Source: an optimization exercise on an open RTL-to-GDS flow (aim: small area). Production flows keep margins and buffers that such runs may drop.
Where RTL was checked, it was by simulation tests only, not by an equivalence proof against the original.
Some runs may be left out. An edit can pass the tests and still lose a function that they never use.
For run 4, only the layout was checked, not whether the RTL still works.
Power figures rest on the tool's default switching activity, not on a simulated workload.

--- flow/flow/run.sh ---
#!/bin/bash
# Own layout flow: the standard synthesis (same script, same register mapping) with
# two changes to the combinational mapping: Yosys's extract_fa (half/full adder cells)
# is skipped and ABC runs the area-oriented script flow/abc.script instead of ORFS's
# delay script. Then the standard layout steps (standard.sh), with every port still
# buffered (by buf_1 cells), and clock tree synthesis with clkbuf_4 cells, small sink
# clusters and no dummy loads. Each tool's output goes to synth.log / layout.log here.
set -euo pipefail
W=$(pwd)
F=$W/flow
python3 - "$FLOW_HOME/scripts/synth.tcl" "$W/synth_area.tcl" "$F/abc.script" <<'PY'
import sys
src, dst, script = sys.argv[1:4]
s = open(src).read()
old = "  log_cmd abc {*}$abc_args\n"
assert s.count(old) == 1
new = ("  set abc_args [lreplace $abc_args 1 1 " + script + "]\n"
       "  set i [lsearch $abc_args -D]\n"
       "  if { $i >= 0 } { set abc_args [lreplace $abc_args $i [expr {$i + 1}]] }\n" + old)
s = s.replace(old, new)
old = "  extract_fa {*}[dont_use_extract_fa_args]\n"
assert s.count(old) == 1
s = s.replace(old, "")
open(dst, "w").write(s)
PY
python3 - "$W/synth_recipe.tcl" "$W/synth_top.tcl" "$W/synth_area.tcl" <<'PY'
import sys
src, dst, inner = sys.argv[1:4]
s = open(src).read()
old = "source $::env(SCRIPTS_DIR)/synth.tcl"
assert s.count(old) == 1
open(dst, "w").write(s.replace(old, "source " + inner))
PY
make -C "$FLOW_HOME" DESIGN_CONFIG="$W/config.mk" WORK_HOME="$W/orfs" CLKGATE_MAP_FILE= \
    SYNTH_SCRIPT="$W/synth_top.tcl" synth > "$W/synth.log" 2>&1
bash standard.sh "BUFFER_PORTS_ARGS=-buffer_cell sky130_fd_sc_hd__buf_1" "CTS_ARGS=-sink_clustering_enable -repair_clock_nets -buf_list sky130_fd_sc_hd__clkbuf_4 -dont_use_dummy_load -sink_clustering_size 8 -sink_clustering_max_diameter 40" finish > "$W/layout.log" 2>&1
--- flow/design.v ---
`timescale 1ns / 1ps
module turn_points_rom(
    input                   clk,
    input                   reset,
    input                   load_raw,
    input [ 1:0]            song,
    input [10:0]            refer_x, refer_y,
    input [ 9:0]            current_block_x, current_block_y,
    input [ 9:0]            x1, y1, x2, y2,
    output reg              fail,
    output                  is_road,
    output [2:0]            debug
    );
    reg        load;
    reg  [8:0] cnt;
    reg        phi;       
    reg  [1:0] wsong;     
    reg        spwrap;    
    reg  [9:0] curx, cury;     
    reg  [9:0] prvx, pry;      
    wire       shift_enable;
    reg  [9:0] s1;
    reg  [9:0] s2;
    reg  [9:0] s3;
    reg  [9:0] s4;
    reg  [9:0] s5;
    reg  [9:0] s6;
    reg  [9:0] s7;
    reg  [9:0] s8;
    reg  [9:0] s9;
    reg  [9:0] s10;
    reg  [9:0] s11;
    reg  [9:0] s12;
    reg  [9:0] s13;
    reg  [9:0] s14;
    reg  [9:0] s15;
    reg  [9:0] s16;
    reg  [9:0] s17;
    reg  [9:0] s18;
    reg  [9:0] s19;
    reg        isc1;
    reg        isc2;
    reg        isc3;
    reg        isc4;
    reg        isc5;
    reg        isc6;
    reg        isc7;
    reg        isc8;
    reg        isc9;
    reg        isc10;
    reg        isc11;
    reg        isc12;
    reg        isc13;
    reg        isc14;
    reg        isc15;
    reg        isc16;
    reg        isc17;
    reg        isc18;
    reg        isc19;
    reg        al1;
    reg        al2;
    reg        al3;
    reg        al4;
    reg        al5;
    reg        al6;
    reg        al7;
    reg        al8;
    reg        al9;
    reg        al10;
    reg        al11;
    reg        al12;
    reg        al13;
    reg        al14;
    reg        al15;
    reg        al16;
    reg        al17;
    reg        al18;
    reg  [4:0] sp_pos;    
    assign debug = {shift_enable, load_raw, fail};
    wire [11:0] rxs = {1'b0, refer_x} + 12'd21;
    wire [11:0] rys = {1'b0, refer_y} + 12'd16;
    assign shift_enable = ({2'b0, prvx} <= rxs) & ({2'b0, pry} <= rys);
    reg [5:0] dlt;
    always @(*) begin
        case ({wsong, cnt})
            {2'd0, 9'd1}: dlt = 6'd4;
            {2'd0, 9'd2}: dlt = 6'd8;
            {2'd0, 9'd3}: dlt = 6'd8;
            {2'd0, 9'd4}: dlt = 6'd8;
            {2'd0, 9'd5}: dlt = 6'd8;
            {2'd0, 9'd6}: dlt = 6'd8;
            {2'd0, 9'd7}: dlt = 6'd4;
            {2'd0, 9'd8}: dlt = 6'd3;
            {2'd0, 9'd9}: dlt = 6'd3;
            {2'd0, 9'd10}: dlt = 6'd2;
            {2'd0, 9'd11}: dlt = 6'd4;
            {2'd0, 9'd12}: dlt = 6'd4;
            {2'd0, 9'd13}: dlt = 6'd4;
            {2'd0, 9'd14}: dlt = 6'd4;
            {2'd0, 9'd15}: dlt = 6'd4;
            {2'd0, 9'd16}: dlt = 6'd4;
            {2'd0, 9'd18}: dlt = 6'd2;
            {2'd0, 9'd19}: dlt = 6'd2;
            {2'd0, 9'd20}: dlt = 6'd2;
            {2'd0, 9'd21}: dlt = 6'd4;
            {2'd0, 9'd22}: dlt = 6'd4;
            {2'd0, 9'd23}: dlt = 6'd4;
            {2'd0, 9'd24}: dlt = 6'd4;
            {2'd0, 9'd25}: dlt = 6'd2;
            {2'd0, 9'd26}: dlt = 6'd2;
            {2'd0, 9'd27}: dlt = 6'd2;
            {2'd0, 9'd28}: dlt = 6'd2;
            {2'd0, 9'd29}: dlt = 6'd4;
            {2'd0, 9'd30}: dlt = 6'd4;
            {2'd0, 9'd31}: dlt = 6'd2;
            {2'd0, 9'd32}: dlt = 6'd2;
            {2'd0, 9'd33}: dlt = 6'd2;
            {2'd0, 9'd34}: dlt = 6'd2;
            {2'd0, 9'd35}: dlt = 6'd4;
            {2'd0, 9'd36}: dlt = 6'd4;
            {2'd0, 9'd37}: dlt = 6'd6;
            {2'd0, 9'd38}: dlt = 6'd2;
            {2'd0, 9'd39}: dlt = 6'd4;
            {2'd0, 9'd40}: dlt = 6'd4;
            {2'd0, 9'd41}: dlt = 6'd2;
            {2'd0, 9'd42}: dlt = 6'd2;
            {2'd0, 9'd43}: dlt = 6'd2;
            {2'd0, 9'd44}: dlt = 6'd2;
            {2'd0, 9'd45}: dlt = 6'd2;
            {2'd0, 9'd46}: dlt = 6'd2;
            {2'd0, 9'd47}: dlt = 6'd2;
            {2'd0, 9'd48}: dlt = 6'd2;
            {2'd0, 9'd49}: dlt = 6'd2;
            {2'd0, 9'd50}: dlt = 6'd2;
            {2'd0, 9'd51}: dlt = 6'd2;
            {2'd0, 9'd52}: dlt = 6'd2;
            {2'd0, 9'd53}: dlt = 6'd12;
            {2'd0, 9'd54}: dlt = 6'd4;
            {2'd0, 9'd55}: dlt = 6'd4;
            {2'd0, 9'd56}: dlt = 6'd4;
            {2'd0, 9'd57}: dlt = 6'd4;
            {2'd0, 9'd58}: dlt = 6'd4;
            {2'd0, 9'd59}: dlt = 6'd2;
            {2'd0, 9'd60}: dlt = 6'd2;
            {2'd0, 9'd61}: dlt = 6'd2;
            {2'd0, 9'd62}: dlt = 6'd2;
            {2'd0, 9'd63}: dlt = 6'd4;
            {2'd0, 9'd64}: dlt = 6'd4;
            {2'd0, 9'd65}: dlt = 6'd4;
            {2'd0, 9'd66}: dlt = 6'd4;
            {2'd0, 9'd67}: dlt = 6'd4;
            {2'd0, 9'd68}: dlt = 6'd4;
            {2'd0, 9'd69}: dlt = 6'd2;
            {2'd0, 9'd70}: dlt = 6'd2;
            {2'd0, 9'd71}: dlt = 6'd2;
            {2'd0, 9'd72}: dlt = 6'd2;
            {2'd0, 9'd73}: dlt = 6'd4;
            {2'd0, 9'd74}: dlt = 6'd2;
            {2'd0, 9'd75}: dlt = 6'd2;
            {2'd0, 9'd76}: dlt = 6'd4;
            {2'd0, 9'd77}: dlt = 6'd4;
            {2'd0, 9'd78}: dlt = 6'd4;
            {2'd0, 9'd79}: dlt = 6'd4;
            {2'd0, 9'd80}: dlt = 6'd2;
            {2'd0, 9'd81}: dlt = 6'd2;
            {2'd0, 9'd82}: dlt = 6'd2;
            {2'd0, 9'd83}: dlt = 6'd2;
            {2'd0, 9'd84}: dlt = 6'd4;
            {2'd0, 9'd85}: dlt = 6'd4;
            {2'd0, 9'd86}: dlt = 6'd4;
            {2'd0, 9'd87}: dlt = 6'd4;
            {2'd0, 9'd88}: dlt = 6'd2;
            {2'd0, 9'd89}: dlt = 6'd2;
            {2'd0, 9'd90}: dlt = 6'd2;
            {2'd0, 9'd91}: dlt = 6'd2;
            {2'd0, 9'd92}: dlt = 6'd12;
            {2'd0, 9'd93}: dlt = 6'd4;
            {2'd0, 9'd94}: dlt = 6'd4;
            {2'd0, 9'd95}: dlt = 6'd2;
            {2'd0, 9'd96}: dlt = 6'd2;
            {2'd0, 9'd97}: dlt = 6'd4;
            {2'd0, 9'd98}: dlt = 6'd2;
            {2'd0, 9'd99}: dlt = 6'd2;
            {2'd0, 9'd100}: dlt = 6'd2;
            {2'd0, 9'd101}: dlt = 6'd2;
            {2'd0, 9'd102}: dlt = 6'd2;
            {2'd0, 9'd103}: dlt = 6'd2;
            {2'd0, 9'd104}: dlt = 6'd4;
            {2'd0, 9'd105}: dlt = 6'd4;
            {2'd0, 9'd106}: dlt = 6'd4;
            {2'd0, 9'd107}: dlt = 6'd2;
            {2'd0, 9'd108}: dlt = 6'd2;
            {2'd0, 9'd109}: dlt = 6'd4;
            {2'd0, 9'd110}: dlt = 6'd2;
            {2'd0, 9'd111}: dlt = 6'd2;
            {2'd0, 9'd112}: dlt = 6'd2;
            {2'd0, 9'd113}: dlt = 6'd2;
            {2'd0, 9'd114}: dlt = 6'd2;
            {2'd0, 9'd115}: dlt = 6'd2;
            {2'd0, 9'd116}: dlt = 6'd4;
            {2'd0, 9'd117}: dlt = 6'd2;
            {2'd0, 9'd118}: dlt = 6'd2;
            {2'd0, 9'd119}: dlt = 6'd4;
            {2'd0, 9'd120}: dlt = 6'd2;
            {2'd0, 9'd121}: dlt = 6'd2;
            {2'd0, 9'd122}: dlt = 6'd2;
            {2'd0, 9'd123}: dlt = 6'd2;
            {2'd0, 9'd124}: dlt = 6'd2;
            {2'd0, 9'd125}: dlt = 6'd2;
            {2'd0, 9'd126}: dlt = 6'd2;
            {2'd0, 9'd127}: dlt = 6'd2;
            {2'd0, 9'd128}: dlt = 6'd2;
            {2'd0, 9'd129}: dlt = 6'd2;
            {2'd0, 9'd130}: dlt = 6'd4;
            {2'd0, 9'd131}: dlt = 6'd4;
            {2'd0, 9'd132}: dlt = 6'd4;
            {2'd0, 9'd133}: dlt = 6'd2;
            {2'd0, 9'd134}: dlt = 6'd2;
            {2'd0, 9'd135}: dlt = 6'd2;
            {2'd0, 9'd136}: dlt = 6'd2;
            {2'd0, 9'd137}: dlt = 6'd2;
            {2'd0, 9'd138}: dlt = 6'd2;
            {2'd0, 9'd139}: dlt = 6'd12;
            {2'd0, 9'd140}: dlt = 6'd4;
            {2'd0, 9'd141}: dlt = 6'd8;
            {2'd0, 9'd142}: dlt = 6'd8;
            {2'd0, 9'd143}: dlt = 6'd8;
            {2'd0, 9'd144}: dlt = 6'd8;
            {2'd0, 9'd145}: dlt = 6'd12;
            {2'd0, 9'd146}: dlt = 6'd4;
            {2'd0, 9'd147}: dlt = 6'd8;
            {2'd0, 9'd148}: dlt = 6'd4;
            {2'd0, 9'd149}: dlt = 6'd4;
            {2'd0, 9'd150}: dlt = 6'd8;
            {2'd0, 9'd151}: dlt = 6'd8;
            {2'd0, 9'd152}: dlt = 6'd8;
            {2'd0, 9'd153}: dlt = 6'd8;
            {2'd0, 9'd154}: dlt = 6'd12;
            {2'd0, 9'd155}: dlt = 6'd4;
            {2'd0, 9'd156}: dlt = 6'd4;
            {2'd0, 9'd157}: dlt = 6'd4;
            {2'd0, 9'd158}: dlt = 6'd4;
            {2'd0, 9'd159}: dlt = 6'd4;
            {2'd0, 9'd160}: dlt = 6'd8;
            {2'd0, 9'd161}: dlt = 6'd8;
            {2'd0, 9'd162}: dlt = 6'd8;
            {2'd0, 9'd163}: dlt = 6'd8;
            {2'd0, 9'd164}: dlt = 6'd12;
            {2'd0, 9'd165}: dlt = 6'd4;
            {2'd0, 9'd166}: dlt = 6'd8;
            {2'd0, 9'd167}: dlt = 6'd4;
            {2'd0, 9'd168}: dlt = 6'd4;
            {2'd0, 9'd169}: dlt = 6'd8;
            {2'd0, 9'd170}: dlt = 6'd8;
            {2'd0, 9'd171}: dlt = 6'd8;
            {2'd0, 9'd172}: dlt = 6'd8;
            {2'd0, 9'd173}: dlt = 6'd12;
            {2'd0, 9'd174}: dlt = 6'd4;
            {2'd0, 9'd175}: dlt = 6'd4;
            {2'd0, 9'd176}: dlt = 6'd4;
            {2'd0, 9'd177}: dlt = 6'd4;
            {2'd0, 9'd178}: dlt = 6'd8;
            {2'd0, 9'd179}: dlt = 6'd8;
            {2'd0, 9'd180}: dlt = 6'd8;
            {2'd0, 9'd181}: dlt = 6'd8;
            {2'd0, 9'd182}: dlt = 6'd8;
            {2'd0, 9'd183}: dlt = 6'd8;
            {2'd0, 9'd184}: dlt = 6'd4;
            {2'd0, 9'd185}: dlt = 6'd3;
            {2'd0, 9'd186}: dlt = 6'd3;
            {2'd0, 9'd187}: dlt = 6'd2;
            {2'd0, 9'd188}: dlt = 6'd8;
            {2'd0, 9'd189}: dlt = 6'd4;
            {2'd0, 9'd190}: dlt = 6'd2;
            {2'd0, 9'd191}: dlt = 6'd2;
            {2'd0, 9'd192}: dlt = 6'd4;
            {2'd0, 9'd193}: dlt = 6'd2;
            {2'd0, 9'd194}: dlt = 6'd2;
            {2'd0, 9'd195}: dlt = 6'd2;
            {2'd0, 9'd196}: dlt = 6'd2;
            {2'd0, 9'd197}: dlt = 6'd2;
            {2'd0, 9'd198}: dlt = 6'd2;
            {2'd0, 9'd199}: dlt = 6'd4;
            {2'd0, 9'd200}: dlt = 6'd2;
            {2'd0, 9'd201}: dlt = 6'd2;
            {2'd0, 9'd202}: dlt = 6'd4;
            {2'd0, 9'd203}: dlt = 6'd2;
            {2'd0, 9'd204}: dlt = 6'd2;
            {2'd0, 9'd205}: dlt = 6'd2;
            {2'd0, 9'd206}: dlt = 6'd2;
            {2'd0, 9'd207}: dlt = 6'd2;
            {2'd0, 9'd208}: dlt = 6'd2;
            {2'd0, 9'd209}: dlt = 6'd4;
            {2'd0, 9'd210}: dlt = 6'd2;
            {2'd0, 9'd211}: dlt = 6'd2;
            {2'd0, 9'd212}: dlt = 6'd2;
            {2'd0, 9'd213}: dlt = 6'd2;
            {2'd0, 9'd214}: dlt = 6'd2;
            {2'd0, 9'd215}: dlt = 6'd2;
            {2'd0, 9'd216}: dlt = 6'd2;
            {2'd0, 9'd217}: dlt = 6'd2;
            {2'd0, 9'd218}: dlt = 6'd2;
            {2'd0, 9'd219}: dlt = 6'd2;
            {2'd0, 9'd220}: dlt = 6'd6;
            {2'd0, 9'd221}: dlt = 6'd2;
            {2'd0, 9'd222}: dlt = 6'd4;
            {2'd0, 9'd223}: dlt = 6'd4;
            {2'd0, 9'd224}: dlt = 6'd2;
            {2'd0, 9'd225}: dlt = 6'd2;
            {2'd0, 9'd226}: dlt = 6'd2;
            {2'd0, 9'd227}: dlt = 6'd2;
            {2'd0, 9'd228}: dlt = 6'd2;
            {2'd0, 9'd229}: dlt = 6'd2;
            {2'd0, 9'd230}: dlt = 6'd2;
            {2'd0, 9'd231}: dlt = 6'd2;
            {2'd0, 9'd232}: dlt = 6'd2;
            {2'd0, 9'd233}: dlt = 6'd2;
            {2'd0, 9'd234}: dlt = 6'd2;
            {2'd0, 9'd235}: dlt = 6'd2;
            {2'd0, 9'd236}: dlt = 6'd12;
            {2'd0, 9'd237}: dlt = 6'd4;
            {2'd0, 9'd238}: dlt = 6'd4;
            {2'd0, 9'd239}: dlt = 6'd2;
            {2'd0, 9'd240}: dlt = 6'd2;
            {2'd0, 9'd241}: dlt = 6'd4;
            {2'd0, 9'd242}: dlt = 6'd2;
            {2'd0, 9'd243}: dlt = 6'd2;
            {2'd0, 9'd244}: dlt = 6'd2;
            {2'd0, 9'd245}: dlt = 6'd2;
            {2'd0, 9'd246}: dlt = 6'd2;
            {2'd0, 9'd247}: dlt = 6'd2;
            {2'd0, 9'd248}: dlt = 6'd4;
            {2'd0, 9'd249}: dlt = 6'd4;
            {2'd0, 9'd250}: dlt = 6'd4;
            {2'd0, 9'd251}: dlt = 6'd2;
            {2'd0, 9'd252}: dlt = 6'd2;
            {2'd0, 9'd253}: dlt = 6'd4;
            {2'd0, 9'd254}: dlt = 6'd2;
            {2'd0, 9'd255}: dlt = 6'd2;
            {2'd0, 9'd256}: dlt = 6'd2;
            {2'd0, 9'd257}: dlt = 6'd2;
            {2'd0, 9'd258}: dlt = 6'd2;
            {2'd0, 9'd259}: dlt = 6'd2;
            {2'd0, 9'd260}: dlt = 6'd4;
            {2'd0, 9'd261}: dlt = 6'd2;
            {2'd0, 9'd262}: dlt = 6'd2;
            {2'd0, 9'd263}: dlt = 6'd4;
            {2'd0, 9'd264}: dlt = 6'd2;
            {2'd0, 9'd265}: dlt = 6'd2;
            {2'd0, 9'd266}: dlt = 6'd2;
            {2'd0, 9'd267}: dlt = 6'd2;
            {2'd0, 9'd268}: dlt = 6'd2;
            {2'd0, 9'd269}: dlt = 6'd2;
            {2'd0, 9'd270}: dlt = 6'd2;
            {2'd0, 9'd271}: dlt = 6'd2;
            {2'd0, 9'd272}: dlt = 6'd2;
            {2'd0, 9'd273}: dlt = 6'd2;
            {2'd0, 9'd274}: dlt = 6'd4;
            {2'd0, 9'd275}: dlt = 6'd4;
            {2'd0, 9'd276}: dlt = 6'd4;
            {2'd0, 9'd277}: dlt = 6'd2;
            {2'd0, 9'd278}: dlt = 6'd2;
            {2'd0, 9'd279}: dlt = 6'd2;
            {2'd0, 9'd280}: dlt = 6'd2;
            {2'd0, 9'd281}: dlt = 6'd2;
            {2'd0, 9'd282}: dlt = 6'd2;
            {2'd0, 9'd283}: dlt = 6'd12;
            {2'd0, 9'd284}: dlt = 6'd2;
            {2'd0, 9'd285}: dlt = 6'd2;
            {2'd0, 9'd286}: dlt = 6'd4;
            {2'd0, 9'd287}: dlt = 6'd2;
            {2'd0, 9'd288}: dlt = 6'd2;
            {2'd0, 9'd289}: dlt = 6'd4;
            {2'd0, 9'd290}: dlt = 6'd2;
            {2'd0, 9'd291}: dlt = 6'd2;
            {2'd0, 9'd292}: dlt = 6'd2;
            {2'd0, 9'd293}: dlt = 6'd2;
            {2'd0, 9'd294}: dlt = 6'd2;
            {2'd0, 9'd295}: dlt = 6'd2;
            {2'd0, 9'd296}: dlt = 6'd4;
            {2'd0, 9'd297}: dlt = 6'd4;
            {2'd0, 9'd298}: dlt = 6'd4;
            {2'd0, 9'd299}: dlt = 6'd2;
            {2'd0, 9'd300}: dlt = 6'd2;
            {2'd0, 9'd301}: dlt = 6'd2;
            {2'd0, 9'd302}: dlt = 6'd2;
            {2'd0, 9'd303}: dlt = 6'd2;
            {2'd0, 9'd304}: dlt = 6'd2;
            {2'd0, 9'd305}: dlt = 6'd2;
            {2'd0, 9'd306}: dlt = 6'd2;
            {2'd0, 9'd307}: dlt = 6'd2;
            {2'd0, 9'd308}: dlt = 6'd2;
            {2'd0, 9'd309}: dlt = 6'd4;
            {2'd0, 9'd310}: dlt = 6'd2;
            {2'd0, 9'd311}: dlt = 6'd2;
            {2'd0, 9'd312}: dlt = 6'd4;
            {2'd0, 9'd313}: dlt = 6'd2;
            {2'd0, 9'd314}: dlt = 6'd2;
            {2'd0, 9'd315}: dlt = 6'd2;
            {2'd0, 9'd316}: dlt = 6'd2;
            {2'd0, 9'd317}: dlt = 6'd2;
            {2'd0, 9'd318}: dlt = 6'd2;
            {2'd0, 9'd319}: dlt = 6'd2;
            {2'd0, 9'd320}: dlt = 6'd2;
            {2'd0, 9'd321}: dlt = 6'd2;
            {2'd0, 9'd322}: dlt = 6'd2;
            {2'd0, 9'd323}: dlt = 6'd4;
            {2'd0, 9'd324}: dlt = 6'd4;
            {2'd0, 9'd325}: dlt = 6'd4;
            {2'd0, 9'd326}: dlt = 6'd2;
            {2'd0, 9'd327}: dlt = 6'd2;
            {2'd0, 9'd328}: dlt = 6'd2;
            {2'd0, 9'd329}: dlt = 6'd2;
            {2'd0, 9'd330}: dlt = 6'd2;
            {2'd0, 9'd331}: dlt = 6'd2;
            {2'd0, 9'd332}: dlt = 6'd12;
            {2'd0, 9'd333}: dlt = 6'd2;
            {2'd0, 9'd334}: dlt = 6'd2;
            {2'd0, 9'd335}: dlt = 6'd4;
            {2'd0, 9'd336}: dlt = 6'd2;
            {2'd0, 9'd337}: dlt = 6'd2;
            {2'd0, 9'd338}: dlt = 6'd4;
            {2'd0, 9'd339}: dlt = 6'd2;
            {2'd0, 9'd340}: dlt = 6'd2;
            {2'd0, 9'd341}: dlt = 6'd2;
            {2'd0, 9'd342}: dlt = 6'd2;
            {2'd0, 9'd343}: dlt = 6'd2;
            {2'd0, 9'd344}: dlt = 6'd2;
            {2'd0, 9'd345}: dlt = 6'd4;
            {2'd0, 9'd346}: dlt = 6'd2;
            {2'd0, 9'd347}: dlt = 6'd2;
            {2'd0, 9'd348}: dlt = 6'd4;
            {2'd0, 9'd349}: dlt = 6'd2;
            {2'd0, 9'd350}: dlt = 6'd2;
            {2'd0, 9'd351}: dlt = 6'd2;
            {2'd0, 9'd352}: dlt = 6'd2;
            {2'd0, 9'd353}: dlt = 6'd2;
            {2'd0, 9'd354}: dlt = 6'd2;
            {2'd0, 9'd355}: dlt = 6'd2;
            {2'd0, 9'd356}: dlt = 6'd2;
            {2'd0, 9'd357}: dlt = 6'd2;
            {2'd0, 9'd358}: dlt = 6'd2;
            {2'd0, 9'd359}: dlt = 6'd4;
            {2'd0, 9'd360}: dlt = 6'd2;
            {2'd0, 9'd361}: dlt = 6'd2;
            {2'd0, 9'd362}: dlt = 6'd4;
            {2'd0, 9'd363}: dlt = 6'd2;
            {2'd0, 9'd364}: dlt = 6'd2;
            {2'd0, 9'd365}: dlt = 6'd2;
            {2'd0, 9'd366}: dlt = 6'd2;
            {2'd0, 9'd367}: dlt = 6'd2;
            {2'd0, 9'd368}: dlt = 6'd2;
            {2'd0, 9'd369}: dlt = 6'd2;
            {2'd0, 9'd370}: dlt = 6'd2;
            {2'd0, 9'd371}: dlt = 6'd2;
            {2'd0, 9'd372}: dlt = 6'd2;
            {2'd0, 9'd373}: dlt = 6'd4;
            {2'd0, 9'd374}: dlt = 6'd2;
            {2'd0, 9'd375}: dlt = 6'd2;
            {2'd0, 9'd376}: dlt = 6'd4;
            {2'd0, 9'd377}: dlt = 6'd2;
            {2'd0, 9'd378}: dlt = 6'd2;
            {2'd0, 9'd379}: dlt = 6'd2;
            {2'd0, 9'd380}: dlt = 6'd2;
            {2'd0, 9'd381}: dlt = 6'd2;
            {2'd0, 9'd382}: dlt = 6'd2;
            {2'd0, 9'd383}: dlt = 6'd12;
            {2'd0, 9'd384}: dlt = 6'd2;
            {2'd0, 9'd385}: dlt = 6'd2;
            {2'd0, 9'd386}: dlt = 6'd4;
            {2'd0, 9'd387}: dlt = 6'd2;
            {2'd0, 9'd388}: dlt = 6'd2;
            {2'd0, 9'd389}: dlt = 6'd4;
            {2'd0, 9'd390}: dlt = 6'd2;
            {2'd0, 9'd391}: dlt = 6'd2;
            {2'd0, 9'd392}: dlt = 6'd2;
            {2'd0, 9'd393}: dlt = 6'd2;
            {2'd0, 9'd394}: dlt = 6'd2;
            {2'd0, 9'd395}: dlt = 6'd2;
            {2'd0, 9'd396}: dlt = 6'd4;
            {2'd0, 9'd397}: dlt = 6'd2;
            {2'd0, 9'd398}: dlt = 6'd2;
            {2'd0, 9'd399}: dlt = 6'd4;
            {2'd0, 9'd400}: dlt = 6'd2;
            {2'd0, 9'd401}: dlt = 6'd2;
            {2'd0, 9'd402}: dlt = 6'd2;
            {2'd0, 9'd403}: dlt = 6'd2;
            {2'd0, 9'd404}: dlt = 6'd2;
            {2'd0, 9'd405}: dlt = 6'd2;
            {2'd0, 9'd406}: dlt = 6'd2;
            {2'd0, 9'd407}: dlt = 6'd2;
            {2'd0, 9'd408}: dlt = 6'd2;
            {2'd0, 9'd409}: dlt = 6'd2;
            {2'd0, 9'd410}: dlt = 6'd4;
            {2'd0, 9'd411}: dlt = 6'd2;
            {2'd0, 9'd412}: dlt = 6'd2;
            {2'd0, 9'd413}: dlt = 6'd4;
            {2'd0, 9'd414}: dlt = 6'd2;
            {2'd0, 9'd415}: dlt = 6'd2;
            {2'd0, 9'd416}: dlt = 6'd2;
            {2'd0, 9'd417}: dlt = 6'd2;
            {2'd0, 9'd418}: dlt = 6'd2;
            {2'd0, 9'd419}: dlt = 6'd2;
            {2'd0, 9'd420}: dlt = 6'd2;
            {2'd0, 9'd421}: dlt = 6'd2;
            {2'd0, 9'd422}: dlt = 6'd2;
            {2'd0, 9'd423}: dlt = 6'd2;
            {2'd0, 9'd424}: dlt = 6'd4;
            {2'd0, 9'd425}: dlt = 6'd2;
            {2'd0, 9'd426}: dlt = 6'd2;
            {2'd0, 9'd427}: dlt = 6'd4;
            {2'd0, 9'd428}: dlt = 6'd2;
            {2'd0, 9'd429}: dlt = 6'd2;
            {2'd0, 9'd430}: dlt = 6'd2;
            {2'd0, 9'd431}: dlt = 6'd2;
            {2'd0, 9'd432}: dlt = 6'd2;
            {2'd0, 9'd433}: dlt = 6'd2;
            {2'd0, 9'd434}: dlt = 6'd12;
            {2'd0, 9'd435}: dlt = 6'd2;
            {2'd0, 9'd436}: dlt = 6'd2;
            {2'd0, 9'd437}: dlt = 6'd6;
            {2'd0, 9'd438}: dlt = 6'd2;
            {2'd0, 9'd439}: dlt = 6'd6;
            {2'd0, 9'd440}: dlt = 6'd2;
            {2'd0, 9'd441}: dlt = 6'd6;
            {2'd0, 9'd442}: dlt = 6'd2;
            {2'd0, 9'd443}: dlt = 6'd4;
            {2'd0, 9'd444}: dlt = 6'd4;
            {2'd0, 9'd445}: dlt = 6'd6;
            {2'd0, 9'd446}: dlt = 6'd2;
            {2'd0, 9'd447}: dlt = 6'd4;
            {2'd0, 9'd448}: dlt = 6'd4;
            {2'd0, 9'd449}: dlt = 6'd3;
            {2'd0, 9'd450}: dlt = 6'd3;
            {2'd0, 9'd451}: dlt = 6'd2;
            {2'd0, 9'd452}: dlt = 6'd8;
            {2'd0, 9'd453}: dlt = 6'd20;
            {2'd1, 9'd1}: dlt = 6'd4;
            {2'd1, 9'd2}: dlt = 6'd4;
            {2'd1, 9'd3}: dlt = 6'd4;
            {2'd1, 9'd4}: dlt = 6'd4;
            {2'd1, 9'd5}: dlt = 6'd4;
            {2'd1, 9'd6}: dlt = 6'd4;
            {2'd1, 9'd7}: dlt = 6'd4;
            {2'd1, 9'd8}: dlt = 6'd4;
            {2'd1, 9'd9}: dlt = 6'd4;
            {2'd1, 9'd10}: dlt = 6'd4;
            {2'd1, 9'd11}: dlt = 6'd4;
            {2'd1, 9'd12}: dlt = 6'd4;
            {2'd1, 9'd13}: dlt = 6'd4;
            {2'd1, 9'd14}: dlt = 6'd4;
            {2'd1, 9'd15}: dlt = 6'd4;
            {2'd1, 9'd16}: dlt = 6'd4;
            {2'd1, 9'd18}: dlt = 6'd4;
            {2'd1, 9'd19}: dlt = 6'd4;
            {2'd1, 9'd20}: dlt = 6'd4;
            {2'd1, 9'd21}: dlt = 6'd4;
            {2'd1, 9'd22}: dlt = 6'd4;
            {2'd1, 9'd23}: dlt = 6'd4;
            {2'd1, 9'd24}: dlt = 6'd4;
            {2'd1, 9'd25}: dlt = 6'd4;
            {2'd1, 9'd26}: dlt = 6'd4;
            {2'd1, 9'd27}: dlt = 6'd4;
            {2'd1, 9'd28}: dlt = 6'd4;
            {2'd1, 9'd29}: dlt = 6'd4;
            {2'd1, 9'd30}: dlt = 6'd4;
            {2'd1, 9'd31}: dlt = 6'd4;
            {2'd1, 9'd32}: dlt = 6'd4;
            {2'd1, 9'd33}: dlt = 6'd4;
            {2'd1, 9'd34}: dlt = 6'd2;
            {2'd1, 9'd35}: dlt = 6'd2;
            {2'd1, 9'd36}: dlt = 6'd4;
            {2'd1, 9'd37}: dlt = 6'd2;
            {2'd1, 9'd38}: dlt = 6'd2;
            {2'd1, 9'd39}: dlt = 6'd4;
            {2'd1, 9'd40}: dlt = 6'd2;
            {2'd1, 9'd41}: dlt = 6'd2;
            {2'd1, 9'd42}: dlt = 6'd4;
            {2'd1, 9'd43}: dlt = 6'd2;
            {2'd1, 9'd44}: dlt = 6'd1;
            {2'd1, 9'd45}: dlt = 6'd1;
            {2'd1, 9'd46}: dlt = 6'd4;
            {2'd1, 9'd47}: dlt = 6'd2;
            {2'd1, 9'd48}: dlt = 6'd2;
            {2'd1, 9'd49}: dlt = 6'd4;
            {2'd1, 9'd50}: dlt = 6'd2;
            {2'd1, 9'd51}: dlt = 6'd2;
            {2'd1, 9'd52}: dlt = 6'd4;
            {2'd1, 9'd53}: dlt = 6'd2;
            {2'd1, 9'd54}: dlt = 6'd2;
            {2'd1, 9'd55}: dlt = 6'd4;
            {2'd1, 9'd56}: dlt = 6'd2;
            {2'd1, 9'd57}: dlt = 6'd2;
            {2'd1, 9'd58}: dlt = 6'd4;
            {2'd1, 9'd59}: dlt = 6'd2;
            {2'd1, 9'd60}: dlt = 6'd2;
            {2'd1, 9'd61}: dlt = 6'd4;
            {2'd1, 9'd62}: dlt = 6'd2;
            {2'd1, 9'd63}: dlt = 6'd2;
            {2'd1, 9'd64}: dlt = 6'd4;
            {2'd1, 9'd65}: dlt = 6'd2;
            {2'd1, 9'd66}: dlt = 6'd2;
            {2'd1, 9'd67}: dlt = 6'd4;
            {2'd1, 9'd68}: dlt = 6'd2;
            {2'd1, 9'd69}: dlt = 6'd1;
            {2'd1, 9'd70}: dlt = 6'd1;
            {2'd1, 9'd71}: dlt = 6'd4;
            {2'd1, 9'd72}: dlt = 6'd2;
            {2'd1, 9'd73}: dlt = 6'd2;
            {2'd1, 9'd74}: dlt = 6'd4;
            {2'd1, 9'd75}: dlt = 6'd2;
            {2'd1, 9'd76}: dlt = 6'd2;
            {2'd1, 9'd77}: dlt = 6'd4;
            {2'd1, 9'd78}: dlt = 6'd2;
            {2'd1, 9'd79}: dlt = 6'd2;
            {2'd1, 9'd80}: dlt = 6'd2;
            {2'd1, 9'd81}: dlt = 6'd1;
            {2'd1, 9'd82}: dlt = 6'd1;
            {2'd1, 9'd83}: dlt = 6'd2;
            {2'd1, 9'd84}: dlt = 6'd1;
            {2'd1, 9'd85}: dlt = 6'd1;
            {2'd1, 9'd86}: dlt = 6'd4;
            {2'd1, 9'd87}: dlt = 6'd4;
            {2'd1, 9'd88}: dlt = 6'd8;
            {2'd1, 9'd89}: dlt = 6'd4;
            {2'd1, 9'd90}: dlt = 6'd4;
            {2'd1, 9'd91}: dlt = 6'd2;
            {2'd1, 9'd92}: dlt = 6'd6;
            {2'd1, 9'd93}: dlt = 6'd4;
            {2'd1, 9'd94}: dlt = 6'd4;
            {2'd1, 9'd95}: dlt = 6'd8;
            {2'd1, 9'd96}: dlt = 6'd4;
            {2'd1, 9'd97}: dlt = 6'd4;
            {2'd1, 9'd98}: dlt = 6'd2;
            {2'd1, 9'd99}: dlt = 6'd6;
            {2'd1, 9'd100}: dlt = 6'd4;
            {2'd1, 9'd101}: dlt = 6'd4;
            {2'd1, 9'd102}: dlt = 6'd8;
            {2'd1, 9'd103}: dlt = 6'd4;
            {2'd1, 9'd104}: dlt = 6'd4;
            {2'd1, 9'd105}: dlt = 6'd2;
            {2'd1, 9'd106}: dlt = 6'd6;
            {2'd1, 9'd107}: dlt = 6'd4;
            {2'd1, 9'd108}: dlt = 6'd4;
            {2'd1, 9'd109}: dlt = 6'd8;
            {2'd1, 9'd110}: dlt = 6'd4;
            {2'd1, 9'd111}: dlt = 6'd4;
            {2'd1, 9'd112}: dlt = 6'd4;
            {2'd1, 9'd113}: dlt = 6'd4;
            {2'd1, 9'd114}: dlt = 6'd2;
            {2'd1, 9'd115}: dlt = 6'd2;
            {2'd1, 9'd116}: dlt = 6'd2;
            {2'd1, 9'd117}: dlt = 6'd2;
            {2'd1, 9'd118}: dlt = 6'd4;
            {2'd1, 9'd119}: dlt = 6'd2;
            {2'd1, 9'd120}: dlt = 6'd2;
            {2'd1, 9'd121}: dlt = 6'd4;
            {2'd1, 9'd122}: dlt = 6'd4;
            {2'd1, 9'd123}: dlt = 6'd2;
            {2'd1, 9'd124}: dlt = 6'd2;
            {2'd1, 9'd125}: dlt = 6'd2;
            {2'd1, 9'd126}: dlt = 6'd2;
            {2'd1, 9'd127}: dlt = 6'd2;
            {2'd1, 9'd128}: dlt = 6'd2;
            {2'd1, 9'd129}: dlt = 6'd2;
            {2'd1, 9'd130}: dlt = 6'd2;
            {2'd1, 9'd131}: dlt = 6'd4;
            {2'd1, 9'd132}: dlt = 6'd2;
            {2'd1, 9'd133}: dlt = 6'd2;
            {2'd1, 9'd134}: dlt = 6'd2;
            {2'd1, 9'd135}: dlt = 6'd2;
            {2'd1, 9'd136}: dlt = 6'd2;
            {2'd1, 9'd137}: dlt = 6'd2;
            {2'd1, 9'd138}: dlt = 6'd2;
            {2'd1, 9'd139}: dlt = 6'd2;
            {2'd1, 9'd140}: dlt = 6'd2;
            {2'd1, 9'd141}: dlt = 6'd2;
            {2'd1, 9'd142}: dlt = 6'd2;
            {2'd1, 9'd143}: dlt = 6'd2;
            {2'd1, 9'd144}: dlt = 6'd2;
            {2'd1, 9'd145}: dlt = 6'd2;
            {2'd1, 9'd146}: dlt = 6'd4;
            {2'd1, 9'd147}: dlt = 6'd2;
            {2'd1, 9'd148}: dlt = 6'd2;
            {2'd1, 9'd149}: dlt = 6'd4;
            {2'd1, 9'd150}: dlt = 6'd4;
            {2'd1, 9'd151}: dlt = 6'd2;
            {2'd1, 9'd152}: dlt = 6'd2;
            {2'd1, 9'd153}: dlt = 6'd2;
            {2'd1, 9'd154}: dlt = 6'd2;
            {2'd1, 9'd155}: dlt = 6'd2;
            {2'd1, 9'd156}: dlt = 6'd2;
            {2'd1, 9'd157}: dlt = 6'd2;
            {2'd1, 9'd158}: dlt = 6'd2;
            {2'd1, 9'd159}: dlt = 6'd4;
            {2'd1, 9'd160}: dlt = 6'd2;
            {2'd1, 9'd161}: dlt = 6'd2;
            {2'd1, 9'd162}: dlt = 6'd4;
            {2'd1, 9'd163}: dlt = 6'd4;
            {2'd1, 9'd164}: dlt = 6'd4;
            {2'd1, 9'd165}: dlt = 6'd4;
            {2'd1, 9'd166}: dlt = 6'd2;
            {2'd1, 9'd167}: dlt = 6'd2;
            {2'd1, 9'd168}: dlt = 6'd2;
            {2'd1, 9'd169}: dlt = 6'd2;
            {2'd1, 9'd170}: dlt = 6'd4;
            {2'd1, 9'd171}: dlt = 6'd2;
            {2'd1, 9'd172}: dlt = 6'd2;
            {2'd1, 9'd173}: dlt = 6'd4;
            {2'd1, 9'd174}: dlt = 6'd4;
            {2'd1, 9'd175}: dlt = 6'd2;
            {2'd1, 9'd176}: dlt = 6'd2;
            {2'd1, 9'd177}: dlt = 6'd2;
            {2'd1, 9'd178}: dlt = 6'd2;
            {2'd1, 9'd179}: dlt = 6'd2;
            {2'd1, 9'd180}: dlt = 6'd2;
            {2'd1, 9'd181}: dlt = 6'd2;
            {2'd1, 9'd182}: dlt = 6'd2;
            {2'd1, 9'd183}: dlt = 6'd4;
            {2'd1, 9'd184}: dlt = 6'd2;
            {2'd1, 9'd185}: dlt = 6'd2;
            {2'd1, 9'd186}: dlt = 6'd2;
            {2'd1, 9'd187}: dlt = 6'd2;
            {2'd1, 9'd188}: dlt = 6'd2;
            {2'd1, 9'd189}: dlt = 6'd2;
            {2'd1, 9'd190}: dlt = 6'd2;
            {2'd1, 9'd191}: dlt = 6'd2;
            {2'd1, 9'd192}: dlt = 6'd2;
            {2'd1, 9'd193}: dlt = 6'd2;
            {2'd1, 9'd194}: dlt = 6'd2;
            {2'd1, 9'd195}: dlt = 6'd2;
            {2'd1, 9'd196}: dlt = 6'd2;
            {2'd1, 9'd197}: dlt = 6'd2;
            {2'd1, 9'd198}: dlt = 6'd4;
            {2'd1, 9'd199}: dlt = 6'd2;
            {2'd1, 9'd200}: dlt = 6'd2;
            {2'd1, 9'd201}: dlt = 6'd4;
            {2'd1, 9'd202}: dlt = 6'd4;
            {2'd1, 9'd203}: dlt = 6'd2;
            {2'd1, 9'd204}: dlt = 6'd2;
            {2'd1, 9'd205}: dlt = 6'd2;
            {2'd1, 9'd206}: dlt = 6'd2;
            {2'd1, 9'd207}: dlt = 6'd2;
            {2'd1, 9'd208}: dlt = 6'd2;
            {2'd1, 9'd209}: dlt = 6'd2;
            {2'd1, 9'd210}: dlt = 6'd2;
            {2'd1, 9'd211}: dlt = 6'd4;
            {2'd1, 9'd212}: dlt = 6'd2;
            {2'd1, 9'd213}: dlt = 6'd2;
            {2'd1, 9'd214}: dlt = 6'd4;
            {2'd1, 9'd215}: dlt = 6'd4;
            {2'd1, 9'd216}: dlt = 6'd4;
            {2'd1, 9'd217}: dlt = 6'd4;
            {2'd1, 9'd218}: dlt = 6'd2;
            {2'd1, 9'd219}: dlt = 6'd2;
            {2'd1, 9'd220}: dlt = 6'd2;
            {2'd1, 9'd221}: dlt = 6'd2;
            {2'd1, 9'd222}: dlt = 6'd4;
            {2'd1, 9'd223}: dlt = 6'd2;
            {2'd1, 9'd224}: dlt = 6'd2;
            {2'd1, 9'd225}: dlt = 6'd2;
            {2'd1, 9'd226}: dlt = 6'd2;
            {2'd1, 9'd227}: dlt = 6'd2;
            {2'd1, 9'd228}: dlt = 6'd2;
            {2'd1, 9'd229}: dlt = 6'd4;
            {2'd1, 9'd230}: dlt = 6'd2;
            {2'd1, 9'd231}: dlt = 6'd2;
            {2'd1, 9'd232}: dlt = 6'd2;
            {2'd1, 9'd233}: dlt = 6'd2;
            {2'd1, 9'd234}: dlt = 6'd2;
            {2'd1, 9'd235}: dlt = 6'd2;
            {2'd1, 9'd236}: dlt = 6'd4;
            {2'd1, 9'd237}: dlt = 6'd2;
            {2'd1, 9'd238}: dlt = 6'd2;
            {2'd1, 9'd239}: dlt = 6'd2;
            {2'd1, 9'd240}: dlt = 6'd2;
            {2'd1, 9'd241}: dlt = 6'd2;
            {2'd1, 9'd242}: dlt = 6'd2;
            {2'd1, 9'd243}: dlt = 6'd4;
            {2'd1, 9'd244}: dlt = 6'd2;
            {2'd1, 9'd245}: dlt = 6'd2;
            {2'd1, 9'd246}: dlt = 6'd2;
            {2'd1, 9'd247}: dlt = 6'd2;
            {2'd1, 9'd248}: dlt = 6'd2;
            {2'd1, 9'd249}: dlt = 6'd2;
            {2'd1, 9'd250}: dlt = 6'd4;
            {2'd1, 9'd251}: dlt = 6'd2;
            {2'd1, 9'd252}: dlt = 6'd2;
            {2'd1, 9'd253}: dlt = 6'd2;
            {2'd1, 9'd254}: dlt = 6'd2;
            {2'd1, 9'd255}: dlt = 6'd2;
            {2'd1, 9'd256}: dlt = 6'd2;
            {2'd1, 9'd257}: dlt = 6'd4;
            {2'd1, 9'd258}: dlt = 6'd2;
            {2'd1, 9'd259}: dlt = 6'd2;
            {2'd1, 9'd260}: dlt = 6'd2;
            {2'd1, 9'd261}: dlt = 6'd2;
            {2'd1, 9'd262}: dlt = 6'd2;
            {2'd1, 9'd263}: dlt = 6'd2;
            {2'd1, 9'd264}: dlt = 6'd4;
            {2'd1, 9'd265}: dlt = 6'd2;
            {2'd1, 9'd266}: dlt = 6'd2;
            {2'd1, 9'd267}: dlt = 6'd2;
            {2'd1, 9'd268}: dlt = 6'd2;
            {2'd1, 9'd269}: dlt = 6'd2;
            {2'd1, 9'd270}: dlt = 6'd2;
            {2'd1, 9'd271}: dlt = 6'd4;
            {2'd1, 9'd272}: dlt = 6'd2;
            {2'd1, 9'd273}: dlt = 6'd2;
            {2'd1, 9'd274}: dlt = 6'd2;
            {2'd1, 9'd275}: dlt = 6'd2;
            {2'd1, 9'd276}: dlt = 6'd2;
            {2'd1, 9'd277}: dlt = 6'd2;
            {2'd1, 9'd278}: dlt = 6'd4;
            {2'd1, 9'd279}: dlt = 6'd2;
            {2'd1, 9'd280}: dlt = 6'd2;
            {2'd1, 9'd281}: dlt = 6'd2;
            {2'd1, 9'd282}: dlt = 6'd2;
            {2'd1, 9'd283}: dlt = 6'd2;
            {2'd1, 9'd284}: dlt = 6'd2;
            {2'd1, 9'd285}: dlt = 6'd4;
            {2'd1, 9'd286}: dlt = 6'd2;
            {2'd1, 9'd287}: dlt = 6'd2;
            {2'd1, 9'd288}: dlt = 6'd2;
            {2'd1, 9'd289}: dlt = 6'd2;
            {2'd1, 9'd290}: dlt = 6'd2;
            {2'd1, 9'd291}: dlt = 6'd2;
            {2'd1, 9'd292}: dlt = 6'd4;
            {2'd1, 9'd293}: dlt = 6'd2;
            {2'd1, 9'd294}: dlt = 6'd2;
            {2'd1, 9'd295}: dlt = 6'd2;
            {2'd1, 9'd296}: dlt = 6'd2;
            {2'd1, 9'd297}: dlt = 6'd2;
            {2'd1, 9'd298}: dlt = 6'd2;
            {2'd1, 9'd299}: dlt = 6'd4;
            {2'd1, 9'd300}: dlt = 6'd2;
            {2'd1, 9'd301}: dlt = 6'd2;
            {2'd1, 9'd302}: dlt = 6'd2;
            {2'd1, 9'd303}: dlt = 6'd2;
            {2'd1, 9'd304}: dlt = 6'd2;
            {2'd1, 9'd305}: dlt = 6'd2;
            {2'd1, 9'd306}: dlt = 6'd4;
            {2'd1, 9'd307}: dlt = 6'd2;
            {2'd1, 9'd308}: dlt = 6'd2;
            {2'd1, 9'd309}: dlt = 6'd2;
            {2'd1, 9'd310}: dlt = 6'd2;
            {2'd1, 9'd311}: dlt = 6'd2;
            {2'd1, 9'd312}: dlt = 6'd2;
            {2'd1, 9'd313}: dlt = 6'd4;
            {2'd1, 9'd314}: dlt = 6'd2;
            {2'd1, 9'd315}: dlt = 6'd2;
            {2'd1, 9'd316}: dlt = 6'd2;
            {2'd1, 9'd317}: dlt = 6'd2;
            {2'd1, 9'd318}: dlt = 6'd2;
            {2'd1, 9'd319}: dlt = 6'd2;
            {2'd1, 9'd320}: dlt = 6'd4;
            {2'd1, 9'd321}: dlt = 6'd2;
            {2'd1, 9'd322}: dlt = 6'd2;
            {2'd1, 9'd323}: dlt = 6'd2;
            {2'd1, 9'd324}: dlt = 6'd2;
            {2'd1, 9'd325}: dlt = 6'd2;
            {2'd1, 9'd326}: dlt = 6'd2;
            {2'd1, 9'd327}: dlt = 6'd8;
            {2'd1, 9'd328}: dlt = 6'd8;
            {2'd1, 9'd329}: dlt = 6'd8;
            {2'd1, 9'd330}: dlt = 6'd8;
            {2'd1, 9'd331}: dlt = 6'd8;
            {2'd1, 9'd332}: dlt = 6'd8;
            {2'd1, 9'd333}: dlt = 6'd8;
            {2'd1, 9'd334}: dlt = 6'd8;
            {2'd1, 9'd335}: dlt = 6'd8;
            {2'd1, 9'd336}: dlt = 6'd8;
            {2'd1, 9'd337}: dlt = 6'd8;
            {2'd1, 9'd338}: dlt = 6'd8;
            {2'd1, 9'd339}: dlt = 6'd8;
            {2'd1, 9'd340}: dlt = 6'd8;
            {2'd1, 9'd341}: dlt = 6'd8;
            {2'd1, 9'd342}: dlt = 6'd2;
            {2'd1, 9'd343}: dlt = 6'd2;
            {2'd1, 9'd344}: dlt = 6'd2;
            {2'd1, 9'd345}: dlt = 6'd2;
            {2'd1, 9'd346}: dlt = 6'd4;
            {2'd1, 9'd347}: dlt = 6'd2;
            {2'd1, 9'd348}: dlt = 6'd2;
            {2'd1, 9'd349}: dlt = 6'd2;
            {2'd1, 9'd350}: dlt = 6'd2;
            {2'd1, 9'd351}: dlt = 6'd2;
            {2'd1, 9'd352}: dlt = 6'd2;
            {2'd1, 9'd353}: dlt = 6'd4;
            {2'd1, 9'd354}: dlt = 6'd2;
            {2'd1, 9'd355}: dlt = 6'd2;
            {2'd1, 9'd356}: dlt = 6'd2;
            {2'd1, 9'd357}: dlt = 6'd2;
            {2'd1, 9'd358}: dlt = 6'd2;
            {2'd1, 9'd359}: dlt = 6'd2;
            {2'd1, 9'd360}: dlt = 6'd4;
            {2'd1, 9'd361}: dlt = 6'd2;
            {2'd1, 9'd362}: dlt = 6'd2;
            {2'd1, 9'd363}: dlt = 6'd2;
            {2'd1, 9'd364}: dlt = 6'd2;
            {2'd1, 9'd365}: dlt = 6'd2;
            {2'd1, 9'd366}: dlt = 6'd2;
            {2'd1, 9'd367}: dlt = 6'd4;
            {2'd1, 9'd368}: dlt = 6'd2;
            {2'd1, 9'd369}: dlt = 6'd2;
            {2'd1, 9'd370}: dlt = 6'd2;
            {2'd1, 9'd371}: dlt = 6'd2;
            {2'd1, 9'd372}: dlt = 6'd2;
            {2'd1, 9'd373}: dlt = 6'd2;
            {2'd1, 9'd374}: dlt = 6'd4;
            {2'd1, 9'd375}: dlt = 6'd2;
            {2'd1, 9'd376}: dlt = 6'd2;
            {2'd1, 9'd377}: dlt = 6'd2;
            {2'd1, 9'd378}: dlt = 6'd2;
            {2'd1, 9'd379}: dlt = 6'd2;
            {2'd1, 9'd380}: dlt = 6'd2;
            {2'd1, 9'd381}: dlt = 6'd4;
            {2'd1, 9'd382}: dlt = 6'd2;
            {2'd1, 9'd383}: dlt = 6'd2;
            {2'd1, 9'd384}: dlt = 6'd2;
            {2'd1, 9'd385}: dlt = 6'd2;
            {2'd1, 9'd386}: dlt = 6'd2;
            {2'd1, 9'd387}: dlt = 6'd2;
            {2'd1, 9'd388}: dlt = 6'd4;
            {2'd1, 9'd389}: dlt = 6'd2;
            {2'd1, 9'd390}: dlt = 6'd2;
            {2'd1, 9'd391}: dlt = 6'd2;
            {2'd1, 9'd392}: dlt = 6'd2;
            {2'd1, 9'd393}: dlt = 6'd2;
            {2'd1, 9'd394}: dlt = 6'd2;
            {2'd1, 9'd395}: dlt = 6'd4;
            {2'd1, 9'd396}: dlt = 6'd2;
            {2'd1, 9'd397}: dlt = 6'd2;
            {2'd1, 9'd398}: dlt = 6'd2;
            {2'd1, 9'd399}: dlt = 6'd2;
            {2'd1, 9'd400}: dlt = 6'd2;
            {2'd1, 9'd401}: dlt = 6'd2;
            {2'd1, 9'd402}: dlt = 6'd8;
            {2'd1, 9'd403}: dlt = 6'd3;
            {2'd1, 9'd404}: dlt = 6'd3;
            {2'd1, 9'd405}: dlt = 6'd2;
            {2'd1, 9'd406}: dlt = 6'd3;
            {2'd1, 9'd407}: dlt = 6'd3;
            {2'd1, 9'd408}: dlt = 6'd2;
            {2'd1, 9'd409}: dlt = 6'd3;
            {2'd1, 9'd410}: dlt = 6'd3;
            {2'd1, 9'd411}: dlt = 6'd2;
            {2'd1, 9'd412}: dlt = 6'd3;
            {2'd1, 9'd413}: dlt = 6'd3;
            {2'd1, 9'd414}: dlt = 6'd2;
            {2'd1, 9'd415}: dlt = 6'd3;
            {2'd1, 9'd416}: dlt = 6'd3;
            {2'd1, 9'd417}: dlt = 6'd2;
            {2'd1, 9'd418}: dlt = 6'd3;
            {2'd1, 9'd419}: dlt = 6'd3;
            {2'd1, 9'd420}: dlt = 6'd2;
            {2'd1, 9'd421}: dlt = 6'd3;
            {2'd1, 9'd422}: dlt = 6'd3;
            {2'd1, 9'd423}: dlt = 6'd2;
            {2'd1, 9'd424}: dlt = 6'd3;
            {2'd1, 9'd425}: dlt = 6'd3;
            {2'd1, 9'd426}: dlt = 6'd2;
            {2'd1, 9'd427}: dlt = 6'd8;
            {2'd1, 9'd428}: dlt = 6'd20;
            {2'd2, 9'd1}: dlt = 6'd8;
            {2'd2, 9'd2}: dlt = 6'd8;
            {2'd2, 9'd3}: dlt = 6'd8;
            {2'd2, 9'd4}: dlt = 6'd2;
            {2'd2, 9'd5}: dlt = 6'd2;
            {2'd2, 9'd6}: dlt = 6'd4;
            {2'd2, 9'd7}: dlt = 6'd4;
            {2'd2, 9'd8}: dlt = 6'd4;
            {2'd2, 9'd9}: dlt = 6'd8;
            {2'd2, 9'd10}: dlt = 6'd8;
            {2'd2, 9'd11}: dlt = 6'd2;
            {2'd2, 9'd12}: dlt = 6'd2;
            {2'd2, 9'd13}: dlt = 6'd4;
            {2'd2, 9'd14}: dlt = 6'd2;
            {2'd2, 9'd15}: dlt = 6'd2;
            {2'd2, 9'd16}: dlt = 6'd2;
            {2'd2, 9'd18}: dlt = 6'd4;
            {2'd2, 9'd19}: dlt = 6'd4;
            {2'd2, 9'd20}: dlt = 6'd16;
            {2'd2, 9'd21}: dlt = 6'd6;
            {2'd2, 9'd22}: dlt = 6'd6;
            {2'd2, 9'd23}: dlt = 6'd4;
            {2'd2, 9'd24}: dlt = 6'd4;
            {2'd2, 9'd25}: dlt = 6'd12;
            {2'd2, 9'd26}: dlt = 6'd6;
            {2'd2, 9'd27}: dlt = 6'd6;
            {2'd2, 9'd28}: dlt = 6'd4;
            {2'd2, 9'd29}: dlt = 6'd16;
            {2'd2, 9'd30}: dlt = 6'd6;
            {2'd2, 9'd31}: dlt = 6'd6;
            {2'd2, 9'd32}: dlt = 6'd4;
            {2'd2, 9'd33}: dlt = 6'd4;
            {2'd2, 9'd34}: dlt = 6'd12;
            {2'd2, 9'd35}: dlt = 6'd6;
            {2'd2, 9'd36}: dlt = 6'd6;
            {2'd2, 9'd37}: dlt = 6'd4;
            {2'd2, 9'd38}: dlt = 6'd16;
            {2'd2, 9'd39}: dlt = 6'd8;
            {2'd2, 9'd40}: dlt = 6'd2;
            {2'd2, 9'd41}: dlt = 6'd2;
            {2'd2, 9'd42}: dlt = 6'd4;
            {2'd2, 9'd43}: dlt = 6'd8;
            {2'd2, 9'd44}: dlt = 6'd2;
            {2'd2, 9'd45}: dlt = 6'd2;
            {2'd2, 9'd46}: dlt = 6'd4;
            {2'd2, 9'd47}: dlt = 6'd8;
            {2'd2, 9'd48}: dlt = 6'd2;
            {2'd2, 9'd49}: dlt = 6'd2;
            {2'd2, 9'd50}: dlt = 6'd2;
            {2'd2, 9'd51}: dlt = 6'd2;
            {2'd2, 9'd52}: dlt = 6'd10;
            {2'd2, 9'd53}: dlt = 6'd2;
            {2'd2, 9'd54}: dlt = 6'd2;
            {2'd2, 9'd55}: dlt = 6'd2;
            {2'd2, 9'd56}: dlt = 6'd4;
            {2'd2, 9'd57}: dlt = 6'd4;
            {2'd2, 9'd58}: dlt = 6'd2;
            {2'd2, 9'd59}: dlt = 6'd2;
            {2'd2, 9'd60}: dlt = 6'd4;
            {2'd2, 9'd61}: dlt = 6'd4;
            {2'd2, 9'd62}: dlt = 6'd2;
            {2'd2, 9'd63}: dlt = 6'd2;
            {2'd2, 9'd64}: dlt = 6'd2;
            {2'd2, 9'd65}: dlt = 6'd4;
            {2'd2, 9'd66}: dlt = 6'd2;
            {2'd2, 9'd67}: dlt = 6'd10;
            {2'd2, 9'd68}: dlt = 6'd2;
            {2'd2, 9'd69}: dlt = 6'd4;
            {2'd2, 9'd70}: dlt = 6'd8;
            {2'd2, 9'd71}: dlt = 6'd2;
            {2'd2, 9'd72}: dlt = 6'd2;
            {2'd2, 9'd73}: dlt = 6'd2;
            {2'd2, 9'd74}: dlt = 6'd2;
            {2'd2, 9'd75}: dlt = 6'd12;
            {2'd2, 9'd76}: dlt = 6'd2;
            {2'd2, 9'd77}: dlt = 6'd2;
            {2'd2, 9'd78}: dlt = 6'd12;
            {2'd2, 9'd79}: dlt = 6'd4;
            {2'd2, 9'd80}: dlt = 6'd2;
            {2'd2, 9'd81}: dlt = 6'd6;
            {2'd2, 9'd82}: dlt = 6'd2;
            {2'd2, 9'd83}: dlt = 6'd2;
            {2'd2, 9'd84}: dlt = 6'd4;
            {2'd2, 9'd85}: dlt = 6'd4;
            {2'd2, 9'd86}: dlt = 6'd2;
            {2'd2, 9'd87}: dlt = 6'd2;
            {2'd2, 9'd88}: dlt = 6'd4;
            {2'd2, 9'd89}: dlt = 6'd2;
            {2'd2, 9'd90}: dlt = 6'd2;
            {2'd2, 9'd91}: dlt = 6'd10;
            {2'd2, 9'd92}: dlt = 6'd2;
            {2'd2, 9'd93}: dlt = 6'd4;
            {2'd2, 9'd94}: dlt = 6'd4;
            {2'd2, 9'd95}: dlt = 6'd8;
            {2'd2, 9'd96}: dlt = 6'd4;
            {2'd2, 9'd97}: dlt = 6'd2;
            {2'd2, 9'd98}: dlt = 6'd2;
            {2'd2, 9'd99}: dlt = 6'd2;
            {2'd2, 9'd100}: dlt = 6'd2;
            {2'd2, 9'd101}: dlt = 6'd4;
            {2'd2, 9'd102}: dlt = 6'd4;
            {2'd2, 9'd103}: dlt = 6'd8;
            {2'd2, 9'd104}: dlt = 6'd8;
            {2'd2, 9'd105}: dlt = 6'd4;
            {2'd2, 9'd106}: dlt = 6'd4;
            {2'd2, 9'd107}: dlt = 6'd2;
            {2'd2, 9'd108}: dlt = 6'd2;
            {2'd2, 9'd109}: dlt = 6'd4;
            {2'd2, 9'd110}: dlt = 6'd4;
            {2'd2, 9'd111}: dlt = 6'd4;
            {2'd2, 9'd112}: dlt = 6'd2;
            {2'd2, 9'd113}: dlt = 6'd2;
            {2'd2, 9'd114}: dlt = 6'd4;
            {2'd2, 9'd115}: dlt = 6'd4;
            {2'd2, 9'd116}: dlt = 6'd4;
            {2'd2, 9'd117}: dlt = 6'd2;
            {2'd2, 9'd118}: dlt = 6'd2;
            {2'd2, 9'd119}: dlt = 6'd4;
            {2'd2, 9'd120}: dlt = 6'd4;
            {2'd2, 9'd121}: dlt = 6'd4;
            {2'd2, 9'd122}: dlt = 6'd2;
            {2'd2, 9'd123}: dlt = 6'd2;
            {2'd2, 9'd124}: dlt = 6'd4;
            {2'd2, 9'd125}: dlt = 6'd4;
            {2'd2, 9'd126}: dlt = 6'd4;
            {2'd2, 9'd127}: dlt = 6'd2;
            {2'd2, 9'd128}: dlt = 6'd2;
            {2'd2, 9'd129}: dlt = 6'd4;
            {2'd2, 9'd130}: dlt = 6'd4;
            {2'd2, 9'd131}: dlt = 6'd4;
            {2'd2, 9'd132}: dlt = 6'd2;
            {2'd2, 9'd133}: dlt = 6'd2;
            {2'd2, 9'd134}: dlt = 6'd4;
            {2'd2, 9'd135}: dlt = 6'd6;
            {2'd2, 9'd136}: dlt = 6'd6;
            {2'd2, 9'd137}: dlt = 6'd4;
            {2'd2, 9'd138}: dlt = 6'd8;
            {2'd2, 9'd139}: dlt = 6'd2;
            {2'd2, 9'd140}: dlt = 6'd2;
            {2'd2, 9'd141}: dlt = 6'd4;
            {2'd2, 9'd142}: dlt = 6'd4;
            {2'd2, 9'd143}: dlt = 6'd2;
            {2'd2, 9'd144}: dlt = 6'd2;
            {2'd2, 9'd145}: dlt = 6'd2;
            {2'd2, 9'd146}: dlt = 6'd2;
            {2'd2, 9'd147}: dlt = 6'd4;
            {2'd2, 9'd148}: dlt = 6'd4;
            {2'd2, 9'd149}: dlt = 6'd4;
            {2'd2, 9'd150}: dlt = 6'd2;
            {2'd2, 9'd151}: dlt = 6'd2;
            {2'd2, 9'd152}: dlt = 6'd4;
            {2'd2, 9'd153}: dlt = 6'd4;
            {2'd2, 9'd154}: dlt = 6'd2;
            {2'd2, 9'd155}: dlt = 6'd2;
            {2'd2, 9'd156}: dlt = 6'd2;
            {2'd2, 9'd157}: dlt = 6'd2;
            {2'd2, 9'd158}: dlt = 6'd4;
            {2'd2, 9'd159}: dlt = 6'd4;
            {2'd2, 9'd160}: dlt = 6'd4;
            {2'd2, 9'd161}: dlt = 6'd2;
            {2'd2, 9'd162}: dlt = 6'd2;
            {2'd2, 9'd163}: dlt = 6'd4;
            {2'd2, 9'd164}: dlt = 6'd4;
            {2'd2, 9'd165}: dlt = 6'd2;
            {2'd2, 9'd166}: dlt = 6'd2;
            {2'd2, 9'd167}: dlt = 6'd2;
            {2'd2, 9'd168}: dlt = 6'd2;
            {2'd2, 9'd169}: dlt = 6'd4;
            {2'd2, 9'd170}: dlt = 6'd4;
            {2'd2, 9'd171}: dlt = 6'd4;
            {2'd2, 9'd172}: dlt = 6'd2;
            {2'd2, 9'd173}: dlt = 6'd2;
            {2'd2, 9'd174}: dlt = 6'd4;
            {2'd2, 9'd175}: dlt = 6'd6;
            {2'd2, 9'd176}: dlt = 6'd6;
            {2'd2, 9'd177}: dlt = 6'd4;
            {2'd2, 9'd178}: dlt = 6'd8;
            {2'd2, 9'd179}: dlt = 6'd2;
            {2'd2, 9'd180}: dlt = 6'd2;
            {2'd2, 9'd181}: dlt = 6'd4;
            {2'd2, 9'd182}: dlt = 6'd16;
            {2'd2, 9'd183}: dlt = 6'd16;
            {2'd2, 9'd184}: dlt = 6'd16;
            {2'd2, 9'd185}: dlt = 6'd24;
            {2'd2, 9'd186}: dlt = 6'd20;
            {2'd3, 9'd1}: dlt = 6'd4;
            {2'd3, 9'd2}: dlt = 6'd8;
            {2'd3, 9'd3}: dlt = 6'd8;
            {2'd3, 9'd4}: dlt = 6'd2;
            {2'd3, 9'd5}: dlt = 6'd1;
            {2'd3, 9'd6}: dlt = 6'd3;
            {2'd3, 9'd7}: dlt = 6'd2;
            {2'd3, 9'd8}: dlt = 6'd8;
            {2'd3, 9'd9}: dlt = 6'd4;
            {2'd3, 9'd10}: dlt = 6'd4;
            {2'd3, 9'd11}: dlt = 6'd8;
            {2'd3, 9'd12}: dlt = 6'd8;
            {2'd3, 9'd13}: dlt = 6'd8;
            {2'd3, 9'd14}: dlt = 6'd8;
            {2'd3, 9'd15}: dlt = 6'd8;
            {2'd3, 9'd16}: dlt = 6'd2;
            {2'd3, 9'd18}: dlt = 6'd3;
            {2'd3, 9'd19}: dlt = 6'd2;
            {2'd3, 9'd20}: dlt = 6'd8;
            {2'd3, 9'd21}: dlt = 6'd4;
            {2'd3, 9'd22}: dlt = 6'd4;
            {2'd3, 9'd23}: dlt = 6'd2;
            {2'd3, 9'd24}: dlt = 6'd2;
            {2'd3, 9'd25}: dlt = 6'd2;
            {2'd3, 9'd26}: dlt = 6'd2;
            {2'd3, 9'd27}: dlt = 6'd7;
            {2'd3, 9'd28}: dlt = 6'd9;
            {2'd3, 9'd29}: dlt = 6'd4;
            {2'd3, 9'd30}: dlt = 6'd4;
            {2'd3, 9'd31}: dlt = 6'd2;
            {2'd3, 9'd32}: dlt = 6'd2;
            {2'd3, 9'd33}: dlt = 6'd4;
            {2'd3, 9'd34}: dlt = 6'd4;
            {2'd3, 9'd35}: dlt = 6'd4;
            {2'd3, 9'd36}: dlt = 6'd2;
            {2'd3, 9'd37}: dlt = 6'd2;
            {2'd3, 9'd38}: dlt = 6'd4;
            {2'd3, 9'd39}: dlt = 6'd4;
            {2'd3, 9'd40}: dlt = 6'd4;
            {2'd3, 9'd41}: dlt = 6'd2;
            {2'd3, 9'd42}: dlt = 6'd2;
            {2'd3, 9'd43}: dlt = 6'd2;
            {2'd3, 9'd44}: dlt = 6'd2;
            {2'd3, 9'd45}: dlt = 6'd4;
            {2'd3, 9'd46}: dlt = 6'd2;
            {2'd3, 9'd47}: dlt = 6'd2;
            {2'd3, 9'd48}: dlt = 6'd4;
            {2'd3, 9'd49}: dlt = 6'd4;
            {2'd3, 9'd50}: dlt = 6'd1;
            {2'd3, 9'd51}: dlt = 6'd3;
            {2'd3, 9'd52}: dlt = 6'd1;
            {2'd3, 9'd53}: dlt = 6'd3;
            {2'd3, 9'd54}: dlt = 6'd1;
            {2'd3, 9'd55}: dlt = 6'd3;
            {2'd3, 9'd56}: dlt = 6'd4;
            {2'd3, 9'd57}: dlt = 6'd1;
            {2'd3, 9'd58}: dlt = 6'd3;
            {2'd3, 9'd59}: dlt = 6'd1;
            {2'd3, 9'd60}: dlt = 6'd3;
            {2'd3, 9'd61}: dlt = 6'd1;
            {2'd3, 9'd62}: dlt = 6'd3;
            {2'd3, 9'd63}: dlt = 6'd4;
            {2'd3, 9'd64}: dlt = 6'd1;
            {2'd3, 9'd65}: dlt = 6'd3;
            {2'd3, 9'd66}: dlt = 6'd1;
            {2'd3, 9'd67}: dlt = 6'd3;
            {2'd3, 9'd68}: dlt = 6'd1;
            {2'd3, 9'd69}: dlt = 6'd3;
            {2'd3, 9'd70}: dlt = 6'd1;
            {2'd3, 9'd71}: dlt = 6'd3;
            {2'd3, 9'd72}: dlt = 6'd1;
            {2'd3, 9'd73}: dlt = 6'd3;
            {2'd3, 9'd74}: dlt = 6'd1;
            {2'd3, 9'd75}: dlt = 6'd3;
            {2'd3, 9'd76}: dlt = 6'd4;
            {2'd3, 9'd77}: dlt = 6'd4;
            {2'd3, 9'd78}: dlt = 6'd1;
            {2'd3, 9'd79}: dlt = 6'd3;
            {2'd3, 9'd80}: dlt = 6'd1;
            {2'd3, 9'd81}: dlt = 6'd3;
            {2'd3, 9'd82}: dlt = 6'd1;
            {2'd3, 9'd83}: dlt = 6'd3;
            {2'd3, 9'd84}: dlt = 6'd4;
            {2'd3, 9'd85}: dlt = 6'd1;
            {2'd3, 9'd86}: dlt = 6'd3;
            {2'd3, 9'd87}: dlt = 6'd1;
            {2'd3, 9'd88}: dlt = 6'd3;
            {2'd3, 9'd89}: dlt = 6'd8;
            {2'd3, 9'd90}: dlt = 6'd2;
            {2'd3, 9'd91}: dlt = 6'd2;
            {2'd3, 9'd92}: dlt = 6'd2;
            {2'd3, 9'd93}: dlt = 6'd2;
            {2'd3, 9'd94}: dlt = 6'd1;
            {2'd3, 9'd95}: dlt = 6'd3;
            {2'd3, 9'd96}: dlt = 6'd1;
            {2'd3, 9'd97}: dlt = 6'd3;
            {2'd3, 9'd98}: dlt = 6'd1;
            {2'd3, 9'd99}: dlt = 6'd3;
            {2'd3, 9'd100}: dlt = 6'd1;
            {2'd3, 9'd101}: dlt = 6'd3;
            {2'd3, 9'd102}: dlt = 6'd8;
            {2'd3, 9'd103}: dlt = 6'd2;
            {2'd3, 9'd104}: dlt = 6'd2;
            {2'd3, 9'd105}: dlt = 6'd2;
            {2'd3, 9'd106}: dlt = 6'd2;
            {2'd3, 9'd107}: dlt = 6'd1;
            {2'd3, 9'd108}: dlt = 6'd3;
            {2'd3, 9'd109}: dlt = 6'd1;
            {2'd3, 9'd110}: dlt = 6'd3;
            {2'd3, 9'd111}: dlt = 6'd1;
            {2'd3, 9'd112}: dlt = 6'd3;
            {2'd3, 9'd113}: dlt = 6'd1;
            {2'd3, 9'd114}: dlt = 6'd3;
            {2'd3, 9'd115}: dlt = 6'd16;
            {2'd3, 9'd116}: dlt = 6'd4;
            {2'd3, 9'd117}: dlt = 6'd4;
            {2'd3, 9'd118}: dlt = 6'd4;
            {2'd3, 9'd119}: dlt = 6'd4;
            {2'd3, 9'd120}: dlt = 6'd4;
            {2'd3, 9'd121}: dlt = 6'd4;
            {2'd3, 9'd122}: dlt = 6'd4;
            {2'd3, 9'd123}: dlt = 6'd4;
            {2'd3, 9'd124}: dlt = 6'd8;
            {2'd3, 9'd125}: dlt = 6'd4;
            {2'd3, 9'd126}: dlt = 6'd4;
            {2'd3, 9'd127}: dlt = 6'd4;
            {2'd3, 9'd128}: dlt = 6'd4;
            {2'd3, 9'd129}: dlt = 6'd4;
            {2'd3, 9'd130}: dlt = 6'd4;
            {2'd3, 9'd131}: dlt = 6'd8;
            {2'd3, 9'd132}: dlt = 6'd4;
            {2'd3, 9'd133}: dlt = 6'd4;
            {2'd3, 9'd134}: dlt = 6'd2;
            {2'd3, 9'd135}: dlt = 6'd2;
            {2'd3, 9'd136}: dlt = 6'd4;
            {2'd3, 9'd137}: dlt = 6'd4;
            {2'd3, 9'd138}: dlt = 6'd2;
            {2'd3, 9'd139}: dlt = 6'd2;
            {2'd3, 9'd140}: dlt = 6'd8;
            {2'd3, 9'd141}: dlt = 6'd4;
            {2'd3, 9'd142}: dlt = 6'd4;
            {2'd3, 9'd143}: dlt = 6'd4;
            {2'd3, 9'd144}: dlt = 6'd4;
            {2'd3, 9'd145}: dlt = 6'd4;
            {2'd3, 9'd146}: dlt = 6'd4;
            {2'd3, 9'd147}: dlt = 6'd2;
            {2'd3, 9'd148}: dlt = 6'd2;
            {2'd3, 9'd149}: dlt = 6'd4;
            {2'd3, 9'd150}: dlt = 6'd4;
            {2'd3, 9'd151}: dlt = 6'd4;
            {2'd3, 9'd152}: dlt = 6'd4;
            {2'd3, 9'd153}: dlt = 6'd4;
            {2'd3, 9'd154}: dlt = 6'd12;
            {2'd3, 9'd155}: dlt = 6'd4;
            {2'd3, 9'd156}: dlt = 6'd1;
            {2'd3, 9'd157}: dlt = 6'd3;
            {2'd3, 9'd158}: dlt = 6'd1;
            {2'd3, 9'd159}: dlt = 6'd3;
            {2'd3, 9'd160}: dlt = 6'd1;
            {2'd3, 9'd161}: dlt = 6'd3;
            {2'd3, 9'd162}: dlt = 6'd4;
            {2'd3, 9'd163}: dlt = 6'd1;
            {2'd3, 9'd164}: dlt = 6'd3;
            {2'd3, 9'd165}: dlt = 6'd1;
            {2'd3, 9'd166}: dlt = 6'd3;
            {2'd3, 9'd167}: dlt = 6'd1;
            {2'd3, 9'd168}: dlt = 6'd3;
            {2'd3, 9'd169}: dlt = 6'd4;
            {2'd3, 9'd170}: dlt = 6'd1;
            {2'd3, 9'd171}: dlt = 6'd3;
            {2'd3, 9'd172}: dlt = 6'd1;
            {2'd3, 9'd173}: dlt = 6'd3;
            {2'd3, 9'd174}: dlt = 6'd1;
            {2'd3, 9'd175}: dlt = 6'd3;
            {2'd3, 9'd176}: dlt = 6'd1;
            {2'd3, 9'd177}: dlt = 6'd3;
            {2'd3, 9'd178}: dlt = 6'd1;
            {2'd3, 9'd179}: dlt = 6'd3;
            {2'd3, 9'd180}: dlt = 6'd1;
            {2'd3, 9'd181}: dlt = 6'd3;
            {2'd3, 9'd182}: dlt = 6'd8;
            {2'd3, 9'd183}: dlt = 6'd1;
            {2'd3, 9'd184}: dlt = 6'd3;
            {2'd3, 9'd185}: dlt = 6'd1;
            {2'd3, 9'd186}: dlt = 6'd3;
            {2'd3, 9'd187}: dlt = 6'd1;
            {2'd3, 9'd188}: dlt = 6'd3;
            {2'd3, 9'd189}: dlt = 6'd4;
            {2'd3, 9'd190}: dlt = 6'd1;
            {2'd3, 9'd191}: dlt = 6'd3;
            {2'd3, 9'd192}: dlt = 6'd1;
            {2'd3, 9'd193}: dlt = 6'd3;
            {2'd3, 9'd194}: dlt = 6'd8;
            {2'd3, 9'd195}: dlt = 6'd2;
            {2'd3, 9'd196}: dlt = 6'd2;
            {2'd3, 9'd197}: dlt = 6'd2;
            {2'd3, 9'd198}: dlt = 6'd2;
            {2'd3, 9'd199}: dlt = 6'd1;
            {2'd3, 9'd200}: dlt = 6'd3;
            {2'd3, 9'd201}: dlt = 6'd1;
            {2'd3, 9'd202}: dlt = 6'd3;
            {2'd3, 9'd203}: dlt = 6'd1;
            {2'd3, 9'd204}: dlt = 6'd3;
            {2'd3, 9'd205}: dlt = 6'd1;
            {2'd3, 9'd206}: dlt = 6'd3;
            {2'd3, 9'd207}: dlt = 6'd8;
            {2'd3, 9'd208}: dlt = 6'd2;
            {2'd3, 9'd209}: dlt = 6'd2;
            {2'd3, 9'd210}: dlt = 6'd2;
            {2'd3, 9'd211}: dlt = 6'd2;
            {2'd3, 9'd212}: dlt = 6'd1;
            {2'd3, 9'd213}: dlt = 6'd3;
            {2'd3, 9'd214}: dlt = 6'd1;
            {2'd3, 9'd215}: dlt = 6'd3;
            {2'd3, 9'd216}: dlt = 6'd1;
            {2'd3, 9'd217}: dlt = 6'd3;
            {2'd3, 9'd218}: dlt = 6'd1;
            {2'd3, 9'd219}: dlt = 6'd3;
            {2'd3, 9'd220}: dlt = 6'd8;
            {2'd3, 9'd221}: dlt = 6'd2;
            {2'd3, 9'd222}: dlt = 6'd2;
            {2'd3, 9'd223}: dlt = 6'd2;
            {2'd3, 9'd224}: dlt = 6'd2;
            {2'd3, 9'd225}: dlt = 6'd1;
            {2'd3, 9'd226}: dlt = 6'd3;
            {2'd3, 9'd227}: dlt = 6'd1;
            {2'd3, 9'd228}: dlt = 6'd3;
            {2'd3, 9'd229}: dlt = 6'd1;
            {2'd3, 9'd230}: dlt = 6'd3;
            {2'd3, 9'd231}: dlt = 6'd1;
            {2'd3, 9'd232}: dlt = 6'd3;
            {2'd3, 9'd233}: dlt = 6'd8;
            {2'd3, 9'd234}: dlt = 6'd4;
            {2'd3, 9'd235}: dlt = 6'd4;
            {2'd3, 9'd236}: dlt = 6'd4;
            {2'd3, 9'd237}: dlt = 6'd4;
            {2'd3, 9'd238}: dlt = 6'd4;
            {2'd3, 9'd239}: dlt = 6'd40;
            {2'd3, 9'd240}: dlt = 6'd20;
            default: dlt = 6'bxxxxxx;
        endcase
    end
    reg [8:0] len; reg lastd; reg [9:0] c17x, c17y, spendx, spendy;
    always @(*) begin
        case (wsong)
            2'd0: begin len = 9'd454; lastd = 1'b1; c17x = 10'd51; c17y = 10'd48; spendx = 10'd747; spendy = 10'd762; end
            2'd1: begin len = 9'd429; lastd = 1'b0; c17x = 10'd46; c17y = 10'd39; spendx = 10'd644; spendy = 10'd617; end
            2'd2: begin len = 9'd187; lastd = 1'b0; c17x = 10'd50; c17y = 10'd39; spendx = 10'd446; spendy = 10'd399; end
            2'd3: begin len = 9'd241; lastd = 1'b0; c17x = 10'd54; c17y = 10'd50; spendx = 10'd443; spendy = 10'd378; end
        endcase
    end
    wire is17  = (cnt == 9'd17);
    wire is0   = (cnt == 9'd0);
    wire past  = (cnt >= len);
    wire islast = (cnt == len - 9'd1);
    wire sdir  = islast ? lastd : ~cnt[0];    
    wire t     = phi;                          
    reg [9:0] nx, ny;
    always @(*) begin
        if (is17) begin
            nx = c17x; ny = c17y;
        end else if (is0) begin
            nx = 10'd10; ny = 10'd7;
        end else if (past) begin
            nx = 10'd0; ny = 10'd0;
        end else begin
            nx = curx + (sdir ? 10'd0 : {4'd0, dlt});
            ny = cury + (sdir ? {4'd0, dlt} : 10'd0);
        end
    end
    reg n_al;
    always @(*) begin
        if (is17)      n_al = (c17y == cury);
        else if (past) n_al = (cnt != len);
        else           n_al = (t == sdir);
    end
    wire n_isc = is17;
    wire n_sp  = is0 | (islast & ~past);
    wire [9:0] n_own  = t ? ny : nx;         
    wire [9:0] n_lend = t ? cury : curx;     
    wire       n_bank = is17 | (islast & ~past);
    always @(posedge clk or posedge reset) begin
        if (reset) cnt <= 9'd17;
        else if (load) cnt <= 9'd17;
        else if (shift_enable) cnt <= cnt + 9'd1;
    end
    always @(posedge clk) begin
        load <= load_raw;
        if (load) begin
            phi <= 1'b0;
            wsong <= song;
            case (song)
            2'd0: begin
                curx <= 10'd49; cury <= 10'd48; prvx <= 10'd49; pry <= 10'd44;
                s1 <= ~10'd48;
                s2 <= ~10'd49;
                s3 <= ~10'd44;
                s4 <= ~10'd45;
                s5 <= ~10'd40;
                s6 <= ~10'd41;
                s7 <= ~10'd36;
                s8 <= ~10'd37;
                s9 <= ~10'd34;
                s10 <= ~10'd34;
                s11 <= ~10'd31;
                s12 <= ~10'd30;
                s13 <= ~10'd23;
                s14 <= ~10'd22;
                s15 <= ~10'd15;
                s16 <= ~10'd14;
                s17 <= ~10'd7;
                s18 <= ~10'd10;
            end
            2'd1: begin
                curx <= 10'd42; cury <= 10'd39; prvx <= 10'd42; pry <= 10'd35;
                s1 <= ~10'd39;
                s2 <= ~10'd42;
                s3 <= ~10'd35;
                s4 <= ~10'd38;
                s5 <= ~10'd31;
                s6 <= ~10'd34;
                s7 <= ~10'd27;
                s8 <= ~10'd30;
                s9 <= ~10'd23;
                s10 <= ~10'd26;
                s11 <= ~10'd19;
                s12 <= ~10'd22;
                s13 <= ~10'd15;
                s14 <= ~10'd18;
                s15 <= ~10'd11;
                s16 <= ~10'd14;
                s17 <= ~10'd7;
                s18 <= ~10'd10;
            end
            2'd2: begin
                curx <= 10'd48; cury <= 10'd39; prvx <= 10'd48; pry <= 10'd37;
                s1 <= ~10'd39;
                s2 <= ~10'd48;
                s3 <= ~10'd37;
                s4 <= ~10'd46;
                s5 <= ~10'd35;
                s6 <= ~10'd42;
                s7 <= ~10'd33;
                s8 <= ~10'd40;
                s9 <= ~10'd25;
                s10 <= ~10'd32;
                s11 <= ~10'd21;
                s12 <= ~10'd28;
                s13 <= ~10'd17;
                s14 <= ~10'd26;
                s15 <= ~10'd15;
                s16 <= ~10'd18;
                s17 <= ~10'd7;
                s18 <= ~10'd10;
            end
            2'd3: begin
                curx <= 10'd53; cury <= 10'd50; prvx <= 10'd53; pry <= 10'd48;
                s1 <= ~10'd50;
                s2 <= ~10'd53;
                s3 <= ~10'd48;
                s4 <= ~10'd45;
                s5 <= ~10'd40;
                s6 <= ~10'd37;
                s7 <= ~10'd32;
                s8 <= ~10'd29;
                s9 <= ~10'd28;
                s10 <= ~10'd25;
                s11 <= ~10'd20;
                s12 <= ~10'd23;
                s13 <= ~10'd17;
                s14 <= ~10'd22;
                s15 <= ~10'd15;
                s16 <= ~10'd14;
                s17 <= ~10'd7;
                s18 <= ~10'd10;
            end
            endcase
            isc1 <= 1'b0; al1 <= 1'b1;
            isc2 <= 1'b0; al2 <= 1'b1;
            isc3 <= 1'b0; al3 <= 1'b1;
            isc4 <= 1'b0; al4 <= 1'b1;
            isc5 <= 1'b0; al5 <= 1'b1;
            isc6 <= 1'b0; al6 <= 1'b1;
            isc7 <= 1'b0; al7 <= 1'b1;
            isc8 <= 1'b0; al8 <= 1'b1;
            isc9 <= 1'b0; al9 <= 1'b1;
            isc10 <= 1'b0; al10 <= 1'b1;
            isc11 <= 1'b0; al11 <= 1'b1;
            isc12 <= 1'b0; al12 <= 1'b1;
            isc13 <= 1'b0; al13 <= 1'b1;
            isc14 <= 1'b0; al14 <= 1'b1;
            isc15 <= 1'b0; al15 <= 1'b1;
            isc16 <= 1'b0; al16 <= 1'b1;
            isc17 <= 1'b0; al17 <= 1'b1;
            isc18 <= 1'b0; al18 <= 1'b0;
            isc19 <= 1'b0;
            sp_pos <= 5'd0;
        end else if (shift_enable) begin
            phi <= ~phi;
            if (n_sp) begin
                spwrap <= is0; sp_pos <= 5'd1;
            end else if (sp_pos != 5'd0 && sp_pos != 5'd19) sp_pos <= sp_pos + 5'd1;
            curx <= nx; cury <= ny; prvx <= curx; pry <= cury;
            s1 <= ~(n_bank ? n_lend : n_own);    
            isc1 <= n_isc; al1 <= n_al;
            s2 <= s1; isc2 <= isc1; al2 <= al1;
            s3 <= s2; isc3 <= isc2; al3 <= al2;
            s4 <= s3; isc4 <= isc3; al4 <= al3;
            s5 <= s4; isc5 <= isc4; al5 <= al4;
            s6 <= s5; isc6 <= isc5; al6 <= al5;
            s7 <= s6; isc7 <= isc6; al7 <= al6;
            s8 <= s7; isc8 <= isc7; al8 <= al7;
            s9 <= s8; isc9 <= isc8; al9 <= al8;
            s10 <= s9; isc10 <= isc9; al10 <= al9;
            s11 <= s10; isc11 <= isc10; al11 <= al10;
            s12 <= s11; isc12 <= isc11; al12 <= al11;
            s13 <= s12; isc13 <= isc12; al13 <= al12;
            s14 <= s13; isc14 <= isc13; al14 <= al13;
            s15 <= s14; isc15 <= isc14; al15 <= al14;
            s16 <= s15; isc16 <= isc15; al16 <= al15;
            s17 <= s16; isc17 <= isc16; al17 <= al16;
            s18 <= s17; isc18 <= isc17; al18 <= al17;
            s19 <= s18; isc19 <= isc18;
        end
    end
    function [1:0] cmp;   
        input [9:0] u, v;
        integer i;
        reg ge, gt;
        begin
            ge = 1'b1; gt = 1'b0;
            for (i = 0; i < 10; i = i + 1) begin
                ge = (u[i] & ~v[i]) | (u[i] & ge) | (~v[i] & ge);
                gt = (u[i] & ~v[i]) | (u[i] & gt) | (~v[i] & gt);
            end
            cmp = {ge, ~gt};
        end
    endfunction
    wire [9:0] ecx = phi ? current_block_y : current_block_x;
    wire [9:0] eax = phi ? y1 : x1;
    wire [9:0] ebx = phi ? y2 : x2;
    wire [9:0] ocx = phi ? current_block_x : current_block_y;
    wire [9:0] oax = phi ? x1 : y1;
    wire [9:0] obx = phi ? x2 : y2;
    function [5:0] cmp3;
        input [9:0] c, a, b, v;
        cmp3 = {cmp(c, v), cmp(a, v), cmp(b, v)};
    endfunction
    wire [5:0] c17_x = cmp3(current_block_x, x1, x2, c17x);
    wire [5:0] c17_y = cmp3(current_block_y, y1, y2, c17y);
    wire [5:0] c17_e = phi ? c17_y : c17_x;    
    wire [5:0] c17_o = phi ? c17_x : c17_y;
    wire [2:0] c17_le = {c17_x[4] & c17_y[4], c17_x[2] & c17_y[2], c17_x[0] & c17_y[0]};
    wire [2:0] c17_ge = {c17_x[5] & c17_y[5], c17_x[3] & c17_y[3], c17_x[1] & c17_y[1]};
    wire       c17_cond = c17_y[4] & c17_x[5] & c17_x[4];    
    wire [9:0] spx = spwrap ? 10'd10 : spendx;
    wire [9:0] spy = spwrap ? 10'd7  : spendy;
    wire [5:0] sp_x = cmp3(current_block_x, x1, x2, spx);
    wire [5:0] sp_y = cmp3(current_block_y, y1, y2, spy);
    wire [2:0] sp_le = {sp_x[4] & sp_y[4], sp_x[2] & sp_y[2], sp_x[0] & sp_y[0]};
    wire [2:0] sp_ge = {sp_x[5] & sp_y[5], sp_x[3] & sp_y[3], sp_x[1] & sp_y[1]};
    wire       wrap_road = (current_block_y <= 10'd7) & (current_block_x == 10'd10);
    wire       sp_rle = spwrap ? wrap_road : sp_le[2];
    wire [5:0] S1 = cmp3(ocx, oax, obx, ~s1);
    wire [5:0] S2 = cmp3(ecx, eax, ebx, ~s2);
    wire [5:0] S3 = cmp3(ocx, oax, obx, ~s3);
    wire [5:0] S4 = cmp3(ecx, eax, ebx, ~s4);
    wire [5:0] S5 = cmp3(ocx, oax, obx, ~s5);
    wire [5:0] S6 = cmp3(ecx, eax, ebx, ~s6);
    wire [5:0] S7 = cmp3(ocx, oax, obx, ~s7);
    wire [5:0] S8 = cmp3(ecx, eax, ebx, ~s8);
    wire [5:0] S9 = cmp3(ocx, oax, obx, ~s9);
    wire [5:0] S10 = cmp3(ecx, eax, ebx, ~s10);
    wire [5:0] S11 = cmp3(ocx, oax, obx, ~s11);
    wire [5:0] S12 = cmp3(ecx, eax, ebx, ~s12);
    wire [5:0] S13 = cmp3(ocx, oax, obx, ~s13);
    wire [5:0] S14 = cmp3(ecx, eax, ebx, ~s14);
    wire [5:0] S15 = cmp3(ocx, oax, obx, ~s15);
    wire [5:0] S16 = cmp3(ecx, eax, ebx, ~s16);
    wire [5:0] S17 = cmp3(ocx, oax, obx, ~s17);
    wire [5:0] S18 = cmp3(ecx, eax, ebx, ~s18);
    wire [5:0] S19 = cmp3(ocx, oax, obx, ~s19);
    wire [9:0] oth1 = phi ? cury : curx;    
    wire [5:0] S1o = cmp3(ecx, eax, ebx, oth1);
    wire isp1 = (sp_pos == 5'd1);
    wire [5:0] H1 = S1o;
    wire [2:0] LEn1 = {S1[4] & H1[4], S1[2] & H1[2], S1[0] & H1[0]};
    wire [2:0] GEn1 = {S1[5] & H1[5], S1[3] & H1[3], S1[1] & H1[1]};
    wire [1:0] LE1 = isc1 ? c17_le[1:0] : isp1 ? sp_le[1:0] : LEn1[1:0];
    wire rle1 = isc1 ? (al1 ? c17_le[2] : c17_cond) : isp1 ? sp_rle : LEn1[2];
    wire [2:0] GE1 = isc1 ? c17_ge : isp1 ? sp_ge : GEn1;
    wire isp2 = (sp_pos == 5'd2);
    wire [5:0] H2 = al2 ? (isc3 ? c17_o : S3) : S1;
    wire [2:0] LEn2 = {S2[4] & H2[4], S2[2] & H2[2], S2[0] & H2[0]};
    wire [2:0] GEn2 = {S2[5] & H2[5], S2[3] & H2[3], S2[1] & H2[1]};
    wire [1:0] LE2 = isc2 ? c17_le[1:0] : isp2 ? sp_le[1:0] : LEn2[1:0];
    wire rle2 = isc2 ? (al2 ? c17_le[2] : c17_cond) : isp2 ? sp_rle : LEn2[2];
    wire [2:0] GE2 = isc2 ? c17_ge : isp2 ? sp_ge : GEn2;
    wire isp3 = (sp_pos == 5'd3);
    wire [5:0] H3 = al3 ? (isc4 ? c17_e : S4) : S2;
    wire [2:0] LEn3 = {S3[4] & H3[4], S3[2] & H3[2], S3[0] & H3[0]};
    wire [2:0] GEn3 = {S3[5] & H3[5], S3[3] & H3[3], S3[1] & H3[1]};
    wire [1:0] LE3 = isc3 ? c17_le[1:0] : isp3 ? sp_le[1:0] : LEn3[1:0];
    wire rle3 = isc3 ? (al3 ? c17_le[2] : c17_cond) : isp3 ? sp_rle : LEn3[2];
    wire [2:0] GE3 = isc3 ? c17_ge : isp3 ? sp_ge : GEn3;
    wire isp4 = (sp_pos == 5'd4);
    wire [5:0] H4 = al4 ? (isc5 ? c17_o : S5) : S3;
    wire [2:0] LEn4 = {S4[4] & H4[4], S4[2] & H4[2], S4[0] & H4[0]};
    wire [2:0] GEn4 = {S4[5] & H4[5], S4[3] & H4[3], S4[1] & H4[1]};
    wire [1:0] LE4 = isc4 ? c17_le[1:0] : isp4 ? sp_le[1:0] : LEn4[1:0];
    wire rle4 = isc4 ? (al4 ? c17_le[2] : c17_cond) : isp4 ? sp_rle : LEn4[2];
    wire [2:0] GE4 = isc4 ? c17_ge : isp4 ? sp_ge : GEn4;
    wire isp5 = (sp_pos == 5'd5);
    wire [5:0] H5 = al5 ? (isc6 ? c17_e : S6) : S4;
    wire [2:0] LEn5 = {S5[4] & H5[4], S5[2] & H5[2], S5[0] & H5[0]};
    wire [2:0] GEn5 = {S5[5] & H5[5], S5[3] & H5[3], S5[1] & H5[1]};
    wire [1:0] LE5 = isc5 ? c17_le[1:0] : isp5 ? sp_le[1:0] : LEn5[1:0];
    wire rle5 = isc5 ? (al5 ? c17_le[2] : c17_cond) : isp5 ? sp_rle : LEn5[2];
    wire [2:0] GE5 = isc5 ? c17_ge : isp5 ? sp_ge : GEn5;
    wire isp6 = (sp_pos == 5'd6);
    wire [5:0] H6 = al6 ? (isc7 ? c17_o : S7) : S5;
    wire [2:0] LEn6 = {S6[4] & H6[4], S6[2] & H6[2], S6[0] & H6[0]};
    wire [2:0] GEn6 = {S6[5] & H6[5], S6[3] & H6[3], S6[1] & H6[1]};
    wire [1:0] LE6 = isc6 ? c17_le[1:0] : isp6 ? sp_le[1:0] : LEn6[1:0];
    wire rle6 = isc6 ? (al6 ? c17_le[2] : c17_cond) : isp6 ? sp_rle : LEn6[2];
    wire [2:0] GE6 = isc6 ? c17_ge : isp6 ? sp_ge : GEn6;
    wire isp7 = (sp_pos == 5'd7);
    wire [5:0] H7 = al7 ? (isc8 ? c17_e : S8) : S6;
    wire [2:0] LEn7 = {S7[4] & H7[4], S7[2] & H7[2], S7[0] & H7[0]};
    wire [2:0] GEn7 = {S7[5] & H7[5], S7[3] & H7[3], S7[1] & H7[1]};
    wire [1:0] LE7 = isc7 ? c17_le[1:0] : isp7 ? sp_le[1:0] : LEn7[1:0];
    wire rle7 = isc7 ? (al7 ? c17_le[2] : c17_cond) : isp7 ? sp_rle : LEn7[2];
    wire [2:0] GE7 = isc7 ? c17_ge : isp7 ? sp_ge : GEn7;
    wire isp8 = (sp_pos == 5'd8);
    wire [5:0] H8 = al8 ? (isc9 ? c17_o : S9) : S7;
    wire [2:0] LEn8 = {S8[4] & H8[4], S8[2] & H8[2], S8[0] & H8[0]};
    wire [2:0] GEn8 = {S8[5] & H8[5], S8[3] & H8[3], S8[1] & H8[1]};
    wire [1:0] LE8 = isc8 ? c17_le[1:0] : isp8 ? sp_le[1:0] : LEn8[1:0];
    wire rle8 = isc8 ? (al8 ? c17_le[2] : c17_cond) : isp8 ? sp_rle : LEn8[2];
    wire [2:0] GE8 = isc8 ? c17_ge : isp8 ? sp_ge : GEn8;
    wire isp9 = (sp_pos == 5'd9);
    wire [5:0] H9 = al9 ? (isc10 ? c17_e : S10) : S8;
    wire [2:0] LEn9 = {S9[4] & H9[4], S9[2] & H9[2], S9[0] & H9[0]};
    wire [2:0] GEn9 = {S9[5] & H9[5], S9[3] & H9[3], S9[1] & H9[1]};
    wire [1:0] LE9 = isc9 ? c17_le[1:0] : isp9 ? sp_le[1:0] : LEn9[1:0];
    wire rle9 = isc9 ? (al9 ? c17_le[2] : c17_cond) : isp9 ? sp_rle : LEn9[2];
    wire [2:0] GE9 = isc9 ? c17_ge : isp9 ? sp_ge : GEn9;
    wire isp10 = (sp_pos == 5'd10);
    wire [5:0] H10 = al10 ? (isc11 ? c17_o : S11) : S9;
    wire [2:0] LEn10 = {S10[4] & H10[4], S10[2] & H10[2], S10[0] & H10[0]};
    wire [2:0] GEn10 = {S10[5] & H10[5], S10[3] & H10[3], S10[1] & H10[1]};
    wire [1:0] LE10 = isc10 ? c17_le[1:0] : isp10 ? sp_le[1:0] : LEn10[1:0];
    wire rle10 = isc10 ? (al10 ? c17_le[2] : c17_cond) : isp10 ? sp_rle : LEn10[2];
    wire [2:0] GE10 = isc10 ? c17_ge : isp10 ? sp_ge : GEn10;
    wire isp11 = (sp_pos == 5'd11);
    wire [5:0] H11 = al11 ? (isc12 ? c17_e : S12) : S10;
    wire [2:0] LEn11 = {S11[4] & H11[4], S11[2] & H11[2], S11[0] & H11[0]};
    wire [2:0] GEn11 = {S11[5] & H11[5], S11[3] & H11[3], S11[1] & H11[1]};
    wire [1:0] LE11 = isc11 ? c17_le[1:0] : isp11 ? sp_le[1:0] : LEn11[1:0];
    wire rle11 = isc11 ? (al11 ? c17_le[2] : c17_cond) : isp11 ? sp_rle : LEn11[2];
    wire [2:0] GE11 = isc11 ? c17_ge : isp11 ? sp_ge : GEn11;
    wire isp12 = (sp_pos == 5'd12);
    wire [5:0] H12 = al12 ? (isc13 ? c17_o : S13) : S11;
    wire [2:0] LEn12 = {S12[4] & H12[4], S12[2] & H12[2], S12[0] & H12[0]};
    wire [2:0] GEn12 = {S12[5] & H12[5], S12[3] & H12[3], S12[1] & H12[1]};
    wire [1:0] LE12 = isc12 ? c17_le[1:0] : isp12 ? sp_le[1:0] : LEn12[1:0];
    wire rle12 = isc12 ? (al12 ? c17_le[2] : c17_cond) : isp12 ? sp_rle : LEn12[2];
    wire [2:0] GE12 = isc12 ? c17_ge : isp12 ? sp_ge : GEn12;
    wire isp13 = (sp_pos == 5'd13);
    wire [5:0] H13 = al13 ? (isc14 ? c17_e : S14) : S12;
    wire [2:0] LEn13 = {S13[4] & H13[4], S13[2] & H13[2], S13[0] & H13[0]};
    wire [2:0] GEn13 = {S13[5] & H13[5], S13[3] & H13[3], S13[1] & H13[1]};
    wire [1:0] LE13 = isc13 ? c17_le[1:0] : isp13 ? sp_le[1:0] : LEn13[1:0];
    wire rle13 = isc13 ? (al13 ? c17_le[2] : c17_cond) : isp13 ? sp_rle : LEn13[2];
    wire [2:0] GE13 = isc13 ? c17_ge : isp13 ? sp_ge : GEn13;
    wire isp14 = (sp_pos == 5'd14);
    wire [5:0] H14 = al14 ? (isc15 ? c17_o : S15) : S13;
    wire [2:0] LEn14 = {S14[4] & H14[4], S14[2] & H14[2], S14[0] & H14[0]};
    wire [2:0] GEn14 = {S14[5] & H14[5], S14[3] & H14[3], S14[1] & H14[1]};
    wire [1:0] LE14 = isc14 ? c17_le[1:0] : isp14 ? sp_le[1:0] : LEn14[1:0];
    wire rle14 = isc14 ? (al14 ? c17_le[2] : c17_cond) : isp14 ? sp_rle : LEn14[2];
    wire [2:0] GE14 = isc14 ? c17_ge : isp14 ? sp_ge : GEn14;
    wire isp15 = (sp_pos == 5'd15);
    wire [5:0] H15 = al15 ? (isc16 ? c17_e : S16) : S14;
    wire [2:0] LEn15 = {S15[4] & H15[4], S15[2] & H15[2], S15[0] & H15[0]};
    wire [2:0] GEn15 = {S15[5] & H15[5], S15[3] & H15[3], S15[1] & H15[1]};
    wire [1:0] LE15 = isc15 ? c17_le[1:0] : isp15 ? sp_le[1:0] : LEn15[1:0];
    wire rle15 = isc15 ? (al15 ? c17_le[2] : c17_cond) : isp15 ? sp_rle : LEn15[2];
    wire [2:0] GE15 = isc15 ? c17_ge : isp15 ? sp_ge : GEn15;
    wire isp16 = (sp_pos == 5'd16);
    wire [5:0] H16 = al16 ? (isc17 ? c17_o : S17) : S15;
    wire [2:0] LEn16 = {S16[4] & H16[4], S16[2] & H16[2], S16[0] & H16[0]};
    wire [2:0] GEn16 = {S16[5] & H16[5], S16[3] & H16[3], S16[1] & H16[1]};
    wire [1:0] LE16 = isc16 ? c17_le[1:0] : isp16 ? sp_le[1:0] : LEn16[1:0];
    wire rle16 = isc16 ? (al16 ? c17_le[2] : c17_cond) : isp16 ? sp_rle : LEn16[2];
    wire [2:0] GE16 = isc16 ? c17_ge : isp16 ? sp_ge : GEn16;
    wire isp17 = (sp_pos == 5'd17);
    wire [5:0] H17 = al17 ? (isc18 ? c17_e : S18) : S16;
    wire [2:0] LEn17 = {S17[4] & H17[4], S17[2] & H17[2], S17[0] & H17[0]};
    wire [2:0] GEn17 = {S17[5] & H17[5], S17[3] & H17[3], S17[1] & H17[1]};
    wire [1:0] LE17 = isc17 ? c17_le[1:0] : isp17 ? sp_le[1:0] : LEn17[1:0];
    wire rle17 = isc17 ? (al17 ? c17_le[2] : c17_cond) : isp17 ? sp_rle : LEn17[2];
    wire [2:0] GE17 = isc17 ? c17_ge : isp17 ? sp_ge : GEn17;
    wire isp18 = (sp_pos == 5'd18);
    wire [5:0] H18 = al18 ? (isc19 ? c17_o : S19) : S17;
    wire [2:0] LEn18 = {S18[4] & H18[4], S18[2] & H18[2], S18[0] & H18[0]};
    wire [2:0] GEn18 = {S18[5] & H18[5], S18[3] & H18[3], S18[1] & H18[1]};
    wire [1:0] LE18 = isc18 ? c17_le[1:0] : isp18 ? sp_le[1:0] : LEn18[1:0];
    wire rle18 = isc18 ? (al18 ? c17_le[2] : c17_cond) : isp18 ? sp_rle : LEn18[2];
    wire [2:0] GE18 = isc18 ? c17_ge : isp18 ? sp_ge : GEn18;
    wire [1:0] in1 = LE1 & GE2[1:0];
    wire road1 = rle1 & GE2[2];
    wire [1:0] in2 = LE2 & GE3[1:0];
    wire road2 = rle2 & GE3[2];
    wire [1:0] in3 = LE3 & GE4[1:0];
    wire road3 = rle3 & GE4[2];
    wire [1:0] in4 = LE4 & GE5[1:0];
    wire road4 = rle4 & GE5[2];
    wire [1:0] in5 = LE5 & GE6[1:0];
    wire road5 = rle5 & GE6[2];
    wire [1:0] in6 = LE6 & GE7[1:0];
    wire road6 = rle6 & GE7[2];
    wire [1:0] in7 = LE7 & GE8[1:0];
    wire road7 = rle7 & GE8[2];
    wire [1:0] in8 = LE8 & GE9[1:0];
    wire road8 = rle8 & GE9[2];
    wire [1:0] in9 = LE9 & GE10[1:0];
    wire road9 = rle9 & GE10[2];
    wire [1:0] in10 = LE10 & GE11[1:0];
    wire road10 = rle10 & GE11[2];
    wire [1:0] in11 = LE11 & GE12[1:0];
    wire road11 = rle11 & GE12[2];
    wire [1:0] in12 = LE12 & GE13[1:0];
    wire road12 = rle12 & GE13[2];
    wire [1:0] in13 = LE13 & GE14[1:0];
    wire road13 = rle13 & GE14[2];
    wire [1:0] in14 = LE14 & GE15[1:0];
    wire road14 = rle14 & GE15[2];
    wire [1:0] in15 = LE15 & GE16[1:0];
    wire road15 = rle15 & GE16[2];
    wire [1:0] in16 = LE16 & GE17[1:0];
    wire road16 = rle16 & GE17[2];
    wire [1:0] in17 = LE17 & GE18[1:0];
    wire road17 = rle17 & GE18[2];
    assign is_road = road1 | road2 | road3 | road4 | road5 | road6 | road7 | road8 | road9 | road10 | road11 | road12 | road13 | road14 | road15 | road16 | road17;
    always @(posedge clk) fail <= ~(in1[1] | in1[0] | in2[1] | in2[0] | in3[1] | in3[0] | in4[1] | in4[0] | in5[1] | in5[0] | in6[1] | in6[0] | in7[1] | in7[0] | in8[1] | in8[0] | in9[1] | in9[0] | in10[1] | in10[0] | in11[1] | in11[0] | in12[1] | in12[0] | in13[1] | in13[0] | in14[1] | in14[0] | in15[1] | in15[0] | in16[1] | in16[0] | in17[1] | in17[0] | shift_enable);
endmodule
--- flow/standard.sh ---
#!/bin/bash
# synth_recipe.tcl (not shown) runs the flow's synth.tcl, then flattens the netlist and writes it again
# the make line also repeats each setting of config.mk as NAME=value (left out here)
make -C /OpenROAD-flow-scripts/flow DESIGN_CONFIG=/design/flow/config.mk WORK_HOME=/design/flow/orfs CLKGATE_MAP_FILE= SYNTH_SCRIPT=/design/flow/synth_recipe.tcl "${@:-finish}"
--- flow/config.mk ---
export PLATFORM = sky130hd
export DESIGN_NAME = turn_points_rom
export DESIGN_NICKNAME = turn_points_rom
export VERILOG_FILES = /design/flow/design.v
export SDC_FILE = /design/flow/constraint.sdc
export NUM_CORES = 8
export LEC_CHECK = 0
export CAP_MARGIN = 20
export CORE_MARGIN = 2
export CORE_UTILIZATION = 40
export CTS_BUF_LIST = sky130_fd_sc_hd__clkbuf_4
export PLACE_DENSITY = 0.4
export SETUP_SLACK_MARGIN = 0.4
export SLEW_MARGIN = 20
export SYNTH_MEMORY_MAX_BITS = 16384
--- flow/flow/abc.script ---
strash
balance -l
resub -K 6 -l
rewrite -l
resub -K 6 -N 2 -l
refactor -l
resub -K 8 -l
balance -l
resub -K 8 -N 2 -l
rewrite -l
resub -K 10 -l
rewrite -z -l
resub -K 10 -N 2 -l
balance -l
resub -K 12 -l
refactor -z -l
resub -K 12 -N 2 -l
rewrite -z -l
balance -l
&get -n
&get -n
&deepsyn -T 600
&put
dch -f
amap
strash
dch -f
amap
topo
--- flow/constraint.sdc ---
create_clock -name core_clock -period 10.0 [get_ports {clk}]
set_input_delay 2.0000 -clock core_clock [delete_from_list [all_inputs] [get_ports {clk}]]
set_output_delay 2.0000 -clock core_clock [all_outputs]
set_load 0.01 [all_outputs]
Run 1, placed cells, one colour a class:
Fill, decap, tap and diode cells in grey.
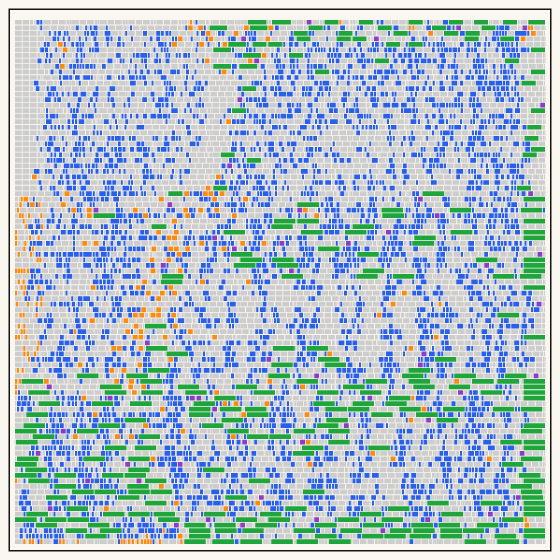
clock drivers -> purple  # cells 59
sequential cells -> green  # cells 287
remaining buffers and delay cells -> orange  # cells 244
combinational and other logic -> blue  # cells 3649
final core occ: 45.2%
Row Count: 95

Run 1, clock wires, drivers and flops:
Scale bar: 100 um.
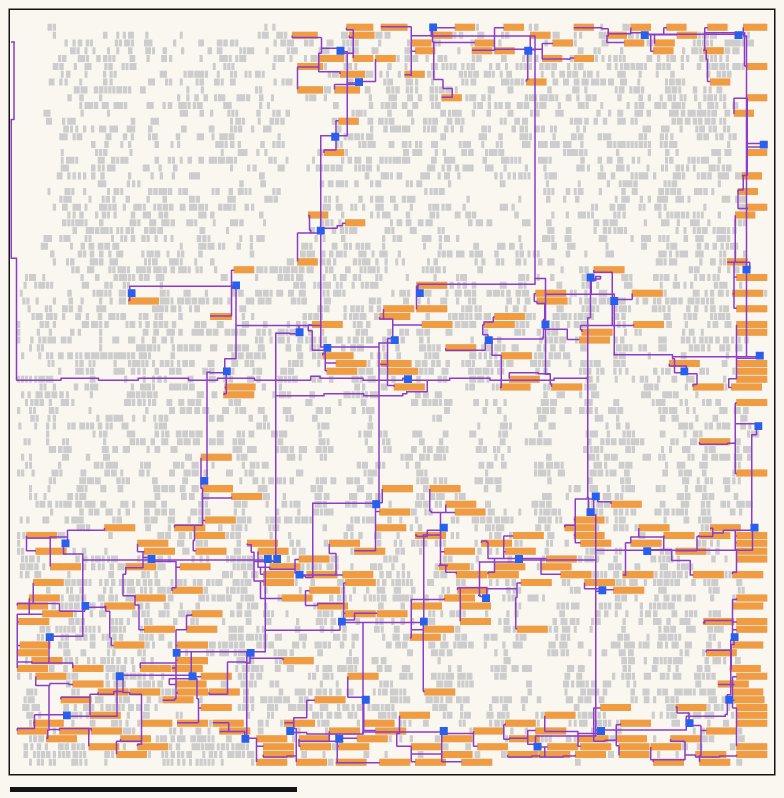
clock wires -> purple  # length 4890 um
flip-flops -> orange  # count 287
clock drivers -> blue  # count 59
flops lie = widely spread
routed clock nets = 60
Clk Latency, worst-skew pair: 940 ps
Clock Power Share: 12.3%
skew final: 158 ps
Power Clock: 744 uW

Run 1, path with the least slack:
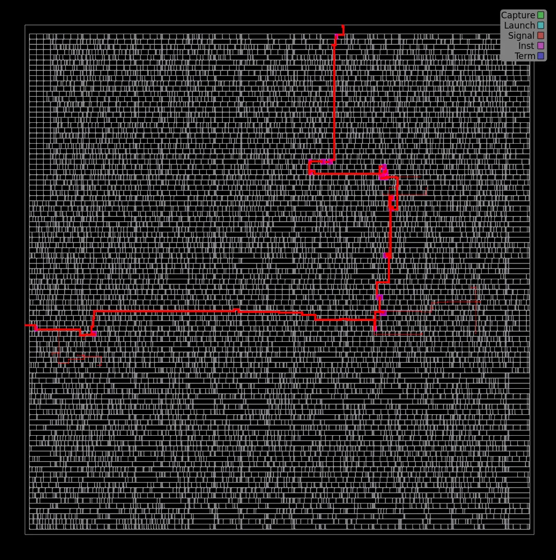
fin crit period: 8920 ps
final non-filler cell total: 5115
Final TNS setup: 0 ps
final setup margin: 1080 ps

==> impl_metrics.csv, run 1 <==
group,metric,value,unit
final_layout,signal_buffers,244,
status,status,"no timing/DRC/antenna violations",
min_path,hold_start,"sp_pos[4]",
drt,antenna_left,0,
placed_design,numPortBuffers,91,
floorplan,pin_count,92,
min_path,min_to,"sp_pos[4]",
grt,grt_max_degree,107,
setup_path,critPathTopFamily,"compound AO/OA/AOI/OAI gates",
setup_path,critPathRequiredTime,8000,ps
final_layout,final_cell_mix,"nor2_1, clkinv_1, o22ai_1",
floorplan,tapCellCount,873,
floorplan,dieWidth,266,um
placed_design,place_congestion,1.13,
logic_synthesis,synth_area,27400,um2
placed_design,placed_cells,5050,
clocking,clk_path_buf_depth,3,
drt,top_layer,"met4",
setup_path,worstSetupStartpointType,"input port",
final_layout,layout-drive-gt1-share,5.43,%
clocking,ctsRootBufferMaster,"clkbuf_4",
final_layout,inv_count,515,
power_and_ir_drop,p_seq_share,30.2,%
placed_design,place_ws,1390,ps
logic_synthesis,synth-xor-area-share,0.0320,%
setup_path,r2r-start,"cnt[5]",
power_and_ir_drop,cellPowerDensity,198,nW/um2
logic_synthesis,synth_top_family_by_area,"compound AO/OA/AOI/OAI gates",
timing,holdWs,511,ps
logic_synthesis,synth_nets,4026,
drt,vias_per_cell,7.35,
setup_path,ff2ff_setup_slack,1990,ps
setup_path,cp.depth,17,
power_and_ir_drop,p_comb_share,57.5,%
logic_synthesis,synthMuxAreaShare,0,%
final_layout,regArea,8130,um2
grt,met3_usage,12.2,%
logic_synthesis,synth-edff-count,233,
final_layout,seq_share,26.7,%
drt,post-route-drc-count,0,
timing,drv_slew,0,
drt,drt_iter0_drc,7083,
setup_path,reg2reg_to,"s1[9]",
power_and_ir_drop,p_sw,3290,uW
floorplan,dieArea,70600,um2
clocking,cts_made_buffers,59,
grt,groute.usage.overall,47.4,%
grt,grt_pass1_wl,244,mm
clocking,clk_pin_slew,70,ps
setup_path,critPathArrivalTime,6920,ps
final_layout,num-fill-cells,7226,
timing,slew_headroom,18.1,%
power_and_ir_drop,p_leak,0.00991,uW
final_layout,clock_area_share,1.45,%
setup_path,worstPathCellList,"buf_1 -> o22ai_1 -> clkinv_1 -> o22a_1 -> o22a_1 -> o21ai_0 -> clkinv_1 -> a31oi_1 -> nor2_1 -> o311ai_0 -> a31oi_1 -> or4_1 -> nor2_1 -> nand2_1 -> nand2b_1 -> nand2b_1 -> buf_1",
final_layout,finalInstanceArea,30500,um2
final_layout,multi_input_area,17400,um2
final_layout,layout.nets,4328,
min_path,hold-path-cell-count,1,
clocking,cts_setup_buffers,0,
clocking,cts_resized,0,
drt,dr_wl_met2,70.5,mm
setup_path,cp_slowest_cell,"o22ai_1",
timing,finalSetupViolations,0,
clocking,clkSinkCount,287,
drt,first_pass_iters,8,
logic_synthesis,yosys.area_share.simple,24.0,%
power_and_ir_drop,seq_power,1830,uW
grt,use_met2,70.1,%
logic_synthesis,synth-adder-area-share,0,%
drt,routedWlPerCell,33.9,um
setup_path,end_kind,"primary output",
logic_synthesis,synth_common_cells,"nor2_1, clkinv_1, o22ai_1",
power_and_ir_drop,vdd_drop_max,0.142,mV
final_layout,seq_cells,287,
final_layout,clkbuf_count,59,
logic_synthesis,synth.distinct_cells,61,
power_and_ir_drop,power,6050,uW
drt,wl_met1,61.5,mm
Run 1, floorplan with the power grid:
Pins as bars on the die edge. Tap cells in grey.
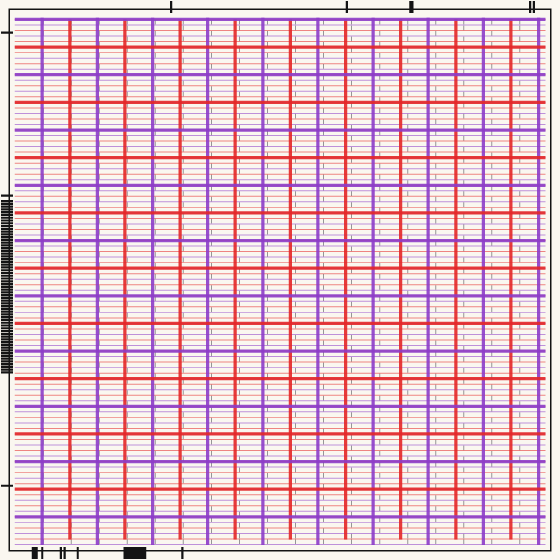

==> run 2: changes to the inputs <==
--- a/flow/flow/abc.script
+++ b/flow/flow/abc.script
@@ -19,7 +19,8 @@
 balance -l
 &get -n
 &get -n
-&deepsyn -T 600
+&stochsyn -I 30 -P 4 -T 300 &dc2
+&deepsyn -T 300
 &put
 dch -f
 amap
Run 2, floorplan with the power grid:
Pins as bars on the die edge. Tap cells in grey.
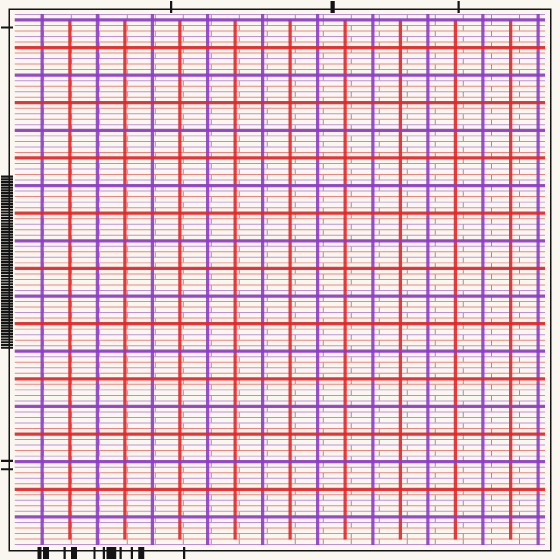
VSS -> purple
VDD -> red
met1 rails = 97
tap cells = 882
met4 straps = 19
met5 straps = 19
rows = 96
peak supply drop: 0.0800 mV
core box area: 68200 um2
die height: 266 um
Die X: 266 um

==> impl_metrics.csv, run 2 <==
group,metric,value,unit
status,status,"no timing/DRC/antenna violations",
setup_path,critPathRequiredTime,8000,ps
final_layout,seq_cells,287,
setup_path,critPathArrivalTime,7290,ps
placed_design,numPortBuffers,91,
grt,grt_max_degree,111,
grt,use_met2,72.3,%
final_layout,final_cell_mix,"nor2_1, clkinv_1, o22ai_1",
timing,finalSetupViolations,0,
setup_path,cp_slowest_cell,"o22ai_1",
final_layout,inv_count,523,
setup_path,critPathTopFamily,"compound AO/OA/AOI/OAI gates",
timing,period_needed,9290,ps
final_layout,clkbuf_count,73,
power_and_ir_drop,seq_power,1730,uW
logic_synthesis,synth_nets,4023,
clocking,ctsRootBufferMaster,"clkbuf_4",
clocking,clkSinkCount,287,
placed_design,placed_cells,5092,
power_and_ir_drop,power,5760,uW
logic_synthesis,synth-edff-count,233,
logic_synthesis,synth_area,27500,um2
final_layout,fin_cells,5184,
final_layout,clock_area_share,1.76,%
floorplan,dieArea,70800,um2
final_layout,seq_share,26.1,%
logic_synthesis,yosys.area_share.simple,22.9,%
floorplan,pin_count,92,
setup_path,worstPathCellList,"buf_1 -> o22ai_1 -> clkinv_1 -> o21ai_0 -> o31ai_1 -> nor3_1 -> o21ai_0 -> o21ai_0 -> nor2_1 -> a221oi_1 -> or3_1 -> a31oi_1 -> nor4_1 -> buf_4 -> nor2b_1 -> nor2b_1 -> nand2_1 -> nand3b_1 -> buf_1",
clocking,cts_setup_buffers,0,
drt,antenna_left,0,
drt,routedWlPerCell,36.4,um
drt,first_pass_iters,11,
power_and_ir_drop,cellPowerDensity,185,nW/um2
setup_path,end_kind,"primary output",
drt,top_layer,"met5",
clocking,clk_pin_slew,60,ps
power_and_ir_drop,p_sw,3100,uW
power_and_ir_drop,power.clock.fraction,14.7,%
floorplan,rows,96,
Run 2, congestion heat map:
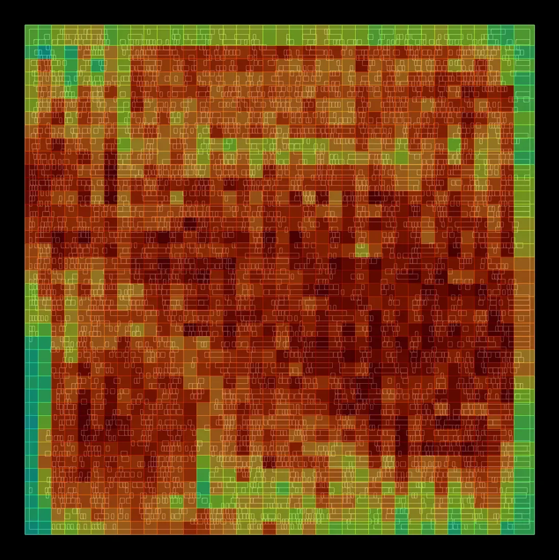
met1 usage in global routing: 62.7%
M3 GR Usage: 21.8%
Most Crowded Layer GR: met2
final core occ: 45.6%
GRT Util Overall: 52.0%

Run 2, wiring by layer:
Scale bar: 100 um. Only two layers are drawn.
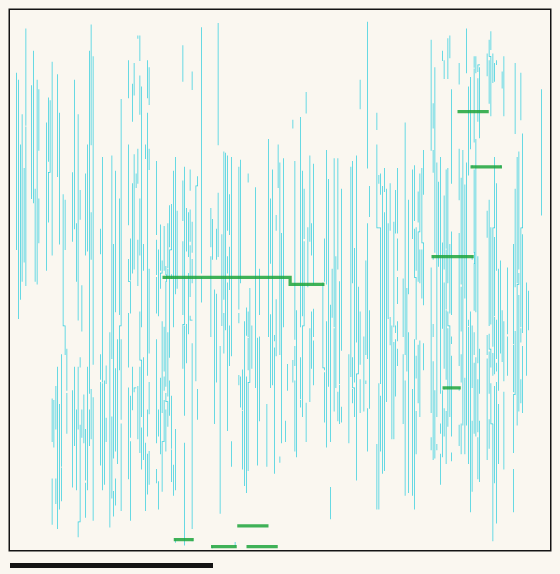

==> run 3: changes to the inputs <==
--- a/flow/flow/run.sh
+++ b/flow/flow/run.sh
@@ -4,7 +4,8 @@
 # is skipped and ABC runs the area-oriented script flow/abc.script instead of ORFS's
 # delay script. Then the standard layout steps (standard.sh), with every port still
 # buffered (by buf_1 cells), and clock tree synthesis with clkbuf_4 cells, small sink
-# clusters and no dummy loads. Each tool's output goes to synth.log / layout.log here.
+# clusters and no dummy loads, and ORFS power recovery (downsizing gates off the
+# critical paths) after global routing. Each tool's output goes to synth.log / layout.log here.
 set -euo pipefail
 W=$(pwd)
 F=$W/flow
@@ -33,4 +34,4 @@
 PY
 make -C "$FLOW_HOME" DESIGN_CONFIG="$W/config.mk" WORK_HOME="$W/orfs" CLKGATE_MAP_FILE= \
     SYNTH_SCRIPT="$W/synth_top.tcl" synth > "$W/synth.log" 2>&1
-bash standard.sh "BUFFER_PORTS_ARGS=-buffer_cell sky130_fd_sc_hd__buf_1" "CTS_ARGS=-sink_clustering_enable -repair_clock_nets -buf_list sky130_fd_sc_hd__clkbuf_4 -dont_use_dummy_load -sink_clustering_size 8 -sink_clustering_max_diameter 40" finish > "$W/layout.log" 2>&1
+bash standard.sh RECOVER_POWER=100 "BUFFER_PORTS_ARGS=-buffer_cell sky130_fd_sc_hd__buf_1" "CTS_ARGS=-sink_clustering_enable -repair_clock_nets -buf_list sky130_fd_sc_hd__clkbuf_4 -dont_use_dummy_load -sink_clustering_size 8 -sink_clustering_max_diameter 40" finish > "$W/layout.log" 2>&1
--- a/flow/flow/abc.script
+++ b/flow/flow/abc.script
@@ -19,8 +19,7 @@
 balance -l
 &get -n
 &get -n
-&stochsyn -I 30 -P 4 -T 300 &dc2
-&deepsyn -T 300
+&deepsyn -T 600
 &put
 dch -f
 amap
Run 3, wiring by layer:
Scale bar: 100 um. Only two layers are drawn.
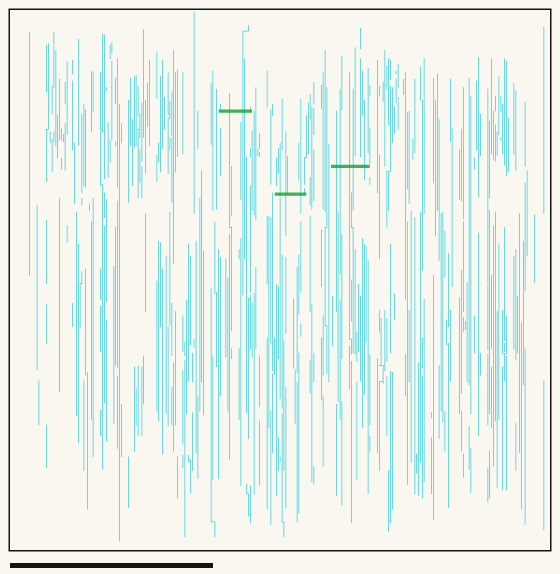
metal 5 -> green  # wire length 46.0 um
metal 4 -> cyan  # wire length 18400 um
DR vias: 37700
drt total wl: 175 mm
wire length per cell: 34.0 um
GRT Util Overall: 48.0%

Run 3, floorplan with the power grid:
Pins as bars on the die edge. Tap cells in grey.
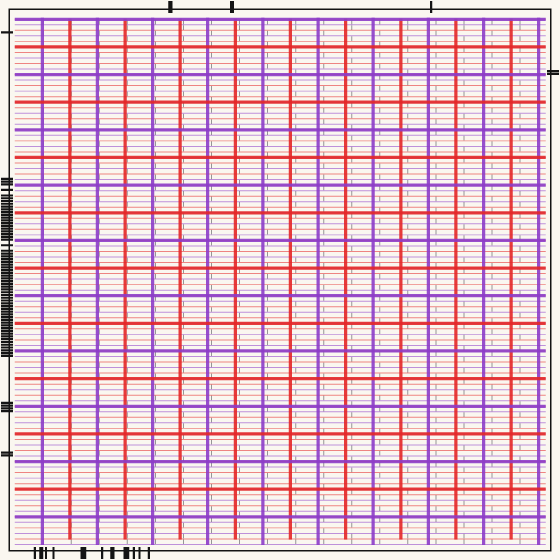
VSS -> purple
VDD -> red
met1 rails = 96
tap cells = 873
met4 straps = 19
met5 straps = 19
die height: 266 um
core box area: 67500 um2
Die X: 266 um
peak supply drop: 0.133 mV

==> impl_metrics.csv, run 3 <==
group,metric,value,unit
drt,first_pass_iters,8,
setup_path,end_kind,"primary output",
setup_path,cp.depth,17,
logic_synthesis,synth.distinct_cells,59,
clocking,cts_setup_buffers,0,
power_and_ir_drop,p_leak,0.00985,uW
status,status,"failed layout checks",
final_layout,clock_area_share,1.50,%
timing,tns,0,ps
final_layout,num-fill-cells,7244,
timing,finClkSkew,114,ps
placed_design,numPortBuffers,91,
grt,grt_max_degree,104,
clocking,ctsRootBufferMaster,"clkbuf_4",
final_layout,fin_cells,5134,
power_and_ir_drop,power.clock.fraction,12.6,%
timing,drv_slew,370,
floorplan,pin_count,92,
placed_design,placed_cells,5068,
power_and_ir_drop,p_comb_share,57.3,%
drt,dr_wl_met2,68.8,mm
setup_path,cp_slowest_cell,"clkinv_1",
power_and_ir_drop,cellPowerDensity,194,nW/um2
final_layout,utilization,45.3,%
placed_design,place_ws,972,ps
power_and_ir_drop,seq_power,1790,uW
setup_path,r2r-start,"cnt[4]",
drt,post-route-drc-count,0,
drt,top_layer,"met5",
power_and_ir_drop,p_seq_share,30.1,%
logic_synthesis,yosys.area_share.simple,24.1,%
run,max_cap_viol_count,7,
timing,holdWs,507,ps
grt,met1_usage,60.1,%
setup_path,worstSetupStartpointType,"flip-flop",
timing,finalSetupViolations,0,
status,failed_checks,"capacitance limit, slew limit",
final_layout,final_cell_mix,"nor2_1, clkinv_1, nand2_1",
grt,grt_pass1_wl,246,mm
drt,wl_met1,62.5,mm
setup_path,critPathRequiredTime,8000,ps
floorplan,rows,95,
final_layout,inv_count,519,
setup_path,ff2ff_setup_slack,1710,ps
setup_path,critPathTopFamily,"compound AO/OA/AOI/OAI gates",
logic_synthesis,synth_area,27400,um2
clocking,clkLatencyLatePin,930,ps
logic_synthesis,synth-edff-count,233,
logic_synthesis,synth_top_family_by_area,"compound AO/OA/AOI/OAI gates",
final_layout,multi_input_area,17400,um2
Run 3, placed cells, one colour a class:
Fill, decap, tap and diode cells in grey.
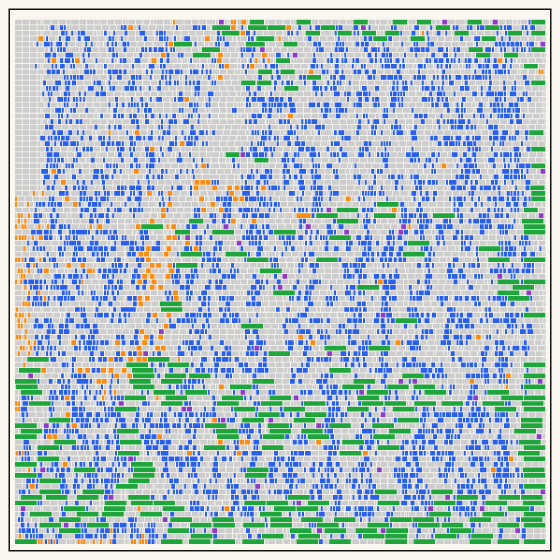

--- run 4 (changed files replaced; the others as in run 3) ---
removed: flow/flow/run.sh
removed: flow/flow/abc.script
removed: flow/standard.sh
==> flow/design.v <==
`timescale 1ns / 1ps
module turn_points_rom(
    input                   clk,
    input                   reset,
    input                   load_raw,
    input [ 1:0]            song,
    input [10:0]            refer_x, refer_y,
    input [ 9:0]            current_block_x, current_block_y,
    input [ 9:0]            x1, y1, x2, y2,
    output reg              fail,
    output                  is_road,
    output [2:0]            debug
    );
    reg                     load;
    wire                    shift_enable;
    reg  [ 8:0]             cnt, cnt_next;
    reg  [21:0]             memory  [0:453];
    reg  [21:0]             memory2 [0:428];
    reg  [21:0]             memory3 [0:186];
    reg  [21:0]             memory4 [0:240];
    wire [21:0]             rd1, rd2, rd3, rd4;
    assign rd1 = (cnt < 9'd454) ? memory [cnt] : 22'd0;
    assign rd2 = (cnt < 9'd429) ? memory2[cnt] : 22'd0;
    assign rd3 = (cnt < 9'd187) ? memory3[cnt] : 22'd0;
    assign rd4 = (cnt < 9'd241) ? memory4[cnt] : 22'd0;
    reg [21:0] turn1, turn2, turn3, turn4, turn5, turn6, turn7, turn8, turn9, 
				turn10, turn11, turn12, turn13, turn14, turn15, turn16, turn17, 
				turn18;
	wire scan_in_turn12, scan_in_turn23, scan_in_turn34, scan_in_turn45, scan_in_turn56, scan_in_turn67, scan_in_turn78, scan_in_turn89, scan_in_turn910, 
				scan_in_turn1011, scan_in_turn1112, scan_in_turn1213, scan_in_turn1314, scan_in_turn1415, scan_in_turn1516, scan_in_turn1617, scan_in_turn1718;
	wire dot1_in_turn12, dot1_in_turn23, dot1_in_turn34, dot1_in_turn45, dot1_in_turn56, dot1_in_turn67, dot1_in_turn78, dot1_in_turn89, dot1_in_turn910, 
				dot1_in_turn1011, dot1_in_turn1112, dot1_in_turn1213, dot1_in_turn1314, dot1_in_turn1415, dot1_in_turn1516, dot1_in_turn1617, dot1_in_turn1718;
	wire dot2_in_turn12, dot2_in_turn23, dot2_in_turn34, dot2_in_turn45, dot2_in_turn56, dot2_in_turn67, dot2_in_turn78, dot2_in_turn89, dot2_in_turn910, 
				dot2_in_turn1011, dot2_in_turn1112, dot2_in_turn1213, dot2_in_turn1314, dot2_in_turn1415, dot2_in_turn1516, dot2_in_turn1617, dot2_in_turn1718;
    assign debug = {shift_enable,load_raw,fail}; 
    assign shift_enable = (turn2[21:11] <= refer_x + 21) & (turn2[10:0] <= refer_y + 16);
    always@(posedge clk) begin
        load <= load_raw;
        if(load) begin  
			case(song)
				2'd0: begin
					turn1 <= memory[16]; turn2 <= memory[15]; turn3 <= memory[14]; 
					turn4 <= memory[13]; turn5 <= memory[12]; turn6 <= memory[11]; 
					turn7 <= memory[10]; turn8 <= memory[ 9]; turn9 <= memory[ 8]; 
					turn10 <= memory[ 7]; turn11 <= memory[ 6]; turn12 <= memory[ 5]; 
					turn13 <= memory[ 4]; turn14 <= memory[ 3]; turn15 <= memory[ 2]; 
					turn16 <= memory[ 1]; turn17 <= memory[ 0]; turn18 <= memory[ 0]; 
				end
				2'd1: begin
					turn1 <= memory2[16]; turn2 <= memory2[15]; turn3 <= memory2[14]; 
					turn4 <= memory2[13]; turn5 <= memory2[12]; turn6 <= memory2[11]; 
					turn7 <= memory2[10]; turn8 <= memory2[ 9]; turn9 <= memory2[ 8]; 
					turn10 <= memory2[ 7]; turn11 <= memory2[ 6]; turn12 <= memory2[ 5]; 
					turn13 <= memory2[ 4]; turn14 <= memory2[ 3]; turn15 <= memory2[ 2]; 
					turn16 <= memory2[ 1]; turn17 <= memory2[ 0]; turn18 <= memory2[ 0]; 
				end
				2'd2: begin
					turn1 <= memory3[16]; turn2 <= memory3[15]; turn3 <= memory3[14]; 
					turn4 <= memory3[13]; turn5 <= memory3[12]; turn6 <= memory3[11]; 
					turn7 <= memory3[10]; turn8 <= memory3[ 9]; turn9 <= memory3[ 8]; 
					turn10 <= memory3[ 7]; turn11 <= memory3[ 6]; turn12 <= memory3[ 5]; 
					turn13 <= memory3[ 4]; turn14 <= memory3[ 3]; turn15 <= memory3[ 2]; 
					turn16 <= memory3[ 1]; turn17 <= memory3[ 0]; turn18 <= memory3[ 0]; 
				end
				2'd3: begin
					turn1 <= memory4[16]; turn2 <= memory4[15]; turn3 <= memory4[14]; 
					turn4 <= memory4[13]; turn5 <= memory4[12]; turn6 <= memory4[11]; 
					turn7 <= memory4[10]; turn8 <= memory4[ 9]; turn9 <= memory4[ 8]; 
					turn10 <= memory4[ 7]; turn11 <= memory4[ 6]; turn12 <= memory4[ 5]; 
					turn13 <= memory4[ 4]; turn14 <= memory4[ 3]; turn15 <= memory4[ 2]; 
					turn16 <= memory4[ 1]; turn17 <= memory4[ 0]; turn18 <= memory4[ 0]; 
				end
			endcase
        end else begin
            if(shift_enable) begin
                case(song)
                    2'd0: turn1 <= rd1;
                    2'd1: turn1 <= rd2;
                    2'd2: turn1 <= rd3;
                    2'd3: turn1 <= rd4;                    
                endcase
				turn2 <= turn1; turn3 <= turn2; turn4 <= turn3; 
				turn5 <= turn4; turn6 <= turn5; turn7 <= turn6; 
				turn8 <= turn7; turn9 <= turn8; turn10 <= turn9; 
				turn11 <= turn10; turn12 <= turn11; turn13 <= turn12; 
				turn14 <= turn13; turn15 <= turn14; turn16 <= turn15; 
				turn17 <= turn16; turn18 <= turn17; 
            end
        end
    end
    always @(posedge clk or posedge reset) begin
        if(reset) begin
            cnt <= 17;
        end else begin 
            cnt <= cnt_next;
        end 
    end
    always@(*)begin
        if(load) begin
            cnt_next = 17;
        end else begin
            if(shift_enable) begin
                cnt_next = cnt + 1;
            end else begin
                cnt_next = cnt;
            end
        end
    end
	assign is_road = (scan_in_turn12 | scan_in_turn23 | scan_in_turn34 | 
		scan_in_turn45 | scan_in_turn56 | scan_in_turn67 | scan_in_turn78 | 
		scan_in_turn89 | scan_in_turn910 | scan_in_turn1011 | scan_in_turn1112 | 
		scan_in_turn1213 | scan_in_turn1314 | scan_in_turn1415 | scan_in_turn1516 | 
		scan_in_turn1617 | scan_in_turn1718);
	assign scan_in_turn12 = 
    (
        turn1[10:0]==turn2[10:0] ? (current_block_x >= turn2[21:11] && current_block_x <= turn1[21:11])
        && current_block_y == turn1[10:0]
        : (current_block_y >= turn2[10:0] && current_block_y <= turn1[10:0])
        && current_block_x == turn1[21:11]
    );
	assign scan_in_turn23 = 
    (
        turn2[10:0]==turn3[10:0] ? (current_block_x >= turn3[21:11] && current_block_x <= turn2[21:11])
        && current_block_y == turn2[10:0]
        : (current_block_y >= turn3[10:0] && current_block_y <= turn2[10:0])
        && current_block_x == turn2[21:11]
    );
	assign scan_in_turn34 = 
    (
        turn3[10:0]==turn4[10:0] ? (current_block_x >= turn4[21:11] && current_block_x <= turn3[21:11])
        && current_block_y == turn3[10:0]
        : (current_block_y >= turn4[10:0] && current_block_y <= turn3[10:0])
        && current_block_x == turn3[21:11]
    );
	assign scan_in_turn45 = 
    (
        turn4[10:0]==turn5[10:0] ? (current_block_x >= turn5[21:11] && current_block_x <= turn4[21:11])
        && current_block_y == turn4[10:0]
        : (current_block_y >= turn5[10:0] && current_block_y <= turn4[10:0])
        && current_block_x == turn4[21:11]
    );
	assign scan_in_turn56 = 
    (
        turn5[10:0]==turn6[10:0] ? (current_block_x >= turn6[21:11] && current_block_x <= turn5[21:11])
        && current_block_y == turn5[10:0]
        : (current_block_y >= turn6[10:0] && current_block_y <= turn5[10:0])
        && current_block_x == turn5[21:11]
    );
	assign scan_in_turn67 = 
    (
        turn6[10:0]==turn7[10:0] ? (current_block_x >= turn7[21:11] && current_block_x <= turn6[21:11])
        && current_block_y == turn6[10:0]
        : (current_block_y >= turn7[10:0] && current_block_y <= turn6[10:0])
        && current_block_x == turn6[21:11]
    );
	assign scan_in_turn78 = 
    (
        turn7[10:0]==turn8[10:0] ? (current_block_x >= turn8[21:11] && current_block_x <= turn7[21:11])
        && current_block_y == turn7[10:0]
        : (current_block_y >= turn8[10:0] && current_block_y <= turn7[10:0])
        && current_block_x == turn7[21:11]
    );
	assign scan_in_turn89 = 
    (
        turn8[10:0]==turn9[10:0] ? (current_block_x >= turn9[21:11] && current_block_x <= turn8[21:11])
        && current_block_y == turn8[10:0]
        : (current_block_y >= turn9[10:0] && current_block_y <= turn8[10:0])
        && current_block_x == turn8[21:11]
    );
	assign scan_in_turn910 = 
    (
        turn9[10:0]==turn10[10:0] ? (current_block_x >= turn10[21:11] && current_block_x <= turn9[21:11])
        && current_block_y == turn9[10:0]
        : (current_block_y >= turn10[10:0] && current_block_y <= turn9[10:0])
        && current_block_x == turn9[21:11]
    );
	assign scan_in_turn1011 = 
    (
        turn10[10:0]==turn11[10:0] ? (current_block_x >= turn11[21:11] && current_block_x <= turn10[21:11])
        && current_block_y == turn10[10:0]
        : (current_block_y >= turn11[10:0] && current_block_y <= turn10[10:0])
        && current_block_x == turn10[21:11]
    );
	assign scan_in_turn1112 = 
    (
        turn11[10:0]==turn12[10:0] ? (current_block_x >= turn12[21:11] && current_block_x <= turn11[21:11])
        && current_block_y == turn11[10:0]
        : (current_block_y >= turn12[10:0] && current_block_y <= turn11[10:0])
        && current_block_x == turn11[21:11]
    );
	assign scan_in_turn1213 = 
    (
        turn12[10:0]==turn13[10:0] ? (current_block_x >= turn13[21:11] && current_block_x <= turn12[21:11])
        && current_block_y == turn12[10:0]
        : (current_block_y >= turn13[10:0] && current_block_y <= turn12[10:0])
        && current_block_x == turn12[21:11]
    );
	assign scan_in_turn1314 = 
    (
        turn13[10:0]==turn14[10:0] ? (current_block_x >= turn14[21:11] && current_block_x <= turn13[21:11])
        && current_block_y == turn13[10:0]
        : (current_block_y >= turn14[10:0] && current_block_y <= turn13[10:0])
        && current_block_x == turn13[21:11]
    );
	assign scan_in_turn1415 = 
    (
        turn14[10:0]==turn15[10:0] ? (current_block_x >= turn15[21:11] && current_block_x <= turn14[21:11])
        && current_block_y == turn14[10:0]
        : (current_block_y >= turn15[10:0] && current_block_y <= turn14[10:0])
        && current_block_x == turn14[21:11]
    );
	assign scan_in_turn1516 = 
    (
        turn15[10:0]==turn16[10:0] ? (current_block_x >= turn16[21:11] && current_block_x <= turn15[21:11])
        && current_block_y == turn15[10:0]
        : (current_block_y >= turn16[10:0] && current_block_y <= turn15[10:0])
        && current_block_x == turn15[21:11]
    );
	assign scan_in_turn1617 = 
    (
        turn16[10:0]==turn17[10:0] ? (current_block_x >= turn17[21:11] && current_block_x <= turn16[21:11])
        && current_block_y == turn16[10:0]
        : (current_block_y >= turn17[10:0] && current_block_y <= turn16[10:0])
        && current_block_x == turn16[21:11]
    );
	assign scan_in_turn1718 = 
    (
        turn17[10:0]==turn18[10:0] ? (current_block_x >= turn18[21:11] && current_block_x <= turn17[21:11])
        && current_block_y == turn17[10:0]
        : (current_block_y >= turn18[10:0] && current_block_y <= turn17[10:0])
        && current_block_x == turn17[21:11]
    );
    always@(posedge clk) begin
     fail = 
        ~(
            (dot1_in_turn12 | dot1_in_turn23 | dot1_in_turn34 | 
            dot1_in_turn45 | dot1_in_turn56 | dot1_in_turn67 | dot1_in_turn78 | 
            dot1_in_turn89 | dot1_in_turn910 | dot1_in_turn1011 | dot1_in_turn1112 | 
            dot1_in_turn1213 | dot1_in_turn1314 | dot1_in_turn1415 | dot1_in_turn1516 | 
            dot1_in_turn1617 | dot1_in_turn1718) | 
            (dot2_in_turn12 | dot2_in_turn23 | dot2_in_turn34 | 
            dot2_in_turn45 | dot2_in_turn56 | dot2_in_turn67 | dot2_in_turn78 | 
            dot2_in_turn89 | dot2_in_turn910 | dot2_in_turn1011 | dot2_in_turn1112 | 
            dot2_in_turn1213 | dot2_in_turn1314 | dot2_in_turn1415 | dot2_in_turn1516 | 
            dot2_in_turn1617 | dot2_in_turn1718) | 
            shift_enable 
        );
    end
    assign dot1_in_turn12 = (x1 >= turn2[21:11] && x1 <= turn1[21:11] && y1 >= turn2[10:0] && y1 <= turn1[10:0]);
    assign dot1_in_turn23 = (x1 >= turn3[21:11] && x1 <= turn2[21:11] && y1 >= turn3[10:0] && y1 <= turn2[10:0]);
    assign dot1_in_turn34 = (x1 >= turn4[21:11] && x1 <= turn3[21:11] && y1 >= turn4[10:0] && y1 <= turn3[10:0]);
    assign dot1_in_turn45 = (x1 >= turn5[21:11] && x1 <= turn4[21:11] && y1 >= turn5[10:0] && y1 <= turn4[10:0]);
    assign dot1_in_turn56 = (x1 >= turn6[21:11] && x1 <= turn5[21:11] && y1 >= turn6[10:0] && y1 <= turn5[10:0]);
    assign dot1_in_turn67 = (x1 >= turn7[21:11] && x1 <= turn6[21:11] && y1 >= turn7[10:0] && y1 <= turn6[10:0]);
    assign dot1_in_turn78 = (x1 >= turn8[21:11] && x1 <= turn7[21:11] && y1 >= turn8[10:0] && y1 <= turn7[10:0]);
    assign dot1_in_turn89 = (x1 >= turn9[21:11] && x1 <= turn8[21:11] && y1 >= turn9[10:0] && y1 <= turn8[10:0]);
    assign dot1_in_turn910 = (x1 >= turn10[21:11] && x1 <= turn9[21:11] && y1 >= turn10[10:0] && y1 <= turn9[10:0]);
    assign dot1_in_turn1011 = (x1 >= turn11[21:11] && x1 <= turn10[21:11] && y1 >= turn11[10:0] && y1 <= turn10[10:0]);
    assign dot1_in_turn1112 = (x1 >= turn12[21:11] && x1 <= turn11[21:11] && y1 >= turn12[10:0] && y1 <= turn11[10:0]);
    assign dot1_in_turn1213 = (x1 >= turn13[21:11] && x1 <= turn12[21:11] && y1 >= turn13[10:0] && y1 <= turn12[10:0]);
    assign dot1_in_turn1314 = (x1 >= turn14[21:11] && x1 <= turn13[21:11] && y1 >= turn14[10:0] && y1 <= turn13[10:0]);
    assign dot1_in_turn1415 = (x1 >= turn15[21:11] && x1 <= turn14[21:11] && y1 >= turn15[10:0] && y1 <= turn14[10:0]);
    assign dot1_in_turn1516 = (x1 >= turn16[21:11] && x1 <= turn15[21:11] && y1 >= turn16[10:0] && y1 <= turn15[10:0]);
    assign dot1_in_turn1617 = (x1 >= turn17[21:11] && x1 <= turn16[21:11] && y1 >= turn17[10:0] && y1 <= turn16[10:0]);
    assign dot1_in_turn1718 = (x1 >= turn18[21:11] && x1 <= turn17[21:11] && y1 >= turn18[10:0] && y1 <= turn17[10:0]);
    assign dot2_in_turn12 = (x2 >= turn2[21:11] && x2 <= turn1[21:11] && y2 >= turn2[10:0] && y2 <= turn1[10:0]);
    assign dot2_in_turn23 = (x2 >= turn3[21:11] && x2 <= turn2[21:11] && y2 >= turn3[10:0] && y2 <= turn2[10:0]);
    assign dot2_in_turn34 = (x2 >= turn4[21:11] && x2 <= turn3[21:11] && y2 >= turn4[10:0] && y2 <= turn3[10:0]);
    assign dot2_in_turn45 = (x2 >= turn5[21:11] && x2 <= turn4[21:11] && y2 >= turn5[10:0] && y2 <= turn4[10:0]);
    assign dot2_in_turn56 = (x2 >= turn6[21:11] && x2 <= turn5[21:11] && y2 >= turn6[10:0] && y2 <= turn5[10:0]);
    assign dot2_in_turn67 = (x2 >= turn7[21:11] && x2 <= turn6[21:11] && y2 >= turn7[10:0] && y2 <= turn6[10:0]);
    assign dot2_in_turn78 = (x2 >= turn8[21:11] && x2 <= turn7[21:11] && y2 >= turn8[10:0] && y2 <= turn7[10:0]);
    assign dot2_in_turn89 = (x2 >= turn9[21:11] && x2 <= turn8[21:11] && y2 >= turn9[10:0] && y2 <= turn8[10:0]);
    assign dot2_in_turn910 = (x2 >= turn10[21:11] && x2 <= turn9[21:11] && y2 >= turn10[10:0] && y2 <= turn9[10:0]);
    assign dot2_in_turn1011 = (x2 >= turn11[21:11] && x2 <= turn10[21:11] && y2 >= turn11[10:0] && y2 <= turn10[10:0]);
    assign dot2_in_turn1112 = (x2 >= turn12[21:11] && x2 <= turn11[21:11] && y2 >= turn12[10:0] && y2 <= turn11[10:0]);
    assign dot2_in_turn1213 = (x2 >= turn13[21:11] && x2 <= turn12[21:11] && y2 >= turn13[10:0] && y2 <= turn12[10:0]);
    assign dot2_in_turn1314 = (x2 >= turn14[21:11] && x2 <= turn13[21:11] && y2 >= turn14[10:0] && y2 <= turn13[10:0]);
    assign dot2_in_turn1415 = (x2 >= turn15[21:11] && x2 <= turn14[21:11] && y2 >= turn15[10:0] && y2 <= turn14[10:0]);
    assign dot2_in_turn1516 = (x2 >= turn16[21:11] && x2 <= turn15[21:11] && y2 >= turn16[10:0] && y2 <= turn15[10:0]);
    assign dot2_in_turn1617 = (x2 >= turn17[21:11] && x2 <= turn16[21:11] && y2 >= turn17[10:0] && y2 <= turn16[10:0]);
    assign dot2_in_turn1718 = (x2 >= turn18[21:11] && x2 <= turn17[21:11] && y2 >= turn18[10:0] && y2 <= turn17[10:0]);
    initial begin
        $readmemh("map_song0.hex", memory);
        $readmemh("map_song1.hex", memory2);
        $readmemh("map_song2.hex", memory3);
        $readmemh("map_song3.hex", memory4);
    end
endmodule
==> flow/map_song0.hex <==
005007
007007
00700f
00b00f
00b017
00f017
00f01f
01101f
011022
012822
012824
014824
014828
016828
01682c
01882c
018830
019830
019832
01a832
01a834
01c834
01c838
01e838
01e83c
01f83c
01f83e
02083e
020840
022840
022844
023844
023846
024846
024848
026848
02684c
02984c
02984e
02b84e
02b852
02c852
02c854
02d854
02d856
02e856
02e858
02f858
02f85a
03085a
03085c
03185c
03185e
03785e
037862
039862
039866
03b866
03b86a
03c86a
03c86c
03d86c
03d86e
03f86e
03f872
041872
041876
043876
04387a
04487a
04487c
04587c
04587e
04787e
047880
048880
048884
04a884
04a888
04c888
04c88a
04d88a
04d88c
04e88c
04e890
050890
050894
052894
052896
053896
053898
054898
0548a4
0568a4
0568a8
0578a8
0578aa
0598aa
0598ac
05a8ac
05a8ae
05b8ae
05b8b0
05c8b0
05c8b4
05e8b4
05e8b8
05f8b8
05f8ba
0618ba
0618bc
0628bc
0628be
0638be
0638c0
0648c0
0648c4
0658c4
0658c6
0678c6
0678c8
0688c8
0688ca
0698ca
0698cc
06a8cc
06a8ce
06b8ce
06b8d0
06c8d0
06c8d4
06e8d4
06e8d8
06f8d8
06f8da
0708da
0708dc
0718dc
0718de
0778de
0778e2
07b8e2
07b8ea
07f8ea
07f8f2
0858f2
0858f6
0898f6
0898fa
08b8fa
08b902
08f902
08f90a
09390a
093916
095916
09591a
09791a
09791e
09991e
099926
09d926
09d92e
0a192e
0a193a
0a393a
0a3942
0a5942
0a5946
0a9946
0a994e
0ad94e
0ad956
0b3956
0b395a
0b595a
0b595e
0b795e
0b7966
0bb966
0bb96e
0bf96e
0bf976
0c3976
0c397a
0c517a
0c517d
0c617d
0c6185
0c8185
0c8187
0c9187
0c918b
0ca18b
0ca18d
0cb18d
0cb18f
0cc18f
0cc191
0ce191
0ce193
0cf193
0cf197
0d0197
0d0199
0d1199
0d119b
0d219b
0d219d
0d419d
0d419f
0d519f
0d51a1
0d61a1
0d61a3
0d71a3
0d71a5
0d81a5
0d81a7
0d91a7
0d91ad
0da1ad
0da1b1
0dc1b1
0dc1b3
0dd1b3
0dd1b5
0de1b5
0de1b7
0df1b7
0df1b9
0e01b9
0e01bb
0e11bb
0e11bd
0e21bd
0e21c9
0e41c9
0e41cd
0e51cd
0e51cf
0e71cf
0e71d1
0e81d1
0e81d3
0e91d3
0e91d5
0ea1d5
0ea1d9
0ec1d9
0ec1dd
0ed1dd
0ed1df
0ef1df
0ef1e1
0f01e1
0f01e3
0f11e3
0f11e5
0f21e5
0f21e9
0f31e9
0f31eb
0f51eb
0f51ed
0f61ed
0f61ef
0f71ef
0f71f1
0f81f1
0f81f3
0f91f3
0f91f5
0fa1f5
0fa1f9
0fc1f9
0fc1fd
0fd1fd
0fd1ff
0fe1ff
0fe201
0ff201
0ff203
105203
105205
106205
106209
107209
10720b
10920b
10920d
10a20d
10a20f
10b20f
10b211
10c211
10c215
10e215
10e219
10f219
10f21b
11021b
11021d
11121d
11121f
11221f
112221
113221
113223
115223
115225
116225
116229
117229
11722b
11822b
11822d
11922d
11922f
11a22f
11a231
11b231
11b233
11d233
11d237
11f237
11f239
120239
12023b
12123b
12123d
12223d
122249
123249
12324b
12524b
12524d
12624d
126251
127251
127253
128253
128255
129255
129257
12b257
12b259
12c259
12c25d
12d25d
12d25f
12e25f
12e261
12f261
12f263
130263
130265
131265
131267
133267
133269
134269
13426d
13526d
13526f
13626f
136271
137271
137273
138273
138275
139275
139277
13b277
13b279
13c279
13c27d
13d27d
13d27f
13e27f
13e281
13f281
13f283
145283
145285
146285
146289
147289
14728b
14928b
14928d
14a28d
14a28f
14b28f
14b291
14c291
14c295
14d295
14d297
14f297
14f299
150299
15029b
15129b
15129d
15229d
15229f
15329f
1532a1
1542a1
1542a5
1552a5
1552a7
1572a7
1572a9
1582a9
1582ab
1592ab
1592ad
15a2ad
15a2af
15b2af
15b2b1
15c2b1
15c2b5
15d2b5
15d2b7
15f2b7
15f2b9
1602b9
1602bb
1612bb
1612bd
1622bd
1622c9
1632c9
1632cb
1662cb
1662cd
1692cd
1692cf
16c2cf
16c2d1
16e2d1
16e2d5
1712d5
1712d7
1732d7
1732db
174adb
174ade
175ade
175ae6
175afa
==> flow/map_song1.hex <==
005007
007007
00700b
00900b
00900f
00b00f
00b013
00d013
00d017
00f017
00f01b
01101b
01101f
01301f
013023
015023
015027
017027
01702b
01902b
01902f
01b02f
01b033
01d033
01d037
01f037
01f03b
02103b
02103f
02303f
023043
025043
025047
027047
027049
028049
02804d
02904d
02904f
02b04f
02b051
02c051
02c055
02d055
02d056
02d856
02d85a
02e85a
02e85c
03085c
03085e
03185e
031862
032862
032864
034864
034866
035866
03586a
03686a
03686c
03886c
03886e
03986e
039872
03a872
03a874
03c874
03c876
03d076
03d077
03f077
03f079
040079
04007d
04107d
04107f
04307f
043081
044081
044083
044883
044884
045884
045885
046085
046089
048089
048091
04a091
04a095
04b095
04b09b
04d09b
04d09f
05109f
0510a3
0530a3
0530a5
0560a5
0560a9
0580a9
0580b1
05a0b1
05a0b5
05b0b5
05b0bb
05d0bb
05d0bf
0610bf
0610c3
0630c3
0630c7
0650c7
0650c9
0660c9
0660cb
0670cb
0670cf
0680cf
0680d1
06a0d1
06a0d5
06b0d5
06b0d7
06c0d7
06c0d9
06d0d9
06d0db
06e0db
06e0dd
0700dd
0700df
0710df
0710e1
0720e1
0720e3
0730e3
0730e5
0740e5
0740e7
0750e7
0750e9
0760e9
0760eb
0770eb
0770ef
0780ef
0780f1
07a0f1
07a0f5
07b0f5
07b0f7
07c0f7
07c0f9
07d0f9
07d0fb
07e0fb
07e0fd
0800fd
0800ff
0810ff
081103
083103
083107
085107
085109
086109
08610b
08710b
08710f
08810f
088111
08a111
08a115
08b115
08b117
08c117
08c119
08d119
08d11b
08e11b
08e11d
09011d
09011f
09111f
091121
092121
092123
093123
093125
094125
094127
095127
095129
096129
09612b
09712b
09712f
09812f
098131
09a131
09a135
09b135
09b137
09c137
09c139
09d139
09d13b
09e13b
09e13d
0a013d
0a013f
0a113f
0a1143
0a3143
0a3147
0a5147
0a5149
0a6149
0a614b
0a714b
0a714f
0a814f
0a8151
0a9151
0a9153
0aa153
0aa155
0ac155
0ac157
0ad157
0ad159
0ae159
0ae15b
0af15b
0af15f
0b015f
0b0161
0b1161
0b1163
0b2163
0b2165
0b4165
0b4167
0b5167
0b5169
0b6169
0b616b
0b716b
0b716f
0b816f
0b8171
0b9171
0b9173
0ba173
0ba175
0bc175
0bc177
0bd177
0bd179
0be179
0be17b
0bf17b
0bf17f
0c017f
0c0181
0c1181
0c1183
0c2183
0c2185
0c4185
0c4187
0c5187
0c5189
0c6189
0c618b
0c718b
0c718f
0c818f
0c8191
0c9191
0c9193
0ca193
0ca195
0cc195
0cc197
0cd197
0cd199
0ce199
0ce19b
0cf19b
0cf19f
0d019f
0d01a1
0d11a1
0d11a3
0d21a3
0d21a5
0d41a5
0d41a7
0d51a7
0d51a9
0d61a9
0d61ab
0d71ab
0d71af
0d81af
0d81b1
0d91b1
0d91b3
0da1b3
0da1b5
0dc1b5
0dc1b7
0dd1b7
0dd1b9
0de1b9
0de1bb
0df1bb
0df1bf
0e01bf
0e01c1
0e11c1
0e11c3
0e21c3
0e21c5
0e61c5
0e61cd
0ea1cd
0ea1d5
0ee1d5
0ee1dd
0f21dd
0f21e5
0f61e5
0f61ed
0fa1ed
0fa1f5
0fe1f5
0fe1fd
1021fd
1021ff
1031ff
103201
104201
104205
105205
105207
106207
106209
107209
10720b
10920b
10920d
10a20d
10a20f
10b20f
10b211
10c211
10c215
10d215
10d217
10e217
10e219
10f219
10f21b
11121b
11121d
11221d
11221f
11321f
113221
114221
114225
115225
115227
116227
116229
117229
11722b
11922b
11922d
11a22d
11a22f
11b22f
11b231
11c231
11c235
11d235
11d237
11e237
11e239
11f239
11f23b
12123b
12123d
12223d
12223f
12323f
123241
124241
124249
125a49
125a4c
126a4c
126a4f
12824f
128251
129a51
129a54
12aa54
12aa57
12c257
12c259
12da59
12da5c
12ea5c
12ea5f
13025f
130261
131a61
131a64
132a64
132a67
134267
134269
138269
142269
==> flow/map_song2.hex <==
005007
009007
00900f
00d00f
00d011
00e011
00e015
010015
010019
014019
014021
015021
015023
017023
017025
018025
018027
019027
01902b
01b02b
01b03b
01e03b
01e041
020041
020045
026045
02604b
02904b
02904f
03104f
031055
034055
034059
036059
036065
039065
03906b
03b06b
03b07b
03f07b
03f07d
04007d
040081
044081
044083
045083
045087
049087
049089
04a089
04a08b
04b08b
04b095
04c095
04c097
04d097
04d09b
04f09b
04f09d
05009d
0500a1
0520a1
0520a3
0530a3
0530a5
0550a5
0550a7
05a0a7
05a0a9
05c0a9
05c0b1
05d0b1
05d0b3
05e0b3
05e0b5
0640b5
0640b7
0650b7
0650c3
0670c3
0670c5
06a0c5
06a0c7
06b0c7
06b0cb
06d0cb
06d0cd
06e0cd
06e0d1
06f0d1
06f0d3
0740d3
0740d5
0760d5
0760d9
07a0d9
07a0dd
07b0dd
07b0df
07c0df
07c0e1
07e0e1
07e0e5
0820e5
0820ed
0840ed
0840f1
0850f1
0850f3
0870f3
0870f7
0890f7
0890f9
08a0f9
08a0fd
08c0fd
08c101
08d101
08d103
08f103
08f107
091107
091109
092109
09210d
09410d
094111
095111
095113
097113
097117
099117
099119
09a119
09a11d
09d11d
09d123
09f123
09f12b
0a012b
0a012d
0a212d
0a2131
0a3131
0a3133
0a4133
0a4135
0a6135
0a6139
0a8139
0a813b
0a913b
0a913f
0ab13f
0ab141
0ac141
0ac143
0ad143
0ad147
0af147
0af14b
0b014b
0b014d
0b214d
0b2151
0b3151
0b3153
0b4153
0b4155
0b6155
0b6159
0b8159
0b815b
0b915b
0b915f
0bc15f
0bc165
0be165
0be16d
0bf16d
0bf16f
0c116f
0c117f
0c917f
0c918f
0d518f
0df18f
==> flow/map_song3.hex <==
005007
007007
00700f
00b00f
00b011
00b811
00b814
00c814
00c81c
00e81c
00e820
012820
012828
016828
016830
01a830
01a832
01b032
01b035
01c035
01c03d
01e03d
01e041
01f041
01f043
020043
020045
023845
02384e
02584e
025852
026852
026854
028854
028858
02a858
02a85a
02b85a
02b85e
02d85e
02d862
02e862
02e864
02f864
02f866
031866
031868
032868
03286c
03486c
03486d
03606d
03606e
03786e
03786f
03906f
039073
039873
039876
03a076
03a079
03a879
03a87c
03c87c
03c87d
03e07d
03e07e
03f87e
03f87f
04107f
041080
042880
042881
044081
044082
045882
045886
047886
047887
049087
049088
04a888
04a889
04c089
04c08d
04c88d
04c890
04d090
04d093
051093
051095
052095
052097
053097
053098
054898
054899
056099
05609a
05789a
05789b
05909b
0590a3
05a0a3
05a0a5
05b0a5
05b0a7
05b8a7
05b8aa
05c0aa
05c0ad
05c8ad
05c8b0
05d0b0
05d0b3
0650b3
0650b7
0670b7
0670bb
0690bb
0690bf
06b0bf
06b0c3
06d0c3
06d0cb
06f0cb
06f0cf
0710cf
0710d3
0730d3
0730d7
0770d7
0770db
0790db
0790dd
07a0dd
07a0e1
07c0e1
07c0e3
07d0e3
07d0eb
07f0eb
07f0ef
0810ef
0810f3
0830f3
0830f7
0840f7
0840f9
0860f9
0860fd
0880fd
088101
08a101
08a10d
08c10d
08c10e
08d90e
08d90f
08f10f
08f110
090910
090914
091114
091117
091917
09191a
09211a
09211d
09411d
09411e
09591e
09591f
09711f
097120
098920
098921
09a121
09a122
09b922
09b923
09d123
09d12b
09d92b
09d92e
09e12e
09e131
09e931
09e934
0a0934
0a0935
0a2135
0a2136
0a3936
0a393e
0a493e
0a4940
0a5940
0a5942
0a6142
0a6145
0a6945
0a6948
0a7148
0a714b
0a794b
0a794e
0ab94e
0ab950
0ac950
0ac952
0ad952
0ad953
0af153
0af154
0b0954
0b0955
0b2155
0b2156
0b3956
0b395e
0b495e
0b4960
0b5960
0b5962
0b6162
0b6165
0b6965
0b6968
0b7168
0b716b
0b796b
0b796e
0bb96e
0bb972
0bd972
0bd976
0bf976
0bf97a
0d397a
0dd97a
==> flow/run.sh <==
#!/bin/bash
# synth_recipe.tcl (not shown) runs the flow's synth.tcl, then flattens the netlist and writes it again
# the make line also repeats each setting of config.mk as NAME=value (left out here)
make -C /OpenROAD-flow-scripts/flow DESIGN_CONFIG=/design/flow/config.mk WORK_HOME=/design/flow/orfs CLKGATE_MAP_FILE= SYNTH_SCRIPT=/design/flow/synth_recipe.tcl finish
==> flow/config.mk <==
export PLATFORM = sky130hd
export DESIGN_NAME = turn_points_rom
export DESIGN_NICKNAME = turn_points_rom
export VERILOG_FILES = /design/flow/design.v
export SDC_FILE = /design/flow/constraint.sdc
export NUM_CORES = 8
export LEC_CHECK = 0
export CAP_MARGIN = 20
export CORE_MARGIN = 2
export CORE_UTILIZATION = 40
export SLEW_MARGIN = 20
export SYNTH_MEMORY_MAX_BITS = 16384
Run 4, placed cells, one colour a class:
Fill, decap, tap and diode cells in grey.
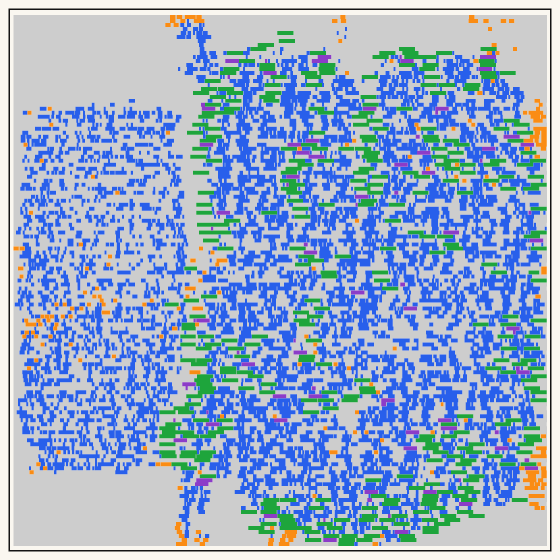
clock drivers and dummy loads -> purple  # cells 86
remaining buffers and delay cells -> orange  # cells 247
sequential cells -> green  # cells 371
combinational and other logic -> blue  # cells 5780
Row Count: 133
core box area: 131000 um2
final core occ: 43.9%

==> impl_metrics.csv, run 4 <==
group,metric,value,unit
logic_synthesis,synth-xor-area-share,3.19,%
power_and_ir_drop,p_leak,0.0240,uW
setup_path,critPathArrivalTime,6670,ps
clocking,ctsRootBufferMaster,"clkbuf_16",
drt,routedWlPerCell,30.3,um
drt,drt_iter0_drc,7141,
setup_path,end_kind,"primary output",
power_and_ir_drop,cellPowerDensity,180,nW/um2
floorplan,die_height,368,um
power_and_ir_drop,p_seq_share,23.3,%
run,max_cap_viol_count,0,
drt,wirelength,250,mm
final_layout,multi_input_area,38900,um2
logic_synthesis,synthMuxAreaShare,0.829,%
clocking,clkLatencyLatePin,640,ps
status,status,"no timing/DRC/antenna violations",
grt,grt_busiest_layer,"met2",
power_and_ir_drop,clock_power,1820,uW
timing,tns,0,ps
setup_path,cp.depth,12,
drt,wl_met1,94.2,mm
timing,worst_slack,1330,ps
floorplan,pin_count,92,
final_layout,inv_count,455,
power_and_ir_drop,vdd_drop_max,0.171,mV
final_layout,fin_cells,8242,
power_and_ir_drop,power.clock.fraction,17.5,%
logic_synthesis,yosys.area_share.simple,17.7,%
drt,first_pass_iters,10,
timing,period_needed,8670,ps
logic_synthesis,synth-adder-area-share,26.9,%
setup_path,worstSetupStartpointType,"input port",
power_and_ir_drop,power,10400,uW
logic_synthesis,synth_common_cells,"ha_1, a21oi_1, o21ai_0",
logic_synthesis,synth_area,53000,um2
min_path,min_to,"turn4[13]",
drt,vias_per_cell,6.71,
setup_path,critPathTopFamily,"buffers and inverters",
drt,top_layer,"met5",
grt,use_met2,55.9,%
clocking,clkSinkCount,371,
clocking,clk_pin_slew,60,ps
setup_path,critPathRequiredTime,8000,ps
timing,holdWs,535,ps
timing,drv_slew,0,
clocking,cts_setup_buffers,0,
final_layout,signal_buffers,247,
clocking,clk_path_buf_depth,3,
floorplan,tapCellCount,1755,
clocking,cts_resized,0,
setup_path,reg2reg_to,"turn1[12]",
final_layout,seq_share,19.3,%
logic_synthesis,synth_top_family_by_area,"adder cells",
timing,slew_headroom,17.5,%
final_layout,layout-drive-gt1-share,5.71,%
power_and_ir_drop,p_sw,5160,uW
power_and_ir_drop,p_comb_share,59.2,%
grt,grt_pass1_wl,361,mm
floorplan,dieWidth,368,um
final_layout,finalInstanceArea,57700,um2
placed_design,numPortBuffers,91,
clocking,cts_made_buffers,46,
min_path,hold_start,"turn3[13]",
drt,post-route-drc-count,0,
placed_design,placed_cells,8152,
drt,antenna_left,0,
final_layout,regArea,11100,um2
grt,grt_max_degree,144,
drt,num_vias,55300,
logic_synthesis,synth_nets,7684,
min_path,hold-path-cell-count,1,
Run 4, congestion heat map:
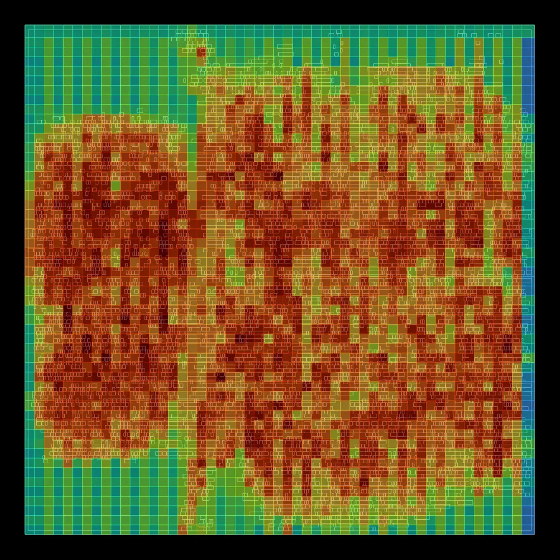
GRT Util Overall: 35.6%
met1 usage in global routing: 42.9%
M3 GR Usage: 6.39%


==> notes/layouts.md <==
Pictures saved along the way, in no particular order.

Clock wires, drivers and flops.
Scale bar: 100 um.
Plate I
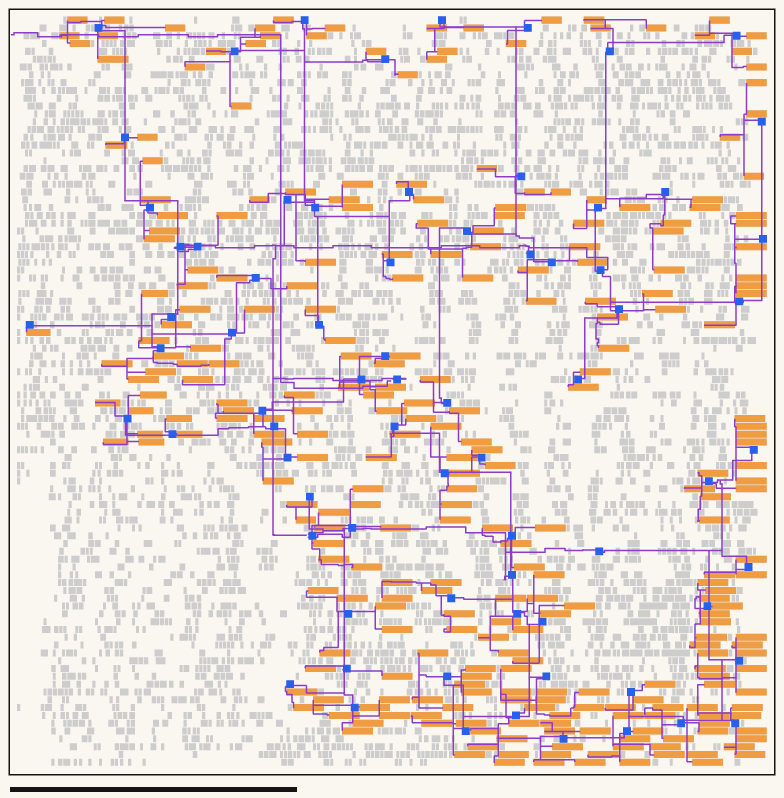
Plate II
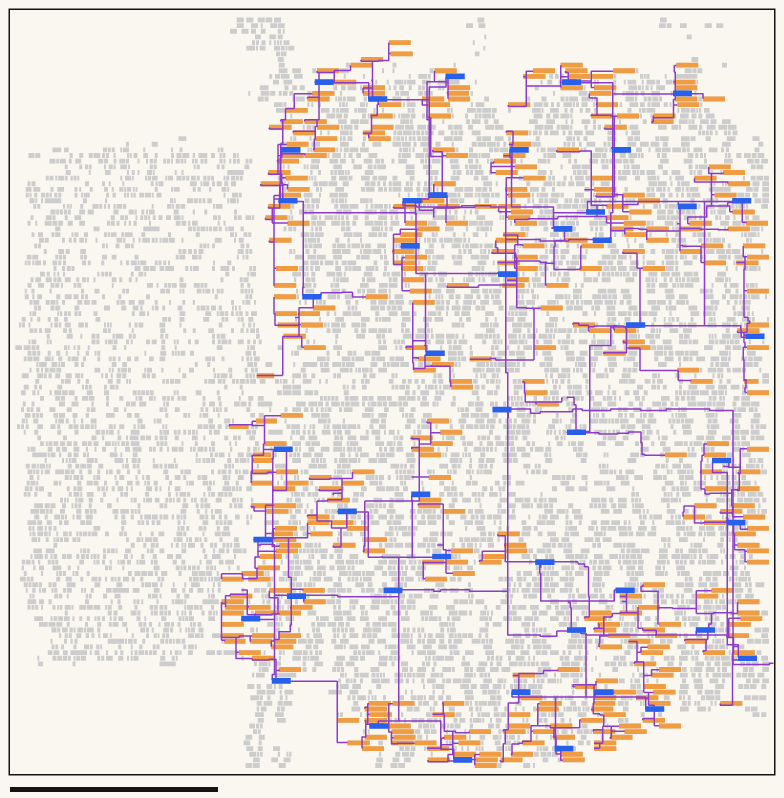
Plate III
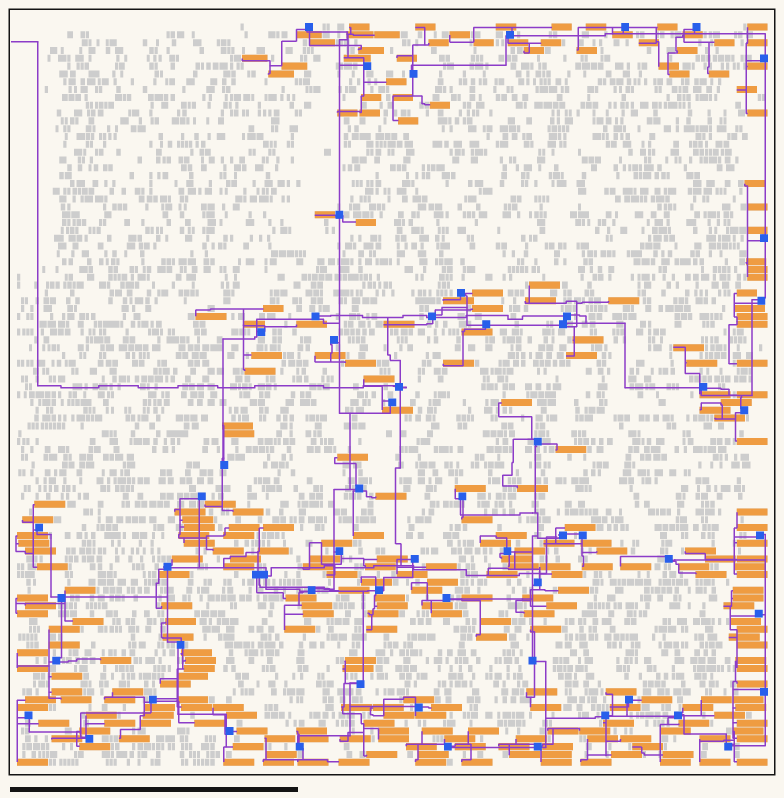
- most sequential cells: Plate II
For run 3, see Plate III.
For run 2, see Plate I.
For run 4, see Plate II.

[afterwards: timing with drivers on the ports]
The results above use ideal ports. As a check the final layouts listed here were re-extracted and re-timed, cells and wires unchanged. Step 1, drivers: a clkbuf_16 drives clk and a buf_2 each remaining input, both assumed. Step 2, shift: input delay + t, output delay - t, t = (earliest + latest rising clock arrival at the registers) / 2. This alone moves slack from input paths to output paths. a / b / c = ideal ports / drivers / drivers and shift; a / b = the first two.
run	shift t [ns]	setup slack, ns	hold slack, ns	cell pins on the clock port's net
run 1	0.926	1.082 / 1.027 / 1.061	0.511 / 0.511 / 0.511	1
run 2	0.913	0.711 / 0.691 / 0.691	0.528 / 0.528 / 0.528	1
run 3	0.935	0.657 / 0.594 / 0.246	0.507 / 0.507 / 0.507	1
run 4	0.697	1.332 / 1.303 / 1.303	0.535 / 0.535 / 0.535	1
The setup slack of run 3, which loses most, moves by -0.063 ns with the drivers and by -0.411 ns with both steps.
